Source: an optimization exercise on an open RTL-to-GDS flow (aim: small area and a short achievable clock period). Production flows keep margins and buffers that such runs may drop.
Where RTL was checked, it was by simulation tests only, not by an equivalence proof against the original.
Not every run is shown, and edits may drop behaviour that the tests do not exercise.
The RTL of runs 8 and 9 was laid out without a check of its function.

### flow/run.sh
#!/bin/bash
# synth_recipe.tcl (not shown) runs the flow's synth.tcl, then flattens the netlist and writes it again
# the make line also repeats each setting of config.mk as NAME=value (left out here)
make -C /OpenROAD-flow-scripts/flow DESIGN_CONFIG=/design/flow/config.mk WORK_HOME=/design/flow/orfs CLKGATE_MAP_FILE= SYNTH_SCRIPT=/design/flow/synth_recipe.tcl finish
### flow/config.mk
export PLATFORM = sky130hd
export DESIGN_NAME = top_module_d11
export DESIGN_NICKNAME = top_module_d11
export VERILOG_FILES = /design/flow/design.v
export SDC_FILE = /design/flow/constraint.sdc
export NUM_CORES = 4
export LEC_CHECK = 0
export CAP_MARGIN = 20
export CORE_MARGIN = 2
export CORE_UTILIZATION = 40
export SLEW_MARGIN = 20
### flow/constraint.sdc
create_clock -name core_clock -period 10.0 [get_ports {i_clk}]
set_input_delay 2.0000 -clock core_clock [delete_from_list [all_inputs] [get_ports {i_clk}]]
set_output_delay 2.0000 -clock core_clock [all_outputs]
set_load 0.01 [all_outputs]
### flow/design.v
module M0_Share1(
    i_in1,
    o_out1
);
input wire [0:15] i_in1;
output wire [0:15] o_out1;
assign o_out1[ 0] = i_in1[4] ^ i_in1[ 8] ^ i_in1[12];
assign o_out1[ 1] = i_in1[1] ^ i_in1[ 9] ^ i_in1[13];
assign o_out1[ 2] = i_in1[2] ^ i_in1[ 6] ^ i_in1[14];
assign o_out1[ 3] = i_in1[3] ^ i_in1[ 7] ^ i_in1[11];
assign o_out1[ 4] = i_in1[0] ^ i_in1[ 4] ^ i_in1[ 8];
assign o_out1[ 5] = i_in1[5] ^ i_in1[ 9] ^ i_in1[13];
assign o_out1[ 6] = i_in1[2] ^ i_in1[10] ^ i_in1[14];
assign o_out1[ 7] = i_in1[3] ^ i_in1[ 7] ^ i_in1[15];
assign o_out1[ 8] = i_in1[0] ^ i_in1[ 4] ^ i_in1[12];
assign o_out1[ 9] = i_in1[1] ^ i_in1[ 5] ^ i_in1[ 9];
assign o_out1[10] = i_in1[6] ^ i_in1[10] ^ i_in1[14];
assign o_out1[11] = i_in1[3] ^ i_in1[11] ^ i_in1[15];
assign o_out1[12] = i_in1[0] ^ i_in1[ 8] ^ i_in1[12];
assign o_out1[13] = i_in1[1] ^ i_in1[ 5] ^ i_in1[13];
assign o_out1[14] = i_in1[2] ^ i_in1[ 6] ^ i_in1[10];
assign o_out1[15] = i_in1[7] ^ i_in1[11] ^ i_in1[15];
endmodule
module M1_Share1(
    i_in1,
    o_out1
);
input wire [0:15] i_in1;
output wire [0:15] o_out1;
assign o_out1[ 0] = i_in1[0] ^ i_in1[ 4] ^ i_in1[ 8];
assign o_out1[ 1] = i_in1[5] ^ i_in1[ 9] ^ i_in1[13];
assign o_out1[ 2] = i_in1[2] ^ i_in1[10] ^ i_in1[14];
assign o_out1[ 3] = i_in1[3] ^ i_in1[ 7] ^ i_in1[15];
assign o_out1[ 4] = i_in1[0] ^ i_in1[ 4] ^ i_in1[12];
assign o_out1[ 5] = i_in1[1] ^ i_in1[ 5] ^ i_in1[ 9];
assign o_out1[ 6] = i_in1[6] ^ i_in1[10] ^ i_in1[14];
assign o_out1[ 7] = i_in1[3] ^ i_in1[11] ^ i_in1[15];
assign o_out1[ 8] = i_in1[0] ^ i_in1[ 8] ^ i_in1[12];
assign o_out1[ 9] = i_in1[1] ^ i_in1[ 5] ^ i_in1[13];
assign o_out1[10] = i_in1[2] ^ i_in1[ 6] ^ i_in1[10];
assign o_out1[11] = i_in1[7] ^ i_in1[11] ^ i_in1[15];
assign o_out1[12] = i_in1[4] ^ i_in1[ 8] ^ i_in1[12];
assign o_out1[13] = i_in1[1] ^ i_in1[ 9] ^ i_in1[13];
assign o_out1[14] = i_in1[2] ^ i_in1[ 6] ^ i_in1[14];
assign o_out1[15] = i_in1[3] ^ i_in1[ 7] ^ i_in1[11];
endmodule
module Mprime_cir(
    in,
    out
);
input wire [0:63] in;
output wire [0:63] out;
M0_Share1 m00_Share1(
    .i_in1 (in[0:15]),
    .o_out1 (out[0:15])
);
M1_Share1 m10_Share1(
    .i_in1 (in[16:31]),
    .o_out1 (out[16:31])
);
M1_Share1 m11_Share1(
    .i_in1 (in[32:47]),
    .o_out1 (out[32:47])
);
M0_Share1 m01_Share1(
    .i_in1 (in[48:63]),
    .o_out1 (out[48:63])
);
endmodule
module affine_2sh(
    in1,
    in2,
    out1,
    out2
);
parameter N=64;
input wire [N - 1 : 0] in1;
input wire [N - 1 : 0] in2;
output wire [N - 1 : 0] out1;
output wire [N - 1 : 0] out2;
genvar i;
generate
for (i=0; i<16; i= i + 1) begin : SHARE1
    affine_share1 sh1(
        .i_in1 (in1[3 + i * 4  : i * 4]),
        .o_out1 (out1[3 + i * 4  : i * 4])
    );
end
endgenerate
generate
for (i=0; i<16; i= i + 1) begin : SHARE2
    affine_share2 sh2(
        .i_in2 (in2[3 + i * 4  : i * 4]),
        .o_out2 (out2[3 + i * 4  : i * 4])
    );
end
endgenerate
endmodule
module affine_share1 (
    i_in1,
    o_out1
);        
    input wire [0:3] i_in1;
    output wire [0:3] o_out1;
    wire x1, w1, v1, u1;
    assign x1 = i_in1[0];
    assign w1 = i_in1[1];
    assign v1 = i_in1[2];
    assign u1 = i_in1[3];
    assign o_out1[3] = 1 ^ v1 ;
    assign o_out1[2] = u1 ^ v1 ^ w1 ;
    assign o_out1[1] = 1 ^ x1 ;
    assign o_out1[0] = w1 ;
endmodule
module affine_share2 (
    i_in2,
    o_out2
);         
    input wire [0:3] i_in2;
    output wire [0:3] o_out2;
    wire x2, w2, v2, u2;
    assign x2 = i_in2[0];
    assign w2 = i_in2[1];
    assign v2 = i_in2[2];
    assign u2 = i_in2[3];
    assign o_out2[3] = v2 ;
    assign o_out2[2] = u2 ^ v2 ^ w2 ;
    assign o_out2[1] = x2 ;
    assign o_out2[0] = w2 ;
endmodule
module inv_sr_2sh(
    in1,
    in2,
    out1,
    out2
);
    parameter N = 64;
    input wire [N - 1 : 0] in1;
    input wire [N - 1 : 0] in2;
    output wire [N - 1 : 0] out1;
    output wire [N - 1 : 0] out2;
    inv_sr_cir sh1(
        .in   (in1),
        .out (out1)
    );
    inv_sr_cir sh2(
        .in   (in2),
        .out (out2)
    );
endmodule
module inv_sr_cir(
    in,
    out
);
input wire [0 : 63] in;
output wire [0 : 63] out;
genvar  i;
generate
  for  ( i  =  0 ;  i  <  16 ;  i  =  i + 1 )
    begin  :  mix
       assign  out[((20*i) % 64):((20*i) % 64) + 3] = in[i*4 : i*4 + 3];
    end
endgenerate
endmodule
module mprime_cir_2sh(
    in1,
    in2,
    out1,
    out2
);
    parameter N = 64;
    input wire [N - 1 : 0] in1;
    input wire [N - 1 : 0] in2;
    output wire [N - 1 : 0] out1;
    output wire [N - 1 : 0] out2;
    Mprime_cir sh1(
        .in   (in1),
        .out (out1)
    );
    Mprime_cir sh2(
        .in   (in2),
        .out (out2)
    );
endmodule
module mux_cir(
    sel,
    a,
    b,
    out
);
parameter N = 64;
input wire sel;
input wire [N - 1 : 0] a;
input wire [N - 1 : 0] b;
output wire [N - 1 : 0] out;
assign out = sel? a : b;
endmodule
module mux_cir_2sh(
    sel,
    a1,
    a2,
    b1,
    b2,
    out1,
    out2
);
    parameter N = 64;
    input wire sel;
    input wire [N - 1 : 0] a1;
    input wire [N - 1 : 0] a2;
    input wire [N - 1 : 0] b1;
    input wire [N - 1 : 0] b2;
    output wire [N - 1 : 0] out1;
    output wire [N - 1 : 0] out2;
    mux_cir sh1(
        .sel (sel),
        .a   (a1),
        .b   (b1),
        .out (out1)
    );
    mux_cir sh2(
        .sel (sel),
        .a   (a2),
        .b   (b2),
        .out (out2)
    );
endmodule
module out_key_share_flip(
    in_key,
    out_key
);
input wire [63 : 0] in_key;
output wire [63 : 0] out_key;
assign out_key = {in_key[0], in_key[63 : 2], in_key[1] ^ in_key[63]};
endmodule
module s (
  in1,
  in2,
  out1,
  out2,
  out3,
  out4
);
    input wire [3:0] in1;
    input wire [3:0] in2;
    output wire [7:0] out1;
    output wire [7:0] out2;
    output wire [7:0] out3;
    output wire [7:0] out4;
    s_bit1 sb1_inst (
      .in1 (in1),
      .in2 (in2),
      .out (out1)
    );
    s_bit2 sb2_inst (
      .in1 (in1),
      .in2 (in2),
      .out (out2)
    );
    s_bit3 sb3_inst (
      .in1 (in1),
      .in2 (in2),
      .out (out3)
    );
    s_bit4 sb4_inst (
      .in1 (in1),
      .in2 (in2),
      .out (out4)
    );
endmodule
module s_bit1 (
  in1,
  in2,
  out
);
    input wire [3:0] in1;
    input wire [3:0] in2;
    output wire [7:0] out;
    wire x1, y1, z1, w1;
    wire x2, y2, z2, w2;
    assign x1 = in1[3];
    assign x2 = in2[3];
    assign y1 = in1[2];
    assign y2 = in2[2];
    assign z1 = in1[1];
    assign z2 = in2[1];
    assign w1 = in1[0];
    assign w2 = in2[0];
    s_bit1_sh1 s_bit11_inst (
      .w1 (w1),
      .z1 (z1),
      .y1 (y1),
      .x1 (x1),
      .out1 (out[0])
    );
    s_bit1_sh2 s_bit12_inst (
      .w2 (w2),
      .z2 (z2),
      .y1 (y1),
      .x1 (x1),
      .out2 (out[1])
    );
    s_bit1_sh3 s_bit13_inst (
      .y2 (y2),
      .z1 (z1),
      .w2 (w2),
      .x1 (x1),
      .out3 (out[2])
    );
    s_bit1_sh4 s_bit14_inst (
      .y2 (y2),
      .w1 (w1),
      .z2 (z2),
      .out4 (out[3])
    );
    s_bit1_sh5 s_bit15_inst (
      .x2 (x2),
      .w2 (w2),
      .y1 (y1),
      .z1 (z1),
      .out5 (out[4])
    );
    s_bit1_sh6 s_bit16_inst (
      .x2 (x2),
      .w1 (w1),
      .y1 (y1),
      .z2 (z2),
      .out6 (out[5])
    );
    s_bit1_sh7 s_bit17_inst (
      .x2 (x2),
      .y2 (y2),
      .w1 (w1),
      .z1 (z1),
      .out7 (out[6])
    );
    s_bit1_sh8 s_bit18_inst (
      .y2 (y2),
      .w2 (w2),
      .z2 (z2),
      .out8 (out[7])
    );
endmodule
module s_bit1_sh1 (
  w1,
  z1,
  y1,
  x1,
  out1
);
    input wire w1;
    input wire z1;
    input wire y1;
    input wire x1;
    output wire out1;
    assign out1 = 1'b1 ^ y1 ^ x1 ^ z1 & w1 ^ y1 & z1 ^ x1 & w1 ^ x1 & y1 ^ y1 & z1 & w1 ;
endmodule
module s_bit1_sh2 (
  w2,
  z2,
  y1,
  x1,
  out2
);
    input wire w2;
    input wire z2;
    input wire y1;
    input wire x1;
    output wire out2;
    assign out2 = z2 & w2 ^ y1 & z2 ^ x1 & w2 ^ y1 & z2 & w2 ;
endmodule
module s_bit1_sh3 (
  y2,
  z1,
  w2,
  x1,
  out3
);
    input wire y2;
    input wire z1;
    input wire w2;
    input wire x1;
    output wire out3;
    assign out3 = y2 ^ z1 & w2 ^ y2 & z1 ^ x1 & y2 ^ y2 & z1 & w2 ;
endmodule
module s_bit1_sh4 (
  y2,
  w1,
  z2,
  out4
);
    input wire y2;
    input wire w1;
    input wire z2;
    output wire out4;
    assign out4 = z2 & w1 ^ y2 & z2 ^ y2 & z2 & w1 ;
endmodule
module s_bit1_sh5 (
  x2,
  w2,
  y1,
  z1,
  out5
);
    input wire x2;
    input wire w2;
    input wire y1;
    input wire z1;
    output wire out5;
    assign out5 = x2 ^ x2 & w2 ^ x2 & y1 ^ y1 & z1 & w2 ;
endmodule
module s_bit1_sh6 (
  x2,
  w1,
  y1,
  z2,
  out6
);
    input wire x2;
    input wire w1;
    input wire y1;
    input wire z2;
    output wire out6;
    assign out6 = x2 & w1 ^ y1 & z2 & w1 ;
endmodule
module s_bit1_sh7 (
  x2,
  y2,
  w1,
  z1,
  out7
);
    input wire x2;
    input wire y2;
    input wire w1;
    input wire z1;
    output wire out7;
    assign out7 = x2 & y2 ^ y2 & z1 & w1 ;
endmodule
module s_bit1_sh8 (
  y2,
  w2,
  z2,
  out8
);
    input wire y2;
    input wire w2;
    input wire z2;
    output wire out8;
    assign out8 = y2 & z2 & w2 ;
endmodule
module s_bit2 (
  in1,
  in2,
  out
);
    input wire [3:0] in1;
    input wire [3:0] in2;
    output wire [7:0] out;
    wire x1, y1, z1, w1;
    wire x2, y2, z2, w2;
    assign x1 = in1[3];
    assign x2 = in2[3];
    assign y1 = in1[2];
    assign y2 = in2[2];
    assign z1 = in1[1];
    assign z2 = in2[1];
    assign w1 = in1[0];
    assign w2 = in2[0];
    s_bit2_sh1 s_bit21_inst (
      .w1 (w1),
      .z1 (z1),
      .y1 (y1),
      .x1 (x1),
      .out1 (out[0])
    );
    s_bit2_sh2 s_bit22_inst (
      .w2 (w2),
      .y1 (y1),
      .z2 (z2),
      .x1 (x1),
      .out2 (out[1])
    );
    s_bit2_sh3 s_bit23_inst (
      .y2 (y2),
      .w2 (w2),
      .z1 (z1),
      .x1 (x1),
      .out3 (out[2])
    );
    s_bit2_sh4 s_bit24_inst (
      .y2 (y2),
      .w1 (w1),
      .z2 (z2),
      .x1 (x1),
      .out4 (out[3])
    );
    s_bit2_sh5 s_bit25_inst (
      .x2 (x2),
      .z1 (z1),
      .y1 (y1),
      .w2 (w2),
      .out5 (out[4])
    );
    s_bit2_sh6 s_bit26_inst (
      .x2 (x2),
      .w1 (w1),
      .z2 (z2),
      .y1 (y1),
      .out6 (out[5])
    );
    s_bit2_sh7 s_bit27_inst (
      .x2 (x2),
      .y2 (y2),
      .w1 (w1),
      .z1 (z1),
      .out7 (out[6])
    );
    s_bit2_sh8 s_bit28_inst (
      .x2 (x2),
      .y2 (y2),
      .w2 (w2),
      .z2 (z2),
      .out8 (out[7])
    );
endmodule
module s_bit2_sh1 (
  w1,
  z1,
  y1,
  x1,
  out1
);
    input wire w1;
    input wire z1;
    input wire y1;
    input wire x1;
    output wire out1;
    assign out1 = 1'b1 ^ y1 & w1 ^ y1 & z1 ^ x1 & z1 ^ y1 & z1 & w1 ^ x1 & y1 & z1 ;
endmodule
module s_bit2_sh2 (
  w2,
  y1,
  z2,
  x1,
  out2
);
    input wire w2;
    input wire y1;
    input wire z2;
    input wire x1;
    output wire out2;
    assign out2 = y1 & w2 ^ y1 & z2 ^ x1 & z2 ^ y1 & z2 & w2 ^ x1 & y1 & z2 ;
endmodule
module s_bit2_sh3 (
  y2,
  w2,
  z1,
  x1,
  out3
);
    input wire y2;
    input wire w2;
    input wire z1;
    input wire x1;
    output wire out3;
    assign out3 = y2 & w2 ^ y2 & z1 ^ y2 & z1 & w2 ^ x1 & y2 & z1 ;
endmodule
module s_bit2_sh4 (
  y2,
  w1,
  z2,
  x1,
  out4
);
    input wire y2;
    input wire w1;
    input wire z2;
    input wire x1;
    output wire out4;
    assign out4 = y2 & w1 ^ y2 & z2 ^ y2 & z2 & w1 ^ x1 & y2 & z2 ;
endmodule
module s_bit2_sh5 (
  x2,
  z1,
  y1,
  w2,
  out5
);
    input wire x2;
    input wire z1;
    input wire y1;
    input wire w2;
    output wire out5;
    assign out5 = x2 & z1 ^ y1 & z1 & w2 ^ x2 & y1 & z1 ;
endmodule
module s_bit2_sh6 (
  x2,
  w1,
  z2,
  y1,
  out6
);
    input wire x2;
    input wire w1;
    input wire z2;
    input wire y1;
    output wire out6;
    assign out6 = x2 & z2 ^ y1 & z2 & w1 ^ x2 & y1 & z2 ;
endmodule
module s_bit2_sh7 (
  x2,
  y2,
  w1,
  z1,
  out7
);
    input wire x2;
    input wire y2;
    input wire w1;
    input wire z1;
    output wire out7;
    assign out7 = y2 & z1 & w1 ^ x2 & y2 & z1 ;
endmodule
module s_bit2_sh8 (
  x2,
  y2,
  w2,
  z2,
  out8
);
    input wire x2;
    input wire y2;
    input wire w2;
    input wire z2;
    output wire out8;
    assign out8 = y2 & z2 & w2 ^ x2 & y2 & z2 ;
endmodule
module s_bit3 (
  in1,
  in2,
  out
);
    input wire [3:0] in1;
    input wire [3:0] in2;
    output wire [7:0] out;
    wire x1, y1, z1, w1;
    wire x2, y2, z2, w2;
    assign x1 = in1[3];
    assign x2 = in2[3];
    assign y1 = in1[2];
    assign y2 = in2[2];
    assign z1 = in1[1];
    assign z2 = in2[1];
    assign w1 = in1[0];
    assign w2 = in2[0];
    s_bit3_sh1 s_bit31_inst (
      .w1 (w1),
      .z1 (z1),
      .y1 (y1),
      .x1 (x1),
      .out1 (out[0])
    );
    s_bit3_sh2 s_bit32_inst (
      .w2 (w2),
      .z2 (z2),
      .y1 (y1),
      .x1 (x1),
      .out2 (out[1])
    );
    s_bit3_sh3 s_bit33_inst (
      .y2 (y2),
      .z1 (z1),
      .w2 (w2),
      .x1 (x1),
      .out3 (out[2])
    );
    s_bit3_sh4 s_bit34_inst (
      .y2 (y2),
      .w1 (w1),
      .z2 (z2),
      .x1 (x1),
      .out4 (out[3])
    );
    s_bit3_sh5 s_bit35_inst (
      .x2 (x2),
      .w2 (w2),
      .z1 (z1),
      .y1 (y1),
      .out5 (out[4])
    );
    s_bit3_sh6 s_bit36_inst (
      .x2 (x2),
      .w1 (w1),
      .z2 (z2),
      .y1 (y1),
      .out6 (out[5])
    );
    s_bit3_sh7 s_bit37_inst (
      .x2 (x2),
      .y2 (y2),
      .w1 (w1),
      .z1 (z1),
      .out7 (out[6])
    );
    s_bit3_sh8 s_bit38_inst (
      .x2 (x2),
      .y2 (y2),
      .w2 (w2),
      .z2 (z2),
      .out8 (out[7])
    );
endmodule
module s_bit3_sh1 (
  w1,
  z1,
  y1,
  x1,
  out1
);
    input wire w1;
    input wire z1;
    input wire y1;
    input wire x1;
    output wire out1;
    assign out1 = w1 ^ x1 ^ z1 & w1 ^ x1 & w1 ^ x1 & z1 ^ x1 & z1 & w1 ^ x1 & y1 & z1 ;
endmodule
module s_bit3_sh2 (
  w2,
  z2,
  y1,
  x1,
  out2
);
    input wire w2;
    input wire z2;
    input wire y1;
    input wire x1;
    output wire out2;
    assign out2 = w2 ^ z2 & w2 ^ x1 & w2 ^ x1 & z2 ^ x1 & z2 & w2 ^ x1 & y1 & z2 ;
endmodule
module s_bit3_sh3 (
  y2,
  z1,
  w2,
  x1,
  out3
);
    input wire y2;
    input wire z1;
    input wire w2;
    input wire x1;
    output wire out3;
    assign out3 = z1 & w2 ^ x1 & z1 & w2 ^ x1 & y2 & z1 ;
endmodule
module s_bit3_sh4 (
  y2,
  w1,
  z2,
  x1,
  out4
);
    input wire y2;
    input wire w1;
    input wire z2;
    input wire x1;
    output wire out4;
    assign out4 = z2 & w1 ^ x1 & z2 & w1 ^ x1 & y2 & z2 ;
endmodule
module s_bit3_sh5 (
  x2,
  w2,
  z1,
  y1,
  out5
);
    input wire x2;
    input wire w2;
    input wire z1;
    input wire y1;
    output wire out5;
    assign out5 = x2 ^ x2 & w2 ^ x2 & z1 ^ x2 & z1 & w2 ^ x2 & y1 & z1 ;
endmodule
module s_bit3_sh6 (
  x2,
  w1,
  z2,
  y1,
  out6
);
    input wire x2;
    input wire w1;
    input wire z2;
    input wire y1;
    output wire out6;
    assign out6 = x2 & w1 ^ x2 & z2 ^ x2 & z2 & w1 ^ x2 & y1 & z2 ;
endmodule
module s_bit3_sh7 (
  x2,
  y2,
  w1,
  z1,
  out7
);
    input wire x2;
    input wire y2;
    input wire w1;
    input wire z1;
    output wire out7;
    assign out7 = x2 & z1 & w1 ^ x2 & y2 & z1 ;
endmodule
module s_bit3_sh8 (
  x2,
  y2,
  w2,
  z2,
  out8
);
    input wire x2;
    input wire y2;
    input wire w2;
    input wire z2;
    output wire out8;
    assign out8 = x2 & z2 & w2 ^ x2 & y2 & z2 ;
endmodule
module s_bit4 (
  in1,
  in2,
  out
);
    input wire [3:0] in1;
    input wire [3:0] in2;
    output wire [7:0] out;
    wire x1, y1, z1, w1;
    wire x2, y2, z2, w2;
    assign x1 = in1[3];
    assign x2 = in2[3];
    assign y1 = in1[2];
    assign y2 = in2[2];
    assign z1 = in1[1];
    assign z2 = in2[1];
    assign w1 = in1[0];
    assign w2 = in2[0];
    s_bit4_sh1 s_bit41_inst (
      .w1 (w1),
      .z1 (z1),
      .y1 (y1),
      .x1 (x1),
      .out1 (out[0])
    );
    s_bit4_sh2 s_bit42_inst (
      .w2 (w2),
      .z2 (z2),
      .y1 (y1),
      .x1 (x1),
      .out2 (out[1])
    );
    s_bit4_sh3 s_bit43_inst (
      .y2 (y2),
      .z1 (z1),
      .w2 (w2),
      .x1 (x1),
      .out3 (out[2])
    );
    s_bit4_sh4 s_bit44_inst (
      .y2 (y2),
      .w1 (w1),
      .z2 (z2),
      .x1 (x1),
      .out4 (out[3])
    );
    s_bit4_sh5 s_bit45_inst (
      .x2 (x2),
      .z1 (z1),
      .y1 (y1),
      .w2 (w2),
      .out5 (out[4])
    );
    s_bit4_sh6 s_bit46_inst (
      .x2 (x2),
      .w1 (w1),
      .y1 (y1),
      .z2 (z2),
      .out6 (out[5])
    );
    s_bit4_sh7 s_bit47_inst (
      .x2 (x2),
      .y2 (y2),
      .w1 (w1),
      .z1 (z1),
      .out7 (out[6])
    );
    s_bit4_sh8 s_bit48_inst (
      .x2 (x2),
      .y2 (y2),
      .w2 (w2),
      .z2 (z2),
      .out8 (out[7])
    );
endmodule
module s_bit4_sh1 (
  w1,
  z1,
  y1,
  x1,
  out1
);
    input wire w1;
    input wire z1;
    input wire y1;
    input wire x1;
    output wire out1;
    assign out1 = 1'b1 ^ z1 ^ x1 ^ y1 & z1 ^ x1 & y1 ^ y1 & z1 & w1 ^ x1 & z1 & w1 ^ x1 & y1 & w1 ;
endmodule
module s_bit4_sh2 (
  w2,
  z2,
  y1,
  x1,
  out2
);
    input wire w2;
    input wire z2;
    input wire y1;
    input wire x1;
    output wire out2;
    assign out2 = z2 ^ y1 & z2 ^ y1 & z2 & w2 ^ x1 & z2 & w2 ^ x1 & y1 & w2 ;
endmodule
module s_bit4_sh3 (
  y2,
  z1,
  w2,
  x1,
  out3
);
    input wire y2;
    input wire z1;
    input wire w2;
    input wire x1;
    output wire out3;
    assign out3 = y2 & z1 ^ x1 & y2 ^ y2 & z1 & w2 ^ x1 & z1 & w2 ^ x1 & y2 & w2 ;
endmodule
module s_bit4_sh4 (
  y2,
  w1,
  z2,
  x1,
  out4
);
    input wire y2;
    input wire w1;
    input wire z2;
    input wire x1;
    output wire out4;
    assign out4 = y2 & z2 ^ y2 & z2 & w1 ^ x1 & z2 & w1 ^ x1 & y2 & w1 ;
endmodule
module s_bit4_sh5 (
  x2,
  z1,
  y1,
  w2,
  out5
);
    input wire x2;
    input wire z1;
    input wire y1;
    input wire w2;
    output wire out5;
    assign out5 = x2 ^ x2 & y1 ^ y1 & z1 & w2 ^ x2 & z1 & w2 ^ x2 & y1 & w2 ;
endmodule
module s_bit4_sh6 (
  x2,
  w1,
  y1,
  z2,
  out6
);
    input wire x2;
    input wire w1;
    input wire y1;
    input wire z2;
    output wire out6;
    assign out6 = y1 & z2 & w1 ^ x2 & z2 & w1 ^ x2 & y1 & w1 ;
endmodule
module s_bit4_sh7 (
  x2,
  y2,
  w1,
  z1,
  out7
);
    input wire x2;
    input wire y2;
    input wire w1;
    input wire z1;
    output wire out7;
    assign out7 = x2 & y2 ^ y2 & z1 & w1 ^ x2 & z1 & w1 ^ x2 & y2 & w1 ;
endmodule
module s_bit4_sh8 (
  x2,
  y2,
  w2,
  z2,
  out8
);
    input wire x2;
    input wire y2;
    input wire w2;
    input wire z2;
    output wire out8;
    assign out8 = y2 & z2 & w2 ^ x2 & z2 & w2 ^ x2 & y2 & w2 ;
endmodule
module sbox_rmsk (
    in1,
    in2,
    in3,
    in4,
    in_rand,
    out1,
    out2,
    out3,
    out4
);
input wire [7 : 0] in1;
input wire [7 : 0] in2;
input wire [7 : 0] in3;
input wire [7 : 0] in4;
input wire [11 : 0] in_rand;
output wire [7 : 0] out1;
output wire [7 : 0] out2;
output wire [7 : 0] out3;
output wire [7 : 0] out4;
wire [2 : 0] r1;
wire [2 : 0] r2;
wire [2 : 0] r3;
wire [2 : 0] r4;
wire [2 : 0] r1_inv;
wire [2 : 0] r2_inv;
wire [2 : 0] r3_inv;
wire [2 : 0] r4_inv;
assign r1 = in_rand[2 : 0];
assign r2 = in_rand[5 : 3];
assign r3 = in_rand[8 : 6];
assign r4 = in_rand[11 : 9];
assign r1_inv = {r1[0],r1[1],r1[2]};
assign r2_inv = {r2[0],r2[1],r2[2]};
assign r3_inv = {r3[0],r3[1],r3[2]};
assign r4_inv = {r4[0],r4[1],r4[2]};
  assign out1 = {in1[7], in1[6:4] ^ r1, in1[3:1] ^ r1_inv, in1[0]};
  assign out2 = {in2[7], in2[6:4] ^ r2, in2[3:1] ^ r2_inv, in2[0]};
  assign out3 = {in3[7], in3[6:4] ^ r3, in3[3:1] ^ r3_inv, in3[0]};
  assign out4 = {in4[7], in4[6:4] ^ r4, in4[3:1] ^ r4_inv, in4[0]};
endmodule
module share_reg(
    i_clk,
    i_d,
    o_q
);
input wire i_clk;
input wire i_d;
output wire o_q;
reg state;
always @(posedge i_clk )
begin
        state <= i_d;
end
assign o_q = state;
endmodule
module sr_2sh(
    in1,
    in2,
    out1,
    out2
);
    parameter N = 64;
    input wire [N - 1 : 0] in1;
    input wire [N - 1 : 0] in2;
    output wire [N - 1 : 0] out1;
    output wire [N - 1 : 0] out2;
    sr_cir sh1(
        .in   (in1),
        .out (out1)
    );
    sr_cir sh2(
        .in   (in2),
        .out (out2)
    );
endmodule
module sr_cir(
    in,
    out
);
input wire [0 : 63] in;
output wire [0 : 63] out;
genvar  i;
generate
  for  ( i  =  0 ;  i  <  16 ;  i  =  i + 1 )
    begin  :  mix
       assign  out[((52*i) % 64):((52*i) % 64) + 3] = in[i*4 : i*4 + 3];
    end
endgenerate
endmodule
module xor_cir(
    a,
    b,
    out
);
parameter N = 64;
input wire [N - 1 : 0] a;
input wire [N - 1 : 0] b;
output wire [N - 1 : 0] out;
assign out = a ^ b;
endmodule
module xor_cir4(
    in1,
    in2,
    in3,
    in4,
    out
);
parameter N = 1;
input wire [N - 1 : 0] in1;
input wire [N - 1 : 0] in2;
input wire [N - 1 : 0] in3;
input wire [N - 1 : 0] in4;
output wire [N - 1 : 0] out;
  assign out = in1 ^ in2 ^ in3 ^ in4;
endmodule
module xor_cir_2sh(
    a1,
    a2,
    b1,
    b2,
    out1,
    out2
);
    parameter N = 64;
    input wire [N - 1 : 0] a1;
    input wire [N - 1 : 0] a2;
    input wire [N - 1 : 0] b1;
    input wire [N - 1 : 0] b2;
    output wire [N - 1 : 0] out1;
    output wire [N - 1 : 0] out2;
    xor_cir sh1(
        .a   (a1),
        .b   (b1),
        .out (out1)
    );
    xor_cir sh2(
        .a   (a2),
        .b   (b2),
        .out (out2)
    );
endmodule
module top_module_d11(
    i_clk,
    i_reset,
    i_start,
    i_load,
    i_enc_dec,
    i_pt1,
    i_pt2,
    i_key1,
    i_key2,
    i_r,
    o_ct1,
    o_ct2,
    o_done
);
input  i_start;
input  i_clk;
input  i_reset;
input  i_enc_dec;
input  i_load;
input  [191 : 0] i_r;
input  [63 : 0] i_pt1;
input  [63 : 0] i_pt2;
input  [127 : 0] i_key1;
input  [127 : 0] i_key2;
output wire [63 : 0] o_ct1;
output wire [63 : 0] o_ct2;
output wire o_done;
parameter IDLE = 2'b0, ROUND_FW = 2'b10, ROUND_BW = 2'b11, HALT = 2'b01;
reg [3 : 0] rnd_cnt;
reg [3 : 0] rnd_next;
reg  subrnd_cnt;
reg  subrnd_next;
reg [1 : 0] state;
reg [1 : 0] next_state;
reg done_reg;
reg done_next;
reg sel1, sel2, sel3, sel4;
reg [3 : 0] rc_sel;
wire rk_sel;
wire [3 : 0] rc_in_xor;
reg enc_dec_reg;
reg enc_dec_next;
wire  [63:0] RCarray [15 : 0];
reg [63 : 0] RC_in;
assign  RCarray[0]  =  64'h0;
assign  RCarray[1]  =  64'h0;
assign  RCarray[2]  =  64'h0;
assign  RCarray[3]  =  64'h13198a2e03707344;
assign  RCarray[4]  =  64'ha4093822299f31d0;
assign  RCarray[5]  =  64'h082efa98ec4e6c89;
assign  RCarray[6]  =  64'h452821e638d01377;
assign  RCarray[7]  =  64'hbe5466cf34e90c6c;
assign  RCarray[8]  =  64'h7ef84f78fd955cb1;
assign  RCarray[9]  =  64'h85840851f1ac43aa;
assign  RCarray[10] =  64'hc882d32f25323c54;
assign  RCarray[11] =  64'h64a51195e0e3610d;
assign  RCarray[12] =  64'hd3b5a399ca0c2399;
assign  RCarray[13] =  64'hc0ac29b7c97c50dd;
assign  RCarray[14]  =  64'h0;
assign  RCarray[15]  =  64'h0;
always @(rc_sel or RCarray[12] or RCarray[13] or RCarray[2] or
         RCarray[3] or RCarray[4] or RCarray[5] or RCarray[6] or 
         RCarray[7] or RCarray[8] or RCarray[9] or RCarray[10] or 
         RCarray[11] or RCarray[0] or RCarray[1] or RCarray[14] or 
         RCarray[15])
    RC_in = RCarray[rc_sel];
wire [63 : 0] in_reg_next1;
wire [63 : 0] in_reg_next2;
wire [63 : 0] in_reg_out1;
wire [63 : 0] in_reg_out2;
wire [15 : 0] sbox_out1_b1;
wire [15 : 0] sbox_out2_b1;
wire [15 : 0] sbox_out3_b1;
wire [15 : 0] sbox_out4_b1;
wire [15 : 0] sbox_out5_b1;
wire [15 : 0] sbox_out6_b1;
wire [15 : 0] sbox_out7_b1;
wire [15 : 0] sbox_out8_b1;
wire [15 : 0] sbox_out1_b2;
wire [15 : 0] sbox_out2_b2;
wire [15 : 0] sbox_out3_b2;
wire [15 : 0] sbox_out4_b2;
wire [15 : 0] sbox_out5_b2;
wire [15 : 0] sbox_out6_b2;
wire [15 : 0] sbox_out7_b2;
wire [15 : 0] sbox_out8_b2;
wire [15 : 0] sbox_out1_b3;
wire [15 : 0] sbox_out2_b3;
wire [15 : 0] sbox_out3_b3;
wire [15 : 0] sbox_out4_b3;
wire [15 : 0] sbox_out5_b3;
wire [15 : 0] sbox_out6_b3;
wire [15 : 0] sbox_out7_b3;
wire [15 : 0] sbox_out8_b3;
wire [15 : 0] sbox_out1_b4;
wire [15 : 0] sbox_out2_b4;
wire [15 : 0] sbox_out3_b4;
wire [15 : 0] sbox_out4_b4;
wire [15 : 0] sbox_out5_b4;
wire [15 : 0] sbox_out6_b4;
wire [15 : 0] sbox_out7_b4;
wire [15 : 0] sbox_out8_b4;
wire [15 : 0] out_b1_reg_next1;
wire [15 : 0] out_b1_reg_next2;
wire [15 : 0] out_b1_reg_next3;
wire [15 : 0] out_b1_reg_next4;
wire [15 : 0] out_b1_reg_next5;
wire [15 : 0] out_b1_reg_next6;
wire [15 : 0] out_b1_reg_next7;
wire [15 : 0] out_b1_reg_next8;
wire [15 : 0] out_b2_reg_next1;
wire [15 : 0] out_b2_reg_next2;
wire [15 : 0] out_b2_reg_next3;
wire [15 : 0] out_b2_reg_next4;
wire [15 : 0] out_b2_reg_next5;
wire [15 : 0] out_b2_reg_next6;
wire [15 : 0] out_b2_reg_next7;
wire [15 : 0] out_b2_reg_next8;
wire [15 : 0] out_b3_reg_next1;
wire [15 : 0] out_b3_reg_next2;
wire [15 : 0] out_b3_reg_next3;
wire [15 : 0] out_b3_reg_next4;
wire [15 : 0] out_b3_reg_next5;
wire [15 : 0] out_b3_reg_next6;
wire [15 : 0] out_b3_reg_next7;
wire [15 : 0] out_b3_reg_next8;
wire [15 : 0] out_b4_reg_next1;
wire [15 : 0] out_b4_reg_next2;
wire [15 : 0] out_b4_reg_next3;
wire [15 : 0] out_b4_reg_next4;
wire [15 : 0] out_b4_reg_next5;
wire [15 : 0] out_b4_reg_next6;
wire [15 : 0] out_b4_reg_next7;
wire [15 : 0] out_b4_reg_next8;
wire [15 : 0] out_b1_reg_out1;
wire [15 : 0] out_b1_reg_out2;
wire [15 : 0] out_b1_reg_out3;
wire [15 : 0] out_b1_reg_out4;
wire [15 : 0] out_b1_reg_out5;
wire [15 : 0] out_b1_reg_out6;
wire [15 : 0] out_b1_reg_out7;
wire [15 : 0] out_b1_reg_out8;
wire [15 : 0] out_b2_reg_out1;
wire [15 : 0] out_b2_reg_out2;
wire [15 : 0] out_b2_reg_out3;
wire [15 : 0] out_b2_reg_out4;
wire [15 : 0] out_b2_reg_out5;
wire [15 : 0] out_b2_reg_out6;
wire [15 : 0] out_b2_reg_out7;
wire [15 : 0] out_b2_reg_out8;
wire [15 : 0] out_b3_reg_out1;
wire [15 : 0] out_b3_reg_out2;
wire [15 : 0] out_b3_reg_out3;
wire [15 : 0] out_b3_reg_out4;
wire [15 : 0] out_b3_reg_out5;
wire [15 : 0] out_b3_reg_out6;
wire [15 : 0] out_b3_reg_out7;
wire [15 : 0] out_b3_reg_out8;
wire [15 : 0] out_b4_reg_out1;
wire [15 : 0] out_b4_reg_out2;
wire [15 : 0] out_b4_reg_out3;
wire [15 : 0] out_b4_reg_out4;
wire [15 : 0] out_b4_reg_out5;
wire [15 : 0] out_b4_reg_out6;
wire [15 : 0] out_b4_reg_out7;
wire [15 : 0] out_b4_reg_out8;
reg [63 : 0] key0_next1;
reg [63 : 0] key0_next2;
wire [63 : 0] key0_reg_out1;
wire [63 : 0] key0_reg_out2;
reg [63 : 0] key1_next1;
reg [63 : 0] key1_next2;
wire [63 : 0] key1_reg_out1;
wire [63 : 0] key1_reg_out2;
wire [63 : 0] comp_sh1;
wire [63 : 0] comp_sh2;
wire [63 : 0] fwd_rnd_mux1_in1;
wire [63 : 0] fwd_rnd_mux1_in2;
wire [63 : 0] outaff_out1;
wire [63 : 0] outaff_out2;
wire [63 : 0] rk_out1;
wire [63 : 0] rk_out2;
wire [63 : 0] k1_out1;
wire [63 : 0] k1_out2;
wire [63 : 0] invkeyadd_out1;
wire [63 : 0] invkeyadd_out2;
wire [63 : 0] inv_sr_out1;
wire [63 : 0] inv_sr_out2;
wire [63 : 0] bkwd_rnd_mux1_in1;
wire [63 : 0] bkwd_rnd_mux1_in2;
wire [63 : 0] mux1_out1;
wire [63 : 0] mux1_out2;
wire [63 : 0] mprime_out1;
wire [63 : 0] mprime_out2;
wire [63 : 0] mux2_in1 [1 : 0];
wire [63 : 0] mux2_in2 [1 : 0];
wire [63 : 0] in_key1;
wire [63 : 0] in_key2;
wire [63 : 0] in_wkey1;
wire [63 : 0] in_wkey2;
wire [63 : 0] in_wkey_out1;
wire [63 : 0] in_wkey_out2;
wire [63 : 0] wkey_inv_out1;
wire [63 : 0] wkey_inv_out2;
wire [63 : 0] mux2_out1;
wire [63 : 0] mux2_out2;
wire [63 : 0] srows_out1;
wire [63 : 0] srows_out2;
wire [63 : 0] fwdkey_out1;
wire [63 : 0] fwdkey_out2;
wire [63 : 0] inaff_out1;
wire [63 : 0] inaff_out2;
wire [63 : 0] mux3_in1 [1 : 0];
wire [63 : 0] mux3_in2 [1 : 0];
wire [63 : 0] mux3_out1;
wire [63 : 0] mux3_out2;
wire [63 : 0] mux4_in1 [1 : 0];
wire [63 : 0] mux4_in2 [1 : 0];
wire [63 : 0] mux4_out1;
wire [63 : 0] mux4_out2;
wire [63 : 0] key0_out1;
wire [63 : 0] key0_out2;
wire [63 : 0] out_wkey1;
wire [63 : 0] out_wkey2;
genvar i;
generate
for(i=0; i<64; i = i + 1) begin: KEY0_REG_INST1
    share_reg in_reg1(
        .i_clk (i_clk),
        .i_d   (key0_next1[i]),
        .o_q   (key0_reg_out1[i])
    );
end
endgenerate
generate
for(i=0; i<64; i = i + 1) begin: KEY0_REG_INST2
    share_reg in_reg2(
        .i_clk (i_clk),
        .i_d   (key0_next2[i]),
        .o_q   (key0_reg_out2[i])
    );
end
endgenerate
generate
for(i=0; i<64; i = i + 1) begin: KEY1_REG_INST1
    share_reg in_reg1(
        .i_clk (i_clk),
        .i_d   (key1_next1[i]),
        .o_q   (key1_reg_out1[i])
    );
end
endgenerate
generate
for(i=0; i<64; i = i + 1) begin: KEY1_REG_INST2
    share_reg in_reg2(
        .i_clk (i_clk),
        .i_d   (key1_next2[i]),
        .o_q   (key1_reg_out2[i])
    );
end
endgenerate
generate
for(i=0; i<64; i = i + 1) begin: IN_REG_INST1
    share_reg in_reg1(
        .i_clk (i_clk),
        .i_d   (in_reg_next1[i]),
        .o_q   (in_reg_out1[i])
    );
end
endgenerate
generate
for(i=0; i<64; i = i + 1) begin: IN_REG_INST2
    share_reg in_reg2(
        .i_clk (i_clk),
        .i_d   (in_reg_next2[i]),
        .o_q   (in_reg_out2[i])
    );
end
endgenerate
generate
for(i=0; i<16; i = i + 1) begin: OUT_REG_INST_B1_S1
    share_reg out_reg_b1_s1(
        .i_clk (i_clk),
        .i_d   (out_b1_reg_next1[i]),
        .o_q   (out_b1_reg_out1[i])
    );
end
endgenerate
generate
for(i=0; i<16; i = i + 1) begin: OUT_REG_INST_B1_S2
    share_reg out_reg_b1_s2(
        .i_clk (i_clk),
        .i_d   (out_b1_reg_next2[i]),
        .o_q   (out_b1_reg_out2[i])
    );
end
endgenerate
generate
for(i=0; i<16; i = i + 1) begin: OUT_REG_INST_B1_S3
    share_reg out_reg_b1_s3(
        .i_clk (i_clk),
        .i_d   (out_b1_reg_next3[i]),
        .o_q   (out_b1_reg_out3[i])
    );
end
endgenerate
generate
for(i=0; i<16; i = i + 1) begin: OUT_REG_INST_B1_S4
    share_reg out_reg_b1_s4(
        .i_clk (i_clk),
        .i_d   (out_b1_reg_next4[i]),
        .o_q   (out_b1_reg_out4[i])
    );
end
endgenerate
generate
for(i=0; i<16; i = i + 1) begin: OUT_REG_INST_B1_S5
    share_reg out_reg_b1_s5(
        .i_clk (i_clk),
        .i_d   (out_b1_reg_next5[i]),
        .o_q   (out_b1_reg_out5[i])
    );
end
endgenerate
generate
for(i=0; i<16; i = i + 1) begin: OUT_REG_INST_B1_S6
    share_reg out_reg_b1_s6(
        .i_clk (i_clk),
        .i_d   (out_b1_reg_next6[i]),
        .o_q   (out_b1_reg_out6[i])
    );
end
endgenerate
generate
for(i=0; i<16; i = i + 1) begin: OUT_REG_INST_B1_S7
    share_reg out_reg_b1_s7(
        .i_clk (i_clk),
        .i_d   (out_b1_reg_next7[i]),
        .o_q   (out_b1_reg_out7[i])
    );
end
endgenerate
generate
for(i=0; i<16; i = i + 1) begin: OUT_REG_INST_B1_S8
    share_reg out_reg_b1_s8(
        .i_clk (i_clk),
        .i_d   (out_b1_reg_next8[i]),
        .o_q   (out_b1_reg_out8[i])
    );
end
endgenerate
generate
for(i=0; i<16; i = i + 1) begin: OUT_REG_INST_B2_S1
    share_reg out_reg_b2_s1(
        .i_clk (i_clk),
        .i_d   (out_b2_reg_next1[i]),
        .o_q   (out_b2_reg_out1[i])
    );
end
endgenerate
generate
for(i=0; i<16; i = i + 1) begin: OUT_REG_INST_B2_S2
    share_reg out_reg_b2_s2(
        .i_clk (i_clk),
        .i_d   (out_b2_reg_next2[i]),
        .o_q   (out_b2_reg_out2[i])
    );
end
endgenerate
generate
for(i=0; i<16; i = i + 1) begin: OUT_REG_INST_B2_S3
    share_reg out_reg_b2_s3(
        .i_clk (i_clk),
        .i_d   (out_b2_reg_next3[i]),
        .o_q   (out_b2_reg_out3[i])
    );
end
endgenerate
generate
for(i=0; i<16; i = i + 1) begin: OUT_REG_INST_B2_S4
    share_reg out_reg_b2_s4(
        .i_clk (i_clk),
        .i_d   (out_b2_reg_next4[i]),
        .o_q   (out_b2_reg_out4[i])
    );
end
endgenerate
generate
for(i=0; i<16; i = i + 1) begin: OUT_REG_INST_B2_S5
    share_reg out_reg_b2_s5(
        .i_clk (i_clk),
        .i_d   (out_b2_reg_next5[i]),
        .o_q   (out_b2_reg_out5[i])
    );
end
endgenerate
generate
for(i=0; i<16; i = i + 1) begin: OUT_REG_INST_B2_S6
    share_reg out_reg_b2_s6(
        .i_clk (i_clk),
        .i_d   (out_b2_reg_next6[i]),
        .o_q   (out_b2_reg_out6[i])
    );
end
endgenerate
generate
for(i=0; i<16; i = i + 1) begin: OUT_REG_INST_B2_S7
    share_reg out_reg_b2_s7(
        .i_clk (i_clk),
        .i_d   (out_b2_reg_next7[i]),
        .o_q   (out_b2_reg_out7[i])
    );
end
endgenerate
generate
for(i=0; i<16; i = i + 1) begin: OUT_REG_INST_B2_S8
    share_reg out_reg_b2_s8(
        .i_clk (i_clk),
        .i_d   (out_b2_reg_next8[i]),
        .o_q   (out_b2_reg_out8[i])
    );
end
endgenerate
generate
for(i=0; i<16; i = i + 1) begin: OUT_REG_INST_B3_S1
    share_reg out_reg_b3_s1(
        .i_clk (i_clk),
        .i_d   (out_b3_reg_next1[i]),
        .o_q   (out_b3_reg_out1[i])
    );
end
endgenerate
generate
for(i=0; i<16; i = i + 1) begin: OUT_REG_INST_B3_S2
    share_reg out_reg_b3_s2(
        .i_clk (i_clk),
        .i_d   (out_b3_reg_next2[i]),
        .o_q   (out_b3_reg_out2[i])
    );
end
endgenerate
generate
for(i=0; i<16; i = i + 1) begin: OUT_REG_INST_B3_S3
    share_reg out_reg_b3_s3(
        .i_clk (i_clk),
        .i_d   (out_b3_reg_next3[i]),
        .o_q   (out_b3_reg_out3[i])
    );
end
endgenerate
generate
for(i=0; i<16; i = i + 1) begin: OUT_REG_INST_B3_S4
    share_reg out_reg_b3_s4(
        .i_clk (i_clk),
        .i_d   (out_b3_reg_next4[i]),
        .o_q   (out_b3_reg_out4[i])
    );
end
endgenerate
generate
for(i=0; i<16; i = i + 1) begin: OUT_REG_INST_B3_S5
    share_reg out_reg_b3_s5(
        .i_clk (i_clk),
        .i_d   (out_b3_reg_next5[i]),
        .o_q   (out_b3_reg_out5[i])
    );
end
endgenerate
generate
for(i=0; i<16; i = i + 1) begin: OUT_REG_INST_B3_S6
    share_reg out_reg_b3_s6(
        .i_clk (i_clk),
        .i_d   (out_b3_reg_next6[i]),
        .o_q   (out_b3_reg_out6[i])
    );
end
endgenerate
generate
for(i=0; i<16; i = i + 1) begin: OUT_REG_INST_B3_S7
    share_reg out_reg_b3_s7(
        .i_clk (i_clk),
        .i_d   (out_b3_reg_next7[i]),
        .o_q   (out_b3_reg_out7[i])
    );
end
endgenerate
generate
for(i=0; i<16; i = i + 1) begin: OUT_REG_INST_B3_S8
    share_reg out_reg_b3_s8(
        .i_clk (i_clk),
        .i_d   (out_b3_reg_next8[i]),
        .o_q   (out_b3_reg_out8[i])
    );
end
endgenerate
generate
for(i=0; i<16; i = i + 1) begin: OUT_REG_INST_B4_S1
    share_reg out_reg_b4_s1(
        .i_clk (i_clk),
        .i_d   (out_b4_reg_next1[i]),
        .o_q   (out_b4_reg_out1[i])
    );
end
endgenerate
generate
for(i=0; i<16; i = i + 1) begin: OUT_REG_INST_B4_S2
    share_reg out_reg_b4_s2(
        .i_clk (i_clk),
        .i_d   (out_b4_reg_next2[i]),
        .o_q   (out_b4_reg_out2[i])
    );
end
endgenerate
generate
for(i=0; i<16; i = i + 1) begin: OUT_REG_INST_B4_S3
    share_reg out_reg_b4_s3(
        .i_clk (i_clk),
        .i_d   (out_b4_reg_next3[i]),
        .o_q   (out_b4_reg_out3[i])
    );
end
endgenerate
generate
for(i=0; i<16; i = i + 1) begin: OUT_REG_INST_B4_S4
    share_reg out_reg_b4_s4(
        .i_clk (i_clk),
        .i_d   (out_b4_reg_next4[i]),
        .o_q   (out_b4_reg_out4[i])
    );
end
endgenerate
generate
for(i=0; i<16; i = i + 1) begin: OUT_REG_INST_B4_S5
    share_reg out_reg_b4_s5(
        .i_clk (i_clk),
        .i_d   (out_b4_reg_next5[i]),
        .o_q   (out_b4_reg_out5[i])
    );
end
endgenerate
generate
for(i=0; i<16; i = i + 1) begin: OUT_REG_INST_B4_S6
    share_reg out_reg_b4_s6(
        .i_clk (i_clk),
        .i_d   (out_b4_reg_next6[i]),
        .o_q   (out_b4_reg_out6[i])
    );
end
endgenerate
generate
for(i=0; i<16; i = i + 1) begin: OUT_REG_INST_B4_S7
    share_reg out_reg_b4_s7(
        .i_clk (i_clk),
        .i_d   (out_b4_reg_next7[i]),
        .o_q   (out_b4_reg_out7[i])
    );
end
endgenerate
generate
for(i=0; i<16; i = i + 1) begin: OUT_REG_INST_B4_S8
    share_reg out_reg_b4_s8(
        .i_clk (i_clk),
        .i_d   (out_b4_reg_next8[i]),
        .o_q   (out_b4_reg_out8[i])
    );
end
endgenerate
assign rk_sel = (rnd_cnt == 4'h2)? 1'b1 : 1'b0;
mux_cir_2sh rk_mux(
    .sel (rk_sel),
    .a1  (i_key1[63 : 0]),
    .a2  (i_key2[63 : 0]),
    .b1  (key1_reg_out1),
    .b2  (key1_reg_out2),
    .out1 (k1_out1),
    .out2 (k1_out2)
);
xor_cir rc_add(
    .a (k1_out1),
    .b (RC_in),
    .out (rk_out1)
);
assign rk_out2 = k1_out2;
assign rc_in_xor = (rnd_cnt == 4'h2)? {i_enc_dec, i_enc_dec, i_enc_dec, i_enc_dec} : {enc_dec_reg, enc_dec_reg, enc_dec_reg, enc_dec_reg};
always @(rnd_cnt or rc_in_xor) begin
    rc_sel = rnd_cnt ^ rc_in_xor;
end
generate 
for (i=0; i<16; i = i+1)begin : COMPRESS11
    xor_cir4 #(.N(1)) comp_b1_s1(
        .in1 (out_b1_reg_out1[i]),
        .in2 (out_b1_reg_out2[i]),
        .in3 (out_b1_reg_out3[i]),
        .in4 (out_b1_reg_out4[i]),
        .out (comp_sh1[0 + 4*i])
    );
end
endgenerate
generate 
for (i=0; i<16; i = i+1)begin : COMPRESS12
    xor_cir4 #(.N(1)) comp_b1_s2(
        .in1 (out_b1_reg_out5[i]),
        .in2 (out_b1_reg_out6[i]),
        .in3 (out_b1_reg_out7[i]),
        .in4 (out_b1_reg_out8[i]),
        .out (comp_sh2[0 + 4*i])
    );
end
endgenerate
generate 
for (i=0; i<16; i = i+1)begin : COMPRESS2
    xor_cir4 #(.N(1)) comp_b2_s1(
        .in1 (out_b2_reg_out1[i]),
        .in2 (out_b2_reg_out2[i]),
        .in3 (out_b2_reg_out3[i]),
        .in4 (out_b2_reg_out4[i]),
        .out (comp_sh1[1 + 4*i])
    );
    xor_cir4 #(.N(1)) comp_b2_s2(
        .in1 (out_b2_reg_out5[i]),
        .in2 (out_b2_reg_out6[i]),
        .in3 (out_b2_reg_out7[i]),
        .in4 (out_b2_reg_out8[i]),
        .out (comp_sh2[1 + 4*i])
    );
end
endgenerate
generate 
for (i=0; i<16; i = i+1)begin : COMPRESS3
    xor_cir4 #(.N(1)) comp_b3_s1(
        .in1 (out_b3_reg_out1[i]),
        .in2 (out_b3_reg_out2[i]),
        .in3 (out_b3_reg_out3[i]),
        .in4 (out_b3_reg_out4[i]),
        .out (comp_sh1[2 + 4*i])
    );
    xor_cir4 #(.N(1)) comp_b3_s2(
        .in1 (out_b3_reg_out5[i]),
        .in2 (out_b3_reg_out6[i]),
        .in3 (out_b3_reg_out7[i]),
        .in4 (out_b3_reg_out8[i]),
        .out (comp_sh2[2 + 4*i])
    );
end
endgenerate
generate 
for (i=0; i<16; i = i+1)begin : COMPRESS4
    xor_cir4 #(.N(1)) comp_b4_s1(
        .in1 (out_b4_reg_out1[i]),
        .in2 (out_b4_reg_out2[i]),
        .in3 (out_b4_reg_out3[i]),
        .in4 (out_b4_reg_out4[i]),
        .out (comp_sh1[3 + 4*i])
    );
    xor_cir4 #(.N(1)) comp_b4_s2(
        .in1 (out_b4_reg_out5[i]),
        .in2 (out_b4_reg_out6[i]),
        .in3 (out_b4_reg_out7[i]),
        .in4 (out_b4_reg_out8[i]),
        .out (comp_sh2[3 + 4*i])
    );
end
endgenerate
assign fwd_rnd_mux1_in1 = comp_sh1;
assign fwd_rnd_mux1_in2 = comp_sh2;
affine_2sh outaff(
    .in1  (comp_sh1),
    .in2  (comp_sh2),
    .out1 (outaff_out1),
    .out2 (outaff_out2)
);
xor_cir_2sh inv_keyadd(
    .a1   (outaff_out1),
    .a2   (outaff_out2),
    .b1   (rk_out1),
    .b2   (rk_out2),
    .out1 (invkeyadd_out1),
    .out2 (invkeyadd_out2)
);
inv_sr_2sh invsr(
    .in1  (invkeyadd_out1),
    .in2  (invkeyadd_out2),
    .out1 (inv_sr_out1),
    .out2 (inv_sr_out2)
);
assign bkwd_rnd_mux1_in1 = inv_sr_out1;
assign bkwd_rnd_mux1_in2 = inv_sr_out2;
mux_cir_2sh mux1(
    .sel (sel1),
    .a1 (fwd_rnd_mux1_in1),
    .a2 (fwd_rnd_mux1_in2),
    .b1 (bkwd_rnd_mux1_in1),
    .b2 (bkwd_rnd_mux1_in2),
    .out1 (mux1_out1),
    .out2 (mux1_out2)
);
mprime_cir_2sh mprime(
    .in1 (mux1_out1),
    .in2 (mux1_out2),
    .out1 (mprime_out1),
    .out2 (mprime_out2)
);
assign mux2_in1[1] = mprime_out1;
assign mux2_in2[1] = mprime_out2;
out_key_share_flip in_ok1(
    .in_key (i_key1[127 : 64]),
    .out_key (in_key1)
);
out_key_share_flip in_ok2(
    .in_key (i_key2[127 : 64]),
    .out_key (in_key2)
);
mux_cir_2sh in_key(
    .sel (i_enc_dec),
    .a1  (in_key1),
    .a2  (in_key2),
    .b1  (i_key1[127 : 64]),
    .b2  (i_key2[127 : 64]),
    .out1 (in_wkey1),
    .out2 (in_wkey2)
);
xor_cir_2sh inwkey_add(
    .a1   (i_pt1),
    .a2   (i_pt2),
    .b1   (in_wkey1),
    .b2   (in_wkey2),
    .out1 (in_wkey_out1),
    .out2 (in_wkey_out2)
);
inv_sr_2sh wkey_invsr(
    .in1  (in_wkey_out1),
    .in2  (in_wkey_out2),
    .out1 (wkey_inv_out1),
    .out2 (wkey_inv_out2)
);
assign mux2_in1[0] = wkey_inv_out1;
assign mux2_in2[0] = wkey_inv_out2;
mux_cir_2sh mux2(
    .sel (sel2),
    .a1 (mux2_in1[1]),
    .a2 (mux2_in2[1]),
    .b1 (mux2_in1[0]),
    .b2 (mux2_in2[0]),
    .out1 (mux2_out1),
    .out2 (mux2_out2)
);
sr_2sh srows(
    .in1  (mux2_out1),
    .in2  (mux2_out2),
    .out1 (srows_out1),
    .out2 (srows_out2)
);
xor_cir_2sh fwdkey_add(
    .a1   (srows_out1),
    .a2   (srows_out2),
    .b1   (rk_out1),
    .b2   (rk_out2),
    .out1 (fwdkey_out1),
    .out2 (fwdkey_out2)
);
affine_2sh inaff(
    .in1  (mux2_out1),
    .in2  (mux2_out2),
    .out1 (inaff_out1),
    .out2 (inaff_out2)
);
assign mux3_in1[1] = fwdkey_out1;
assign mux3_in2[1] = fwdkey_out2;
assign mux3_in1[0] = inaff_out1;
assign mux3_in2[0] = inaff_out2;
mux_cir_2sh mux3(
    .sel (sel3),
    .a1 (mux3_in1[1]),
    .a2 (mux3_in2[1]),
    .b1 (mux3_in1[0]),
    .b2 (mux3_in2[0]),
    .out1 (mux3_out1),
    .out2 (mux3_out2)
);
assign mux4_in1[1] = mux3_out1;
assign mux4_in2[1] = mux3_out2;
assign mux4_in1[0] = in_reg_out1;
assign mux4_in2[0] = in_reg_out2;
mux_cir_2sh mux4(
    .sel (sel4),
    .a1 (mux4_in1[1]),
    .a2 (mux4_in2[1]),
    .b1 (mux4_in1[0]),
    .b2 (mux4_in2[0]),
    .out1 (mux4_out1),
    .out2 (mux4_out2)
);
assign in_reg_next1 = mux4_out1;
assign in_reg_next2 = mux4_out2;
generate
for (i=0; i<16; i= i+1) begin: SBOX_INST
    s SBOX_ITK(
        .in1 (in_reg_out1[4*i + 3: 4*i]),
        .in2 (in_reg_out2[4*i + 3: 4*i]),
        .out1({sbox_out8_b1[i],sbox_out7_b1[i],sbox_out6_b1[i],sbox_out5_b1[i],sbox_out4_b1[i],sbox_out3_b1[i],sbox_out2_b1[i],sbox_out1_b1[i]}),
        .out2({sbox_out8_b2[i],sbox_out7_b2[i],sbox_out6_b2[i],sbox_out5_b2[i],sbox_out4_b2[i],sbox_out3_b2[i],sbox_out2_b2[i],sbox_out1_b2[i]}),
        .out3({sbox_out8_b3[i],sbox_out7_b3[i],sbox_out6_b3[i],sbox_out5_b3[i],sbox_out4_b3[i],sbox_out3_b3[i],sbox_out2_b3[i],sbox_out1_b3[i]}),
        .out4({sbox_out8_b4[i],sbox_out7_b4[i],sbox_out6_b4[i],sbox_out5_b4[i],sbox_out4_b4[i],sbox_out3_b4[i],sbox_out2_b4[i],sbox_out1_b4[i]})
    );
end
endgenerate
generate
for (i=0; i<16; i= i+1) begin: REMASKING
    sbox_rmsk srmsk(
        .in1({sbox_out8_b1[i],sbox_out7_b1[i],sbox_out6_b1[i],sbox_out5_b1[i],sbox_out4_b1[i],sbox_out3_b1[i],sbox_out2_b1[i],sbox_out1_b1[i]}),
        .in2({sbox_out8_b2[i],sbox_out7_b2[i],sbox_out6_b2[i],sbox_out5_b2[i],sbox_out4_b2[i],sbox_out3_b2[i],sbox_out2_b2[i],sbox_out1_b2[i]}),
        .in3({sbox_out8_b3[i],sbox_out7_b3[i],sbox_out6_b3[i],sbox_out5_b3[i],sbox_out4_b3[i],sbox_out3_b3[i],sbox_out2_b3[i],sbox_out1_b3[i]}),
        .in4({sbox_out8_b4[i],sbox_out7_b4[i],sbox_out6_b4[i],sbox_out5_b4[i],sbox_out4_b4[i],sbox_out3_b4[i],sbox_out2_b4[i],sbox_out1_b4[i]}),
        .in_rand (i_r[(11 + 12*i): (12*i)]),
        .out1({out_b1_reg_next8[i],out_b1_reg_next7[i],out_b1_reg_next6[i],out_b1_reg_next5[i],out_b1_reg_next4[i],out_b1_reg_next3[i],out_b1_reg_next2[i],out_b1_reg_next1[i]}),
        .out2({out_b2_reg_next8[i],out_b2_reg_next7[i],out_b2_reg_next6[i],out_b2_reg_next5[i],out_b2_reg_next4[i],out_b2_reg_next3[i],out_b2_reg_next2[i],out_b2_reg_next1[i]}),
        .out3({out_b3_reg_next8[i],out_b3_reg_next7[i],out_b3_reg_next6[i],out_b3_reg_next5[i],out_b3_reg_next4[i],out_b3_reg_next3[i],out_b3_reg_next2[i],out_b3_reg_next1[i]}),
        .out4({out_b4_reg_next8[i],out_b4_reg_next7[i],out_b4_reg_next6[i],out_b4_reg_next5[i],out_b4_reg_next4[i],out_b4_reg_next3[i],out_b4_reg_next2[i],out_b4_reg_next1[i]})
    );
end
endgenerate
out_key_share_flip ok1(
    .in_key (key0_reg_out1),
    .out_key (key0_out1)
);
out_key_share_flip ok2(
    .in_key (key0_reg_out2),
    .out_key (key0_out2)
);
mux_cir_2sh mux_out(
    .sel (enc_dec_reg),
    .a1 (key0_reg_out1),
    .a2 (key0_reg_out2),
    .b1 (key0_out1),
    .b2 (key0_out2),
    .out1 (out_wkey1),
    .out2 (out_wkey2)
);
xor_cir_2sh outkey_add(
    .a1 (out_wkey1),
    .a2 (out_wkey2),
    .b1 (invkeyadd_out1),
    .b2 (invkeyadd_out2),
    .out1 (o_ct1),
    .out2 (o_ct2)
);
assign o_done = done_reg;
always @(i_start or i_load or state or i_pt1 or i_pt2 or i_key1 or i_key2 or rnd_cnt or subrnd_cnt or key0_reg_out1 or key0_reg_out2 or key1_reg_out1 or key1_reg_out2 or in_reg_out1 or in_reg_out2 or out_b1_reg_out1 or out_b1_reg_out2 or out_b1_reg_out3 or out_b1_reg_out4 or out_b1_reg_out5 or out_b1_reg_out6 or out_b1_reg_out7 or out_b1_reg_out8 or out_b2_reg_out1 or out_b2_reg_out2 or out_b2_reg_out3 or out_b2_reg_out4 or out_b2_reg_out5 or out_b2_reg_out6 or out_b2_reg_out7 or out_b2_reg_out8 or out_b3_reg_out1 or out_b3_reg_out2 or out_b3_reg_out3 or out_b3_reg_out4 or out_b3_reg_out5 or out_b3_reg_out6 or out_b3_reg_out7 or out_b3_reg_out8 or out_b4_reg_out1 or out_b4_reg_out2 or out_b4_reg_out3 or out_b4_reg_out4 or out_b4_reg_out5 or out_b4_reg_out6 or out_b4_reg_out7 or out_b4_reg_out8)
begin
    next_state = state;
    sel1 = 1'b1;
    sel2 = 2'b1;
    sel3 = 1'b1;
    sel4 = 2'b1;
    key0_next1 = key0_reg_out1;
    key0_next2 = key0_reg_out2;
    key1_next1 = key1_reg_out1;
    key1_next2 = key1_reg_out2;
    rnd_next = rnd_cnt;
    subrnd_next = subrnd_cnt + 1'b1;
    enc_dec_next = enc_dec_reg;
    done_next = 1'b0;
    case(state) 
        IDLE :  begin
        if (i_load == 1'b1) begin
            key0_next1 = i_key1[127 : 64];
            key0_next2 = i_key2[127 : 64];
            key1_next1 = i_key1[63 : 0];
            key1_next2 = i_key2[63 : 0];
            next_state = IDLE;
            enc_dec_next = i_enc_dec;
            sel2  = 1'b0;
            sel3 = 1'b1;
            sel4 = 1'b1;
        end else if (i_start == 1'b1) begin
            next_state = ROUND_FW;
            rnd_next = 4'h2;
            subrnd_next = 1'b1;
            sel4 = 1'b0;
        end else begin
            sel4 = 1'b0;
            next_state = IDLE;
        end
    end
        ROUND_FW: begin
            sel1 = 1'b1;
            sel2 = 1'b1;
            sel3 = 1'b1;
            sel4 = 1'b1;
            next_state = ROUND_FW;
            subrnd_next = subrnd_cnt + 1'b1;
            rnd_next = rnd_cnt;
            if (subrnd_cnt == 1'b1) begin
                sel4 = 1'b0;
                if (rnd_cnt == 4'h7 ) begin
                    rnd_next = rnd_cnt;
                    next_state = ROUND_BW;
                end else begin
                    rnd_next = rnd_cnt + 4'h1;
                    sel3 = 1'b0;
                end
            end else begin
                sel4 = 1'b1;
                if (rnd_cnt == 4'h7) begin
                end
            end
        end
        ROUND_BW: begin
            sel1 = 1'b0;
            sel2 = 1'b1;
            sel3 = 1'b0;
            sel4 = 1'b1;
            subrnd_next = subrnd_cnt + 1'b1;
            rnd_next = rnd_cnt;
            next_state = ROUND_BW;
            if (rnd_cnt == 4'h7) begin
                sel1 = 1'b1;
                sel2 = 1'b1;
                sel3 = 1'b0;
                sel4 = 1'b1;
            end
            if (subrnd_cnt == 1'b1) begin
                sel4 = 1'b0;
                rnd_next = rnd_cnt + 4'h1;
                if (rnd_cnt == 4'hC) begin
                    next_state = HALT;
                    done_next = 1'b1;
                end
            end else begin
                sel4 = 1'b1;
            end
        end
        HALT: begin
            next_state = HALT;
            done_next = 1'b0;
            if (i_start == 0) begin
                next_state = IDLE;
                done_next = 1'b0;
                rnd_next = 4'h2;
                subrnd_next = 2'h0;
            end
        end
        default: begin
            next_state = IDLE;
        end
    endcase
end
always @(posedge i_clk or posedge i_reset)
begin
    if (i_reset == 1'b1) begin
        state <= IDLE;
        rnd_cnt <= 4'h2;
        subrnd_cnt <= 2'h0;
        done_reg <= 1'h0;
        enc_dec_reg <= 1'h0;
    end else begin
        state <= next_state;
        rnd_cnt <= rnd_next;
        subrnd_cnt <= subrnd_next;
        done_reg <= done_next;
        enc_dec_reg <= enc_dec_next;
    end
end
endmodule
==> summary.md, run 1 <==
| Metric | Value |
|---|---|
| Largest net degree at the start of global routing | `112` |
| Slowest CP cell | `xnor2_1` |
| CTS Sinks | `just over 900` |
| Crit path from | `i_enc_dec` |
| Most frequent cells in the layout | `1268 x xnor2_1, 708 x clkdlybuf4s50_1, 587 x xor2_1` |
| CTS root buffer | `clkbuf_16` |
| Synth top area cells | `edfxtp_1 20%, xnor2_1 19%, dfxtp_1 18%, xor2_1 8.8%, mux2i_1 8.0%` |
| WP buf/inv | `3` |
| Critical Path Sink | `o_ct1[53]` |
| Tot GR Track Use | `0.332` |
| # setup viols final | `0` |
| Mapped Nets | `between 6000 and 7000` |
| Final Critical Period | `approximately 8 ns` |
| Max cap viols | `0` |
| Initial antenna violation count | `38` |
| Worst-path maximum fanout | `between 50 and 60` |
| FMAX | `between 100 and 150 MHz` |
| Post-DP HPWL | `203 mm` |
| DIE AREA | `148000 µm²` |
| Chip height | `around 390 µm` |
| H-tree depth reported by CTS | `3` |
| Clk latency of the worst-skew pair | `~0.75 ns` |
| Leading area contributor after synthesis | `edfxtp_1` |
| Die W | `slightly below 400 µm` |
| Critical path type | `in2out` |
| Routed WL | `~250 mm` |
| Post-Synthesis Cells | `approximately 5900` |
| Endpoint, Worst Hold | `subrnd_cnt` |
| CP endpoint kind | `output pin` |
| R2r setup slk | `3.74 ns` |
| Reg clk slew, reported paths | `0.06 ns` |
| Post-cts sizing count | `0` |
| Site Rows | `about 140` |
| Final instance area | `between 70000 and 80000 µm²` |
| Global route overflow | `0` |
| Reg2reg start | `rnd_cnt[0]` |
| Synth warn | `2` |
| DR WL/cell | `around 30 µm` |
| Count leader, synth | `xnor2_1` |
| Filler cell count | `13400` |
| DRT iter0 DRCs | `~5500` |
| Area after DPL | `between 60000 and 70000 µm²` |
| DR vias | `around 47000` |
| Netlist cell types | `roughly 110` |
| Setup tns final | `0 ns` |
| Asr flop ratio synth | `0.00994` |
| Status | `finished clean` |
| Hold_ws | `0.551 ns` |
| Startpoint types | `primary input` |
| CP top delay family | `buffers and inverters` |
| CTS tree | `yes` |
| Layout cells sized above 1 | `0.0591` |
| Core Region | `roughly 140000 µm²` |
| Post-Layout Cell Count | `8461` |
| Placed instance count | `8238` |
| R2R Path End | `IN_REG_INST2[17].in_reg2.state` |
| Worst endpoint required time | `~8.0 ns` |
| Pre-CTS setup slack | `approximately 2.0 ns` |
| Worst path depth | `9` |
| # DRC | `0` |
| #FFs+latches synth | `just over 900` |
| Final net count | `7066` |
| Most used cell, CP | `nand2_1` |
| Initial Util | `0.404` |
| Hold Path Class | `reg2reg` |
| Max-slew violations | `0` |
| RSZ-0062 raised after global routing | `false` |
| Slew margin rel. | `0.102` |
| Syn avg cell area | `about 10 µm²` |
| Commonest non-fill, non-tap cell in the layout | `xnor2_1` |
| Hold buffers post-CTS | `0` |
| Synth cell count leaders | `1277 x xnor2_1, 587 x xor2_1, 534 x nand2_1` |
| Crit path cell chain | `clkbuf_8 > nand3_1 > nand2_1 > buf_4 > a41oi_1 > nand2_1 > xnor3_1 > xnor2_1 > clkdlybuf4s50_1` |
| Worst-Margin Slew | `around 1.3 ns` |
| Final hold vios | `0` |
| Final WS setup | `1.80 ns` |
| Vias in the first global route | `approximately 44000` |
| Area share of the largest cell type after synthesis | `0.198` |
| Hold Crit Depth | `1` |
| # IOs | `710` |
| Final Cycle Share | `0.820` |
| Largest stage delay, worst path | `between 0.7 and 0.8 ns` |
| CP Data Arrival Time | `around 6.2 ns` |
| PortBufs | `approximately 710` |
| FF-to-FF path depth | `13` |
| Via density | `approximately 5.5` |
| Sequential share of the synthesized area | `0.379` |
| Antenna-violating nets left | `0` |
| Area growth, synth to finish | `20.9%` |
| Multi-input gate area | `roughly 34000 µm²` |
| Global-route wire length before repair | `~340 mm` |
| Post CTS Setup Buffer Count | `0` |
| Register area | `22000 µm²` |
| First-pass DRT Iterations | `8` |
| RD Place Congestion | `about 1.0` |
| Hold Crit Start | `subrnd_cnt` |
| CTS Buf Count | `109` |
| CTS max path bufs | `3` |
| Post-layout util | `0.488` |
| Synthesized area | `58100 µm²` |
| Skew final | `around 0.039 ns` |
| Number of synthesized flops with an enable pin | `between 300 and 400` |
| Top_reg_cell synth | `dfxtp_1` |
## run 1: layer usage
layer / wire (µm) / vias to the layer above / part of all wire / GRT usage
li1: - / 21100 / - / -
met1: 104000 / 22600 / 0.41 / 0.433
met2: 112000 / 2350 / 0.44 / 0.517
met3: 21200 / 497 / 0.083 / 0.0630
met4: 16900 / 14 / 0.066 / 0.187
met5: 94 / - / 0.00037 / 0
## run 1: logic make-up (layout without fill, tap and decap cells)
family | after synthesis | after routing | share of synthesized area
buf+inv | 443 | 1042 | 0.0338
xor+xnor | 1907 | 1907 | 0.297
other cells | 0 | 14 | 0
simple gates | 1184 | 1184 | 0.0941
flops | 905 | 905 | 0.379
compound gates | 941 | 941 | 0.0961
fa+ha+maj | 53 | 53 | 0.0108
mux | 512 | 512 | 0.0895
## run 1: final cells by class
cell class,instances,area share
flip-flops and latches,905,0.313
inverters,60,0.00331
clock buffers,145,0.0437
diodes,14,0.000498
repair buffers,774,0.109
well taps,1903,0.0339
clock inverters,63,0.00876
multi-input cells,4597,0.488
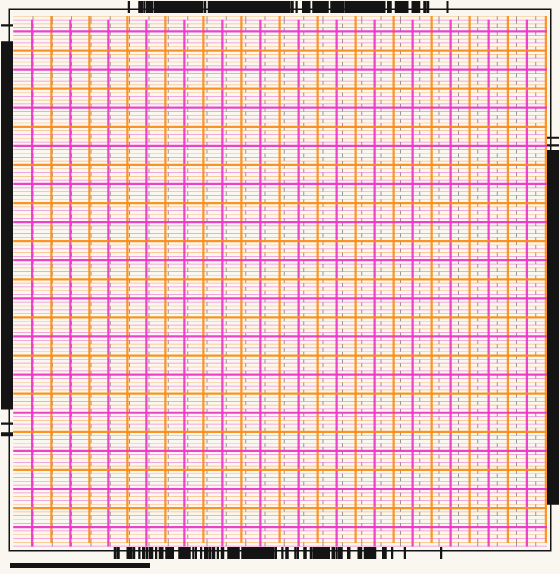
**Above:** run 1 (floorplan with the power grid).
The bar under the picture is 100 µm long. Pins as bars on the die edge. Tap cells in grey.
Key: magenta = VSS; orange = VDD
710 signal pins sit on the boundary. 140 met1 rails follow the rows. 1903 tap cells. 27 straps on met5.

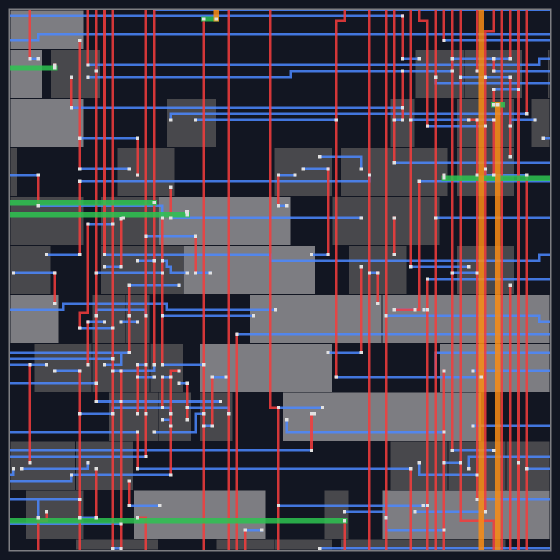
**Above:** run 1 (zoomed window).
Region (81, 81) to (111, 111) µm. Cells in grey, sequential cells in the stronger grey; small squares are vias.
Key: red = metal 2; blue = metal 1; orange = metal 4; green = metal 3
Sequential cells in the window: 11. Most frequent: xnor2_1 (9), dfxtp_1 (7), xor2_1 (7). Netlist names of flops here include IN_REG_INST2.in_reg2.state (2). 43 logic cells have their middle in the window.

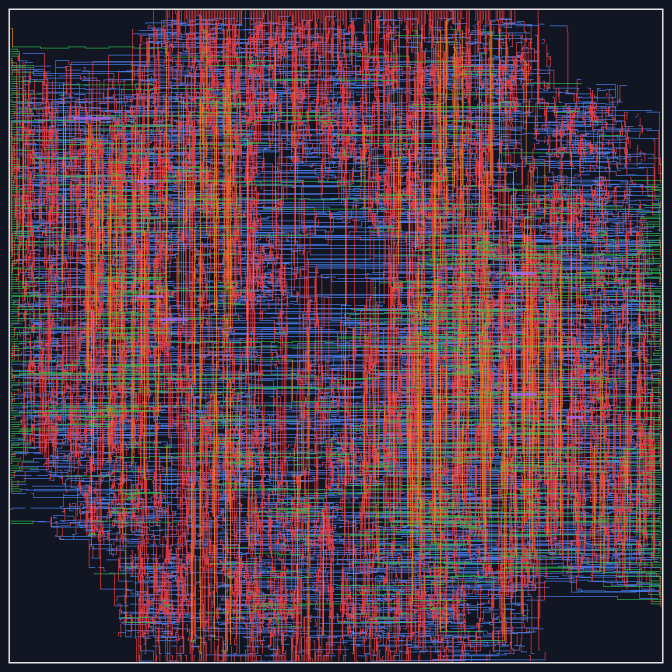
**Above:** run 1 (metal layers overlaid).
Key: red = metal 2 [wire length 112 mm]; purple = metal 5 [wire length 94.8 µm]; blue = metal 1 [wire length 104 mm]; orange = metal 4 [wire length 16900 µm]; green = metal 3 [wire length 21.2 mm]

--- run 2 (changed files replaced; the others as in run 1) ---
==> flow/design.v <==
module M0_Share1(
    i_in1,
    o_out1
);
input wire [0:15] i_in1;
output wire [0:15] o_out1;
assign o_out1[ 0] = i_in1[4] ^ i_in1[ 8] ^ i_in1[12];
assign o_out1[ 1] = i_in1[1] ^ i_in1[ 9] ^ i_in1[13];
assign o_out1[ 2] = i_in1[2] ^ i_in1[ 6] ^ i_in1[14];
assign o_out1[ 3] = i_in1[3] ^ i_in1[ 7] ^ i_in1[11];
assign o_out1[ 4] = i_in1[0] ^ i_in1[ 4] ^ i_in1[ 8];
assign o_out1[ 5] = i_in1[5] ^ i_in1[ 9] ^ i_in1[13];
assign o_out1[ 6] = i_in1[2] ^ i_in1[10] ^ i_in1[14];
assign o_out1[ 7] = i_in1[3] ^ i_in1[ 7] ^ i_in1[15];
assign o_out1[ 8] = i_in1[0] ^ i_in1[ 4] ^ i_in1[12];
assign o_out1[ 9] = i_in1[1] ^ i_in1[ 5] ^ i_in1[ 9];
assign o_out1[10] = i_in1[6] ^ i_in1[10] ^ i_in1[14];
assign o_out1[11] = i_in1[3] ^ i_in1[11] ^ i_in1[15];
assign o_out1[12] = i_in1[0] ^ i_in1[ 8] ^ i_in1[12];
assign o_out1[13] = i_in1[1] ^ i_in1[ 5] ^ i_in1[13];
assign o_out1[14] = i_in1[2] ^ i_in1[ 6] ^ i_in1[10];
assign o_out1[15] = i_in1[7] ^ i_in1[11] ^ i_in1[15];
endmodule
module M1_Share1(
    i_in1,
    o_out1
);
input wire [0:15] i_in1;
output wire [0:15] o_out1;
assign o_out1[ 0] = i_in1[0] ^ i_in1[ 4] ^ i_in1[ 8];
assign o_out1[ 1] = i_in1[5] ^ i_in1[ 9] ^ i_in1[13];
assign o_out1[ 2] = i_in1[2] ^ i_in1[10] ^ i_in1[14];
assign o_out1[ 3] = i_in1[3] ^ i_in1[ 7] ^ i_in1[15];
assign o_out1[ 4] = i_in1[0] ^ i_in1[ 4] ^ i_in1[12];
assign o_out1[ 5] = i_in1[1] ^ i_in1[ 5] ^ i_in1[ 9];
assign o_out1[ 6] = i_in1[6] ^ i_in1[10] ^ i_in1[14];
assign o_out1[ 7] = i_in1[3] ^ i_in1[11] ^ i_in1[15];
assign o_out1[ 8] = i_in1[0] ^ i_in1[ 8] ^ i_in1[12];
assign o_out1[ 9] = i_in1[1] ^ i_in1[ 5] ^ i_in1[13];
assign o_out1[10] = i_in1[2] ^ i_in1[ 6] ^ i_in1[10];
assign o_out1[11] = i_in1[7] ^ i_in1[11] ^ i_in1[15];
assign o_out1[12] = i_in1[4] ^ i_in1[ 8] ^ i_in1[12];
assign o_out1[13] = i_in1[1] ^ i_in1[ 9] ^ i_in1[13];
assign o_out1[14] = i_in1[2] ^ i_in1[ 6] ^ i_in1[14];
assign o_out1[15] = i_in1[3] ^ i_in1[ 7] ^ i_in1[11];
endmodule
module Mprime_cir(
    in,
    out
);
input wire [0:63] in;
output wire [0:63] out;
M0_Share1 m00_Share1(
    .i_in1 (in[0:15]),
    .o_out1 (out[0:15])
);
M1_Share1 m10_Share1(
    .i_in1 (in[16:31]),
    .o_out1 (out[16:31])
);
M1_Share1 m11_Share1(
    .i_in1 (in[32:47]),
    .o_out1 (out[32:47])
);
M0_Share1 m01_Share1(
    .i_in1 (in[48:63]),
    .o_out1 (out[48:63])
);
endmodule
module affine_2sh(
    in1,
    in2,
    out1,
    out2
);
parameter N=64;
input wire [N - 1 : 0] in1;
input wire [N - 1 : 0] in2;
output wire [N - 1 : 0] out1;
output wire [N - 1 : 0] out2;
genvar i;
generate
for (i=0; i<16; i= i + 1) begin : SHARE1
    affine_share1 sh1(
        .i_in1 (in1[3 + i * 4  : i * 4]),
        .o_out1 (out1[3 + i * 4  : i * 4])
    );
end
endgenerate
generate
for (i=0; i<16; i= i + 1) begin : SHARE2
    affine_share2 sh2(
        .i_in2 (in2[3 + i * 4  : i * 4]),
        .o_out2 (out2[3 + i * 4  : i * 4])
    );
end
endgenerate
endmodule
module affine_share1 (
    i_in1,
    o_out1
);        
    input wire [0:3] i_in1;
    output wire [0:3] o_out1;
    wire x1, w1, v1, u1;
    assign x1 = i_in1[0];
    assign w1 = i_in1[1];
    assign v1 = i_in1[2];
    assign u1 = i_in1[3];
    assign o_out1[3] = 1 ^ v1 ;
    assign o_out1[2] = u1 ^ v1 ^ w1 ;
    assign o_out1[1] = 1 ^ x1 ;
    assign o_out1[0] = w1 ;
endmodule
module affine_share2 (
    i_in2,
    o_out2
);         
    input wire [0:3] i_in2;
    output wire [0:3] o_out2;
    wire x2, w2, v2, u2;
    assign x2 = i_in2[0];
    assign w2 = i_in2[1];
    assign v2 = i_in2[2];
    assign u2 = i_in2[3];
    assign o_out2[3] = v2 ;
    assign o_out2[2] = u2 ^ v2 ^ w2 ;
    assign o_out2[1] = x2 ;
    assign o_out2[0] = w2 ;
endmodule
module inv_sr_2sh(
    in1,
    in2,
    out1,
    out2
);
    parameter N = 64;
    input wire [N - 1 : 0] in1;
    input wire [N - 1 : 0] in2;
    output wire [N - 1 : 0] out1;
    output wire [N - 1 : 0] out2;
    inv_sr_cir sh1(
        .in   (in1),
        .out (out1)
    );
    inv_sr_cir sh2(
        .in   (in2),
        .out (out2)
    );
endmodule
module inv_sr_cir(
    in,
    out
);
input wire [0 : 63] in;
output wire [0 : 63] out;
genvar  i;
generate
  for  ( i  =  0 ;  i  <  16 ;  i  =  i + 1 )
    begin  :  mix
       assign  out[((20*i) % 64):((20*i) % 64) + 3] = in[i*4 : i*4 + 3];
    end
endgenerate
endmodule
module mprime_cir_2sh(
    in1,
    in2,
    out1,
    out2
);
    parameter N = 64;
    input wire [N - 1 : 0] in1;
    input wire [N - 1 : 0] in2;
    output wire [N - 1 : 0] out1;
    output wire [N - 1 : 0] out2;
    Mprime_cir sh1(
        .in   (in1),
        .out (out1)
    );
    Mprime_cir sh2(
        .in   (in2),
        .out (out2)
    );
endmodule
module mux_cir(
    sel,
    a,
    b,
    out
);
parameter N = 64;
input wire sel;
input wire [N - 1 : 0] a;
input wire [N - 1 : 0] b;
output wire [N - 1 : 0] out;
assign out = sel? a : b;
endmodule
module mux_cir_2sh(
    sel,
    a1,
    a2,
    b1,
    b2,
    out1,
    out2
);
    parameter N = 64;
    input wire sel;
    input wire [N - 1 : 0] a1;
    input wire [N - 1 : 0] a2;
    input wire [N - 1 : 0] b1;
    input wire [N - 1 : 0] b2;
    output wire [N - 1 : 0] out1;
    output wire [N - 1 : 0] out2;
    mux_cir sh1(
        .sel (sel),
        .a   (a1),
        .b   (b1),
        .out (out1)
    );
    mux_cir sh2(
        .sel (sel),
        .a   (a2),
        .b   (b2),
        .out (out2)
    );
endmodule
module out_key_share_flip(
    in_key,
    out_key
);
input wire [63 : 0] in_key;
output wire [63 : 0] out_key;
assign out_key = {in_key[0], in_key[63 : 2], in_key[1] ^ in_key[63]};
endmodule
module s (
  in1,
  in2,
  out1,
  out2,
  out3,
  out4
);
    input wire [3:0] in1;
    input wire [3:0] in2;
    output wire [7:0] out1;
    output wire [7:0] out2;
    output wire [7:0] out3;
    output wire [7:0] out4;
    s_bit1 sb1_inst (
      .in1 (in1),
      .in2 (in2),
      .out (out1)
    );
    s_bit2 sb2_inst (
      .in1 (in1),
      .in2 (in2),
      .out (out2)
    );
    s_bit3 sb3_inst (
      .in1 (in1),
      .in2 (in2),
      .out (out3)
    );
    s_bit4 sb4_inst (
      .in1 (in1),
      .in2 (in2),
      .out (out4)
    );
endmodule
module s_bit1 (
  in1,
  in2,
  out
);
    input wire [3:0] in1;
    input wire [3:0] in2;
    output wire [7:0] out;
    wire x1, y1, z1, w1;
    wire x2, y2, z2, w2;
    assign x1 = in1[3];
    assign x2 = in2[3];
    assign y1 = in1[2];
    assign y2 = in2[2];
    assign z1 = in1[1];
    assign z2 = in2[1];
    assign w1 = in1[0];
    assign w2 = in2[0];
    s_bit1_sh1 s_bit11_inst (
      .w1 (w1),
      .z1 (z1),
      .y1 (y1),
      .x1 (x1),
      .out1 (out[0])
    );
    s_bit1_sh2 s_bit12_inst (
      .w2 (w2),
      .z2 (z2),
      .y1 (y1),
      .x1 (x1),
      .out2 (out[1])
    );
    s_bit1_sh3 s_bit13_inst (
      .y2 (y2),
      .z1 (z1),
      .w2 (w2),
      .x1 (x1),
      .out3 (out[2])
    );
    s_bit1_sh4 s_bit14_inst (
      .y2 (y2),
      .w1 (w1),
      .z2 (z2),
      .out4 (out[3])
    );
    s_bit1_sh5 s_bit15_inst (
      .x2 (x2),
      .w2 (w2),
      .y1 (y1),
      .z1 (z1),
      .out5 (out[4])
    );
    s_bit1_sh6 s_bit16_inst (
      .x2 (x2),
      .w1 (w1),
      .y1 (y1),
      .z2 (z2),
      .out6 (out[5])
    );
    s_bit1_sh7 s_bit17_inst (
      .x2 (x2),
      .y2 (y2),
      .w1 (w1),
      .z1 (z1),
      .out7 (out[6])
    );
    s_bit1_sh8 s_bit18_inst (
      .y2 (y2),
      .w2 (w2),
      .z2 (z2),
      .out8 (out[7])
    );
endmodule
module s_bit1_sh1 (
  w1,
  z1,
  y1,
  x1,
  out1
);
    input wire w1;
    input wire z1;
    input wire y1;
    input wire x1;
    output wire out1;
    assign out1 = 1'b1 ^ y1 ^ x1 ^ z1 & w1 ^ y1 & z1 ^ x1 & w1 ^ x1 & y1 ^ y1 & z1 & w1 ;
endmodule
module s_bit1_sh2 (
  w2,
  z2,
  y1,
  x1,
  out2
);
    input wire w2;
    input wire z2;
    input wire y1;
    input wire x1;
    output wire out2;
    assign out2 = z2 & w2 ^ y1 & z2 ^ x1 & w2 ^ y1 & z2 & w2 ;
endmodule
module s_bit1_sh3 (
  y2,
  z1,
  w2,
  x1,
  out3
);
    input wire y2;
    input wire z1;
    input wire w2;
    input wire x1;
    output wire out3;
    assign out3 = y2 ^ z1 & w2 ^ y2 & z1 ^ x1 & y2 ^ y2 & z1 & w2 ;
endmodule
module s_bit1_sh4 (
  y2,
  w1,
  z2,
  out4
);
    input wire y2;
    input wire w1;
    input wire z2;
    output wire out4;
    assign out4 = z2 & w1 ^ y2 & z2 ^ y2 & z2 & w1 ;
endmodule
module s_bit1_sh5 (
  x2,
  w2,
  y1,
  z1,
  out5
);
    input wire x2;
    input wire w2;
    input wire y1;
    input wire z1;
    output wire out5;
    assign out5 = x2 ^ x2 & w2 ^ x2 & y1 ^ y1 & z1 & w2 ;
endmodule
module s_bit1_sh6 (
  x2,
  w1,
  y1,
  z2,
  out6
);
    input wire x2;
    input wire w1;
    input wire y1;
    input wire z2;
    output wire out6;
    assign out6 = x2 & w1 ^ y1 & z2 & w1 ;
endmodule
module s_bit1_sh7 (
  x2,
  y2,
  w1,
  z1,
  out7
);
    input wire x2;
    input wire y2;
    input wire w1;
    input wire z1;
    output wire out7;
    assign out7 = x2 & y2 ^ y2 & z1 & w1 ;
endmodule
module s_bit1_sh8 (
  y2,
  w2,
  z2,
  out8
);
    input wire y2;
    input wire w2;
    input wire z2;
    output wire out8;
    assign out8 = y2 & z2 & w2 ;
endmodule
module s_bit2 (
  in1,
  in2,
  out
);
    input wire [3:0] in1;
    input wire [3:0] in2;
    output wire [7:0] out;
    wire x1, y1, z1, w1;
    wire x2, y2, z2, w2;
    assign x1 = in1[3];
    assign x2 = in2[3];
    assign y1 = in1[2];
    assign y2 = in2[2];
    assign z1 = in1[1];
    assign z2 = in2[1];
    assign w1 = in1[0];
    assign w2 = in2[0];
    s_bit2_sh1 s_bit21_inst (
      .w1 (w1),
      .z1 (z1),
      .y1 (y1),
      .x1 (x1),
      .out1 (out[0])
    );
    s_bit2_sh2 s_bit22_inst (
      .w2 (w2),
      .y1 (y1),
      .z2 (z2),
      .x1 (x1),
      .out2 (out[1])
    );
    s_bit2_sh3 s_bit23_inst (
      .y2 (y2),
      .w2 (w2),
      .z1 (z1),
      .x1 (x1),
      .out3 (out[2])
    );
    s_bit2_sh4 s_bit24_inst (
      .y2 (y2),
      .w1 (w1),
      .z2 (z2),
      .x1 (x1),
      .out4 (out[3])
    );
    s_bit2_sh5 s_bit25_inst (
      .x2 (x2),
      .z1 (z1),
      .y1 (y1),
      .w2 (w2),
      .out5 (out[4])
    );
    s_bit2_sh6 s_bit26_inst (
      .x2 (x2),
      .w1 (w1),
      .z2 (z2),
      .y1 (y1),
      .out6 (out[5])
    );
    s_bit2_sh7 s_bit27_inst (
      .x2 (x2),
      .y2 (y2),
      .w1 (w1),
      .z1 (z1),
      .out7 (out[6])
    );
    s_bit2_sh8 s_bit28_inst (
      .x2 (x2),
      .y2 (y2),
      .w2 (w2),
      .z2 (z2),
      .out8 (out[7])
    );
endmodule
module s_bit2_sh1 (
  w1,
  z1,
  y1,
  x1,
  out1
);
    input wire w1;
    input wire z1;
    input wire y1;
    input wire x1;
    output wire out1;
    assign out1 = 1'b1 ^ y1 & w1 ^ y1 & z1 ^ x1 & z1 ^ y1 & z1 & w1 ^ x1 & y1 & z1 ;
endmodule
module s_bit2_sh2 (
  w2,
  y1,
  z2,
  x1,
  out2
);
    input wire w2;
    input wire y1;
    input wire z2;
    input wire x1;
    output wire out2;
    assign out2 = y1 & w2 ^ y1 & z2 ^ x1 & z2 ^ y1 & z2 & w2 ^ x1 & y1 & z2 ;
endmodule
module s_bit2_sh3 (
  y2,
  w2,
  z1,
  x1,
  out3
);
    input wire y2;
    input wire w2;
    input wire z1;
    input wire x1;
    output wire out3;
    assign out3 = y2 & w2 ^ y2 & z1 ^ y2 & z1 & w2 ^ x1 & y2 & z1 ;
endmodule
module s_bit2_sh4 (
  y2,
  w1,
  z2,
  x1,
  out4
);
    input wire y2;
    input wire w1;
    input wire z2;
    input wire x1;
    output wire out4;
    assign out4 = y2 & w1 ^ y2 & z2 ^ y2 & z2 & w1 ^ x1 & y2 & z2 ;
endmodule
module s_bit2_sh5 (
  x2,
  z1,
  y1,
  w2,
  out5
);
    input wire x2;
    input wire z1;
    input wire y1;
    input wire w2;
    output wire out5;
    assign out5 = x2 & z1 ^ y1 & z1 & w2 ^ x2 & y1 & z1 ;
endmodule
module s_bit2_sh6 (
  x2,
  w1,
  z2,
  y1,
  out6
);
    input wire x2;
    input wire w1;
    input wire z2;
    input wire y1;
    output wire out6;
    assign out6 = x2 & z2 ^ y1 & z2 & w1 ^ x2 & y1 & z2 ;
endmodule
module s_bit2_sh7 (
  x2,
  y2,
  w1,
  z1,
  out7
);
    input wire x2;
    input wire y2;
    input wire w1;
    input wire z1;
    output wire out7;
    assign out7 = y2 & z1 & w1 ^ x2 & y2 & z1 ;
endmodule
module s_bit2_sh8 (
  x2,
  y2,
  w2,
  z2,
  out8
);
    input wire x2;
    input wire y2;
    input wire w2;
    input wire z2;
    output wire out8;
    assign out8 = y2 & z2 & w2 ^ x2 & y2 & z2 ;
endmodule
module s_bit3 (
  in1,
  in2,
  out
);
    input wire [3:0] in1;
    input wire [3:0] in2;
    output wire [7:0] out;
    wire x1, y1, z1, w1;
    wire x2, y2, z2, w2;
    assign x1 = in1[3];
    assign x2 = in2[3];
    assign y1 = in1[2];
    assign y2 = in2[2];
    assign z1 = in1[1];
    assign z2 = in2[1];
    assign w1 = in1[0];
    assign w2 = in2[0];
    s_bit3_sh1 s_bit31_inst (
      .w1 (w1),
      .z1 (z1),
      .y1 (y1),
      .x1 (x1),
      .out1 (out[0])
    );
    s_bit3_sh2 s_bit32_inst (
      .w2 (w2),
      .z2 (z2),
      .y1 (y1),
      .x1 (x1),
      .out2 (out[1])
    );
    s_bit3_sh3 s_bit33_inst (
      .y2 (y2),
      .z1 (z1),
      .w2 (w2),
      .x1 (x1),
      .out3 (out[2])
    );
    s_bit3_sh4 s_bit34_inst (
      .y2 (y2),
      .w1 (w1),
      .z2 (z2),
      .x1 (x1),
      .out4 (out[3])
    );
    s_bit3_sh5 s_bit35_inst (
      .x2 (x2),
      .w2 (w2),
      .z1 (z1),
      .y1 (y1),
      .out5 (out[4])
    );
    s_bit3_sh6 s_bit36_inst (
      .x2 (x2),
      .w1 (w1),
      .z2 (z2),
      .y1 (y1),
      .out6 (out[5])
    );
    s_bit3_sh7 s_bit37_inst (
      .x2 (x2),
      .y2 (y2),
      .w1 (w1),
      .z1 (z1),
      .out7 (out[6])
    );
    s_bit3_sh8 s_bit38_inst (
      .x2 (x2),
      .y2 (y2),
      .w2 (w2),
      .z2 (z2),
      .out8 (out[7])
    );
endmodule
module s_bit3_sh1 (
  w1,
  z1,
  y1,
  x1,
  out1
);
    input wire w1;
    input wire z1;
    input wire y1;
    input wire x1;
    output wire out1;
    assign out1 = w1 ^ x1 ^ z1 & w1 ^ x1 & w1 ^ x1 & z1 ^ x1 & z1 & w1 ^ x1 & y1 & z1 ;
endmodule
module s_bit3_sh2 (
  w2,
  z2,
  y1,
  x1,
  out2
);
    input wire w2;
    input wire z2;
    input wire y1;
    input wire x1;
    output wire out2;
    assign out2 = w2 ^ z2 & w2 ^ x1 & w2 ^ x1 & z2 ^ x1 & z2 & w2 ^ x1 & y1 & z2 ;
endmodule
module s_bit3_sh3 (
  y2,
  z1,
  w2,
  x1,
  out3
);
    input wire y2;
    input wire z1;
    input wire w2;
    input wire x1;
    output wire out3;
    assign out3 = z1 & w2 ^ x1 & z1 & w2 ^ x1 & y2 & z1 ;
endmodule
module s_bit3_sh4 (
  y2,
  w1,
  z2,
  x1,
  out4
);
    input wire y2;
    input wire w1;
    input wire z2;
    input wire x1;
    output wire out4;
    assign out4 = z2 & w1 ^ x1 & z2 & w1 ^ x1 & y2 & z2 ;
endmodule
module s_bit3_sh5 (
  x2,
  w2,
  z1,
  y1,
  out5
);
    input wire x2;
    input wire w2;
    input wire z1;
    input wire y1;
    output wire out5;
    assign out5 = x2 ^ x2 & w2 ^ x2 & z1 ^ x2 & z1 & w2 ^ x2 & y1 & z1 ;
endmodule
module s_bit3_sh6 (
  x2,
  w1,
  z2,
  y1,
  out6
);
    input wire x2;
    input wire w1;
    input wire z2;
    input wire y1;
    output wire out6;
    assign out6 = x2 & w1 ^ x2 & z2 ^ x2 & z2 & w1 ^ x2 & y1 & z2 ;
endmodule
module s_bit3_sh7 (
  x2,
  y2,
  w1,
  z1,
  out7
);
    input wire x2;
    input wire y2;
    input wire w1;
    input wire z1;
    output wire out7;
    assign out7 = x2 & z1 & w1 ^ x2 & y2 & z1 ;
endmodule
module s_bit3_sh8 (
  x2,
  y2,
  w2,
  z2,
  out8
);
    input wire x2;
    input wire y2;
    input wire w2;
    input wire z2;
    output wire out8;
    assign out8 = x2 & z2 & w2 ^ x2 & y2 & z2 ;
endmodule
module s_bit4 (
  in1,
  in2,
  out
);
    input wire [3:0] in1;
    input wire [3:0] in2;
    output wire [7:0] out;
    wire x1, y1, z1, w1;
    wire x2, y2, z2, w2;
    assign x1 = in1[3];
    assign x2 = in2[3];
    assign y1 = in1[2];
    assign y2 = in2[2];
    assign z1 = in1[1];
    assign z2 = in2[1];
    assign w1 = in1[0];
    assign w2 = in2[0];
    s_bit4_sh1 s_bit41_inst (
      .w1 (w1),
      .z1 (z1),
      .y1 (y1),
      .x1 (x1),
      .out1 (out[0])
    );
    s_bit4_sh2 s_bit42_inst (
      .w2 (w2),
      .z2 (z2),
      .y1 (y1),
      .x1 (x1),
      .out2 (out[1])
    );
    s_bit4_sh3 s_bit43_inst (
      .y2 (y2),
      .z1 (z1),
      .w2 (w2),
      .x1 (x1),
      .out3 (out[2])
    );
    s_bit4_sh4 s_bit44_inst (
      .y2 (y2),
      .w1 (w1),
      .z2 (z2),
      .x1 (x1),
      .out4 (out[3])
    );
    s_bit4_sh5 s_bit45_inst (
      .x2 (x2),
      .z1 (z1),
      .y1 (y1),
      .w2 (w2),
      .out5 (out[4])
    );
    s_bit4_sh6 s_bit46_inst (
      .x2 (x2),
      .w1 (w1),
      .y1 (y1),
      .z2 (z2),
      .out6 (out[5])
    );
    s_bit4_sh7 s_bit47_inst (
      .x2 (x2),
      .y2 (y2),
      .w1 (w1),
      .z1 (z1),
      .out7 (out[6])
    );
    s_bit4_sh8 s_bit48_inst (
      .x2 (x2),
      .y2 (y2),
      .w2 (w2),
      .z2 (z2),
      .out8 (out[7])
    );
endmodule
module s_bit4_sh1 (
  w1,
  z1,
  y1,
  x1,
  out1
);
    input wire w1;
    input wire z1;
    input wire y1;
    input wire x1;
    output wire out1;
    assign out1 = 1'b1 ^ z1 ^ x1 ^ y1 & z1 ^ x1 & y1 ^ y1 & z1 & w1 ^ x1 & z1 & w1 ^ x1 & y1 & w1 ;
endmodule
module s_bit4_sh2 (
  w2,
  z2,
  y1,
  x1,
  out2
);
    input wire w2;
    input wire z2;
    input wire y1;
    input wire x1;
    output wire out2;
    assign out2 = z2 ^ y1 & z2 ^ y1 & z2 & w2 ^ x1 & z2 & w2 ^ x1 & y1 & w2 ;
endmodule
module s_bit4_sh3 (
  y2,
  z1,
  w2,
  x1,
  out3
);
    input wire y2;
    input wire z1;
    input wire w2;
    input wire x1;
    output wire out3;
    assign out3 = y2 & z1 ^ x1 & y2 ^ y2 & z1 & w2 ^ x1 & z1 & w2 ^ x1 & y2 & w2 ;
endmodule
module s_bit4_sh4 (
  y2,
  w1,
  z2,
  x1,
  out4
);
    input wire y2;
    input wire w1;
    input wire z2;
    input wire x1;
    output wire out4;
    assign out4 = y2 & z2 ^ y2 & z2 & w1 ^ x1 & z2 & w1 ^ x1 & y2 & w1 ;
endmodule
module s_bit4_sh5 (
  x2,
  z1,
  y1,
  w2,
  out5
);
    input wire x2;
    input wire z1;
    input wire y1;
    input wire w2;
    output wire out5;
    assign out5 = x2 ^ x2 & y1 ^ y1 & z1 & w2 ^ x2 & z1 & w2 ^ x2 & y1 & w2 ;
endmodule
module s_bit4_sh6 (
  x2,
  w1,
  y1,
  z2,
  out6
);
    input wire x2;
    input wire w1;
    input wire y1;
    input wire z2;
    output wire out6;
    assign out6 = y1 & z2 & w1 ^ x2 & z2 & w1 ^ x2 & y1 & w1 ;
endmodule
module s_bit4_sh7 (
  x2,
  y2,
  w1,
  z1,
  out7
);
    input wire x2;
    input wire y2;
    input wire w1;
    input wire z1;
    output wire out7;
    assign out7 = x2 & y2 ^ y2 & z1 & w1 ^ x2 & z1 & w1 ^ x2 & y2 & w1 ;
endmodule
module s_bit4_sh8 (
  x2,
  y2,
  w2,
  z2,
  out8
);
    input wire x2;
    input wire y2;
    input wire w2;
    input wire z2;
    output wire out8;
    assign out8 = y2 & z2 & w2 ^ x2 & z2 & w2 ^ x2 & y2 & w2 ;
endmodule
module sbox_rmsk (
    in1,
    in2,
    in3,
    in4,
    in_rand,
    out1,
    out2,
    out3,
    out4
);
input wire [7 : 0] in1;
input wire [7 : 0] in2;
input wire [7 : 0] in3;
input wire [7 : 0] in4;
input wire [11 : 0] in_rand;
output wire [7 : 0] out1;
output wire [7 : 0] out2;
output wire [7 : 0] out3;
output wire [7 : 0] out4;
wire [2 : 0] r1;
wire [2 : 0] r2;
wire [2 : 0] r3;
wire [2 : 0] r4;
wire [2 : 0] r1_inv;
wire [2 : 0] r2_inv;
wire [2 : 0] r3_inv;
wire [2 : 0] r4_inv;
assign r1 = in_rand[2 : 0];
assign r2 = in_rand[5 : 3];
assign r3 = in_rand[8 : 6];
assign r4 = in_rand[11 : 9];
assign r1_inv = {r1[0],r1[1],r1[2]};
assign r2_inv = {r2[0],r2[1],r2[2]};
assign r3_inv = {r3[0],r3[1],r3[2]};
assign r4_inv = {r4[0],r4[1],r4[2]};
  assign out1 = {in1[7], in1[6:4] ^ r1, in1[3:1] ^ r1_inv, in1[0]};
  assign out2 = {in2[7], in2[6:4] ^ r2, in2[3:1] ^ r2_inv, in2[0]};
  assign out3 = {in3[7], in3[6:4] ^ r3, in3[3:1] ^ r3_inv, in3[0]};
  assign out4 = {in4[7], in4[6:4] ^ r4, in4[3:1] ^ r4_inv, in4[0]};
endmodule
module share_reg(
    i_clk,
    i_d,
    o_q
);
input wire i_clk;
input wire i_d;
output wire o_q;
reg state;
always @(posedge i_clk )
begin
        state <= i_d;
end
assign o_q = state;
endmodule
module sr_2sh(
    in1,
    in2,
    out1,
    out2
);
    parameter N = 64;
    input wire [N - 1 : 0] in1;
    input wire [N - 1 : 0] in2;
    output wire [N - 1 : 0] out1;
    output wire [N - 1 : 0] out2;
    sr_cir sh1(
        .in   (in1),
        .out (out1)
    );
    sr_cir sh2(
        .in   (in2),
        .out (out2)
    );
endmodule
module sr_cir(
    in,
    out
);
input wire [0 : 63] in;
output wire [0 : 63] out;
genvar  i;
generate
  for  ( i  =  0 ;  i  <  16 ;  i  =  i + 1 )
    begin  :  mix
       assign  out[((52*i) % 64):((52*i) % 64) + 3] = in[i*4 : i*4 + 3];
    end
endgenerate
endmodule
module xor_cir(
    a,
    b,
    out
);
parameter N = 64;
input wire [N - 1 : 0] a;
input wire [N - 1 : 0] b;
output wire [N - 1 : 0] out;
assign out = a ^ b;
endmodule
module xor_cir4(
    in1,
    in2,
    in3,
    in4,
    out
);
parameter N = 1;
input wire [N - 1 : 0] in1;
input wire [N - 1 : 0] in2;
input wire [N - 1 : 0] in3;
input wire [N - 1 : 0] in4;
output wire [N - 1 : 0] out;
  assign out = in1 ^ in2 ^ in3 ^ in4;
endmodule
module xor_cir_2sh(
    a1,
    a2,
    b1,
    b2,
    out1,
    out2
);
    parameter N = 64;
    input wire [N - 1 : 0] a1;
    input wire [N - 1 : 0] a2;
    input wire [N - 1 : 0] b1;
    input wire [N - 1 : 0] b2;
    output wire [N - 1 : 0] out1;
    output wire [N - 1 : 0] out2;
    xor_cir sh1(
        .a   (a1),
        .b   (b1),
        .out (out1)
    );
    xor_cir sh2(
        .a   (a2),
        .b   (b2),
        .out (out2)
    );
endmodule
module top_module_d11(
    i_clk,
    i_reset,
    i_start,
    i_load,
    i_enc_dec,
    i_pt1,
    i_pt2,
    i_key1,
    i_key2,
    i_r,
    o_ct1,
    o_ct2,
    o_done
);
input  i_start;
input  i_clk;
input  i_reset;
input  i_enc_dec;
input  i_load;
input  [191 : 0] i_r;
input  [63 : 0] i_pt1;
input  [63 : 0] i_pt2;
input  [127 : 0] i_key1;
input  [127 : 0] i_key2;
output wire [63 : 0] o_ct1;
output wire [63 : 0] o_ct2;
output wire o_done;
localparam [63:0] ALPHA = 64'hc0ac29b7c97c50dd;
reg        idle;
reg        halt;
reg        done_reg;
reg  [4:0] cnt;
reg        m_fw;     
reg        m_bw;     
reg        enc_dec_reg;
wire load_now = idle & i_load;
always @(posedge i_clk or posedge i_reset)
begin
    if (i_reset == 1'b1) begin
        idle     <= 1'b1;
        halt     <= 1'b0;
        done_reg <= 1'b0;
        cnt      <= 5'd0;
        m_fw     <= 1'b1;
        m_bw     <= 1'b0;
    end else begin
        done_reg <= 1'b0;
        if (idle) begin
            if (!i_load && i_start) begin
                idle <= 1'b0;
                cnt  <= 5'd1;
                m_fw <= 1'b1;
                m_bw <= 1'b0;
            end
        end else if (halt) begin
            if (!i_start) begin
                halt <= 1'b0;
                idle <= 1'b1;
            end
        end else begin
            cnt  <= cnt + 5'd1;
            m_fw <= (cnt < 5'd11);
            m_bw <= (cnt >= 5'd13);
            if (cnt == 5'd23) begin
                halt     <= 1'b1;
                done_reg <= 1'b1;
            end
        end
    end
end
always @(posedge i_clk)
begin
    if (load_now)
        enc_dec_reg <= i_enc_dec;
end
assign o_done = done_reg;
reg [63:0] rc;
always @(*) begin
    case ({enc_dec_reg, cnt[4:1]})
        5'h01: rc = 64'h13198a2e03707344;
        5'h02: rc = 64'ha4093822299f31d0;
        5'h03: rc = 64'h082efa98ec4e6c89;
        5'h04: rc = 64'h452821e638d01377;
        5'h05: rc = 64'hbe5466cf34e90c6c;
        5'h07: rc = 64'h7ef84f78fd955cb1;
        5'h08: rc = 64'h85840851f1ac43aa;
        5'h09: rc = 64'hc882d32f25323c54;
        5'h0a: rc = 64'h64a51195e0e3610d;
        5'h0b: rc = 64'hd3b5a399ca0c2399;
        5'h11: rc = 64'hd3b5a399ca0c2399;
        5'h12: rc = 64'h64a51195e0e3610d;
        5'h13: rc = 64'hc882d32f25323c54;
        5'h14: rc = 64'h85840851f1ac43aa;
        5'h15: rc = 64'h7ef84f78fd955cb1;
        5'h17: rc = 64'hbe5466cf34e90c6c;
        5'h18: rc = 64'h452821e638d01377;
        5'h19: rc = 64'h082efa98ec4e6c89;
        5'h1a: rc = 64'ha4093822299f31d0;
        5'h1b: rc = 64'h13198a2e03707344;
        default: rc = 64'h0;
    endcase
end
reg  [63:0] k1_1, k1_2;
reg  [63:0] kw_1, kw_2;
wire [63:0] ik0f_1, ik0f_2;
out_key_share_flip in_ok1(.in_key(i_key1[127:64]), .out_key(ik0f_1));
out_key_share_flip in_ok2(.in_key(i_key2[127:64]), .out_key(ik0f_2));
wire [63:0] k0in_1  = i_enc_dec ? ik0f_1 : i_key1[127:64];
wire [63:0] k0in_2  = i_enc_dec ? ik0f_2 : i_key2[127:64];
wire [63:0] k0out_1 = i_enc_dec ? i_key1[127:64] : ik0f_1;
wire [63:0] k0out_2 = i_enc_dec ? i_key2[127:64] : ik0f_2;
always @(posedge i_clk)
begin
    if (load_now) begin
        k1_1 <= i_key1[63:0];
        k1_2 <= i_key2[63:0];
        kw_1 <= k0out_1 ^ i_key1[63:0] ^ (i_enc_dec ? 64'h0 : ALPHA);
        kw_2 <= k0out_2 ^ i_key2[63:0];
    end
end
reg  [63:0] st1, st2;
reg  [31:0] sreg [15:0];
wire [63:0] comp1, comp2;
genvar i;
generate
for (i = 0; i < 16; i = i + 1) begin : SB
    wire [7:0] so1, so2, so3, so4;
    wire [7:0] rm1, rm2, rm3, rm4;
    s sbox(
        .in1 (st1[4*i + 3 : 4*i]),
        .in2 (st2[4*i + 3 : 4*i]),
        .out1(so1),
        .out2(so2),
        .out3(so3),
        .out4(so4)
    );
    sbox_rmsk rmsk(
        .in1 (so1),
        .in2 (so2),
        .in3 (so3),
        .in4 (so4),
        .in_rand (i_r[11 + 12*i : 12*i]),
        .out1(rm1),
        .out2(rm2),
        .out3(rm3),
        .out4(rm4)
    );
    always @(posedge i_clk)
        sreg[i] <= {rm4, rm3, rm2, rm1};
    assign comp1[4*i + 0] = ^sreg[i][ 3: 0];
    assign comp2[4*i + 0] = ^sreg[i][ 7: 4];
    assign comp1[4*i + 1] = ^sreg[i][11: 8];
    assign comp2[4*i + 1] = ^sreg[i][15:12];
    assign comp1[4*i + 2] = ^sreg[i][19:16];
    assign comp2[4*i + 2] = ^sreg[i][23:20];
    assign comp1[4*i + 3] = ^sreg[i][27:24];
    assign comp2[4*i + 3] = ^sreg[i][31:28];
end
endgenerate
wire [63:0] rk1 = k1_1 ^ rc;
wire [63:0] rk2 = k1_2;
wire [63:0] oa1, oa2;
affine_2sh outaff(.in1(comp1), .in2(comp2), .out1(oa1), .out2(oa2));
wire [63:0] bk1, bk2;
inv_sr_2sh invsr(.in1(oa1 ^ rk1), .in2(oa2 ^ rk2), .out1(bk1), .out2(bk2));
wire [63:0] z1 = m_bw ? bk1 : comp1;
wire [63:0] z2 = m_bw ? bk2 : comp2;
wire [63:0] w1, w2;
mprime_cir_2sh mprime(.in1(z1), .in2(z2), .out1(w1), .out2(w2));
wire [63:0] ws1, ws2;
sr_2sh srows(.in1(w1), .in2(w2), .out1(ws1), .out2(ws2));
wire [63:0] wa1, wa2;
affine_2sh inaff(.in1(w1), .in2(w2), .out1(wa1), .out2(wa2));
wire [63:0] rv1 = m_fw ? (ws1 ^ rk1) : wa1;
wire [63:0] rv2 = m_fw ? (ws2 ^ rk2) : wa2;
wire [63:0] x0_1 = i_pt1 ^ k0in_1 ^ i_key1[63:0] ^ (i_enc_dec ? ALPHA : 64'h0);
wire [63:0] x0_2 = i_pt2 ^ k0in_2 ^ i_key2[63:0];
always @(posedge i_clk)
begin
    if (idle) begin
        if (i_load) begin
            st1 <= x0_1;
            st2 <= x0_2;
        end
    end else begin
        st1 <= rv1;
        st2 <= rv2;
    end
end
assign o_ct1 = oa1 ^ kw_1;
assign o_ct2 = oa2 ^ kw_2;
endmodule
==> flow/config.mk <==
export PLATFORM = sky130hd
export DESIGN_NAME = top_module_d11
export DESIGN_NICKNAME = top_module_d11
export VERILOG_FILES = /design/flow/design.v
export SDC_FILE = /design/flow/constraint.sdc
export NUM_CORES = 4
export LEC_CHECK = 0
export CAP_MARGIN = 20
export CORE_MARGIN = 2
export CORE_UTILIZATION = 40
export SETUP_SLACK_MARGIN = 5
export SLEW_MARGIN = 20
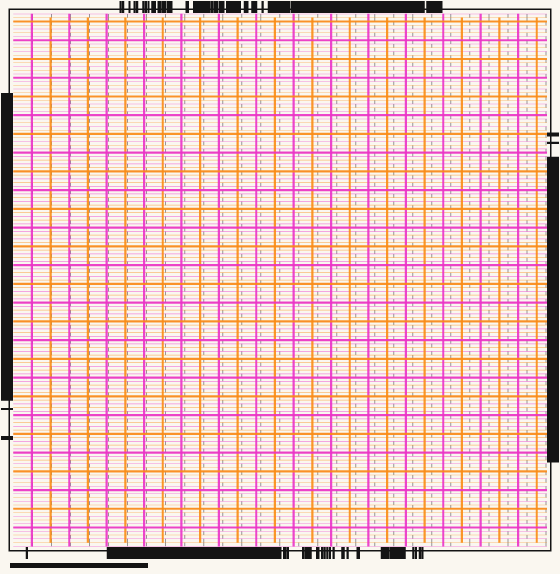
**Above:** run 2 (floorplan with the power grid).
The bar under the picture is 100 µm long. Pins as bars on the die edge. Tap cells in grey.
Key: magenta = VSS; orange = VDD
The core has 142 rows. 28 straps on met4.
chip height: 392 µm
Die W: 392 µm
Core Region: 150000 µm²

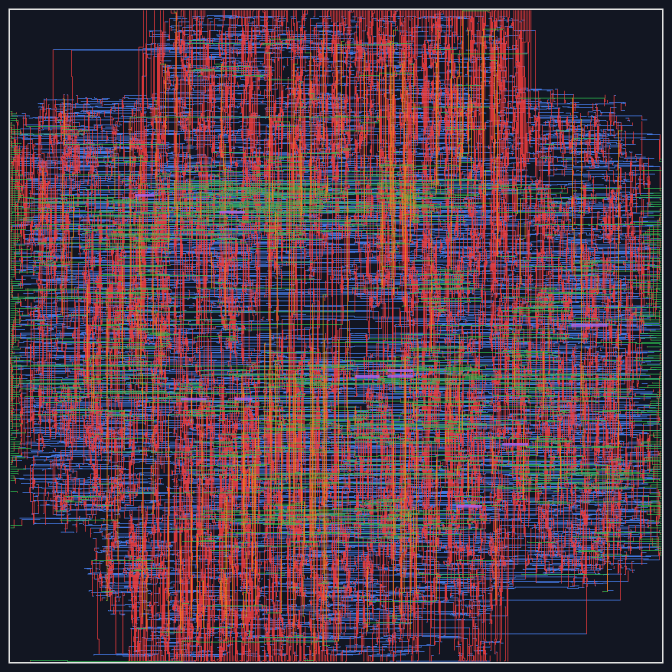
**Above:** run 2 (metal layers overlaid).
Key: blue = metal 1 [wire length 105 mm]; orange = metal 4 [wire length 10800 µm]; green = metal 3 [wire length 23.4 mm]; red = metal 2 [wire length 115 mm]; purple = metal 5 [wire length 135 µm]

==> run 2 against run 1 <==
Via count rose by 4.0%; setup slack better by 3.1 ns; critical path depth fell by 4; global-route usage shrank 1.1 points; critical endpoint is now o_ct2[37]; register-to-register slack better by 1.5 ns; area after synthesis rose by 3.5%; count of clock-buffer cells in the layout grew 7; cell count up 4.7%; still clean on timing, DRC and antenna; fmax is 61% higher.
==> summary.md, run 2 <==
| Metric | Value |
|---|---|
| Status | `finished clean` |
| CP Data Arrival Time | `3.10 ns (-3.10 ns)` |
| Netlist cell types | `106 (unchanged)` |
| CTS tree | `yes` |
| Final Cycle Share | `0.510 (-0.310)` |
| Reg clk slew, reported paths | `0.07 ns (about the same)` |
| Placed instance count | `8589 (+4.3%)` |
| #FFs+latches synth | `907 (+0.22%)` |
| CTS Buf Count | `106 (-2.8%)` |
| Crit path cell chain | `xnor2_1 > xnor2_2 > xnor3_1 > xor2_1 > clkdlybuf4s50_1` |
| Pre-CTS setup slack | `5.03 ns (+2.99 ns)` |
| Antenna-violating nets left | `0 (unchanged)` |
| Post-Layout Cell Count | `8860 (+4.7%)` |
| Largest stage delay, worst path | `0.64 ns (-0.08 ns)` |
| DR vias | `48400 (+4.0%)` |
| Synth cell count leaders | `1436 x xnor2_1, 553 x xor2_1, 512 x dfxtp_1` |
| Worst endpoint required time | `8.00 ns (about the same)` |
| Worst-path maximum fanout | `3 (-95%)` |
| Hold Crit Start | `halt` |
| Top_reg_cell synth | `dfxtp_1` |
| Clock buf/inv share | `0.0489 (-0.00356)` |
| Slowest CP cell | `clkdlybuf4s50_1` |
| FF-to-FF path depth | `10 (-3)` |
| Hold Path Class | `reg2reg` |
| Area after DPL | `69000 µm² (+3.7%)` |
| Final WS setup | `4.90 ns (+3.10 ns)` |
| Largest net degree at the start of global routing | `140 (+25%)` |
| Max reg flops | `512` |
| Synth warn | `2 (unchanged)` |
| Final net count | `7359 (+4.1%)` |
| Worst-Margin Slew | `1.27 ns (-0.0662 ns)` |
| Reg2reg start | `cnt[1]` |
| Non-clock buffers | `833 (+7.6%)` |
| CTS root buffer | `clkbuf_16` |
| FMAX | `196 MHz (+61%)` |
| CTS max path bufs | `3 (unchanged)` |
| DIE AREA | `154000 µm² (+3.5%)` |
| Largest cell class | `multi-input combinational cells` |
| Initial Util | `0.402 (-0.00147)` |
| Commonest non-fill, non-tap cell in the layout | `xnor2_1` |
| Endpoint, Worst Hold | `cnt[1]` |
| Hold Crit Depth | `1 (unchanged)` |
| Max-slew violations | `0 (unchanged)` |
| Post-layout util | `0.497 (+0.00857)` |
| Global route overflow | `0 (unchanged)` |
| Critical path type | `reg2out` |
| CTS Sinks | `907 (+0.22%)` |
| H-tree depth reported by CTS | `3 (unchanged)` |
| Final hold vios | `0 (unchanged)` |
| Hold_ws | `0.567 ns (+0.0161 ns)` |
| Most frequent cells in the layout | `1320 x xnor2_1, 708 x clkdlybuf4s50_1, 541 x xor2_1` |
| Area share of the largest cell type after synthesis | `0.209 (+0.0107)` |
| Setup tns final | `0 ns (unchanged)` |
| Hold buffers post-CTS | `0 (unchanged)` |
| Fraction of area in registers | `0.297 (-0.0160)` |
| Post-DP HPWL | `202 mm (-0.50%)` |
| Synth top area cells | `xnor2_1 21%, edfxtp_1 19%, dfxtp_1 17%, xor2_1 8.0%, xnor3_1 4.5%` |
| Asr flop ratio synth | `0.0110 (+0.00108)` |
| # DRC | `0 (unchanged)` |
| RSZ-0062 raised after global routing | `true` |
| DRT iter0 DRCs | `5826 (+6.5%)` |
| R2r setup slk | `5.29 ns (+1.55 ns)` |
| Leading area contributor after synthesis | `xnor2_1` |
| Syn avg cell area | `9.76 µm² (-0.19%)` |
| WP buf/inv | `1 (-2)` |
| Via density | `5.46 (-0.71%)` |
| RD Place Congestion | `1.01 (-1.8%)` |
| Final Critical Period | `5.10 ns (-3.10 ns)` |
| Initial antenna violation count | `42 (+11%)` |
| Filler cell count | `14100 (+5.4%)` |
| Sequential share of the synthesized area | `0.367 (-0.0119)` |
| Post-Synthesis Cells | `6165 (+3.7%)` |
| Tapcells | `2016 (+5.9%)` |
| First-pass DRT Iterations | `6 (-2)` |
| Register area | `22100 µm² (+0.30%)` |
| Multi-input gates | `4792 (+4.2%)` |
| CP top delay family | `XOR/XNOR gates` |
| Non-clk buf share | `0.109 (+0.000386)` |
| CP endpoint kind | `output pin` |
| Clock buffer cells | `152 (+4.8%)` |
| R2R Path End | `st1[53]` |
| Skew final | `0.0464 ns (+0.00767 ns)` |
| Slew margin rel. | `0.145 (+0.0429)` |
| ANT cells | `20 (+6)` |
| Routed WL | `254 mm (about the same)` |
| Synthesized area | `60200 µm² (+3.5%)` |
| Max cap viols | `0 (unchanged)` |
| Tot GR Track Use | `0.321 (-0.0110)` |
| Multi-input combinational area share | `0.505 (+0.0176)` |
| Largest register by flop count | `sreg` |
| Layout cells sized above 1 | `0.0805 (+0.0213)` |
| Non-CTS inverters | `92 (+53%)` |
| Mapped Nets | `6792 (+3.5%)` |
| # IOs | `710 (unchanged)` |
| Crit path from | `sreg[9][7]` |
| Count leader, synth | `xnor2_1` |
| Seq cells | `907 (+0.22%)` |
| Multi-input gate area | `37500 µm² (+9.5%)` |
| Vias in the first global route | `45700 (+3.7%)` |
| Number of synthesized flops with an enable pin | `385 (+0.26%)` |
| Site Rows | `142 (+2.2%)` |
| PortBufs | `709 (unchanged)` |
| Final instance area | `74300 µm² (+5.7%)` |
| # setup viols final | `0 (unchanged)` |
| Worst path depth | `5 (-4)` |
| Global-route wire length before repair | `347 mm (+0.86%)` |
| Critical Path Sink | `o_ct2[37]` |
| Startpoint types | `flip-flop` |
| Area growth, synth to finish | `23.4%` |
| Clk latency of the worst-skew pair | `0.75 ns (about the same)` |
| DR WL/cell | `28.7 µm (-4.5%)` |
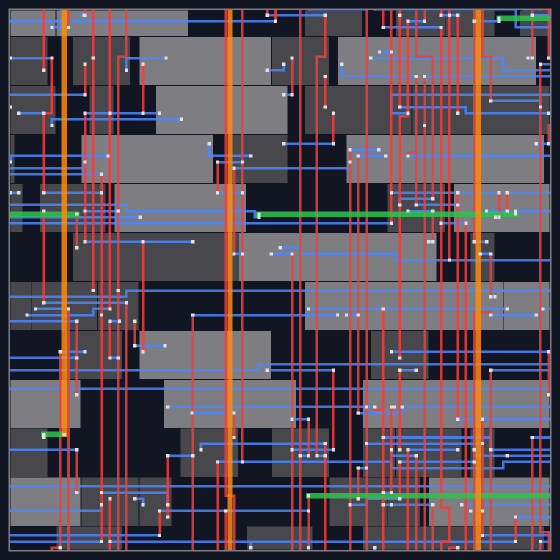
**Above:** run 2 (zoomed window).
Region (83, 83) to (113, 113) µm. Cells in grey, sequential cells in the stronger grey; small squares are vias.
Key: red = metal 2; orange = metal 4; green = metal 3; blue = metal 1
Most frequent: xnor2_1 (9), dfxtp_1 (9), edfxtp_1 (6). Sequential cells in the window: 15. 44 logic cells have their middle in the window. Netlist names of flops here include sreg (9), k1_1 (2), kw_1 (2).

-- run 2: cell count changes after synthesis, moves of 71 or more --
cell     delta
mux2i_1   -299
a21oi_1   +260
nand2_1   -104
nor2b_1    +71
xnor2_1   +159
xnor3_1    +93
-- run 2: cells by family (layout without fill, tap and decap cells) --
family,after synthesis,count (layout),share of synthesized area
xor gates and xnor gates,2149,2149,0.348
and+or+nand+nor,1214,1214,0.0954
AOI/OAI and AO/OA,1167,1167,0.112
DFF,907,907,0.367
buffers and inverters,466,1125,0.0314
muxes,204,204,0.0351
adders and majority gates,58,58,0.0116
other,0,20,0
-- run 2: routing by layer --
| metal | track usage | share of wire |
|---|---|---|
| met1 | 0.432 | 0.41 |
| met3 | 0.0647 | 0.092 |
| met4 | 0.123 | 0.043 |
| met2 | 0.507 | 0.45 |
| met5 | 0 | 0.00053 |
-- run 2: repair_timing --
action / CTS / global route
pin swaps: 34 / 11
resized for setup: 114 / 41
endpoints found under the setup margin: 35 / 23
endpoints found under the hold margin: 0 / 0
buffers inserted: 37 / 14
==> inputs of run 3 (changes only) <==
==> flow/flow/run.sh (new file) <==
#!/bin/bash
set -euo pipefail
export BUFFER_PORTS_ARGS="-buffer_cell sky130_fd_sc_hd__buf_1"
bash standard.sh > standard_flow.log 2>&1
==> flow/standard.sh (new file) <==
#!/bin/bash
# synth_recipe.tcl (not shown) runs the flow's synth.tcl, then flattens the netlist and writes it again
# the make line also repeats each setting of config.mk as NAME=value (left out here)
make -C /OpenROAD-flow-scripts/flow DESIGN_CONFIG=/design/flow/config.mk WORK_HOME=/design/flow/orfs CLKGATE_MAP_FILE= SYNTH_SCRIPT=/design/flow/synth_recipe.tcl "${@:-finish}"
--- a/flow/config.mk
+++ b/flow/config.mk
@@ -9,4 +9,3 @@
 export CORE_MARGIN = 2
 export CORE_UTILIZATION = 40
-export SETUP_SLACK_MARGIN = 5
 export SLEW_MARGIN = 20
removed: flow/run.sh
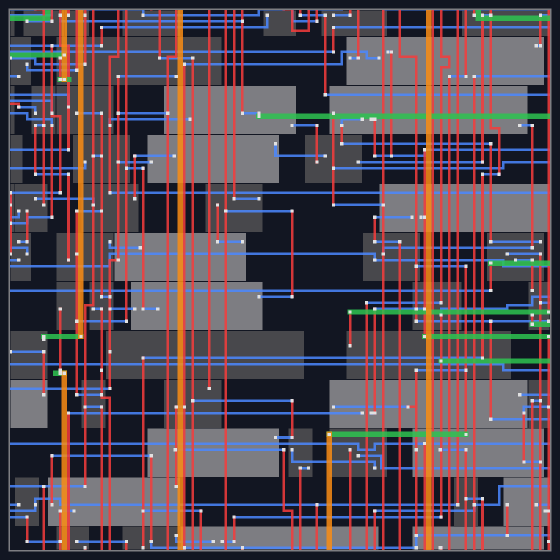
**Above:** run 3 (zoomed window).
Region (83, 83) to (113, 113) µm. Cells in grey, sequential cells in the stronger grey; small squares are vias.
Key: green = metal 3; red = metal 2; blue = metal 1; orange = metal 4
Netlist names of flops here include sreg (7), k1_1 (3). 43 logic cells have their middle in the window. Most frequent: xnor2_1 (10), dfxtp_1 (7). Sequential cells in the window: 11.

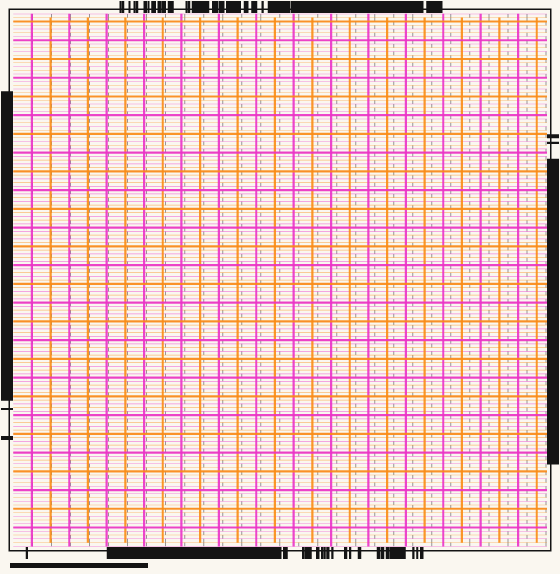
**Above:** run 3 (floorplan with the power grid).
The bar under the picture is 100 µm long. Pins as bars on the die edge. Tap cells in grey.
Key: magenta = VSS; orange = VDD
28 straps on met4. 143 met1 rails follow the rows. The core has 142 rows.

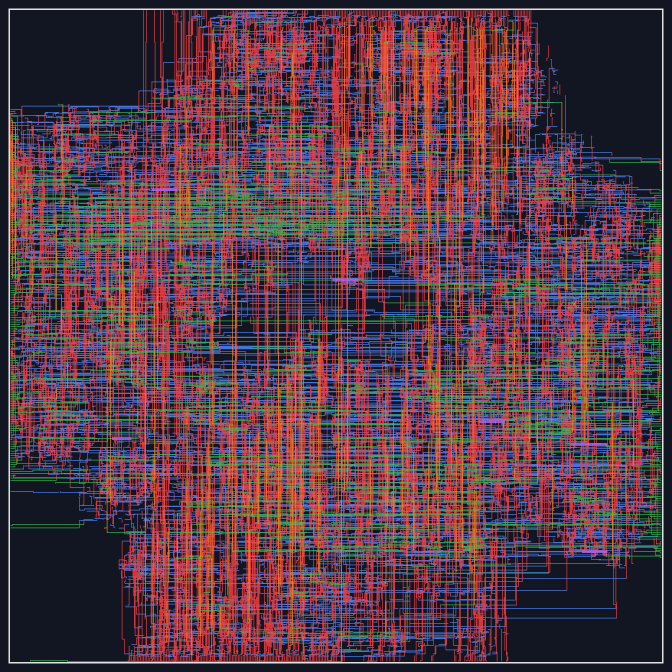
**Above:** run 3 (metal layers overlaid).
Key: blue = metal 1 [wire length 103 mm]; green = metal 3 [wire length 25.6 mm]; red = metal 2 [wire length 113 mm]; purple = metal 5 [wire length 85.6 µm]; orange = metal 4 [wire length 13700 µm]

==> run 3 against run 2 <==
Clock skew decreased by 0.0041 ns; utilization is 3.8 points lower; register-to-register slack worse by 0.17 ns; cell count decreased by 0.56%; global-route usage rose by 0.067 points; critical endpoint is now o_ct1[17].
==> summary.md, run 3 <==
| Metric | Value |
|---|---|
| CTS Buf Count | `107 (+0.94%)` |
| Main combinational cell family by area after synthesis | `XOR/XNOR gates` |
| Final Cycle Share | `0.524 (+0.0148)` |
| Final hold vios | `0 (unchanged)` |
| Layout cells sized above 1 | `0.0554 (-0.0250)` |
| # setup viols final | `0 (unchanged)` |
| Post-layout util | `0.458 (-0.0384)` |
| Area growth, synth to finish | `13.9%` |
| DIE AREA | `154000 µm² (unchanged)` |
| Multiplexer area fraction after synthesis | `0.0351 (unchanged)` |
| DRT iter0 DRCs | `5577 (-4.3%)` |
| Netlist cell types | `106 (unchanged)` |
| # IOs | `710 (unchanged)` |
| R2r setup slk | `5.12 ns (-0.17 ns)` |
| WP buf/inv | `1 (unchanged)` |
| CP top delay family | `XOR/XNOR gates` |
| Critical path type | `reg2out` |
| Area after DPL | `64500 µm² (-6.5%)` |
| Filler cell count | `14500 (+2.9%)` |
| Leading area contributor after synthesis | `xnor2_1` |
| FMAX | `191 MHz (-2.8%)` |
| Setup tns final | `0 ns (unchanged)` |
| Multi-input gate area | `36400 µm² (-3.1%)` |
| Slew margin rel. | `0.185 (+0.0403)` |
| Antenna-violating nets left | `0 (unchanged)` |
| Synth Area in XOR/XNOR | `0.348 (unchanged)` |
| Sequential share of the synthesized area | `0.367 (unchanged)` |
| #FFs+latches synth | `907 (unchanged)` |
| Worst-path maximum fanout | `5 (+2)` |
| Clk latency of the worst-skew pair | `0.79 ns (+0.04 ns)` |
| Final Critical Period | `5.24 ns (+0.148 ns)` |
| CP endpoint kind | `output pin` |
| Mapped Nets | `6792 (unchanged)` |
| Most used cell, CP | `xnor2_1` |
| Chip height | `392 µm (unchanged)` |
| Most frequent cells in the layout | `1417 x xnor2_1, 708 x buf_1, 553 x xor2_1` |
| Skew final | `0.0423 ns (-0.00414 ns)` |
| Crit path cell chain | `xnor2_1 > xnor2_2 > xnor3_1 > xnor2_1 > buf_1` |
| Max cap viols | `0 (unchanged)` |
| DR WL/cell | `29.0 µm (+0.83%)` |
| CTS max path bufs | `3 (unchanged)` |
| Post CTS Setup Buffer Count | `0 (-100%)` |
| Global-route wire length before repair | `346 mm (-0.38%)` |
| Final net count | `7300 (-0.80%)` |
| Worst-Margin Slew | `1.21 ns (-0.0578 ns)` |
| Site Rows | `142 (unchanged)` |
| Compound-Gate Fraction of Synth Area | `0.112 (unchanged)` |
| Largest net degree at the start of global routing | `154 (+10%)` |
| Hold_ws | `0.580 ns (+0.0129 ns)` |
| Synthesized area | `60200 µm² (unchanged)` |
| Die W | `392 µm (unchanged)` |
| Vias in the first global route | `45400 (-0.62%)` |
| H-tree depth reported by CTS | `3 (unchanged)` |
| CP Data Arrival Time | `3.24 ns (+0.14 ns)` |
| Status | `finished clean` |
| Slowest CP cell | `xnor2_2` |
| Placed instance count | `8580 (-0.10%)` |
| Final instance area | `68500 µm² (-7.7%)` |
| Tot GR Track Use | `0.322 (+0.000666)` |
| Initial Util | `0.402 (unchanged)` |
| Core Region | `150000 µm² (unchanged)` |
| Synth warn | `2 (unchanged)` |
| Count leader, synth | `xnor2_1` |
| Global route overflow | `0 (unchanged)` |
| DR vias | `48600 (+0.42%)` |
| CTS root buffer | `clkbuf_16` |
| Hold buffers post-CTS | `0 (unchanged)` |
| Max reg flops | `512 (unchanged)` |
| Largest stage delay, worst path | `0.81 ns (+0.17 ns)` |
| # DRC | `0 (unchanged)` |
| Pre-CTS setup slack | `4.95 ns (-0.0834 ns)` |
| Register area | `22100 µm² (about the same)` |
| Post-Synth Adder-Cell Area | `0.0116 (unchanged)` |
| Final WS setup | `4.76 ns (-0.148 ns)` |
| Routed WL | `255 mm (+0.26%)` |
| Initial antenna violation count | `50 (+19%)` |
| Worst endpoint required time | `8.00 ns (about the same)` |
| Area share of the largest cell type after synthesis | `0.209 (unchanged)` |
| PortBufs | `709 (unchanged)` |
| Post-Synthesis Cells | `6165 (unchanged)` |
| Syn avg cell area | `9.76 µm² (unchanged)` |
| CTS tree | `yes` |
| Post-cts sizing count | `0 (-100%)` |
| Largest register by flop count | `sreg` |
| Number of synthesized flops with an enable pin | `385 (unchanged)` |
| Asr flop ratio synth | `0.0110 (unchanged)` |
| Top_reg_cell synth | `dfxtp_1` |
| Post-Layout Cell Count | `8810 (-0.56%)` |
| Synth top area cells | `xnor2_1 21%, edfxtp_1 19%, dfxtp_1 17%, xor2_1 8.0%, xnor3_1 4.5%` |
| Startpoint types | `flip-flop` |
| Reg clk slew, reported paths | `0.07 ns (about the same)` |
| RSZ-0062 raised after global routing | `false` |
| Commonest non-fill, non-tap cell in the layout | `xnor2_1` |
| Simple-Gate Fraction of Synth Area | `0.0954 (unchanged)` |
| First-pass DRT Iterations | `8 (+2)` |
| RD Place Congestion | `0.994 (-1.4%)` |
| Via density | `5.51 (+0.99%)` |
| Max-slew violations | `0 (unchanged)` |
| Hold Path Class | `reg2reg` |
| Synth cell count leaders | `1436 x xnor2_1, 553 x xor2_1, 512 x dfxtp_1` |
| Post-DP HPWL | `203 mm (+0.36%)` |
| CTS Sinks | `907 (unchanged)` |
run 3: cell type report:
| class | count | share of cell area |
|---|---|---|
| tap | 2016 | 0.0368 |
| inverter | 92 | 0.00509 |
| antenna | 26 | 0.000949 |
| multi-input combinational | 4792 | 0.531 |
| clock buffer | 147 | 0.0465 |
| sequential | 907 | 0.322 |
| timing repair buffer | 773 | 0.0466 |
| clock inverter | 57 | 0.0110 |
run 3: path summary, 6_finish.rpt:
check	start	endpoint	depth (start not counted)
min in group asynchronous	i_reset	cnt[2]	2
hold / removal	halt	cnt[1]	1
setup reg to reg	cnt[2]	st1[53]	10
setup / recovery	sreg[4][19]	o_ct1[17]	5
max in group asynchronous	i_reset	m_bw	2
hold reg to reg	halt	cnt[1]	1
run 3: metal layers:
metal  track usage  vias up  routed length [µm]
met4         0.160       12               13700
met2         0.493     2526              113000
met1         0.425    23800              103000
met3        0.0753      473               25600
li1              -    21800                   -
met5             0        -                  85
==> inputs of run 4 (changes only) <==
--- a/flow/config.mk
+++ b/flow/config.mk
@@ -9,3 +9,4 @@
 export CORE_MARGIN = 2
 export CORE_UTILIZATION = 40
+export SETUP_SLACK_MARGIN = 5
 export SLEW_MARGIN = 20
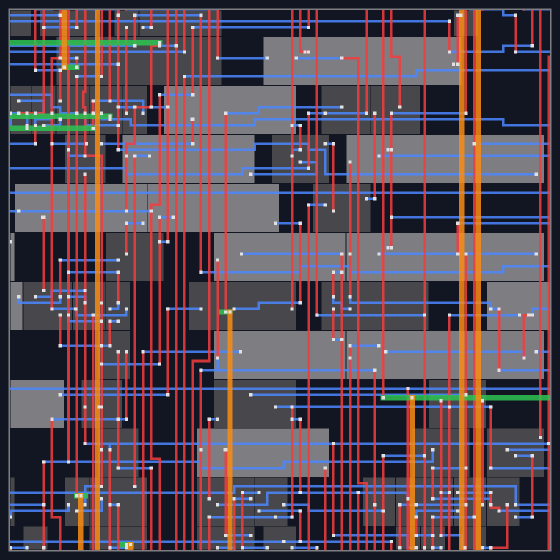
**Above:** run 4 (zoomed window).
Region (83, 83) to (113, 113) µm. Cells in grey, sequential cells in the stronger grey; small squares are vias.
Key: blue = metal 1; orange = metal 4; red = metal 2; green = metal 3
Netlist names of flops here include sreg (7), k1_1 (2), st1 (2). Sequential cells in the window: 11. Most frequent: dfxtp_1 (7), xnor2_1 (6). 47 logic cells have their middle in the window.

==> run 4 against run 3 <==
Hold slack lost 0.0088 ns; critical endpoint is now o_ct2[21]; register-to-register slack lost 0.04 ns; area after synthesis is the same; largest cell class unchanged; clock skew grew 0.012 ns; routed wire length is essentially flat; sequential cell count is the same; die area is the same; highest routed layer unchanged; utilization is essentially flat; global-route usage shrank 0.11 points; cell count is essentially flat.
==> summary.md, run 4 <==
| Metric | Value |
|---|---|
| Leading area contributor after synthesis | `xnor2_1` |
| Non-clock buffers | `784 (+1.4%)` |
| Area share of the largest cell type after synthesis | `0.209 (unchanged)` |
| Commonest non-fill, non-tap cell in the layout | `xnor2_1` |
| Hold Crit Start | `halt` |
| Vias in the first global route | `45000 (-0.87%)` |
| Fraction of area in registers | `0.322 (about the same)` |
| Reg2reg start | `cnt[2]` |
| DIE AREA | `154000 µm² (unchanged)` |
| CTS Buf Count | `107 (unchanged)` |
| Hold_ws | `0.571 ns (-0.00884 ns)` |
| DR vias | `48900 (+0.67%)` |
| Most frequent cells in the layout | `1399 x xnor2_1, 708 x buf_1, 551 x xor2_1` |
| Synthesized area | `60200 µm² (unchanged)` |
| First-pass DRT Iterations | `6 (-2)` |
| Largest net degree at the start of global routing | `112 (-27%)` |
| PortBufs | `709 (unchanged)` |
| Slowest CP cell | `xnor2_1` |
| Largest cell class | `multi-input combinational cells` |
| Worst-Margin Slew | `1.19 ns (-0.0282 ns)` |
| CP Data Arrival Time | `3.06 ns (-0.18 ns)` |
| Seq cells | `907 (unchanged)` |
| Placed instance count | `8587 (+0.082%)` |
| Antenna-violating nets left | `0 (unchanged)` |
| Register area | `22100 µm² (unchanged)` |
| Highest routed layer | `met5` |
| Syn avg cell area | `9.76 µm² (unchanged)` |
| Die W | `392 µm (unchanged)` |
| Synth cell count leaders | `1436 x xnor2_1, 553 x xor2_1, 512 x dfxtp_1` |
| Startpoint types | `flip-flop` |
| Final WS setup | `4.94 ns (+0.187 ns)` |
| Hold Crit Depth | `1 (unchanged)` |
| Non-clk buf share | `0.0475 (+0.000877)` |
| # IOs | `710 (unchanged)` |
| # setup viols final | `0 (unchanged)` |
| Status | `finished clean` |
| Max reg flops | `512 (unchanged)` |
| Area after DPL | `64500 µm² (about the same)` |
| Count leader, synth | `xnor2_1` |
| Compound-Gate Fraction of Synth Area | `0.112 (unchanged)` |
| Worst endpoint required time | `8.00 ns (about the same)` |
| Clock buffer cells | `149 (+1.4%)` |
| Chip height | `392 µm (unchanged)` |
| Clock buf/inv share | `0.0526 (-0.00492)` |
| Initial Util | `0.402 (unchanged)` |
| CP endpoint kind | `output pin` |
| # DRC | `0 (unchanged)` |
| R2r setup slk | `5.08 ns (-0.04 ns)` |
| H-tree depth reported by CTS | `3 (unchanged)` |
| Synth warn | `2 (unchanged)` |
| Initial antenna violation count | `37 (-26%)` |
| Reg clk slew, reported paths | `0.06 ns (about the same)` |
| Top_reg_cell synth | `dfxtp_1` |
| Global route overflow | `0 (unchanged)` |
| Setup tns final | `0 ns (unchanged)` |
| Layout cells sized above 1 | `0.0581 (+0.00271)` |
| Post-DP HPWL | `203 mm (-0.22%)` |
| Most used cell, CP | `xnor2_1` |
| CTS Sinks | `907 (unchanged)` |
| Core Region | `150000 µm² (unchanged)` |
| DRT iter0 DRCs | `5792 (+3.9%)` |
| CP top delay family | `XOR/XNOR gates` |
| Multi-input gate area | `36600 µm² (+0.70%)` |
| RD Place Congestion | `1.01 (+1.5%)` |
| Post-Synthesis Cells | `6165 (unchanged)` |
| Non-CTS inverters | `92 (unchanged)` |
| Critical path type | `reg2out` |
| Area growth, synth to finish | `13.8% (about the same)` |
| Endpoint, Worst Hold | `cnt[1]` |
| Largest register by flop count | `sreg` |
| Post-Layout Cell Count | `8811 (+0.011%)` |
| Final instance area | `68500 µm² (about the same)` |
| Asr flop ratio synth | `0.0110 (unchanged)` |
| Crit path cell chain | `xnor2_4 > xnor2_1 > xor3_1 > xnor2_1 > buf_1` |
| ANT cells | `16 (-38%)` |
| DR WL met3 | `27.4 mm (+7.0%)` |
| Sequential share of the synthesized area | `0.367 (unchanged)` |
| Netlist cell types | `106 (unchanged)` |
| Max-slew violations | `0 (unchanged)` |
| Final Critical Period | `5.06 ns (-0.187 ns)` |
| Post-Synth Adder-Cell Area | `0.0116 (unchanged)` |
| Final net count | `7311 (+0.15%)` |
| Multi-input gates | `4792 (unchanged)` |
| Filler cell count | `14600 (+1.1%)` |
| FF-to-FF path depth | `11 (+1)` |
| Post-layout util | `0.458 (about the same)` |
| WP buf/inv | `1 (unchanged)` |
| Worst-path maximum fanout | `3 (-2)` |
| #FFs+latches synth | `907 (unchanged)` |
| R2R Path End | `st1[29]` |
| Largest stage delay, worst path | `0.50 ns (-0.31 ns)` |
| Max cap viols | `0 (unchanged)` |
| Mapped Nets | `6792 (unchanged)` |
| Via density | `5.55 (+0.66%)` |
| Simple-Gate Fraction of Synth Area | `0.0954 (unchanged)` |
| Site Rows | `142 (unchanged)` |
| FMAX | `198 MHz (+3.7%)` |
| Met2 Wirelength | `114 mm (+0.84%)` |
| Pre-CTS setup slack | `4.87 ns (-0.0749 ns)` |
| Clk latency of the worst-skew pair | `0.79 ns (about the same)` |
| Slew margin rel. | `0.204 (+0.0189)` |
| Synth top area cells | `xnor2_1 21%, edfxtp_1 19%, dfxtp_1 17%, xor2_1 8.0%, xnor3_1 4.5%` |
| Synth Area in XOR/XNOR | `0.348 (unchanged)` |
| RSZ-0062 raised after global routing | `true` |
| CTS root buffer | `clkbuf_16` |
| Hold Path Class | `reg2reg` |
| Worst path depth | `5 (unchanged)` |
| Multi-input combinational area share | `0.535 (+0.00413)` |
| Met1 wire length | `102 mm (-1.3%)` |
| Skew final | `0.0540 ns (+0.0118 ns)` |
| Main combinational cell family by area after synthesis | `XOR/XNOR gates` |
| Final hold vios | `0 (unchanged)` |
| Number of synthesized flops with an enable pin | `385 (unchanged)` |
| Final Cycle Share | `0.506 (-0.0187)` |
| Global-route wire length before repair | `345 mm (-0.18%)` |
| Multiplexer area fraction after synthesis | `0.0351 (unchanged)` |
| CTS max path bufs | `3 (unchanged)` |
| CTS tree | `yes` |
| Tapcells | `2016 (unchanged)` |
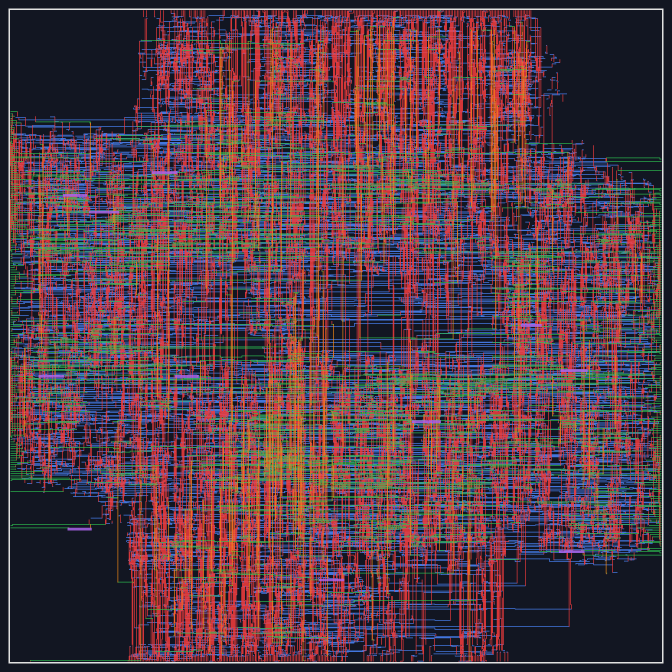
**Above:** run 4 (metal layers overlaid).
Key: purple = metal 5 [wire length 152 µm]; orange = metal 4 [wire length 12000 µm]; green = metal 3 [wire length 27.4 mm]; red = metal 2 [wire length 114 mm]; blue = metal 1 [wire length 102 mm]
DR WL/cell: 28.9 µm
Tot GR Track Use: 0.321
Routed WL: 255 mm

==> run 4: repair_timing <==
action                                  in CTS  in global routing
hold buffers                                 0                  0
endpoints found under the setup margin      19                  8
setup buffers                                2                  2
gates resized for setup                     28                  7
pin swaps                                    1                  1
==> run 4: worst max path at each step <==
| stage | startpoint | end | slack (ns) |
|---|---|---|---|
| finish | sreg[5][13] | o_ct2[21] | 4.94 |
| global route | sreg[5][13] | o_ct2[21] | 4.90 |
| CTS | sreg[5][13] | o_ct2[21] | 4.90 |
| detailed placement | i_enc_dec | st2[28] | 4.87 |
| global placement | i_enc_dec | st2[28] | 4.92 |
| floorplan | i_load | enc_dec_reg | 5.76 |
==> run 4: layer usage <==
layer / vias up / GRT usage
li1: 21800 / -
met1: 23800 / 0.427
met2: 2772 / 0.498
met3: 468 / 0.0743
met4: 22 / 0.136
met5: - / 0
==> inputs of run 5 (changes only) <==
--- a/flow/config.mk
+++ b/flow/config.mk
@@ -9,4 +9,6 @@
 export CORE_MARGIN = 2
 export CORE_UTILIZATION = 40
+export CTS_CLUSTER_DIAMETER = 60
+export CTS_CLUSTER_SIZE = 20
 export SETUP_SLACK_MARGIN = 5
 export SLEW_MARGIN = 20
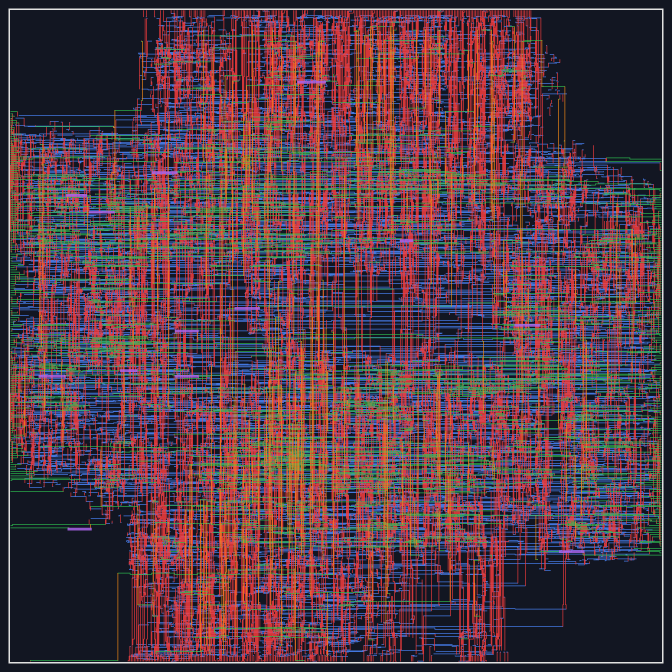
**Above:** run 5 (metal layers overlaid).
Key: red = metal 2 [wire length 113 mm]; blue = metal 1 [wire length 102 mm]; purple = metal 5 [wire length 165 µm]; green = metal 3 [wire length 26.7 mm]; orange = metal 4 [wire length 12600 µm]
Routed WL: 254 mm
DR vias: 48800

==> run 5 against run 4 <==
Register-to-register slack better by 0.06 ns; critical endpoint unchanged; count of clock-buffer cells in the layout is 31 lower; first-iteration DRC count increased by 3.0%; critical path type unchanged; critical path depth is the same; fmax fell by 0.38%.
==> summary.md, run 5 <==
| Metric | Value |
|---|---|
| FMAX | `197 MHz (-0.38%)` |
| Initial Util | `0.402 (unchanged)` |
| CTS max path bufs | `3 (unchanged)` |
| # IOs | `710 (unchanged)` |
| GR Util met3 | `0.0733 (-0.000972)` |
| Skew final | `0.0417 ns (-0.0124 ns)` |
| H-tree depth reported by CTS | `3 (unchanged)` |
| Slew margin rel. | `0.184 (-0.0198)` |
| Most used cell, CP | `xnor2_1` |
| Reg clk slew, reported paths | `0.07 ns (about the same)` |
| Final net count | `7307 (-0.055%)` |
| Compound-Gate Fraction of Synth Area | `0.112 (unchanged)` |
| Hold Path Class | `reg2reg` |
| Clk latency of the worst-skew pair | `0.78 ns (about the same)` |
| Mapped Nets | `6792 (unchanged)` |
| Site Rows | `142 (unchanged)` |
| DR WL/cell | `28.9 µm (-0.12%)` |
| CP endpoint kind | `output pin` |
| PortBufs | `709 (unchanged)` |
| First-pass DRT Iterations | `6 (unchanged)` |
| Area growth, synth to finish | `13.8% (about the same)` |
| # setup viols final | `0 (unchanged)` |
| CTS root buffer | `clkbuf_16` |
| DIE AREA | `154000 µm² (unchanged)` |
| Commonest non-fill, non-tap cell in the layout | `xnor2_1` |
| Simple-Gate Fraction of Synth Area | `0.0954 (unchanged)` |
| CTS tree | `yes` |
| Asr flop ratio synth | `0.0110 (unchanged)` |
| Max reg flops | `512 (unchanged)` |
| WP buf/inv | `1 (unchanged)` |
| Max-slew violations | `0 (unchanged)` |
| Core Region | `150000 µm² (unchanged)` |
| Final hold vios | `0 (unchanged)` |
| Post-cts sizing count | `26 (-7.1%)` |
| CTS Buf Count | `103 (-3.7%)` |
| CTS Sinks | `907 (unchanged)` |
| Startpoint types | `flip-flop` |
| Post-Synthesis Cells | `6165 (unchanged)` |
| Chip height | `392 µm (unchanged)` |
| Post-layout util | `0.458 (about the same)` |
| Critical path type | `reg2out` |
| DR WL met3 | `26.7 mm (-2.5%)` |
| Status | `finished clean` |
| Hold buffers post-CTS | `0 (unchanged)` |
| Worst-path maximum fanout | `3 (unchanged)` |
| Layout cells sized above 1 | `0.0610 (+0.00288)` |
| Setup tns final | `0 ns (unchanged)` |
| Worst-Margin Slew | `1.22 ns (+0.0357 ns)` |
| Initial antenna violation count | `39 (+5.4%)` |
| Met2 usage | `0.494 (-0.00408)` |
| Largest register by flop count | `sreg` |
| Post-DP HPWL | `203 mm (unchanged)` |
| Worst endpoint required time | `8.00 ns (about the same)` |
| Global-route wire length before repair | `345 mm (-0.22%)` |
| Max cap viols | `0 (unchanged)` |
| Most frequent cells in the layout | `1401 x xnor2_1, 708 x buf_1, 552 x xor2_1` |
| Top_reg_cell synth | `dfxtp_1` |
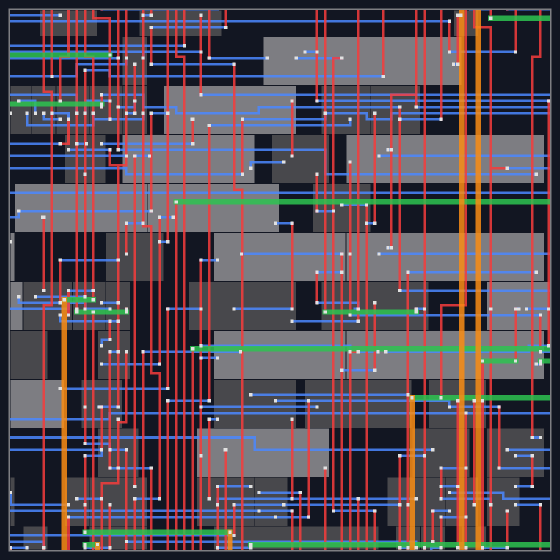
**Above:** run 5 (zoomed window).
Region (83, 83) to (113, 113) µm. Cells in grey, sequential cells in the stronger grey; small squares are vias.
Key: orange = metal 4; green = metal 3; blue = metal 1; red = metal 2
Most frequent: dfxtp_1 (7), xnor2_1 (6). 46 logic cells have their middle in the window. Sequential cells in the window: 11. Netlist names of flops here include sreg (7), k1_1 (2), st1 (2).

==> run 5: final cells by class <==
class,count,area [µm²]
timing repair buffer,784,3250
clock buffer,118,2730
sequential,907,22100
fill,14700,81100
antenna,15,37.5
multi-input combinational,4792,36600
clock inverter,77,891
inverter,92,349
tap,2016,2520
==> run 5: worst paths after layout <==
| kind | slack [ns] | to | cells after the start | startpoint |
|---|---|---|---|---|
| min in group asynchronous | 1.25 | done_reg | 2 | i_reset |
| worst min-delay path | 0.56 | cnt[1] | 1 | halt |
| worst max register to register | 5.14 | st1[13] | 11 | cnt[2] |
| max in group asynchronous | 8.36 | m_bw | 2 | i_reset |
| worst min register to register | 0.56 | cnt[1] | 1 | halt |
| worst max-delay path | 4.92 | o_ct2[21] | 5 | sreg[5][13] |
==> run 5: per-stage QoR <==
stage	worst slack, ns	std cells	hold slack (ns)	area (µm²)
after global routing	4.93	8795	0.579	68500
after global placement	4.92	8587	0.558	64500
after detailed placement	4.87	8587	0.555	64500
after CTS	4.89	8784	0.560	68400
final	4.92	8801	0.561	68500
after floorplan	5.76	6165	0.486	60200
==> inputs of run 6 (changes only) <==
==> flow/flow/run.sh (replaced) <==
#!/bin/bash
set -euo pipefail
export BUFFER_PORTS_ARGS="-buffer_cell sky130_fd_sc_hd__buf_1"
bash standard.sh SETUP_SLACK_MARGIN=6 MATCH_CELL_FOOTPRINT=0 finish > standard_flow.log 2>&1
--- a/flow/config.mk
+++ b/flow/config.mk
@@ -9,6 +9,3 @@
 export CORE_MARGIN = 2
 export CORE_UTILIZATION = 40
-export CTS_CLUSTER_DIAMETER = 60
-export CTS_CLUSTER_SIZE = 20
-export SETUP_SLACK_MARGIN = 5
 export SLEW_MARGIN = 20
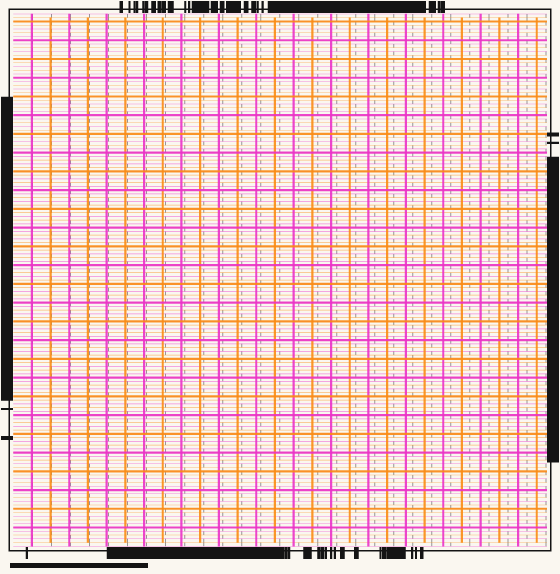
**Above:** run 6 (floorplan with the power grid).
The bar under the picture is 100 µm long. Pins as bars on the die edge. Tap cells in grey.
Key: magenta = VSS; orange = VDD
28 straps on met5. The core has 142 rows. 143 met1 rails follow the rows. 28 straps on met4.

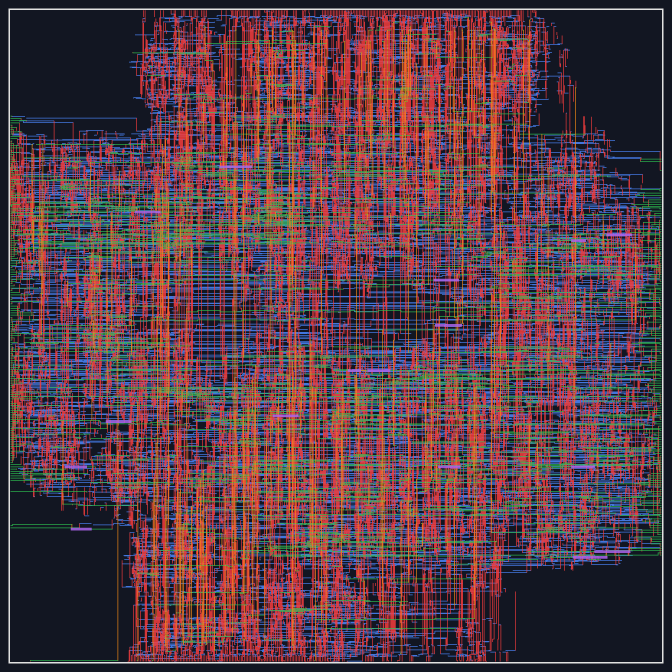
**Above:** run 6 (metal layers overlaid).
Key: orange = metal 4 [wire length 15300 µm]; blue = metal 1 [wire length 102 mm]; purple = metal 5 [wire length 215 µm]; green = metal 3 [wire length 26.8 mm]; red = metal 2 [wire length 115 mm]
Routed WL: 260 mm
DR WL/cell: 28.3 µm
DR vias: 50400
Tot GR Track Use: 0.328

==> run 6 against run 5 <==
Still clean; via count is 3.3% higher; die area unchanged; setup slack better by 0.46 ns; utilization rose by 6.3 points; synthesized cell count is the same; count of clock-buffer cells in the layout is 23 higher; register-to-register slack better by 0.81 ns; critical path depth up 1; sequential share of layout area shrank 3.5 points; routed wire length is 2.1% higher; critical path type unchanged.
==> summary.md, run 6 <==
| Metric | Value |
|---|---|
| Area after DPL | `64500 µm² (about the same)` |
| Post-Layout Cell Count | `9166 (+4.1%)` |
| DRT iter0 DRCs | `between 6000 and 7000` |
| Global route overflow | `0` |
| RD Place Congestion | `roughly 1` |
| Final Critical Period | `between 4 and 5 ns` |
| Worst endpoint required time | `8.00 ns (about the same)` |
| CTS tree | `yes` |
| Most frequent cells in the layout | `1067 x xnor2_1, 595 x buf_1, 504 x a21oi_1` |
| Synth warn | `2` |
| Slowest CP cell | `xor3_2` |
| Vias in the first global route | `47300` |
| Placed instance count | `8597 (+0.12%)` |
| Post-Synth Adder-Cell Area | `0.0116` |
| Antenna-violating nets left | `0` |
| Post-cts sizing count | `987 (+3700%)` |
| Syn avg cell area | `9.76 µm²` |
| First-pass DRT Iterations | `6 (unchanged)` |
| Chip height | `392 µm (unchanged)` |
| Post-DP HPWL | `201 mm (-0.98%)` |
| Status | `finished clean` |
| Hold Path Class | `reg2reg` |
| WP buf/inv | `2 (+1)` |
| Multiplexer area fraction after synthesis | `0.0351` |
| Via density | `5.50` |
| CP endpoint kind | `output pin` |
| Setup tns final | `0 ns (unchanged)` |
| Startpoint types | `flip-flop` |
| Top_reg_cell synth | `dfxtp_1` |
| Clk latency of the worst-skew pair | `0.78 ns (about the same)` |
| Site Rows | `142 (unchanged)` |
| Global-route wire length before repair | `354 mm (+2.7%)` |
| Main combinational cell family by area after synthesis | `XOR/XNOR gates` |
| Largest register by flop count | `sreg` |
| Pre-CTS setup slack | `5.10 ns (+0.227 ns)` |
| Mapped Nets | `6792 (unchanged)` |
| Number of synthesized flops with an enable pin | `~390` |
| Post CTS Setup Buffer Count | `roughly 260` |
| Final instance area | `77900 µm² (+14%)` |
| Reg clk slew, reported paths | `0.06 ns (about the same)` |
| Netlist cell types | `106` |
| Simple-Gate Fraction of Synth Area | `0.0954 (unchanged)` |
| Initial Util | `0.402 (unchanged)` |
| Final WS setup | `5.38 ns (+0.459 ns)` |
| Worst-path maximum fanout | `2 (-1)` |
| Final Cycle Share | `0.462` |
| Max cap viols | `0 (unchanged)` |
| Max-slew violations | `0 (unchanged)` |
| Slew margin rel. | `0.230 (+0.0455)` |
| Compound-Gate Fraction of Synth Area | `0.112 (unchanged)` |
| Synthesized area | `about 60000 µm²` |
| # setup viols final | `0 (unchanged)` |
| Post-Synthesis Cells | `6165 (unchanged)` |
| Area share of the largest cell type after synthesis | `0.209` |
| Core Region | `150000 µm² (unchanged)` |
| Worst-Margin Slew | `1.15 ns (-0.0761 ns)` |
| Hold_ws | `0.564 ns (+0.00225 ns)` |
| Skew final | `0.0468 ns (+0.00513 ns)` |
| Hold buffers post-CTS | `0 (unchanged)` |
| CTS Buf Count | `107 (+3.9%)` |
| Commonest non-fill, non-tap cell in the layout | `xnor2_1` |
| RSZ-0062 raised after global routing | `true` |
| Synth cell count leaders | `1436 x xnor2_1, 553 x xor2_1, 512 x dfxtp_1` |
| CP top delay family | `XOR/XNOR gates` |
| Final net count | `7671 (+5.0%)` |
| Max reg flops | `512 (unchanged)` |
| Asr flop ratio synth | `0.0110 (unchanged)` |
| Largest stage delay, worst path | `0.55 ns` |
| Critical path type | `reg2out` |
| Post-layout util | `0.521 (+0.0628)` |
| Synth top area cells | `xnor2_1 21%, edfxtp_1 19%, dfxtp_1 17%, xor2_1 8.0%, xnor3_1 4.5%` |
| CP Data Arrival Time | `about 2.6 ns` |
| # DRC | `0` |
| CTS max path bufs | `3 (unchanged)` |
| Initial antenna violation count | `32 (-18%)` |
| Final hold vios | `0 (unchanged)` |
| PortBufs | `709 (unchanged)` |
| Sequential share of the synthesized area | `0.367` |
| FMAX | `217 MHz (+9.9%)` |
| Layout cells sized above 1 | `0.212 (+0.151)` |
| # IOs | `710 (unchanged)` |
| CTS root buffer | `clkbuf_16` |
| Synth Area in XOR/XNOR | `0.348` |
| CTS Sinks | `907 (unchanged)` |
| DIE AREA | `154000 µm² (unchanged)` |
| Leading area contributor after synthesis | `xnor2_1` |
| Count leader, synth | `xnor2_1` |
| Die W | `between 300 and 400 µm` |
| Area growth, synth to finish | `29.4%` |
| #FFs+latches synth | `roughly 910` |
| H-tree depth reported by CTS | `3 (unchanged)` |
| Largest net degree at the start of global routing | `between 100 and 150` |
| Crit path cell chain | `xor2_1 > xnor2_1 > buf_4 > xor3_2 > xnor2_4 > buf_2` |
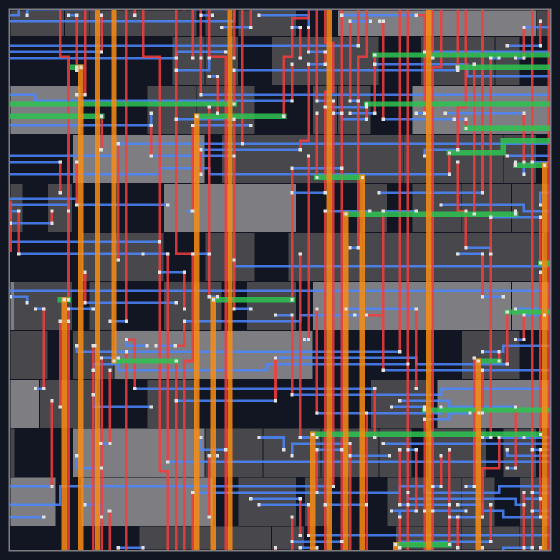
**Above:** run 6 (zoomed window).
Region (83, 83) to (113, 113) µm. Cells in grey, sequential cells in the stronger grey; small squares are vias.
Key: green = metal 3; orange = metal 4; blue = metal 1; red = metal 2
Sequential cells in the window: 10. Netlist names of flops here include sreg (5), kw_1 (2), st1 (2). Most frequent: xnor2_1 (12), buf_4 (7), a21oi_1 (6). 57 logic cells have their middle in the window.

run 6: cell counts after synthesis:
No cell type changed its count.
run 6: routing by layer:
metal	part of all wire	global-route usage
met1	0.39	0.435
met2	0.44	0.507
met3	0.10	0.0700
met4	0.059	0.160
met5	0.00083	0
run 6: worst paths after layout:
path,slack (ns),end,cells past startpoint,from
max,5.38,o_ct2[21],6,sreg[5][7]
min,0.56,cnt[1],1,halt
max in group asynchronous,8.33,m_bw,2,i_reset
min reg2reg,0.56,cnt[1],1,halt
max reg2reg,5.95,st2[41],7,m_bw
min in group asynchronous,1.26,done_reg,2,i_reset
run 6: logic make-up (layout without fill, tap and decap cells):
family                     Yosys count  in the layout
other                                0             12
buffers and inverters              466           1439
adders and majority gates           58             58
muxes                              204            204
xor gates and xnor gates          2149           2149
DFF                                907            907
AOI/OAI and AO/OA                 1167           1167
and+or+nand+nor                   1214           1214
run 6: cell type report:
class                           count  area [µm²]
Antenna cell                       12        30.0
Clock buffer                      141        3010
Clock inverter                     62         653
Fill cell                       13500       71700
Inverter                           92         359
Multi-Input combinational cell   4792       41900
Sequential cell                   907       22400
Tap cell                         2016        2520
Timing Repair Buffer             1144        7060
==> inputs of run 7 (changes only) <==
==> flow/run.sh (new file) <==
#!/bin/bash
# synth_recipe.tcl (not shown) runs the flow's synth.tcl, then flattens the netlist and writes it again
# the make line also repeats each setting of config.mk as NAME=value (left out here)
make -C /OpenROAD-flow-scripts/flow DESIGN_CONFIG=/design/flow/config.mk WORK_HOME=/design/flow/orfs CLKGATE_MAP_FILE= SYNTH_SCRIPT=/design/flow/synth_recipe.tcl finish
removed: flow/flow/run.sh
removed: flow/standard.sh
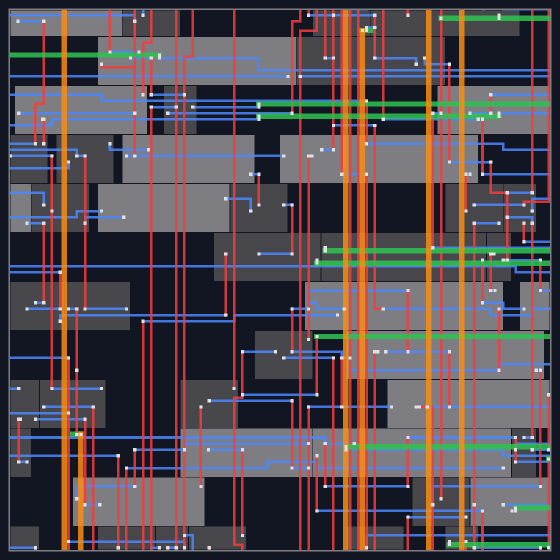
**Above:** run 7 (zoomed window).
Region (83, 83) to (113, 113) µm. Cells in grey, sequential cells in the stronger grey; small squares are vias.
Key: blue = metal 1; red = metal 2; green = metal 3; orange = metal 4
35 logic cells have their middle in the window. Most frequent: xnor2_1 (8), edfxtp_1 (7), dfxtp_1 (6). Netlist names of flops here include sreg (6), st1 (3), k1_1 (2). Sequential cells in the window: 13.

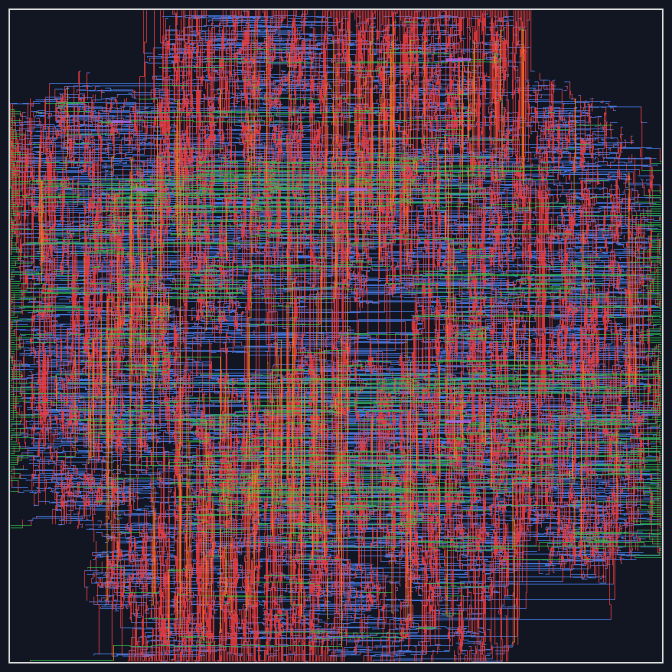
**Above:** run 7 (metal layers overlaid).
Key: green = metal 3 [wire length 24.5 mm]; orange = metal 4 [wire length 11400 µm]; purple = metal 5 [wire length 63.5 µm]; blue = metal 1 [wire length 105 mm]; red = metal 2 [wire length 114 mm]

==> run 7 against run 6 <==
Routed wire length decreased by 1.7%; hold slack got worse by 0.0032 ns; sequential cell count did not move; setup slack got worse by 1.2 ns; largest cell class unchanged.
==> summary.md, run 7 <==
| Metric | Value |
|---|---|
| Status | `finished clean` |
| First-pass DRT Iterations | `6 (unchanged)` |
| Worst endpoint required time | `8.00 ns (about the same)` |
| Die W | `392 µm (unchanged)` |
| Initial antenna violation count | `36 (+13%)` |
| Asr flop ratio synth | `0.0110 (unchanged)` |
| Mapped Nets | `6792 (unchanged)` |
| Chip height | `392 µm (unchanged)` |
| Post-DP HPWL | `204 mm (+1.4%)` |
| Largest net degree at the start of global routing | `156 (+51%)` |
| Vias in the first global route | `45500 (-3.9%)` |
| Initial Util | `0.402 (unchanged)` |
| Crit path cell chain | `xnor2_1 > xnor2_1 > xnor3_1 > xor2_1 > clkdlybuf4s50_1` |
| Tot GR Track Use | `0.323 (-0.00533)` |
| Synth cell count leaders | `1436 x xnor2_1, 553 x xor2_1, 512 x dfxtp_1` |
| Startpoint types | `flip-flop` |
| Most used cell, CP | `xnor2_1` |
| Worst-path maximum fanout | `4 (+2)` |
| # setup viols final | `0 (unchanged)` |
| Global route overflow | `0 (unchanged)` |
| Placed instance count | `8590 (-0.081%)` |
| DR vias | `48300 (-4.1%)` |
| CTS tree | `yes` |
| WP buf/inv | `1 (-1)` |
| Area growth, synth to finish | `20.5%` |
| Highest routed layer | `met5` |
| Pre-CTS setup slack | `5.04 ns (-0.0536 ns)` |
| CTS max path bufs | `3 (unchanged)` |
| R2r setup slk | `5.24 ns (-0.71 ns)` |
| Register area | `22100 µm² (-1.2%)` |
| Via density | `5.48 (-0.29%)` |
| Sequential share of the synthesized area | `0.367 (unchanged)` |
| Top_reg_cell synth | `dfxtp_1` |
| Core Region | `150000 µm² (unchanged)` |
| # IOs | `710 (unchanged)` |
| Post-Synthesis Cells | `6165 (unchanged)` |
| Post CTS Setup Buffer Count | `0 (-100%)` |
| Worst-Margin Slew | `1.25 ns (+0.100 ns)` |
| Slowest CP cell | `xnor2_1` |
| Hold buffers post-CTS | `0 (unchanged)` |
| CP top delay family | `XOR/XNOR gates` |
| DRT iter0 DRCs | `5648 (-6.5%)` |
| Reg clk slew, reported paths | `0.06 ns (about the same)` |
| CTS Sinks | `907 (unchanged)` |
| Hold_ws | `0.560 ns (-0.00318 ns)` |
| Multi-input gate area | `36400 µm² (-13%)` |
| GR Util met3 | `0.0695 (-0.000507)` |
| Final Critical Period | `5.79 ns (+1.17 ns)` |
| CTS root buffer | `clkbuf_16` |
| Final net count | `7309 (-4.7%)` |
| Final instance area | `72500 µm² (-6.9%)` |
| Post-cts sizing count | `0 (-100%)` |
| CTS Buf Count | `106 (-0.93%)` |
| Leading area contributor after synthesis | `xnor2_1` |
| # DRC | `0 (unchanged)` |
| GR peak layer | `met2` |
| Final Cycle Share | `0.579 (+0.117)` |
| Largest register by flop count | `sreg` |
| Antenna-violating nets left | `0 (unchanged)` |
| Site Rows | `142 (unchanged)` |
| DIE AREA | `154000 µm² (unchanged)` |
| Netlist cell types | `106 (unchanged)` |
| Max reg flops | `512 (unchanged)` |
| Routed WL | `255 mm (-1.7%)` |
| #FFs+latches synth | `907 (unchanged)` |
| CP Data Arrival Time | `3.79 ns (+1.17 ns)` |
| Global-route wire length before repair | `347 mm (-1.9%)` |
| Synth warn | `2 (unchanged)` |
| Synthesized area | `60200 µm² (unchanged)` |
| DR WL met3 | `24.5 mm (-8.4%)` |
| Largest stage delay, worst path | `0.95 ns (+0.40 ns)` |
| Syn avg cell area | `9.76 µm² (unchanged)` |
| Max cap viols | `0 (unchanged)` |
| Number of synthesized flops with an enable pin | `385 (unchanged)` |
| Final WS setup | `4.21 ns (-1.17 ns)` |
| RSZ-0062 raised after global routing | `false` |
| Area share of the largest cell type after synthesis | `0.209 (unchanged)` |
| Post-Layout Cell Count | `8812 (-3.9%)` |
| Layout cells sized above 1 | `0.0549 (-0.157)` |
| Hold Path Class | `reg2reg` |
| Met1 usage | `0.433 (-0.00167)` |
| Max-slew violations | `0 (unchanged)` |
| Final hold vios | `0 (unchanged)` |
| H-tree depth reported by CTS | `3 (unchanged)` |
| Met2 usage | `0.503 (-0.00434)` |
| Synth top area cells | `xnor2_1 21%, edfxtp_1 19%, dfxtp_1 17%, xor2_1 8.0%, xnor3_1 4.5%` |
| Slew margin rel. | `0.168 (-0.0617)` |
| RD Place Congestion | `0.993 (-1.0%)` |
| Most frequent cells in the layout | `1418 x xnor2_1, 708 x clkdlybuf4s50_1, 553 x xor2_1` |
| Setup tns final | `0 ns (unchanged)` |
| Filler cell count | `14000 (+3.5%)` |
| Count leader, synth | `xnor2_1` |
| Met1 wire length | `105 mm (+2.9%)` |
| Post-layout util | `0.485 (-0.0357)` |
| DR WL/cell | `29.0 µm (+2.3%)` |
| PortBufs | `709 (unchanged)` |
| Commonest non-fill, non-tap cell in the layout | `xnor2_1` |
| FMAX | `173 MHz (-20%)` |
| Critical path type | `reg2out` |
| Skew final | `0.0455 ns (-0.00130 ns)` |
| CP endpoint kind | `output pin` |
| Clk latency of the worst-skew pair | `0.78 ns (about the same)` |
| Area after DPL | `69000 µm² (+6.9%)` |
| Met2 Wirelength | `114 mm (-0.91%)` |
-- run 7: cell counts after synthesis --
Identical to the previous run, type by type.
-- run 7: worst paths after layout --
path                       cells past startpoint   startpoint         to
max reg2reg                                    9  sreg[5][23]    st2[49]
max                                            5  sreg[9][21]  o_ct2[37]
max in group asynchronous                      2      i_reset       m_bw
min in group asynchronous                      2      i_reset   done_reg
min                                            1         halt     cnt[1]
min reg2reg                                    1         halt     cnt[1]
-- run 7: cell families (layout without fill, tap and decap cells) --
logic type | count (synthesis) | count (layout) | share of synthesized area
AO/OA/AOI/OAI | 1167 | 1167 | 0.112
XOR/XNOR | 2149 | 2149 | 0.348
adder cells (fa/ha/maj) | 58 | 58 | 0.0116
buffers and inverters | 466 | 1076 | 0.0314
flip-flops | 907 | 907 | 0.367
multiplexers | 204 | 204 | 0.0351
other | 0 | 21 | 0
AND/OR/NAND/NOR | 1214 | 1214 | 0.0954
-- run 7: layout make-up --
class                   count  share of cell area
well taps                2016              0.0348
multi-input cells        4792               0.502
diodes                     21            0.000724
flip-flops and latches    907               0.304
clock inverters            39             0.00402
clock buffers             162              0.0439
repair buffers            783               0.106
inverters                  92             0.00481
==> inputs of run 8 (changes only) <==
--- a/flow/design.v
+++ b/flow/design.v
@@ -1185,9 +1185,11 @@
 reg        halt;
 reg        done_reg;
-reg  [4:0] cnt;
+reg  [4:0] cnt;      
 reg        m_fw;     
 reg        m_bw;     
 reg        enc_dec_reg;
-wire load_now = idle & i_load;
+wire load_now  = idle & i_load;
+wire start_now = idle & ~i_load & i_start;
+wire last      = ~idle & ~halt & (cnt == 5'd23);
 always @(posedge i_clk or posedge i_reset)
 begin
@@ -1196,30 +1198,26 @@
         halt     <= 1'b0;
         done_reg <= 1'b0;
-        cnt      <= 5'd0;
-        m_fw     <= 1'b1;
-        m_bw     <= 1'b0;
     end else begin
-        done_reg <= 1'b0;
-        if (idle) begin
-            if (!i_load && i_start) begin
-                idle <= 1'b0;
-                cnt  <= 5'd1;
-                m_fw <= 1'b1;
-                m_bw <= 1'b0;
-            end
-        end else if (halt) begin
-            if (!i_start) begin
-                halt <= 1'b0;
-                idle <= 1'b1;
-            end
-        end else begin
-            cnt  <= cnt + 5'd1;
-            m_fw <= (cnt < 5'd11);
-            m_bw <= (cnt >= 5'd13);
-            if (cnt == 5'd23) begin
-                halt     <= 1'b1;
-                done_reg <= 1'b1;
-            end
-        end
+        done_reg <= last;
+        if (start_now)
+            idle <= 1'b0;
+        else if (halt && !i_start)
+            idle <= 1'b1;
+        if (last)
+            halt <= 1'b1;
+        else if (!i_start)
+            halt <= 1'b0;
+    end
+end
+always @(posedge i_clk)
+begin
+    if (idle) begin
+        cnt  <= 5'd1;
+        m_fw <= 1'b1;
+        m_bw <= 1'b0;
+    end else begin
+        cnt  <= cnt + 5'd1;
+        m_fw <= (cnt < 5'd11);
+        m_bw <= (cnt >= 5'd13);
     end
 end
@@ -1230,27 +1228,27 @@
 end
 assign o_done = done_reg;
+reg  [3:0] ridx;
+reg  [3:0] ridx_next;
+always @(*) begin
+    if (cnt < 5'd11)
+        ridx_next = {1'b0, cnt[4:1]} + 4'd3;
+    else
+        ridx_next = {1'b0, cnt[4:1]} + 4'd2;
+end
+always @(posedge i_clk)
+    ridx <= ridx_next ^ {4{enc_dec_reg}};
 reg [63:0] rc;
 always @(*) begin
-    case ({enc_dec_reg, cnt[4:1]})
-        5'h01: rc = 64'h13198a2e03707344;
-        5'h02: rc = 64'ha4093822299f31d0;
-        5'h03: rc = 64'h082efa98ec4e6c89;
-        5'h04: rc = 64'h452821e638d01377;
-        5'h05: rc = 64'hbe5466cf34e90c6c;
-        5'h07: rc = 64'h7ef84f78fd955cb1;
-        5'h08: rc = 64'h85840851f1ac43aa;
-        5'h09: rc = 64'hc882d32f25323c54;
-        5'h0a: rc = 64'h64a51195e0e3610d;
-        5'h0b: rc = 64'hd3b5a399ca0c2399;
-        5'h11: rc = 64'hd3b5a399ca0c2399;
-        5'h12: rc = 64'h64a51195e0e3610d;
-        5'h13: rc = 64'hc882d32f25323c54;
-        5'h14: rc = 64'h85840851f1ac43aa;
-        5'h15: rc = 64'h7ef84f78fd955cb1;
-        5'h17: rc = 64'hbe5466cf34e90c6c;
-        5'h18: rc = 64'h452821e638d01377;
-        5'h19: rc = 64'h082efa98ec4e6c89;
-        5'h1a: rc = 64'ha4093822299f31d0;
-        5'h1b: rc = 64'h13198a2e03707344;
+    case (ridx)
+        4'd3:  rc = 64'h13198a2e03707344;
+        4'd4:  rc = 64'ha4093822299f31d0;
+        4'd5:  rc = 64'h082efa98ec4e6c89;
+        4'd6:  rc = 64'h452821e638d01377;
+        4'd7:  rc = 64'hbe5466cf34e90c6c;
+        4'd8:  rc = 64'h7ef84f78fd955cb1;
+        4'd9:  rc = 64'h85840851f1ac43aa;
+        4'd10: rc = 64'hc882d32f25323c54;
+        4'd11: rc = 64'h64a51195e0e3610d;
+        4'd12: rc = 64'hd3b5a399ca0c2399;
         default: rc = 64'h0;
     endcase
==> flow/flow/run.sh (new file) <==
#!/bin/bash
set -euo pipefail
export BUFFER_PORTS_ARGS="-buffer_cell sky130_fd_sc_hd__buf_1"
bash standard.sh > standard_flow.log 2>&1
==> flow/standard.sh (new file) <==
#!/bin/bash
# synth_recipe.tcl (not shown) runs the flow's synth.tcl, then flattens the netlist and writes it again
# the make line also repeats each setting of config.mk as NAME=value (left out here)
make -C /OpenROAD-flow-scripts/flow DESIGN_CONFIG=/design/flow/config.mk WORK_HOME=/design/flow/orfs CLKGATE_MAP_FILE= SYNTH_SCRIPT=/design/flow/synth_recipe.tcl "${@:-finish}"
--- a/flow/config.mk
+++ b/flow/config.mk
@@ -8,4 +8,5 @@
 export CAP_MARGIN = 20
 export CORE_MARGIN = 2
-export CORE_UTILIZATION = 40
+export CORE_UTILIZATION = 55
+export SETUP_SLACK_MARGIN = 5
 export SLEW_MARGIN = 20
removed: flow/run.sh
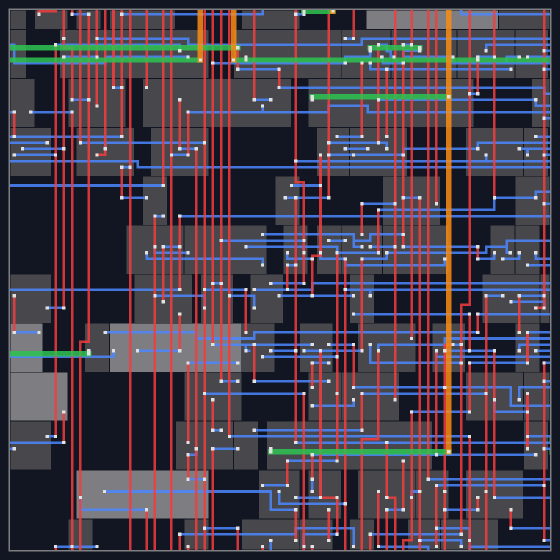
**Above:** run 8 (zoomed window).
Region (69, 69) to (99, 99) µm. Cells in grey, sequential cells in the stronger grey; small squares are vias.
Key: orange = metal 4; red = metal 2; blue = metal 1; green = metal 3
Netlist names of flops here include sreg (2). 65 logic cells have their middle in the window. Most frequent: xnor2_1 (13), xor2_1 (9). Sequential cells in the window: 2.

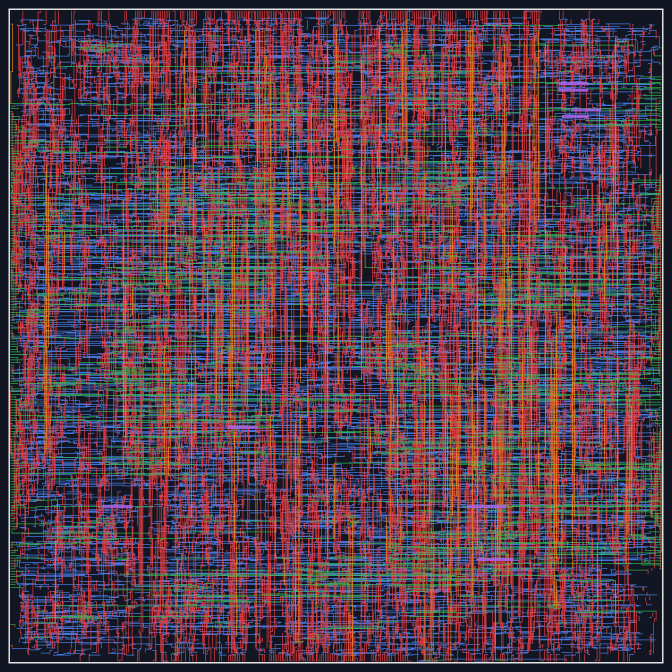
**Above:** run 8 (metal layers overlaid).
Key: red = metal 2 [wire length 99.4 mm]; green = metal 3 [wire length 23.5 mm]; orange = metal 4 [wire length 11600 µm]; blue = metal 1 [wire length 90.2 mm]; purple = metal 5 [wire length 116 µm]
DR vias: 47300
Tot GR Track Use: 0.388
DR WL/cell: 27.4 µm
Routed WL: 225 mm

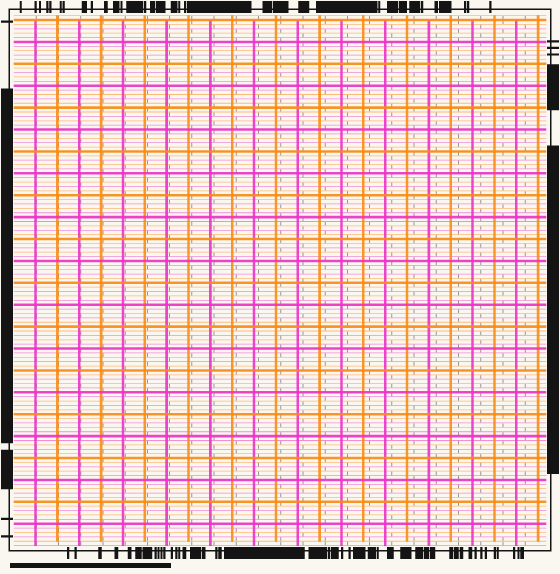
**Above:** run 8 (floorplan with the power grid).
The bar under the picture is 100 µm long. Pins as bars on the die edge. Tap cells in grey.
Key: magenta = VSS; orange = VDD
1414 tap cells. The core has 121 rows. 24 straps on met5. 710 signal pins sit on the boundary. 24 straps on met4.
Core Region: 109000 µm²

==> run 8 against run 7 <==
Setup slack improved by 0.76 ns; critical endpoint is now o_ct1[29]; critical path depth did not move; critical path type unchanged; global-route usage rose by 6.5 points; still clean; hold slack got worse by 0.085 ns; die area fell by 27%; synthesized cell count barely moved; count of clock-buffer cells in the layout fell by 2.
==> summary.md, run 8 <==
| Metric | Value |
|---|---|
| Seq cells | `946 (+4.3%)` |
| R2r setup slk | `5.73 ns (+0.49 ns)` |
| Clk latency of the worst-skew pair | `0.71 ns (-0.07 ns)` |
| Simple-Gate Fraction of Synth Area | `0.0841 (-0.0113)` |
| CTS tree | `yes` |
| Top_reg_cell synth | `dfxtp_1` |
| Final Cycle Share | `0.503 (-0.0761)` |
| Hold buffers post-CTS | `0 (unchanged)` |
| Most frequent cells in the layout | `1530 x xnor2_1, 708 x buf_1, 586 x xor2_1` |
| Largest net degree at the start of global routing | `160 (+2.6%)` |
| Worst path depth | `5 (unchanged)` |
| Netlist cell types | `67 (-37%)` |
| Syn avg cell area | `9.79 µm² (+0.24%)` |
| Skew final | `0.0231 ns (-0.0224 ns)` |
| ANT cells | `24 (+14%)` |
| Die W | `335 µm (-14%)` |
| Mapped Nets | `6802 (+0.15%)` |
| Non-clk buf share | `0.0455 (-0.0604)` |
| # DRC | `0 (unchanged)` |
| CTS Buf Count | `107 (+0.94%)` |
| Filler cell count | `9435 (-33%)` |
| Final WS setup | `4.97 ns (+0.761 ns)` |
| Worst-Margin Slew | `1.31 ns (+0.0609 ns)` |
| Main combinational cell family by area after synthesis | `XOR/XNOR gates` |
| Largest register by flop count | `sreg` |
| Global-route wire length before repair | `311 mm (-10%)` |
| Worst-path maximum fanout | `4 (unchanged)` |
| Multiplexer area fraction after synthesis | `0.0343 (-0.000782)` |
| Max cap viols | `0 (unchanged)` |
| Highest routed layer | `met5` |
| CP Data Arrival Time | `3.03 ns (-0.76 ns)` |
| Final net count | `7319 (+0.14%)` |
| Vias in the first global route | `43700 (-3.9%)` |
| Register area | `22800 µm² (+3.4%)` |
| CTS Sinks | `946 (+4.3%)` |
| Compound-Gate Fraction of Synth Area | `0.0987 (-0.0131)` |
| Fraction of area in registers | `0.338 (+0.0333)` |
| Final instance area | `67600 µm² (-6.8%)` |
| RSZ-0062 raised after global routing | `false` |
| H-tree depth reported by CTS | `3 (unchanged)` |
| Met1 wire length | `90.2 mm (-14%)` |
| Critical path type | `reg2out` |
| RD Place Congestion | `0.982 (-1.1%)` |
| Worst endpoint required time | `8.00 ns (about the same)` |
| Final hold vios | `0 (unchanged)` |
| Synth warn | `2 (unchanged)` |
| Global route overflow | `0 (unchanged)` |
| Synthesized area | `60400 µm² (+0.34%)` |
| Met1 usage | `0.526 (+0.0925)` |
| Count leader, synth | `xnor2_1` |
| Setup tns final | `0 ns (unchanged)` |
| Post-Synthesis Cells | `6171 (+0.097%)` |
| Hold_ws | `0.475 ns (-0.0852 ns)` |
| Multi-input gates | `4775 (-0.35%)` |
| Initial antenna violation count | `43 (+19%)` |
| Status | `finished clean` |
| WP buf/inv | `1 (unchanged)` |
| Endpoint, Worst Hold | `cnt[0]` |
| Met2 usage | `0.597 (+0.0945)` |
| Area growth, synth to finish | `11.9%` |
| CP top delay family | `XOR/XNOR gates` |
| First-pass DRT Iterations | `6 (unchanged)` |
| Synth top area cells | `xnor2_1 22%, edfxtp_1 19%, dfxtp_1 18%, xor2_1 8.5%, a21oi_1 4.3%` |
| Chip height | `335 µm (-14%)` |
| Hold Path Class | `reg2reg` |
| Area share of the largest cell type after synthesis | `0.224 (+0.0151)` |
| Non-CTS inverters | `99 (+7.6%)` |
| Placed instance count | `7993 (-6.9%)` |
| Largest stage delay, worst path | `0.67 ns (-0.28 ns)` |
| Pre-CTS setup slack | `5.36 ns (+0.319 ns)` |
| Layout cells sized above 1 | `0.0499 (-0.00506)` |
-- run 8: cell types whose count changed in the layout (fill, tap and decap cells not counted), sizes merged, moves of 34 or more --
cell | previous run | this run
nand2 | 430 | 476
clkdlybuf4s50 | 708 | 0
xnor2 | 1450 | 1583
xor2 | 555 | 601
dfxtp | 512 | 558
nor2b | 172 | 138
xnor3 | 121 | 86
buf | 75 | 758
-- run 8: worst reg2reg max path, cell delays in order, from the launching register on --
cell      delay (ns)
dfxtp_4         0.59
inv_4           0.67
buf_4           0.91
mux2i_1         0.30
xnor2_1         0.90
xnor2_1         0.29
xnor2_1         0.24
a211oi_2        0.09
-- run 8: what timing repair did --
| action | 4_1_cts | 5_1_grt |
|---|---|---|
| resized for setup | 2 | 4 |
| setup endpoints to repair | 2 | 4 |
| pin swaps | 0 | 0 |
==> inputs of run 9 (changes only) <==
==> flow/flow/run.sh (replaced) <==
#!/bin/bash
set -euo pipefail
export BUFFER_PORTS_ARGS="-buffer_cell sky130_fd_sc_hd__buf_1"
bash standard.sh SETUP_SLACK_MARGIN=5.5 finish > standard_flow.log 2>&1
--- a/flow/config.mk
+++ b/flow/config.mk
@@ -9,4 +9,3 @@
 export CORE_MARGIN = 2
 export CORE_UTILIZATION = 55
-export SETUP_SLACK_MARGIN = 5
 export SLEW_MARGIN = 20
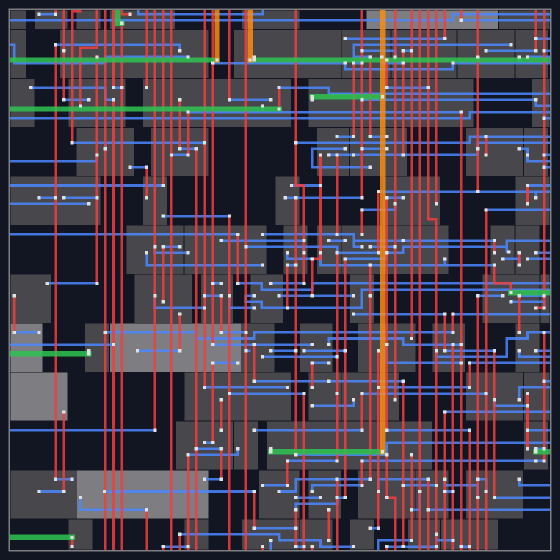
**Above:** run 9 (zoomed window).
Region (69, 69) to (99, 99) µm. Cells in grey, sequential cells in the stronger grey; small squares are vias.
Key: orange = metal 4; red = metal 2; blue = metal 1; green = metal 3
Most frequent: xnor2_1 (10), xor2_1 (9). 65 logic cells have their middle in the window. Sequential cells in the window: 2. Netlist names of flops here include sreg (2).

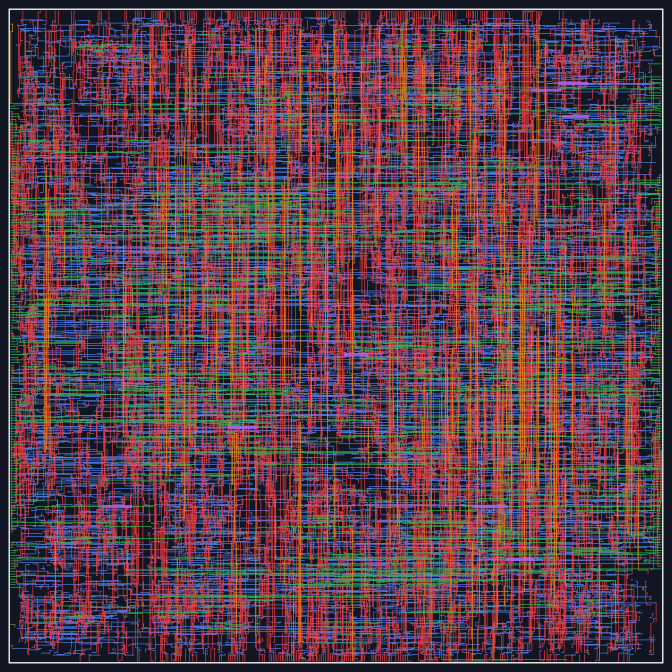
**Above:** run 9 (metal layers overlaid).
Key: red = metal 2 [wire length 101 mm]; orange = metal 4 [wire length 11400 µm]; green = metal 3 [wire length 24.3 mm]; blue = metal 1 [wire length 89.9 mm]; purple = metal 5 [wire length 108 µm]
DR vias: 47500
Tot GR Track Use: 0.391
DR WL/cell: 27.5 µm
Routed WL: 226 mm

==> run 9 against run 8 <==
Routed wire length rose by 0.73%; count of clock-buffer cells in the layout did not move; die area did not move; critical path type unchanged.
==> summary.md, run 9 <==
| Metric | Value |
|---|---|
| Status | `finished clean` |
| Sequential share of the synthesized area | `0.378` |
| Final WS setup | `5.41 ns (+0.437 ns)` |
| Post-Synthesis Cells | `6171 (unchanged)` |
| Reg2reg start | `m_bw` |
| Number of synthesized flops with an enable pin | `approximately 390` |
| Via density | `5.77` |
| CTS Sinks | `946 (unchanged)` |
| Max cap viols | `0 (unchanged)` |
| Crit path cell chain | `xnor2_1 > xnor2_4 > xor2_1 > xnor2_2 > buf_1` |
| CP endpoint kind | `output pin` |
| Largest stage delay, worst path | `0.48 ns (-0.19 ns)` |
| Synth top area cells | `xnor2_1 22%, edfxtp_1 19%, dfxtp_1 18%, xor2_1 8.5%, a21oi_1 4.3%` |
| Synth warn | `2 (unchanged)` |
| Main combinational cell family by area after synthesis | `XOR/XNOR gates` |
| CTS Buf Count | `107 (unchanged)` |
| Clk latency of the worst-skew pair | `0.72 ns (about the same)` |
| Simple-Gate Fraction of Synth Area | `0.0841 (unchanged)` |
| Synthesized area | `60400 µm² (unchanged)` |
| Initial Util | `0.555` |
| Die W | `335 µm (unchanged)` |
| First-pass DRT Iterations | `5 (-1)` |
| Final hold vios | `0 (unchanged)` |
| RD Place Congestion | `0.982 (unchanged)` |
| Register area | `22800 µm² (about the same)` |
| Synth cell count leaders | `1545 x xnor2_1, 586 x xor2_1, 558 x dfxtp_1` |
| PortBufs | `about 710` |
| Area share of the largest cell type after synthesis | `0.224 (unchanged)` |
| Global-route wire length before repair | `313 mm (+0.71%)` |
| Most frequent cells in the layout | `1440 x xnor2_1, 706 x buf_1, 566 x xor2_1` |
| Final instance area | `68900 µm² (+2.0%)` |
| Chip height | `335 µm (unchanged)` |
| Critical Path Sink | `o_ct1[29]` |
| Compound-Gate Fraction of Synth Area | `0.0987 (unchanged)` |
| GR Util met3 | `0.0845` |
| Syn avg cell area | `9.79 µm² (unchanged)` |
| Worst endpoint required time | `8.00 ns (about the same)` |
| Antenna-violating nets left | `0` |
| Netlist cell types | `67 (unchanged)` |
| Top_reg_cell synth | `dfxtp_1` |
| Layout cells sized above 1 | `0.0703 (+0.0204)` |
| Setup tns final | `0 ns (unchanged)` |
| Worst-path maximum fanout | `4 (unchanged)` |
| Asr flop ratio synth | `0.00317` |
| Post-Synth Adder-Cell Area | `0.0128` |
| CP Data Arrival Time | `2.59 ns (-0.44 ns)` |
| Slowest CP cell | `xnor2_1` |
| DRT iter0 DRCs | `roughly 5700` |
| Area growth, synth to finish | `14.2%` |
| DIE AREA | `between 100000 and 150000 µm²` |
| Commonest non-fill, non-tap cell in the layout | `xnor2_1` |
| # setup viols final | `0` |
| Worst path depth | `5 (unchanged)` |
| # DRC | `0 (unchanged)` |
| # IOs | `710` |
| Core Region | `109000 µm² (unchanged)` |
| Crit path from | `sreg[7][9]` |
| CTS max path bufs | `3` |
| RSZ-0062 raised after global routing | `true` |
| Startpoint types | `flip-flop` |
| GR peak layer | `met2` |
| R2r setup slk | `5.67 ns (-0.06 ns)` |
| Max-slew violations | `0` |
| CTS root buffer | `clkbuf_16` |
| Mapped Nets | `6802 (unchanged)` |
| Hold buffers post-CTS | `0 (unchanged)` |
| Synth Area in XOR/XNOR | `0.364` |
| Met1 wire length | `89.9 mm (-0.30%)` |
| Filler cell count | `9317 (-1.3%)` |
| Post-DP HPWL | `between 150 and 200 mm` |
| Final Cycle Share | `0.459 (-0.0437)` |
| WP buf/inv | `1 (unchanged)` |
| Multi-input gate area | `approximately 37000 µm²` |
| Hold Crit Start | `cnt[0]` |
| Leading area contributor after synthesis | `xnor2_1` |
| Skew final | `0.0263 ns (+0.00311 ns)` |
| Area after DPL | `between 60000 and 70000 µm²` |
| Multiplexer area fraction after synthesis | `0.0343 (unchanged)` |
| Hold Crit Depth | `1` |
| Met2 Wirelength | `101 mm` |
| Global route overflow | `0 (unchanged)` |
| R2R Path End | `st2[57]` |
| CP top delay family | `XOR/XNOR gates` |
| Endpoint, Worst Hold | `cnt[0]` |
| FMAX | `~220 MHz` |
| CTS tree | `yes` |
| Met2 usage | `0.602 (+0.00453)` |
| Met1 usage | `0.523 (-0.00243)` |
| Max reg flops | `about 500` |
| FF-to-FF path depth | `7` |
| Worst-Margin Slew | `1.17 ns (-0.138 ns)` |
| #FFs+latches synth | `around 950` |
| Reg clk slew, reported paths | `about 0.060 ns` |
| Largest register by flop count | `sreg` |
| Largest net degree at the start of global routing | `160 (unchanged)` |
| Initial antenna violation count | `39 (-9.3%)` |
| Count leader, synth | `xnor2_1` |
| H-tree depth reported by CTS | `3 (unchanged)` |
| DR WL met3 | `between 20 and 25 mm` |
| Hold Path Class | `reg2reg` |
| Final Critical Period | `about 4.6 ns` |
| Critical path type | `reg2out` |
| Final net count | `7343 (+0.33%)` |
| Vias in the first global route | `44100 (+0.93%)` |
| Slew margin rel. | `0.213` |
| Site Rows | `roughly 120` |
| Highest routed layer | `met5` |
| Pre-CTS setup slack | `5.36 ns (unchanged)` |
[run 9: kinds of logic after synthesis]
family | Yosys count
adders and majority gates | 65
buffers and inverters | 450
xor gates and xnor gates | 2290
DFF | 946
muxes | 198
and+or+nand+nor | 1128
AOI/OAI and AO/OA | 1094
[run 9: cell type report]
type	instances	share of cell area
antenna	21	0.000762
clock buffer	160	0.0454
clock inverter	41	0.00534
inverter	99	0.00543
multi-input combinational	4775	0.539
sequential	946	0.331
tap	1414	0.0257
timing repair buffer	783	0.0476
[run 9: repair_timing]
action                     in CTS  in global routing
setup endpoints to repair      48                 20
setup buffers                  18                  6
gates cloned                    0                  0
pin swaps                      20                 10
gates resized for setup       122                 31
[run 9: per-stage QoR]
| stage | util | instances | hold WS, ns |
|---|---|---|---|
| after global routing | 0.633 | 8232 | 0.494 |
| after detailed placement | 0.588 | 7993 | 0.459 |
| after floorplan | - | 6171 | 0.428 |
| after global placement | 0.588 | 7993 | 0.453 |
| final | 0.633 | 8239 | 0.483 |
| after CTS | 0.630 | 8212 | 0.476 |
==> inputs of run 10 (changes only) <==
--- a/flow/design.v
+++ b/flow/design.v
@@ -1228,30 +1228,34 @@
 end
 assign o_done = done_reg;
-reg  [3:0] ridx;
-reg  [3:0] ridx_next;
+reg  [4:0] rsel;
+reg        rflip;
+reg  [4:0] rsel_next;
 always @(*) begin
-    if (cnt < 5'd11)
-        ridx_next = {1'b0, cnt[4:1]} + 4'd3;
-    else
-        ridx_next = {1'b0, cnt[4:1]} + 4'd2;
+    case (cnt[4:1])
+        4'd0:  rsel_next = 5'b00001;    
+        4'd1:  rsel_next = 5'b00010;    
+        4'd2:  rsel_next = 5'b00100;
+        4'd3:  rsel_next = 5'b01000;
+        4'd4:  rsel_next = 5'b10000;    
+        4'd6:  rsel_next = 5'b10000;    
+        4'd7:  rsel_next = 5'b01000;
+        4'd8:  rsel_next = 5'b00100;
+        4'd9:  rsel_next = 5'b00010;
+        default: rsel_next = 5'b00001;  
+    endcase
 end
 always @(posedge i_clk)
-    ridx <= ridx_next ^ {4{enc_dec_reg}};
-reg [63:0] rc;
-always @(*) begin
-    case (ridx)
-        4'd3:  rc = 64'h13198a2e03707344;
-        4'd4:  rc = 64'ha4093822299f31d0;
-        4'd5:  rc = 64'h082efa98ec4e6c89;
-        4'd6:  rc = 64'h452821e638d01377;
-        4'd7:  rc = 64'hbe5466cf34e90c6c;
-        4'd8:  rc = 64'h7ef84f78fd955cb1;
-        4'd9:  rc = 64'h85840851f1ac43aa;
-        4'd10: rc = 64'hc882d32f25323c54;
-        4'd11: rc = 64'h64a51195e0e3610d;
-        4'd12: rc = 64'hd3b5a399ca0c2399;
-        default: rc = 64'h0;
-    endcase
+begin
+    rsel  <= rsel_next;
+    rflip <= (cnt >= 5'd11) ^ enc_dec_reg;
 end
+localparam [63:0] RC1 = 64'h13198a2e03707344;
+localparam [63:0] RC2 = 64'ha4093822299f31d0;
+localparam [63:0] RC3 = 64'h082efa98ec4e6c89;
+localparam [63:0] RC4 = 64'h452821e638d01377;
+localparam [63:0] RC5 = 64'hbe5466cf34e90c6c;
+wire [63:0] rc = (({64{rsel[0]}} & RC1) | ({64{rsel[1]}} & RC2) |
+                  ({64{rsel[2]}} & RC3) | ({64{rsel[3]}} & RC4) |
+                  ({64{rsel[4]}} & RC5)) ^ ({64{rflip}} & ALPHA);
 reg  [63:0] k1_1, k1_2;
 reg  [63:0] kw_1, kw_2;
==> flow/flow/run.sh (replaced) <==
#!/bin/bash
set -euo pipefail
export BUFFER_PORTS_ARGS="-buffer_cell sky130_fd_sc_hd__buf_1"
bash standard.sh SETUP_SLACK_MARGIN=6 finish > standard_flow.log 2>&1
--- a/flow/config.mk
+++ b/flow/config.mk
@@ -8,4 +8,4 @@
 export CAP_MARGIN = 20
 export CORE_MARGIN = 2
-export CORE_UTILIZATION = 55
+export CORE_UTILIZATION = 65
 export SLEW_MARGIN = 20
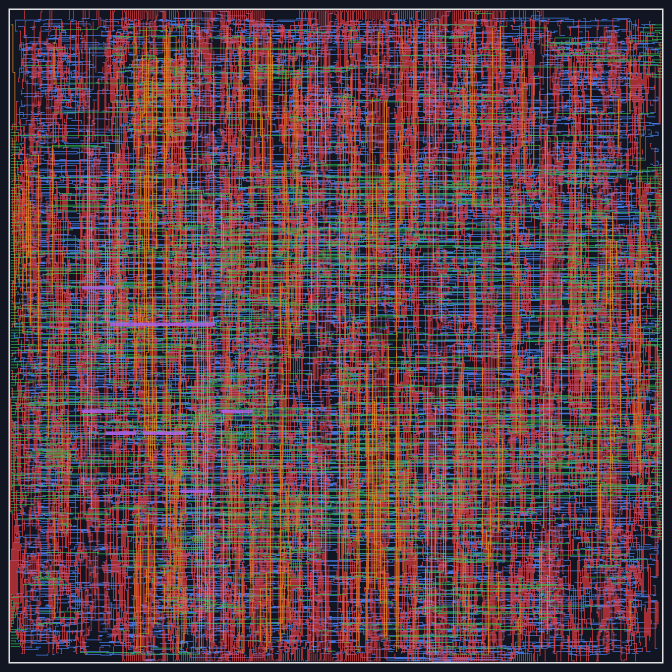
**Above:** run 10 (metal layers overlaid).
Key: orange = metal 4 [wire length 17300 µm]; red = metal 2 [wire length 97.4 mm]; blue = metal 1 [wire length 76.6 mm]; green = metal 3 [wire length 26.7 mm]; purple = metal 5 [wire length 133 µm]

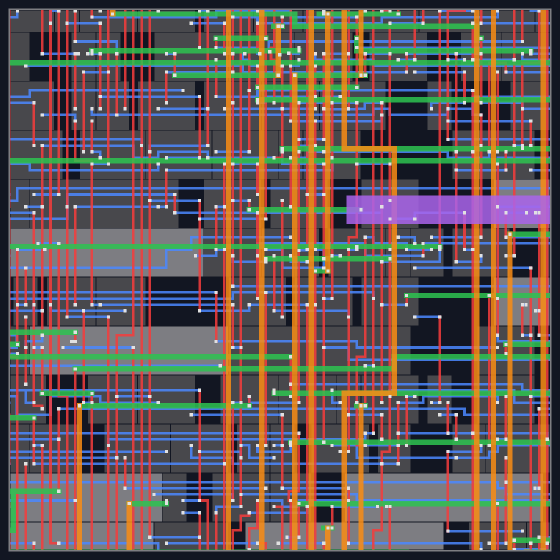
**Above:** run 10 (zoomed window).
Region (61, 61) to (91, 91) µm. Cells in grey, sequential cells in the stronger grey; small squares are vias.
Key: orange = metal 4; green = metal 3; red = metal 2; blue = metal 1; purple = metal 5
Netlist names of flops here include k1_2 (4), st2 (2). Sequential cells in the window: 6. 74 logic cells have their middle in the window. Most frequent: xnor2_1 (19), nor2_1 (9).

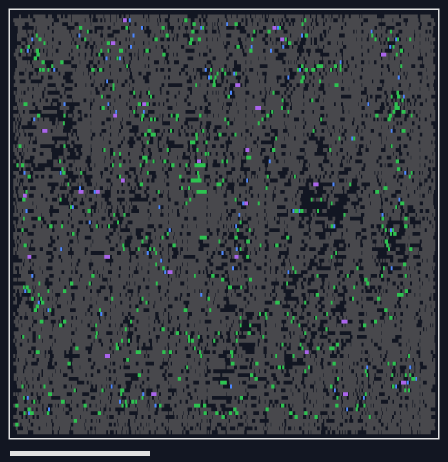
**Above:** run 10 (gate families picked out).
The bar under the picture is 100 µm long.
Key: blue = inv cells [cells 91, where widely spread]; green = nor cells [cells 484, where widely spread]; purple = non-inverting ao/oa cells [cells 28, where widely spread]
commonest non-fill, non-tap cell in the layout: xnor2_1
Post-Layout Cell Count: 8072
multi-input combinational area share: 0.540

==> run 10 against run 9 <==
Still clean on timing, DRC and antenna; sequential share of layout area down 2.2 points; synthesized cell count down 2.1%; global-route usage up 6.0 points; critical path type unchanged.
==> summary.md, run 10 <==
| Metric | Value |
|---|---|
| First-pass DRT Iterations | `6 (+1)` |
| FF-to-FF path depth | `8 (+1)` |
| R2R Path End | `st2[41]` |
| Met2 Wirelength | `97.4 mm (-3.3%)` |
| Most frequent cells in the layout | `1271 x xnor2_1, 629 x buf_1, 490 x xor2_1` |
| Met1 usage | `0.562 (+0.0389)` |
| Synth top area cells | `xnor2_1 24%, edfxtp_1 20%, dfxtp_1 18%, xor2_1 8.0%, a21oi_1 4.1%` |
| Clk latency of the worst-skew pair | `0.71 ns (about the same)` |
| Final Critical Period | `4.44 ns (-0.149 ns)` |
| Chip height | `305 µm (-9.0%)` |
| Max reg flops | `512 (unchanged)` |
| CP top delay family | `XOR/XNOR gates` |
| Final instance area | `72100 µm² (+4.5%)` |
| Netlist cell types | `75 (+12%)` |
| Non-clock buffers | `1021 (+30%)` |
| Seq cells | `913 (-3.5%)` |
| RD Place Congestion | `1.03 (+4.5%)` |
| Largest stage delay, worst path | `0.49 ns (about the same)` |
| Non-clk buf share | `0.0799 (+0.0322)` |
| Area share of the largest cell type after synthesis | `0.236 (+0.0120)` |
| Hold Path Class | `reg2reg` |
| Largest cell class | `multi-input combinational cells` |
| ANT cells | `9 (-57%)` |
| Post-Synthesis Cells | `6042 (-2.1%)` |
| Final net count | `7420 (+1.0%)` |
| CTS root buffer | `clkbuf_16` |
| CTS Sinks | `913 (-3.5%)` |
| R2r setup slk | `5.82 ns (+0.15 ns)` |
| Pre-CTS setup slack | `5.66 ns (+0.294 ns)` |
| Crit path cell chain | `xnor2_1 > xnor2_2 > xnor3_2 > xnor2_2 > buf_1` |
| Synthesized area | `59000 µm² (-2.4%)` |
| CTS max path bufs | `3 (unchanged)` |
| Reg clk slew, reported paths | `0.06 ns (about the same)` |
| CTS Buf Count | `98 (-8.4%)` |
| Skew final | `0.0337 ns (+0.00747 ns)` |
| Met2 usage | `0.698 (+0.0964)` |
| Met1 wire length | `76.6 mm (-15%)` |
| Register area | `22300 µm² (-2.4%)` |
| Status | `finished clean` |
| DR WL/cell | `27.0 µm (-1.7%)` |
| H-tree depth reported by CTS | `3 (unchanged)` |
| Endpoint, Worst Hold | `rflip` |
| Placed instance count | `7614 (-4.7%)` |
| Synth cell count leaders | `1589 x xnor2_1, 537 x xor2_1, 525 x dfxtp_1` |
| Hold Crit Start | `enc_dec_reg` |
| DRT iter0 DRCs | `6338 (+10%)` |
| Top_reg_cell synth | `dfxtp_1` |
| Asr flop ratio synth | `0.00329 (+0.000115)` |
| Filler cell count | `5749 (-38%)` |
| Slowest CP cell | `xnor2_2` |
| # DRC | `0 (unchanged)` |
| Layout cells sized above 1 | `0.165 (+0.0950)` |
| Global-route wire length before repair | `306 mm (-2.3%)` |
| Fraction of area in registers | `0.309 (-0.0218)` |
| Max-slew violations | `0 (unchanged)` |
| CP endpoint kind | `output pin` |
| Initial Util | `0.655 (+0.100)` |
| DR vias | `48700 (+2.6%)` |
| Crit path from | `sreg[1][1]` |
| Startpoint types | `flip-flop` |
| Sequential share of the synthesized area | `0.376 (-0.00202)` |
| Worst-Margin Slew | `1.22 ns (+0.0518 ns)` |
| GR peak layer | `met2` |
| Slew margin rel. | `0.187 (-0.0263)` |
| Tapcells | `1176 (-17%)` |
| Reg2reg start | `m_bw` |
| PortBufs | `709 (unchanged)` |
| FMAX | `225 MHz (+3.3%)` |
| Post-DP HPWL | `159 mm (-10%)` |
| Count leader, synth | `xnor2_1` |
| Synth warn | `2 (unchanged)` |
| Core Region | `90000 µm² (-17%)` |
| Antenna-violating nets left | `0 (unchanged)` |
| Highest routed layer | `met5` |
| Critical Path Sink | `o_ct1[5]` |
| DR WL met3 | `26.7 mm (+9.8%)` |
| Area growth, synth to finish | `22.2%` |
| Routed WL | `218 mm (-3.7%)` |
| Hold_ws | `0.458 ns (-0.0243 ns)` |
| Site Rows | `110 (-9.1%)` |
| Non-CTS inverters | `91 (-8.1%)` |
| RSZ-0062 raised after global routing | `true` |
| Post-layout util | `0.801 (+0.167)` |
| Multi-input gate area | `38900 µm² (+4.8%)` |
| Syn avg cell area | `9.76 µm² (-0.29%)` |
| WP buf/inv | `1 (unchanged)` |
| Final hold vios | `0 (unchanged)` |
| Area after DPL | `62100 µm² (-3.0%)` |
| Global route overflow | `0 (unchanged)` |
| Final Cycle Share | `0.444 (-0.0149)` |
| Largest register by flop count | `sreg` |
| Via density | `6.04 (+4.7%)` |
| #FFs+latches synth | `913 (-3.5%)` |
| Tot GR Track Use | `0.451 (+0.0599)` |
| # setup viols final | `0 (unchanged)` |
| Clock buffer cells | `133 (-17%)` |
| # IOs | `710 (unchanged)` |
| DIE AREA | `93100 µm² (-17%)` |
| Vias in the first global route | `46300 (+4.9%)` |
| Max cap viols | `0 (unchanged)` |
| Largest net degree at the start of global routing | `163 (+1.9%)` |
| Final WS setup | `5.56 ns (+0.149 ns)` |
| Most used cell, CP | `xnor2_2` |
| Clock buf/inv share | `0.0454 (-0.00531)` |
| Hold Crit Depth | `1 (unchanged)` |
| Worst path depth | `5 (unchanged)` |
| GR Util met3 | `0.106 (+0.0212)` |
| Initial antenna violation count | `13 (-67%)` |
| CTS tree | `yes` |
| Die W | `305 µm (-9.0%)` |
| Multi-input gates | `4680 (-2.0%)` |
| CP Data Arrival Time | `2.44 ns (-0.15 ns)` |
| Critical path type | `reg2out` |
| Mapped Nets | `6657 (-2.1%)` |
| Leading area contributor after synthesis | `xnor2_1` |
| Worst-path maximum fanout | `2 (-2)` |
| Number of synthesized flops with an enable pin | `385 (unchanged)` |
| Worst endpoint required time | `8.00 ns (about the same)` |
| Setup tns final | `0 ns (unchanged)` |
==> run 10: cell count changes in the layout (fill, tap and decap cells not counted), sizes merged, moves of 15 or more <==
cell | previous run | this run
xnor2 | 1583 | 1638
nand2 | 476 | 450
nor3 | 17 | 32
ha | 50 | 34
xor2 | 601 | 542
a21oi | 520 | 496
buf | 782 | 1011
xnor3 | 86 | 58
clkbuf | 161 | 143
dfxtp | 558 | 525
==> run 10: cells by family (layout without fill, tap and decap cells) <==
family          count (synthesis)  after routing  synth area share
xor+xnor                     2263           2263             0.363
simple gates                 1123           1123            0.0878
compound gates               1055           1055            0.0988
flops                         913            913             0.376
buf+inv                       449           1294            0.0308
mux                           191            191            0.0340
fa+ha+maj                      48             48           0.00959
other cells                     0              9                 0
==> run 10: timing repair <==
| action | in CTS | in global routing |
|---|---|---|
| setup buffers | 200 | 67 |
| setup endpoints to repair | 125 | 106 |
| gates resized for setup | 557 | 202 |
| endpoints found under the hold margin | 0 | 0 |
| hold buffers | 0 | 0 |
| pin swaps | 207 | 133 |
==> inputs of run 11 (changes only) <==
==> flow/flow/run.sh (replaced) <==
#!/bin/bash
set -euo pipefail
export BUFFER_PORTS_ARGS="-buffer_cell sky130_fd_sc_hd__buf_1"
bash standard.sh SETUP_SLACK_MARGIN=5.5 finish > standard_flow.log 2>&1
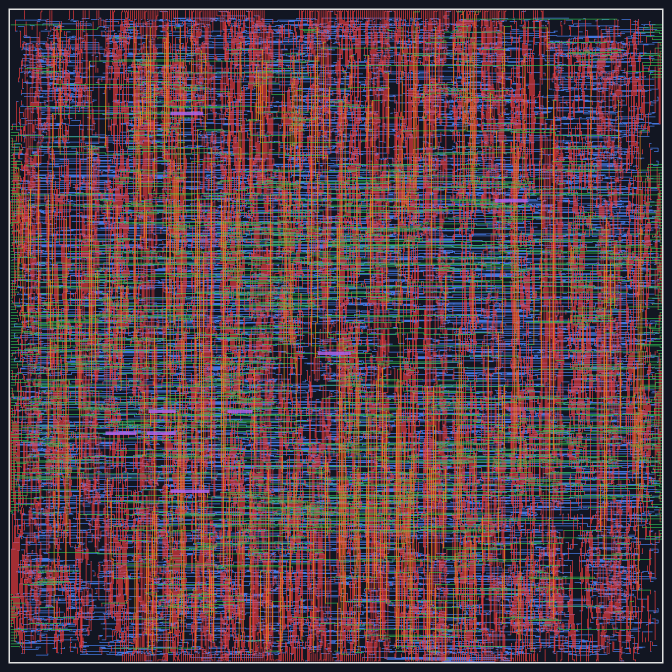
**Above:** run 11 (metal layers overlaid).
Key: orange = metal 4 [wire length 15300 µm]; blue = metal 1 [wire length 76.4 mm]; purple = metal 5 [wire length 104 µm]; green = metal 3 [wire length 23.9 mm]; red = metal 2 [wire length 92.1 mm]

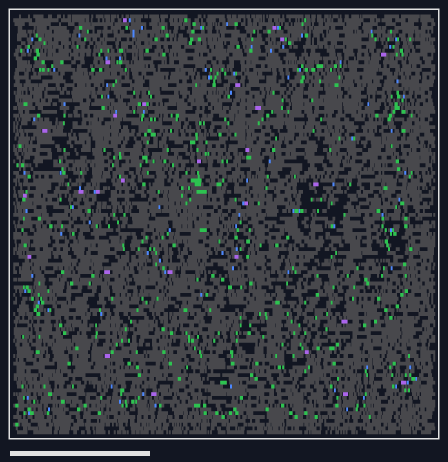
**Above:** run 11 (gate families picked out).
The bar under the picture is 100 µm long.
Key: blue = inv cells [cells 91, where widely spread]; green = nor cells [cells 484, where widely spread]; purple = non-inverting ao/oa cells [cells 28, where widely spread]

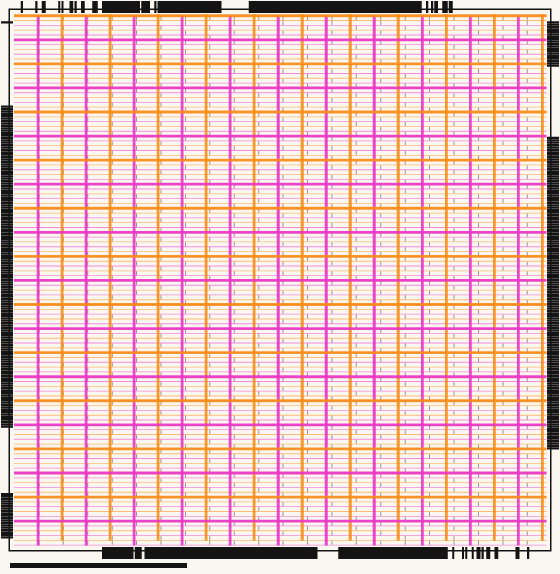
**Above:** run 11 (floorplan with the power grid).
The bar under the picture is 100 µm long. Pins as bars on the die edge. Tap cells in grey.
Key: orange = VDD; magenta = VSS
1176 tap cells. 710 signal pins sit on the boundary. 22 straps on met5. The core has 110 rows. 111 met1 rails follow the rows.
Core Region: 90000 µm²
chip height: 305 µm

==> run 11 against run 10 <==
Count of clock-buffer cells in the layout stayed put; critical path type unchanged; critical path depth up 1; fmax shrank 1.6%; global-route usage shrank 1.7 points; cell count fell by 2.8%; sequential cell count unchanged; routed wire length decreased by 4.7%; non-clock buffer count down 221; sequential share of layout area up 2.3 points; hold slack better by 0.0072 ns.
==> summary.md, run 11 <==
| Metric | Value |
|---|---|
| CP endpoint kind | `output pin` |
| Worst-path maximum fanout | `3 (+1)` |
| Endpoint, Worst Hold | `rflip` |
| Area growth, synth to finish | `13.2%` |
| Compound-Gate Fraction of Synth Area | `0.0988 (unchanged)` |
| Largest register by flop count | `sreg` |
| Synthesized area | `59000 µm² (unchanged)` |
| Post-Synthesis Cells | `6042 (unchanged)` |
| Synth Area in XOR/XNOR | `0.363 (unchanged)` |
| RD Place Congestion | `1.03 (unchanged)` |
| Status | `finished clean` |
| Leading area contributor after synthesis | `xnor2_1` |
| Simple-Gate Fraction of Synth Area | `0.0878 (unchanged)` |
| Final WS setup | `5.48 ns (-0.0722 ns)` |
| Crit path cell chain | `xnor2_2 > buf_4 > xnor2_2 > xor3_2 > xnor2_2 > buf_1` |
| Final Cycle Share | `0.452 (+0.00722)` |
| Hold buffers post-CTS | `0 (unchanged)` |
| Critical Path Sink | `o_ct2[57]` |
| WP buf/inv | `2 (+1)` |
| Filler cell count | `6678 (+16%)` |
| Critical path type | `reg2out` |
| PortBufs | `709 (unchanged)` |
| Global route overflow | `0 (unchanged)` |
| Final instance area | `66700 µm² (-7.4%)` |
| Area share of the largest cell type after synthesis | `0.236 (unchanged)` |
| R2r setup slk | `5.55 ns (-0.27 ns)` |
| Max-slew violations | `0 (unchanged)` |
| Setup tns final | `0 ns (unchanged)` |
| Hold Path Class | `reg2reg` |
| CTS Sinks | `913 (unchanged)` |
| Worst path depth | `6 (+1)` |
| # IOs | `710 (unchanged)` |
| Hold_ws | `0.466 ns (+0.00722 ns)` |
| Synth top area cells | `xnor2_1 24%, edfxtp_1 20%, dfxtp_1 18%, xor2_1 8.0%, a21oi_1 4.1%` |
| CTS Buf Count | `98 (unchanged)` |
| Post-layout util | `0.741 (-0.0592)` |
| Multiplexer area fraction after synthesis | `0.0340 (unchanged)` |
| Met1 wire length | `76.4 mm (-0.24%)` |
| Post CTS Setup Buffer Count | `36 (-82%)` |
| Hold Crit Start | `enc_dec_reg` |
| Count leader, synth | `xnor2_1` |
| Multi-input gate area | `36000 µm² (-7.4%)` |
| Met2 usage | `0.673 (-0.0255)` |
| Startpoint types | `flip-flop` |
| # DRC | `0 (unchanged)` |
| Post-Synth Adder-Cell Area | `0.00959 (unchanged)` |
| Number of synthesized flops with an enable pin | `385 (unchanged)` |
| DR WL met3 | `23.9 mm (-11%)` |
| Commonest non-fill, non-tap cell in the layout | `xnor2_1` |
| H-tree depth reported by CTS | `3 (unchanged)` |
| # setup viols final | `0 (unchanged)` |
| DRT iter0 DRCs | `5864 (-7.5%)` |
| Site Rows | `110 (unchanged)` |
| Final hold vios | `0 (unchanged)` |
| Antenna-violating nets left | `0 (unchanged)` |
| Top_reg_cell synth | `dfxtp_1` |
| Tot GR Track Use | `0.433 (-0.0174)` |
| Worst endpoint required time | `8.00 ns (about the same)` |
| Main combinational cell family by area after synthesis | `XOR/XNOR gates` |
| Post-cts sizing count | `106 (-81%)` |
| GR peak layer | `met2` |
| Highest routed layer | `met5` |
| Synth warn | `2 (unchanged)` |
| Largest net degree at the start of global routing | `163 (unchanged)` |
| RSZ-0062 raised after global routing | `true` |
| Reg clk slew, reported paths | `0.07 ns (about the same)` |
| Final net count | `7199 (-3.0%)` |
| R2R Path End | `st1[16]` |
| DR vias | `47000 (-3.5%)` |
| Via density | `5.99 (-0.77%)` |
| #FFs+latches synth | `913 (unchanged)` |
| Syn avg cell area | `9.76 µm² (unchanged)` |
| Skew final | `0.0266 ns (-0.00710 ns)` |
| CP top delay family | `XOR/XNOR gates` |
| Pre-CTS setup slack | `5.66 ns (unchanged)` |
| FMAX | `221 MHz (-1.6%)` |
| Initial antenna violation count | `15 (+2)` |
| CTS root buffer | `clkbuf_16` |
| Routed WL | `208 mm (-4.7%)` |
| Crit path from | `sreg[14][12]` |
| Hold Crit Depth | `1 (unchanged)` |
| Register area | `22200 µm² (-0.57%)` |
| Asr flop ratio synth | `0.00329 (unchanged)` |
| Area after DPL | `62100 µm² (unchanged)` |
| CTS max path bufs | `3 (unchanged)` |
| Worst-Margin Slew | `1.18 ns (-0.0406 ns)` |
| First-pass DRT Iterations | `5 (-1)` |
| DIE AREA | `93100 µm² (unchanged)` |
| Met1 usage | `0.551 (-0.0112)` |
| GR Util met3 | `0.0966 (-0.00901)` |
| CP Data Arrival Time | `2.52 ns (+0.08 ns)` |
| Layout cells sized above 1 | `0.0729 (-0.0923)` |
| Post-Layout Cell Count | `7847 (-2.8%)` |
| Global-route wire length before repair | `294 mm (-3.9%)` |
| Most used cell, CP | `xnor2_2` |
| Placed instance count | `7614 (unchanged)` |
| Slowest CP cell | `xor3_2` |
| Slew margin rel. | `0.214 (+0.0271)` |
| CTS tree | `yes` |
| Post-DP HPWL | `159 mm (unchanged)` |
| Initial Util | `0.655 (unchanged)` |
| Die W | `305 µm (unchanged)` |
| Reg2reg start | `rsel[2]` |
| Final Critical Period | `4.52 ns (+0.0722 ns)` |
| Largest stage delay, worst path | `0.52 ns (+0.03 ns)` |
| Mapped Nets | `6657 (unchanged)` |
| Met2 Wirelength | `92.1 mm (-5.4%)` |
| Clk latency of the worst-skew pair | `0.69 ns (-0.02 ns)` |
| Netlist cell types | `75 (unchanged)` |
| FF-to-FF path depth | `9 (+1)` |
==> run 11: cell types whose count changed in the layout (fill, tap and decap cells not counted), moves of 59 or more <==
| cell | previous run | this run |
|---|---|---|
| buf_1 | 629 | 707 |
| buf_4 | 220 | 81 |
| xnor2_2 | 288 | 133 |
| dfxtp_1 | 431 | 522 |
| xnor2_4 | 79 | 15 |
| xnor2_1 | 1271 | 1490 |
| dfxtp_2 | 87 | 1 |
| buf_2 | 60 | 1 |
| buf_6 | 72 | 3 |
==> run 11: area by class of cell <==
type / count / area share
Multi-Input combinational cell: 4680 / 0.540
Sequential cell: 913 / 0.332
Timing Repair Buffer: 800 / 0.0517
Clock buffer: 133 / 0.0415
Tap cell: 1176 / 0.0221
Clock inverter: 49 / 0.00754
Inverter: 91 / 0.00512
Antenna cell: 5 / 0.000188
==> run 11: logic make-up (layout without fill, tap and decap cells) <==
group                      after synthesis  after routing
adders and majority gates               48             48
AOI/OAI and AO/OA                     1055           1055
xor gates and xnor gates              2263           2263
muxes                                  191            191
buffers and inverters                  449           1073
DFF                                    913            913
other                                    0              5
and+or+nand+nor                       1123           1123
**Run 11: zoomed window**

Region (61, 61) to (91, 91) µm. Cells in grey, sequential cells in the stronger grey; small squares are vias.
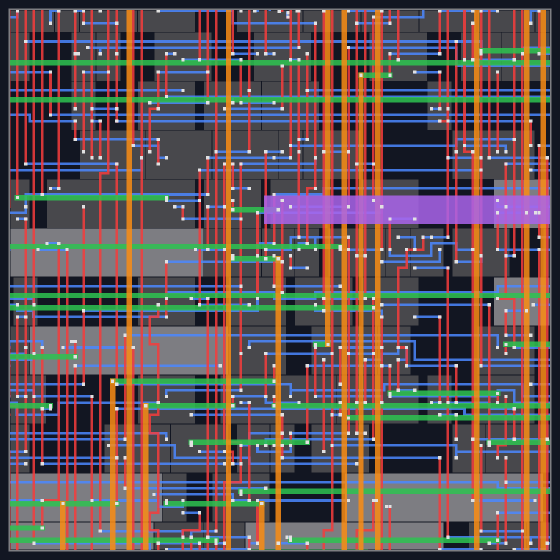

==> inputs of run 12 (changes only) <==
--- a/flow/design.v
+++ b/flow/design.v
@@ -1186,6 +1186,6 @@
 reg        done_reg;
 reg  [4:0] cnt;      
-reg        m_fw;     
-reg        m_bw;     
+reg  [3:0] m_fw;     
+reg  [3:0] m_bw;     
 reg        enc_dec_reg;
 wire load_now  = idle & i_load;
@@ -1214,10 +1214,10 @@
     if (idle) begin
         cnt  <= 5'd1;
-        m_fw <= 1'b1;
-        m_bw <= 1'b0;
+        m_fw <= 4'b0011;
+        m_bw <= 4'b0101;
     end else begin
         cnt  <= cnt + 5'd1;
-        m_fw <= (cnt < 5'd11);
-        m_bw <= (cnt >= 5'd13);
+        m_fw <= {cnt < 5'd10, cnt < 5'd11, cnt < 5'd10, cnt < 5'd11};
+        m_bw <= {cnt >= 5'd12, cnt >= 5'd12, cnt >= 5'd13, cnt >= 5'd13};
     end
 end
@@ -1321,6 +1321,8 @@
 wire [63:0] bk1, bk2;
 inv_sr_2sh invsr(.in1(oa1 ^ rk1), .in2(oa2 ^ rk2), .out1(bk1), .out2(bk2));
-wire [63:0] z1 = m_bw ? bk1 : comp1;
-wire [63:0] z2 = m_bw ? bk2 : comp2;
+wire [63:0] sel_bw = {{16{m_bw[3]}}, {16{m_bw[2]}}, {16{m_bw[1]}}, {16{m_bw[0]}}};
+wire [63:0] sel_fw = {{16{m_fw[3]}}, {16{m_fw[2]}}, {16{m_fw[1]}}, {16{m_fw[0]}}};
+wire [63:0] z1 = (sel_bw & bk1) | (~sel_bw & comp1);
+wire [63:0] z2 = (sel_bw & bk2) | (~sel_bw & comp2);
 wire [63:0] w1, w2;
 mprime_cir_2sh mprime(.in1(z1), .in2(z2), .out1(w1), .out2(w2));
@@ -1329,6 +1331,6 @@
 wire [63:0] wa1, wa2;
 affine_2sh inaff(.in1(w1), .in2(w2), .out1(wa1), .out2(wa2));
-wire [63:0] rv1 = m_fw ? (ws1 ^ rk1) : wa1;
-wire [63:0] rv2 = m_fw ? (ws2 ^ rk2) : wa2;
+wire [63:0] rv1 = (sel_fw & (ws1 ^ rk1)) | (~sel_fw & wa1);
+wire [63:0] rv2 = (sel_fw & (ws2 ^ rk2)) | (~sel_fw & wa2);
 wire [63:0] x0_1 = i_pt1 ^ k0in_1 ^ i_key1[63:0] ^ (i_enc_dec ? ALPHA : 64'h0);
 wire [63:0] x0_2 = i_pt2 ^ k0in_2 ^ i_key2[63:0];
--- a/flow/config.mk
+++ b/flow/config.mk
@@ -9,3 +9,4 @@
 export CORE_MARGIN = 2
 export CORE_UTILIZATION = 65
+export CTS_BUF_LIST = sky130_fd_sc_hd__clkbuf_8
 export SLEW_MARGIN = 20
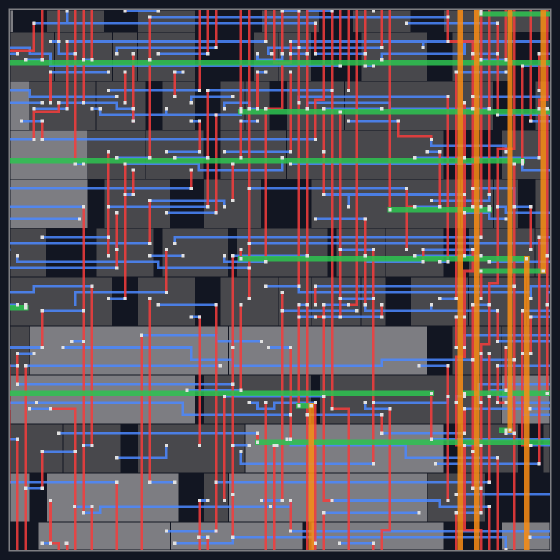
**Above:** run 12 (zoomed window).
Region (61, 61) to (91, 91) µm. Cells in grey, sequential cells in the stronger grey; small squares are vias.
Key: blue = metal 1; red = metal 2; green = metal 3; orange = metal 4
62 logic cells have their middle in the window. Most frequent: xnor2_1 (15), mux2i_1 (8). Sequential cells in the window: 10. Netlist names of flops here include sreg (5), k1_1 (3), st1 (2).

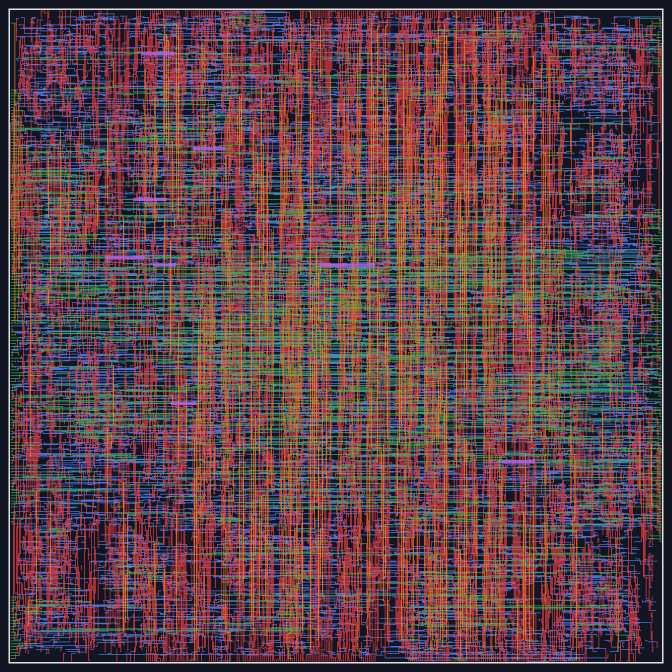
**Above:** run 12 (metal layers overlaid).
Key: green = metal 3 [wire length 27.0 mm]; orange = metal 4 [wire length 16800 µm]; purple = metal 5 [wire length 116 µm]; blue = metal 1 [wire length 77.8 mm]; red = metal 2 [wire length 94.8 mm]
DR WL/cell: 26.8 µm
Routed WL: 216 mm

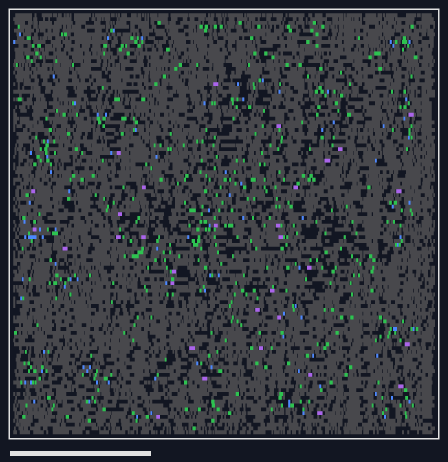
**Above:** run 12 (gate families picked out).
The bar under the picture is 100 µm long.
Key: green = nor cells [cells 497, where widely spread]; purple = non-inverting ao/oa cells [cells 32]; blue = inv cells [cells 98, where widely spread]
multi-input combinational area share: 0.536
Post-Layout Cell Count: 8088

==> run 12 against run 11 <==
Critical path depth stayed put; utilization is 1.8 points higher; critical path type unchanged; highest routed layer unchanged; die area decreased by 0.56%; still clean; non-clock buffer count rose by 87; register-to-register slack improved by 0.14 ns.
==> summary.md, run 12 <==
| Metric | Value |
|---|---|
| Initial Util | `0.653 (-0.00173)` |
| Syn avg cell area | `9.67 µm² (-0.93%)` |
| Post-layout util | `0.759 (+0.0176)` |
| Mapped Nets | `6679 (+0.33%)` |
| Most frequent cells in the layout | `1466 x xnor2_1, 687 x buf_1, 510 x dfxtp_1` |
| Leading area contributor after synthesis | `xnor2_1` |
| First-pass DRT Iterations | `9 (+4)` |
| Area share of the largest cell type after synthesis | `0.246 (+0.0100)` |
| Number of synthesized flops with an enable pin | `385 (unchanged)` |
| Clk latency of the worst-skew pair | `0.89 ns (+0.20 ns)` |
| Final WS setup | `5.31 ns (-0.177 ns)` |
| Clock buffer cells | `198 (+49%)` |
| Skew final | `0.0324 ns (+0.00574 ns)` |
| Tot GR Track Use | `0.454 (+0.0207)` |
| Layout cells sized above 1 | `0.106 (+0.0331)` |
| Core Region | `89700 µm² (-0.31%)` |
| ANT cells | `17 (+12)` |
| Synth warn | `2 (unchanged)` |
| Largest cell class | `multi-input combinational cells` |
| Met2 usage | `0.686 (+0.0132)` |
| RD Place Congestion | `1.05 (+2.6%)` |
| Worst-Margin Slew | `1.12 ns (-0.0560 ns)` |
| Met2 Wirelength | `94.8 mm (+2.9%)` |
| CTS Sinks | `919 (+0.66%)` |
| # IOs | `710 (unchanged)` |
| Area after DPL | `61900 µm² (-0.21%)` |
| Synthesized area | `58600 µm² (-0.57%)` |
| RSZ-0062 raised after global routing | `true` |
| Site Rows | `110 (unchanged)` |
| Most used cell, CP | `xnor2_4` |
| Netlist cell types | `68 (-9.3%)` |
| Final Critical Period | `4.69 ns (+0.177 ns)` |
| Fraction of area in registers | `0.327 (-0.00470)` |
| Hold Path Class | `reg2reg` |
| Met1 wire length | `77.8 mm (+1.7%)` |
| PortBufs | `709 (unchanged)` |
| Synth cell count leaders | `1647 x xnor2_1, 531 x dfxtp_1, 524 x xor2_1` |
| Worst endpoint required time | `8.00 ns (about the same)` |
| R2r setup slk | `5.69 ns (+0.14 ns)` |
| Tapcells | `1176 (unchanged)` |
| Filler cell count | `6589 (-1.3%)` |
| Global route overflow | `0 (unchanged)` |
| Vias in the first global route | `around 46000` |
| Multi-input gates | `4694 (+0.30%)` |
| DIE AREA | `92600 µm² (-0.56%)` |
| CTS tree | `yes` |
| DR WL met3 | `27.0 mm (+13%)` |
| DRT iter0 DRCs | `6888 (+17%)` |
| CTS max path bufs | `3 (unchanged)` |
| Max cap viols | `0` |
| Via density | `6.00 (+0.16%)` |
| Count leader, synth | `xnor2_1` |
| CTS root buffer | `clkbuf_8` |
| Crit path cell chain | `xnor2_1 > xnor2_2 > xnor2_4 > xnor2_4 > xnor2_4 > buf_2` |
| Hold buffers post-CTS | `0 (unchanged)` |
| Slew margin rel. | `0.246 (+0.0320)` |
| #FFs+latches synth | `919 (+0.66%)` |
| Multi-input gate area | `36500 µm² (+1.3%)` |
| CP endpoint kind | `output pin` |
| Final instance area | `68100 µm² (+2.1%)` |
| Non-CTS inverters | `98 (+7.7%)` |
| Max reg flops | `512` |
| Status | `finished clean` |
| Largest stage delay, worst path | `0.48 ns (-0.04 ns)` |
| Clock buf/inv share | `0.0490 (about the same)` |
| Final net count | `7373 (+2.4%)` |
| # DRC | `0 (unchanged)` |
| CP top delay family | `XOR/XNOR gates` |
| Area growth, synth to finish | `16.2%` |
| Max-slew violations | `0 (unchanged)` |
| Final hold vios | `0 (unchanged)` |
| Global-route wire length before repair | `304 mm (+3.6%)` |
| Initial antenna violation count | `23 (+8)` |
| CTS Buf Count | `158 (+61%)` |
| Sequential share of the synthesized area | `0.380` |
| H-tree depth reported by CTS | `4 (+1)` |
| Post-DP HPWL | `165 mm (+3.7%)` |
| Largest register by flop count | `sreg` |
| Slowest CP cell | `xnor2_2` |
| GR peak layer | `met2` |
| Critical path type | `reg2out` |
| Placed instance count | `7659 (+0.59%)` |
| Pre-CTS setup slack | `5.55 ns (-0.104 ns)` |
| Die W | `304 µm (-0.28%)` |
| Synth top area cells | `xnor2_1 25%, edfxtp_1 20%, dfxtp_1 18%, xor2_1 7.8%, a21oi_1 4.3%` |
| Register area | `22300 µm² (+0.62%)` |
| Antenna-violating nets left | `0 (unchanged)` |
| Chip height | `304 µm (-0.28%)` |
| Post-Synthesis Cells | `6064 (+0.36%)` |
| Seq cells | `919 (+0.66%)` |
| Commonest non-fill, non-tap cell in the layout | `xnor2_1` |
| Non-clk buf share | `0.0602 (+0.00852)` |
| Largest net degree at the start of global routing | `130 (-20%)` |
| Setup tns final | `0 ns (unchanged)` |
| Asr flop ratio synth | `0.00326 (-0.0000215)` |
| Worst-path maximum fanout | `3 (unchanged)` |
| Non-clock buffers | `887 (+11%)` |
| CP Data Arrival Time | `2.69 ns (+0.17 ns)` |
| FMAX | `213 MHz (-3.8%)` |
| WP buf/inv | `1 (-1)` |
| Reg clk slew, reported paths | `0.06 ns (about the same)` |
| GR Util met3 | `0.125 (+0.0286)` |
| Met1 usage | `0.568 (+0.0173)` |
| Startpoint types | `flip-flop` |
| Top_reg_cell synth | `dfxtp_1` |
| # setup viols final | `0 (unchanged)` |
| DR vias | `48500 (+3.2%)` |
| Highest routed layer | `met5` |
| Final Cycle Share | `0.469 (+0.0177)` |
| Hold_ws | `0.444 ns (-0.0221 ns)` |
[run 12: cell types whose count changed after synthesis, sizes merged, moves of 7 or more]
cell and change:
a211o +11, xnor2 +32, clkbuf +9, a21oi +9, buf -14, xnor3 -9, nand2 -13, xor2 -18
nor2 +21, o211ai +9, mux2i -10, xor3 +7
[run 12: worst paths after layout]
check,startpoint,endpoint,cells after the start
max in group asynchronous,i_reset,idle,2
max,sreg[5][6],o_ct2[21],6
min,enc_dec_reg,rflip,1
max reg2reg,rflip,st1[38],10
min in group asynchronous,i_reset,halt,2
min reg2reg,enc_dec_reg,rflip,1
[run 12: logic make-up (layout without fill, tap and decap cells)]
group	after synthesis	after routing	share of synthesized area
flip-flops	919	919	0.380
AND/OR/NAND/NOR	1117	1117	0.0866
adder cells (fa/ha/maj)	48	48	0.00965
XOR/XNOR	2275	2275	0.363
other	0	17	0
buffers and inverters	451	1282	0.0294
AO/OA/AOI/OAI	1070	1070	0.0999
multiplexers	184	184	0.0318
[run 12: what timing repair did]
item | 4_1_cts | 5_1_grt
cloned | 0 | 0
pin swaps | 89 | 55
resized for setup | 223 | 65
endpoints found under the setup margin | 57 | 29
setup buffers | 89 | 26
==> inputs of run 13 (changes only) <==
--- a/flow/config.mk
+++ b/flow/config.mk
@@ -9,4 +9,3 @@
 export CORE_MARGIN = 2
 export CORE_UTILIZATION = 65
-export CTS_BUF_LIST = sky130_fd_sc_hd__clkbuf_8
 export SLEW_MARGIN = 20
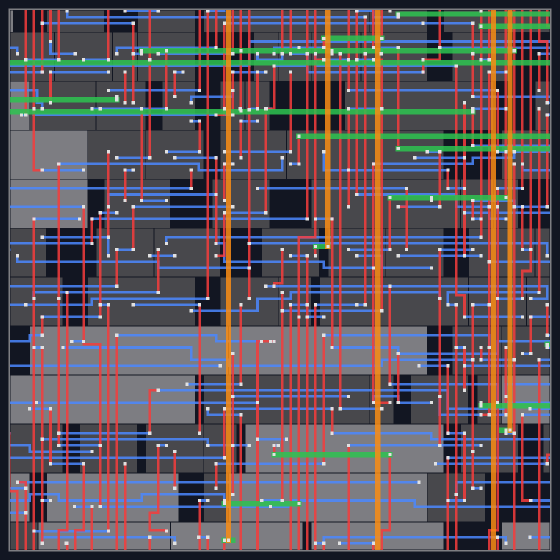
**Above:** run 13 (zoomed window).
Region (61, 61) to (91, 91) µm. Cells in grey, sequential cells in the stronger grey; small squares are vias.
Key: orange = metal 4; green = metal 3; blue = metal 1; red = metal 2
Netlist names of flops here include sreg (5), k1_1 (3), st1 (2). Sequential cells in the window: 10. 62 logic cells have their middle in the window. Most frequent: xnor2_1 (15), mux2i_1 (8).

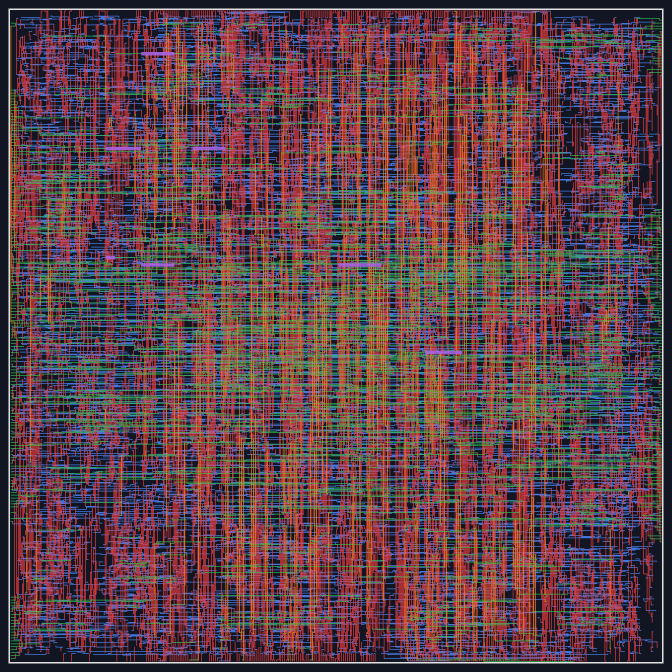
**Above:** run 13 (metal layers overlaid).
Key: green = metal 3 [wire length 25.9 mm]; red = metal 2 [wire length 94.4 mm]; blue = metal 1 [wire length 77.9 mm]; orange = metal 4 [wire length 15700 µm]; purple = metal 5 [wire length 92.9 µm]

==> run 13 against run 12 <==
First-iteration DRC count down 6.3%; critical path type unchanged; hold slack about the same; utilization down 1.7 points; still clean; critical endpoint is now o_ct2[52]; largest cell class unchanged; sequential share of layout area up 0.75 points; die area unchanged.
==> summary.md, run 13 <==
| Metric | Value |
|---|---|
| Largest net degree at the start of global routing | `130 (unchanged)` |
| CTS tree | `yes` |
| DR WL met3 | `25.9 mm (-4.1%)` |
| Met1 usage | `0.562 (-0.00559)` |
| Final instance area | `66500 µm² (-2.3%)` |
| Final Cycle Share | `0.457 (-0.0125)` |
| Status | `finished clean` |
| Routed WL | `214 mm (-1.1%)` |
| Initial antenna violation count | `22 (-4.3%)` |
| Post-Synthesis Cells | `6064 (unchanged)` |
| Synthesized area | `58600 µm² (unchanged)` |
| Post-layout util | `0.742 (-0.0174)` |
| GR Util met3 | `0.117 (-0.00780)` |
| Vias in the first global route | `44800 (-1.8%)` |
| DR vias | `47800 (-1.5%)` |
| Global route overflow | `0 (unchanged)` |
| Max-slew violations | `0 (unchanged)` |
| Die W | `304 µm (unchanged)` |
| Endpoint, Worst Hold | `rflip` |
| Top_reg_cell synth | `dfxtp_1` |
| Hold Crit Depth | `1 (unchanged)` |
| Crit path from | `sreg[13][15]` |
| RD Place Congestion | `1.05 (unchanged)` |
| Met2 Wirelength | `94.4 mm (-0.39%)` |
| Initial Util | `0.653 (unchanged)` |
| R2r setup slk | `5.56 ns (-0.13 ns)` |
| Layout cells sized above 1 | `0.0681 (-0.0379)` |
| CTS max path bufs | `3 (unchanged)` |
| Final WS setup | `5.43 ns (+0.125 ns)` |
| Max reg flops | `512 (unchanged)` |
| Critical Path Sink | `o_ct2[52]` |
| First-pass DRT Iterations | `8 (-1)` |
| Antenna-violating nets left | `0 (unchanged)` |
| Hold Path Class | `reg2reg` |
| Main combinational cell family by area after synthesis | `XOR/XNOR gates` |
| Skew final | `0.0374 ns (+0.00501 ns)` |
| Number of synthesized flops with an enable pin | `385 (unchanged)` |
| FF-to-FF path depth | `10 (unchanged)` |
| Met2 usage | `0.687 (+0.00101)` |
| Placed instance count | `7659 (unchanged)` |
| Area share of the largest cell type after synthesis | `0.246 (unchanged)` |
| Final Critical Period | `4.57 ns (-0.125 ns)` |
| Highest routed layer | `met5` |
| Tot GR Track Use | `0.447 (-0.00654)` |
| DRT iter0 DRCs | `6457 (-6.3%)` |
| Global-route wire length before repair | `301 mm (-1.2%)` |
| # IOs | `710 (unchanged)` |
| Largest register by flop count | `sreg` |
| H-tree depth reported by CTS | `3 (-1)` |
| Hold_ws | `0.444 ns (+0.000481 ns)` |
| DIE AREA | `92600 µm² (unchanged)` |
| Final net count | `7241 (-1.8%)` |
| Sequential share of the synthesized area | `0.380 (unchanged)` |
| Clk latency of the worst-skew pair | `0.71 ns (-0.18 ns)` |
| CP Data Arrival Time | `2.57 ns (-0.12 ns)` |
| PortBufs | `709 (unchanged)` |
| Most frequent cells in the layout | `1554 x xnor2_1, 704 x buf_1, 522 x dfxtp_1` |
| Chip height | `304 µm (unchanged)` |
| Reg2reg start | `rsel[0]` |
| Synth cell count leaders | `1647 x xnor2_1, 531 x dfxtp_1, 524 x xor2_1` |
| Core Region | `89700 µm² (unchanged)` |
| Compound-Gate Fraction of Synth Area | `0.0999 (unchanged)` |
| Leading area contributor after synthesis | `xnor2_1` |
| Synth top area cells | `xnor2_1 25%, edfxtp_1 20%, dfxtp_1 18%, xor2_1 7.8%, a21oi_1 4.3%` |
| Pre-CTS setup slack | `5.55 ns (unchanged)` |
| #FFs+latches synth | `919 (unchanged)` |
| RSZ-0062 raised after global routing | `true` |
| R2R Path End | `st1[26]` |
| Syn avg cell area | `9.67 µm² (unchanged)` |
| Netlist cell types | `68 (unchanged)` |
| Synth Area in XOR/XNOR | `0.363 (unchanged)` |
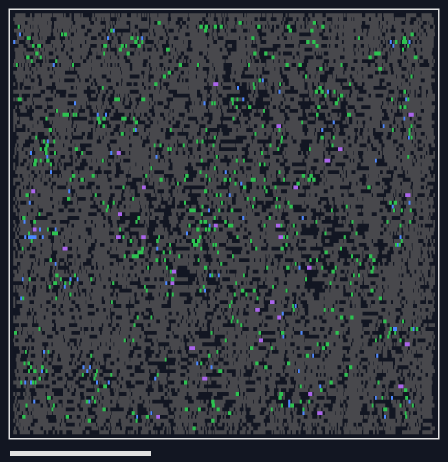
**Above:** run 13 (gate families picked out).
The bar under the picture is 100 µm long.
Key: blue = inv cells [cells 98, where widely spread]; purple = non-inverting ao/oa cells [cells 32]; green = nor cells [cells 497, where widely spread]
Post-Layout Cell Count: 7903
multi-input combinational area share: 0.534

[run 13: cell counts after synthesis]
No cell type changed its count.
[run 13: timing repair]
| item | 4_1_cts | 5_1_grt |
|---|---|---|
| gates cloned | 0 | 0 |
| setup buffers | 27 | 16 |
| pin swaps | 27 | 15 |
| setup endpoints to repair | 33 | 20 |
| hold buffers | 0 | 0 |
| gates resized for setup | 99 | 29 |
| endpoints found under the hold margin | 0 | 0 |
[run 13: worst max-delay path, cell delays in order (launching register included)]
cell	delay (ns)
dfxtp_1	0.34
xnor2_1	0.39
xnor2_4	0.22
xnor2_1	0.69
buf_1	0.23
[run 13: cell type report]
| type | instances | area, µm² |
|---|---|---|
| clock inverters | 42 | 383 |
| well taps | 1176 | 1470 |
| flip-flops and latches | 919 | 22300 |
| repair buffers | 815 | 3510 |
| fillers | 6752 | 23200 |
| clock buffers | 143 | 2960 |
| diodes | 16 | 40.0 |
| inverters | 98 | 380 |
| multi-input cells | 4694 | 35500 |
**Run 13: floorplan with the power grid**

The bar under the picture is 100 µm long. Pins as bars on the die edge. Tap cells in grey.
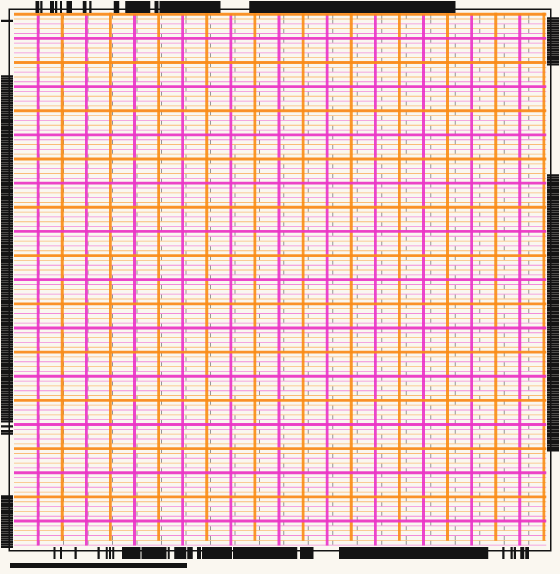

==> inputs of run 14 (changes only) <==
==> flow/flow/run.sh (replaced) <==
#!/bin/bash
set -euo pipefail
export BUFFER_PORTS_ARGS="-buffer_cell sky130_fd_sc_hd__buf_1"
bash standard.sh SETUP_SLACK_MARGIN=5.5 MATCH_CELL_FOOTPRINT=0 finish > standard_flow.log 2>&1
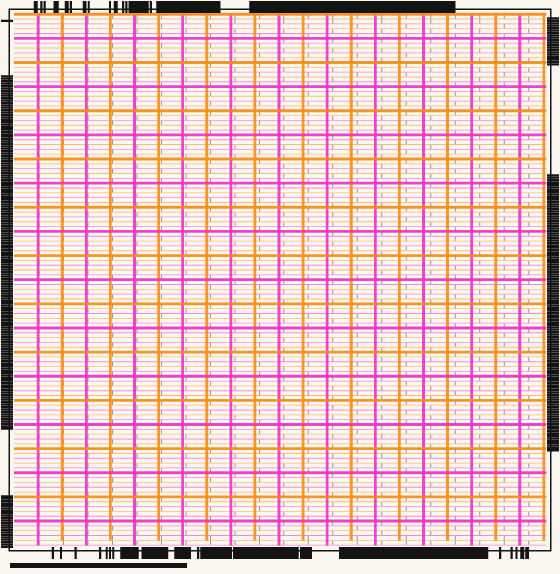
**Above:** run 14 (floorplan with the power grid).
The bar under the picture is 100 µm long. Pins as bars on the die edge. Tap cells in grey.
Key: magenta = VSS; orange = VDD
22 straps on met4. 1176 tap cells. The core has 110 rows.

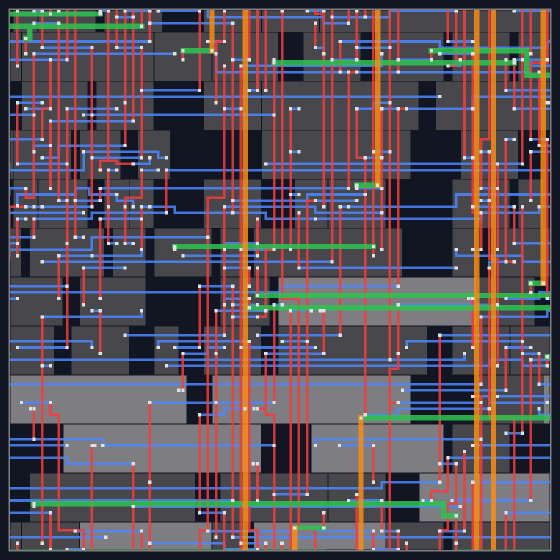
**Above:** run 14 (zoomed window).
Region (61, 61) to (91, 91) µm. Cells in grey, sequential cells in the stronger grey; small squares are vias.
Key: green = metal 3; orange = metal 4; red = metal 2; blue = metal 1
Netlist names of flops here include k1_1 (3), sreg (3). 61 logic cells have their middle in the window. Most frequent: xnor2_1 (17), mux2i_1 (7), edfxtp_1 (5). Sequential cells in the window: 8.

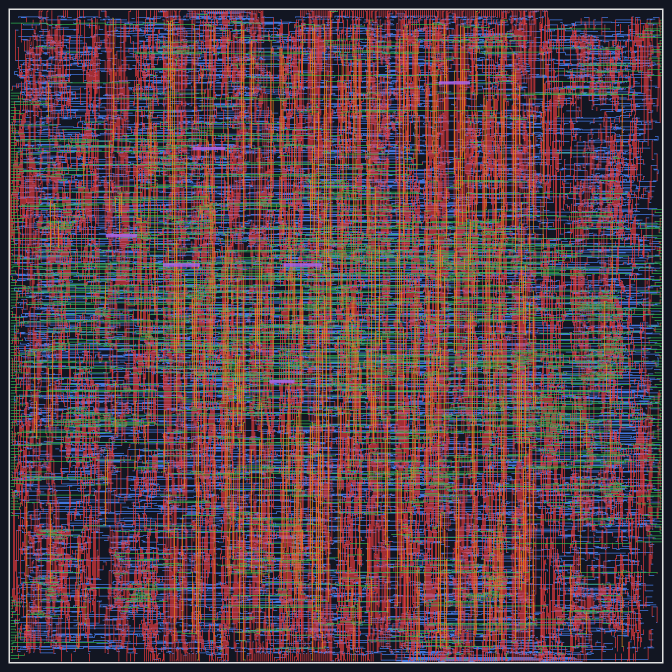
**Above:** run 14 (metal layers overlaid).
Key: blue = metal 1 [wire length 76.9 mm]; red = metal 2 [wire length 93.1 mm]; purple = metal 5 [wire length 81.9 µm]; orange = metal 4 [wire length 15200 µm]; green = metal 3 [wire length 25.8 mm]

==> run 14 against run 13 <==
Clock skew is 0.0078 ns lower; sequential cell count stayed put; die area did not move; register-to-register slack worse by 0.24 ns; setup slack worse by 0.11 ns; cell count barely moved; first-iteration DRC count is 4.6% lower; critical path depth rose by 4; via count hardly changed; area after synthesis is the same.
==> summary.md, run 14 <==
| Metric | Value |
|---|---|
| Synth Area in XOR/XNOR | `0.363 (unchanged)` |
| Post CTS Setup Buffer Count | `34 (+26%)` |
| Synth top area cells | `xnor2_1 25%, edfxtp_1 20%, dfxtp_1 18%, xor2_1 7.8%, a21oi_1 4.3%` |
| Core Region | `89700 µm² (unchanged)` |
| Compound-Gate Fraction of Synth Area | `0.0999 (unchanged)` |
| Most frequent cells in the layout | `1550 x xnor2_1, 704 x buf_1, 518 x dfxtp_1` |
| Final Cycle Share | `0.468 (+0.0112)` |
| Initial Util | `0.653 (unchanged)` |
| DRT iter0 DRCs | `6161 (-4.6%)` |
| RD Place Congestion | `1.04 (-1.3%)` |
| Area share of the largest cell type after synthesis | `0.246 (unchanged)` |
| Post-cts sizing count | `99 (unchanged)` |
| Filler cell count | `6822 (+1.0%)` |
| R2r setup slk | `5.32 ns (-0.24 ns)` |
| # IOs | `710 (unchanged)` |
| Global route overflow | `0 (unchanged)` |
| Syn avg cell area | `9.67 µm² (unchanged)` |
| Hold buffers post-CTS | `0 (unchanged)` |
| Synth cell count leaders | `1647 x xnor2_1, 531 x dfxtp_1, 524 x xor2_1` |
| Global-route wire length before repair | `297 mm (-1.1%)` |
| Tot GR Track Use | `0.442 (-0.00529)` |
| Initial antenna violation count | `24 (+9.1%)` |
| First-pass DRT Iterations | `6 (-2)` |
| Chip height | `304 µm (unchanged)` |
| Placed instance count | `7654 (-0.065%)` |
| Crit path cell chain | `nor2_1 > xnor2_1 > xor2_1 > a21oi_1 > xnor2_1 > xor2_1 > mux2i_1 > mux2i_1` |
| Final WS setup | `5.32 ns (-0.112 ns)` |
| Slowest CP cell | `nor2_1` |
| Max reg flops | `512 (unchanged)` |
| Post-layout util | `0.743 (+0.00185)` |
| CTS tree | `yes` |
| Status | `finished clean` |
| Antenna-violating nets left | `0 (unchanged)` |
| CP top delay family | `XOR/XNOR gates` |
| Post-Layout Cell Count | `7905 (+0.025%)` |
| Max-slew violations | `0 (unchanged)` |
| Layout cells sized above 1 | `0.0705 (+0.00236)` |
| Die W | `304 µm (unchanged)` |
| Final Critical Period | `4.68 ns (+0.112 ns)` |
| Post-Synthesis Cells | `6064 (unchanged)` |
| Routed WL | `211 mm (-1.4%)` |
| Netlist cell types | `68 (unchanged)` |
| Number of synthesized flops with an enable pin | `385 (unchanged)` |
| RSZ-0062 raised after global routing | `true` |
| DIE AREA | `92600 µm² (unchanged)` |
| H-tree depth reported by CTS | `3 (unchanged)` |
| DR vias | `47800 (+0.027%)` |
| Skew final | `0.0295 ns (-0.00785 ns)` |
| Clk latency of the worst-skew pair | `0.72 ns (about the same)` |
| Vias in the first global route | `44200 (-1.3%)` |
| Largest net degree at the start of global routing | `220 (+69%)` |
| WP buf/inv | `0 (-1)` |
| Leading area contributor after synthesis | `xnor2_1` |
| Largest register by flop count | `sreg` |
| Setup tns final | `0 ns` |
| Hold Path Class | `reg2reg` |
| PortBufs | `709 (unchanged)` |
| Pre-CTS setup slack | `5.48 ns (-0.0704 ns)` |
[run 14: cell count changes in the layout (fill, tap and decap cells not counted), moves of 4 or more]
cell	change
xnor2_1	-4
xor2_2	+5
xnor2_4	+5
xor2_1	-4
dfxtp_1	-4
dfxtp_2	+4
clkbuf_16	-4
bufinv_16	+4
[run 14: path summary, 6_finish.rpt]
check                            startpoint      end  cells past startpoint
worst max-delay path                rsel[4]  st1[36]                      8
worst min-delay path            enc_dec_reg    rflip                      1
worst max register to register      rsel[4]  st1[36]                      8
worst min register to register  enc_dec_reg    rflip                      1
max in group asynchronous           i_reset     idle                      2
min in group asynchronous           i_reset     halt                      2
[run 14: layout make-up]
type | count | area (µm²) | area share
sequential | 919 | 22300 | 0.334
tap | 1176 | 1470 | 0.0221
clock inverter | 52 | 571 | 0.00855
multi-input combinational | 4694 | 35600 | 0.534
inverter | 98 | 375 | 0.00563
antenna | 16 | 40.0 | 0.000600
clock buffer | 134 | 2820 | 0.0423
timing repair buffer | 816 | 3510 | 0.0527
[run 14: layer usage]
metal | part of all wire | track usage
met5 | 0.00038 | 0
met4 | 0.072 | 0.275
met3 | 0.12 | 0.105
met2 | 0.44 | 0.679
met1 | 0.36 | 0.564
**Run 14: gate families picked out**

The bar under the picture is 100 µm long.
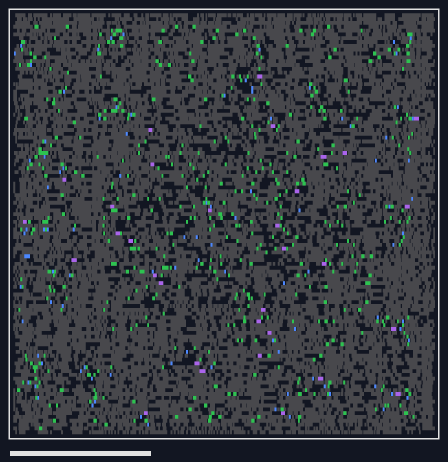

==> inputs of run 15 (changes only) <==
==> flow/flow/run.sh (replaced) <==
#!/bin/bash
set -euo pipefail
export BUFFER_PORTS_ARGS="-buffer_cell sky130_fd_sc_hd__buf_1"
bash standard.sh SETUP_SLACK_MARGIN=5.75 finish > standard_flow.log 2>&1
--- a/flow/config.mk
+++ b/flow/config.mk
@@ -9,3 +9,5 @@
 export CORE_MARGIN = 2
 export CORE_UTILIZATION = 65
+export CTS_CLUSTER_DIAMETER = 80
+export CTS_CLUSTER_SIZE = 32
 export SLEW_MARGIN = 20
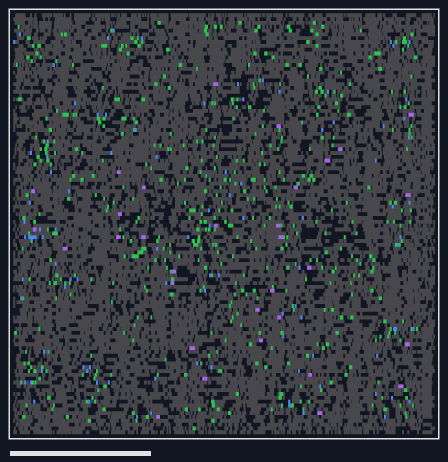
**Above:** run 15 (gate families picked out).
The bar under the picture is 100 µm long.
Key: blue = inv cells [cells 98, where widely spread]; green = nor cells [cells 497, where widely spread]; purple = non-inverting ao/oa cells [cells 32]
multi-input combinational area share: 0.550
Post-Layout Cell Count: 7887

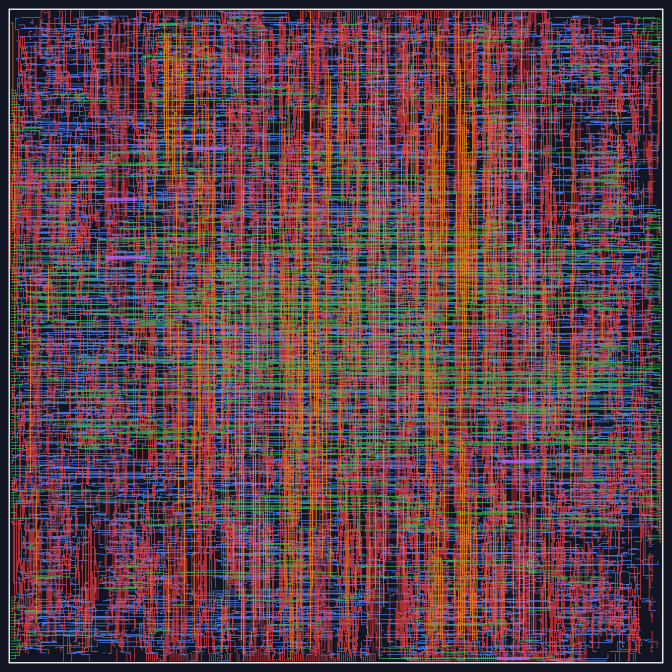
**Above:** run 15 (metal layers overlaid).
Key: purple = metal 5 [wire length 70.8 µm]; orange = metal 4 [wire length 15900 µm]; red = metal 2 [wire length 95.1 mm]; blue = metal 1 [wire length 77.5 mm]; green = metal 3 [wire length 26.2 mm]

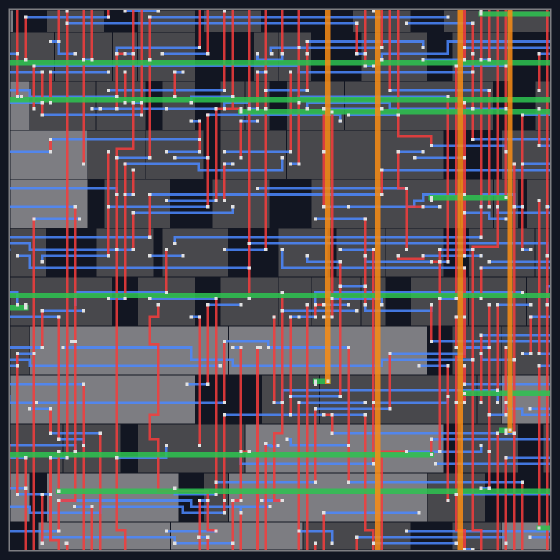
**Above:** run 15 (zoomed window).
Region (61, 61) to (91, 91) µm. Cells in grey, sequential cells in the stronger grey; small squares are vias.
Key: orange = metal 4; red = metal 2; green = metal 3; blue = metal 1
Netlist names of flops here include sreg (4), k1_1 (3), st1 (2). Most frequent: xnor2_1 (15), mux2i_1 (8). 63 logic cells have their middle in the window. Sequential cells in the window: 9.

==> run 15 against run 14 <==
Setup slack improved by 0.24 ns; sequential cell count unchanged; global-route usage increased by 0.37 points; die area unchanged; critical path depth decreased by 3; final area increased by 0.61%; via count about the same; hold slack improved by 0.0052 ns; largest cell class unchanged; fmax increased by 5.4%; cell count decreased by 0.23%; utilization increased by 0.46 points.
==> summary.md, run 15 <==
| Metric | Value |
|---|---|
| Global-route wire length before repair | `300 mm (+0.89%)` |
| WP buf/inv | `1 (+1)` |
| Largest register by flop count | `sreg` |
| PortBufs | `709 (unchanged)` |
| RD Place Congestion | `1.05 (+1.3%)` |
| Pre-CTS setup slack | `5.55 ns (+0.0704 ns)` |
| # IOs | `710 (unchanged)` |
| Number of synthesized flops with an enable pin | `385 (unchanged)` |
| DIE AREA | `92600 µm² (unchanged)` |
| Final WS setup | `5.56 ns (+0.241 ns)` |
| Largest net degree at the start of global routing | `130 (-41%)` |
| Post-Synthesis Cells | `6064 (unchanged)` |
| Critical Path Sink | `o_ct1[37]` |
| Syn avg cell area | `9.67 µm² (unchanged)` |
| Highest routed layer | `met5` |
| FF-to-FF path depth | `9 (+1)` |
| Final Critical Period | `4.44 ns (-0.241 ns)` |
| Layout cells sized above 1 | `0.0994 (+0.0289)` |
| GR Util met3 | `0.111 (+0.00620)` |
| Antenna-violating nets left | `0 (unchanged)` |
| Status | `finished clean` |
| Register area | `22300 µm² (+0.20%)` |
| Slowest CP cell | `xor3_2` |
| Met2 Wirelength | `95.1 mm (+2.2%)` |
| Post CTS Setup Buffer Count | `95 (+180%)` |
| Multi-input gate area | `36900 µm² (+3.6%)` |
| Area share of the largest cell type after synthesis | `0.246 (unchanged)` |
| Vias in the first global route | `44500 (+0.58%)` |
| Most frequent cells in the layout | `1435 x xnor2_1, 683 x buf_1, 502 x xor2_1` |
| GR peak layer | `met2` |
| CTS tree | `yes` |
| Crit path cell chain | `xor2_2 > xnor2_4 > xor3_2 > xnor2_4 > buf_6` |
| Filler cell count | `6662 (-2.3%)` |
| RSZ-0062 raised after global routing | `true` |
| Worst path depth | `5 (-3)` |
| Leading area contributor after synthesis | `xnor2_1` |
| Initial antenna violation count | `15 (-38%)` |
| Clk latency of the worst-skew pair | `0.69 ns (-0.03 ns)` |
| Synth top area cells | `xnor2_1 25%, edfxtp_1 20%, dfxtp_1 18%, xor2_1 7.8%, a21oi_1 4.3%` |
| Hold Path Class | `reg2reg` |
| Die W | `304 µm (unchanged)` |
| DR vias | `47900 (+0.071%)` |
| Core Region | `89700 µm² (unchanged)` |
| Endpoint, Worst Hold | `rflip` |
| Chip height | `304 µm (unchanged)` |
| Hold Crit Start | `enc_dec_reg` |
| Met2 usage | `0.689 (+0.00915)` |
==> run 15: stage by stage <==
step                      instances  instance area [µm²]  hold slack [ns]   util
after floorplan                6064                58600            0.421      -
after global placement         7659                61900            0.438  0.690
after detailed placement       7659                61900            0.454  0.690
after CTS                      7840                66100            0.461  0.736
after global routing           7884                67100            0.503  0.748
final                          7887                67100            0.461  0.748
==> run 15: cell type report <==
class                           count  share of cell area
Clock inverter                     30             0.00628
Antenna cell                       11            0.000410
Tap cell                         1176              0.0219
Clock buffer                       56              0.0197
Inverter                           98             0.00567
Timing Repair Buffer              903              0.0633
Multi-Input combinational cell   4694               0.550
Sequential cell                   919               0.333
==> run 15: cell families (layout without fill, tap and decap cells) <==
family | count (synthesis) | count (layout) | share of synthesized area
compound gates | 1070 | 1070 | 0.0999
xor+xnor | 2275 | 2275 | 0.363
fa+ha+maj | 48 | 48 | 0.00965
buf+inv | 451 | 1087 | 0.0294
flops | 919 | 919 | 0.380
mux | 184 | 184 | 0.0318
other cells | 0 | 11 | 0
simple gates | 1117 | 1117 | 0.0866

==> afterwards: timing with drivers on the ports <==
No port has a modelled driver above. Below, the same layouts with a new extraction and two added sets of constraints. Step 1 assumes that a clkbuf_16 drives the clock port and a buf_2 every other input. Step 2, shift: input delay + t, output delay - t, t = (earliest + latest rising clock arrival at the registers) / 2. This alone moves slack from input paths to output paths. a / b / c = ideal ports / drivers / drivers and shift; a / b = the first two.
run | t (ns) | setup WS [ns] | slew at the worst register clock pin (ns) | worst data-port slew with drivers (ns)
run 1 | 0.817 | 1.802 / 1.754 / 1.754 | 0.07 / 0.07 | 0.18
run 2 | 0.811 | 4.904 / 4.818 / 4.977 | 0.08 / 0.08 | 0.23
run 3 | 0.840 | 4.755 / 4.680 / 4.954 | 0.07 / 0.07 | 0.22
run 4 | 0.853 | 4.942 / 4.856 / 4.755 | 0.08 / 0.08 | 0.26
run 5 | 0.844 | 4.923 / 4.837 / 4.766 | 0.08 / 0.08 | 0.26
run 6 | 0.841 | 5.382 / 5.297 / 5.198 | 0.07 / 0.07 | 0.21
run 7 | 0.839 | 4.208 / 4.123 / 4.962 | 0.07 / 0.07 | 0.23
run 8 | 0.786 | 4.969 / 4.885 / 5.342 | 0.07 / 0.07 | 0.25
run 9 | 0.794 | 5.406 / 5.322 / 5.374 | 0.07 / 0.07 | 0.25
run 10 | 0.766 | 5.555 / 5.478 / 5.477 | 0.07 / 0.07 | 0.16
run 11 | 0.756 | 5.483 / 5.406 / 5.490 | 0.07 / 0.07 | 0.16
run 12 | 0.945 | 5.305 / 5.230 / 5.460 | 0.07 / 0.07 | 0.14
run 13 | 0.772 | 5.431 / 5.354 / 5.435 | 0.07 / 0.07 | 0.14
run 14 | 0.784 | 5.319 / 5.319 / 5.283 | 0.07 / 0.07 | 0.17
run 15 | 0.746 | 5.560 / 5.477 / 5.388 | 0.12 / 0.12 | 0.14
After both steps setup and hold are still met in every run listed. For run 4, which loses most, drivers alone change the setup slack by -0.086 ns; drivers and shift together by -0.187 ns.
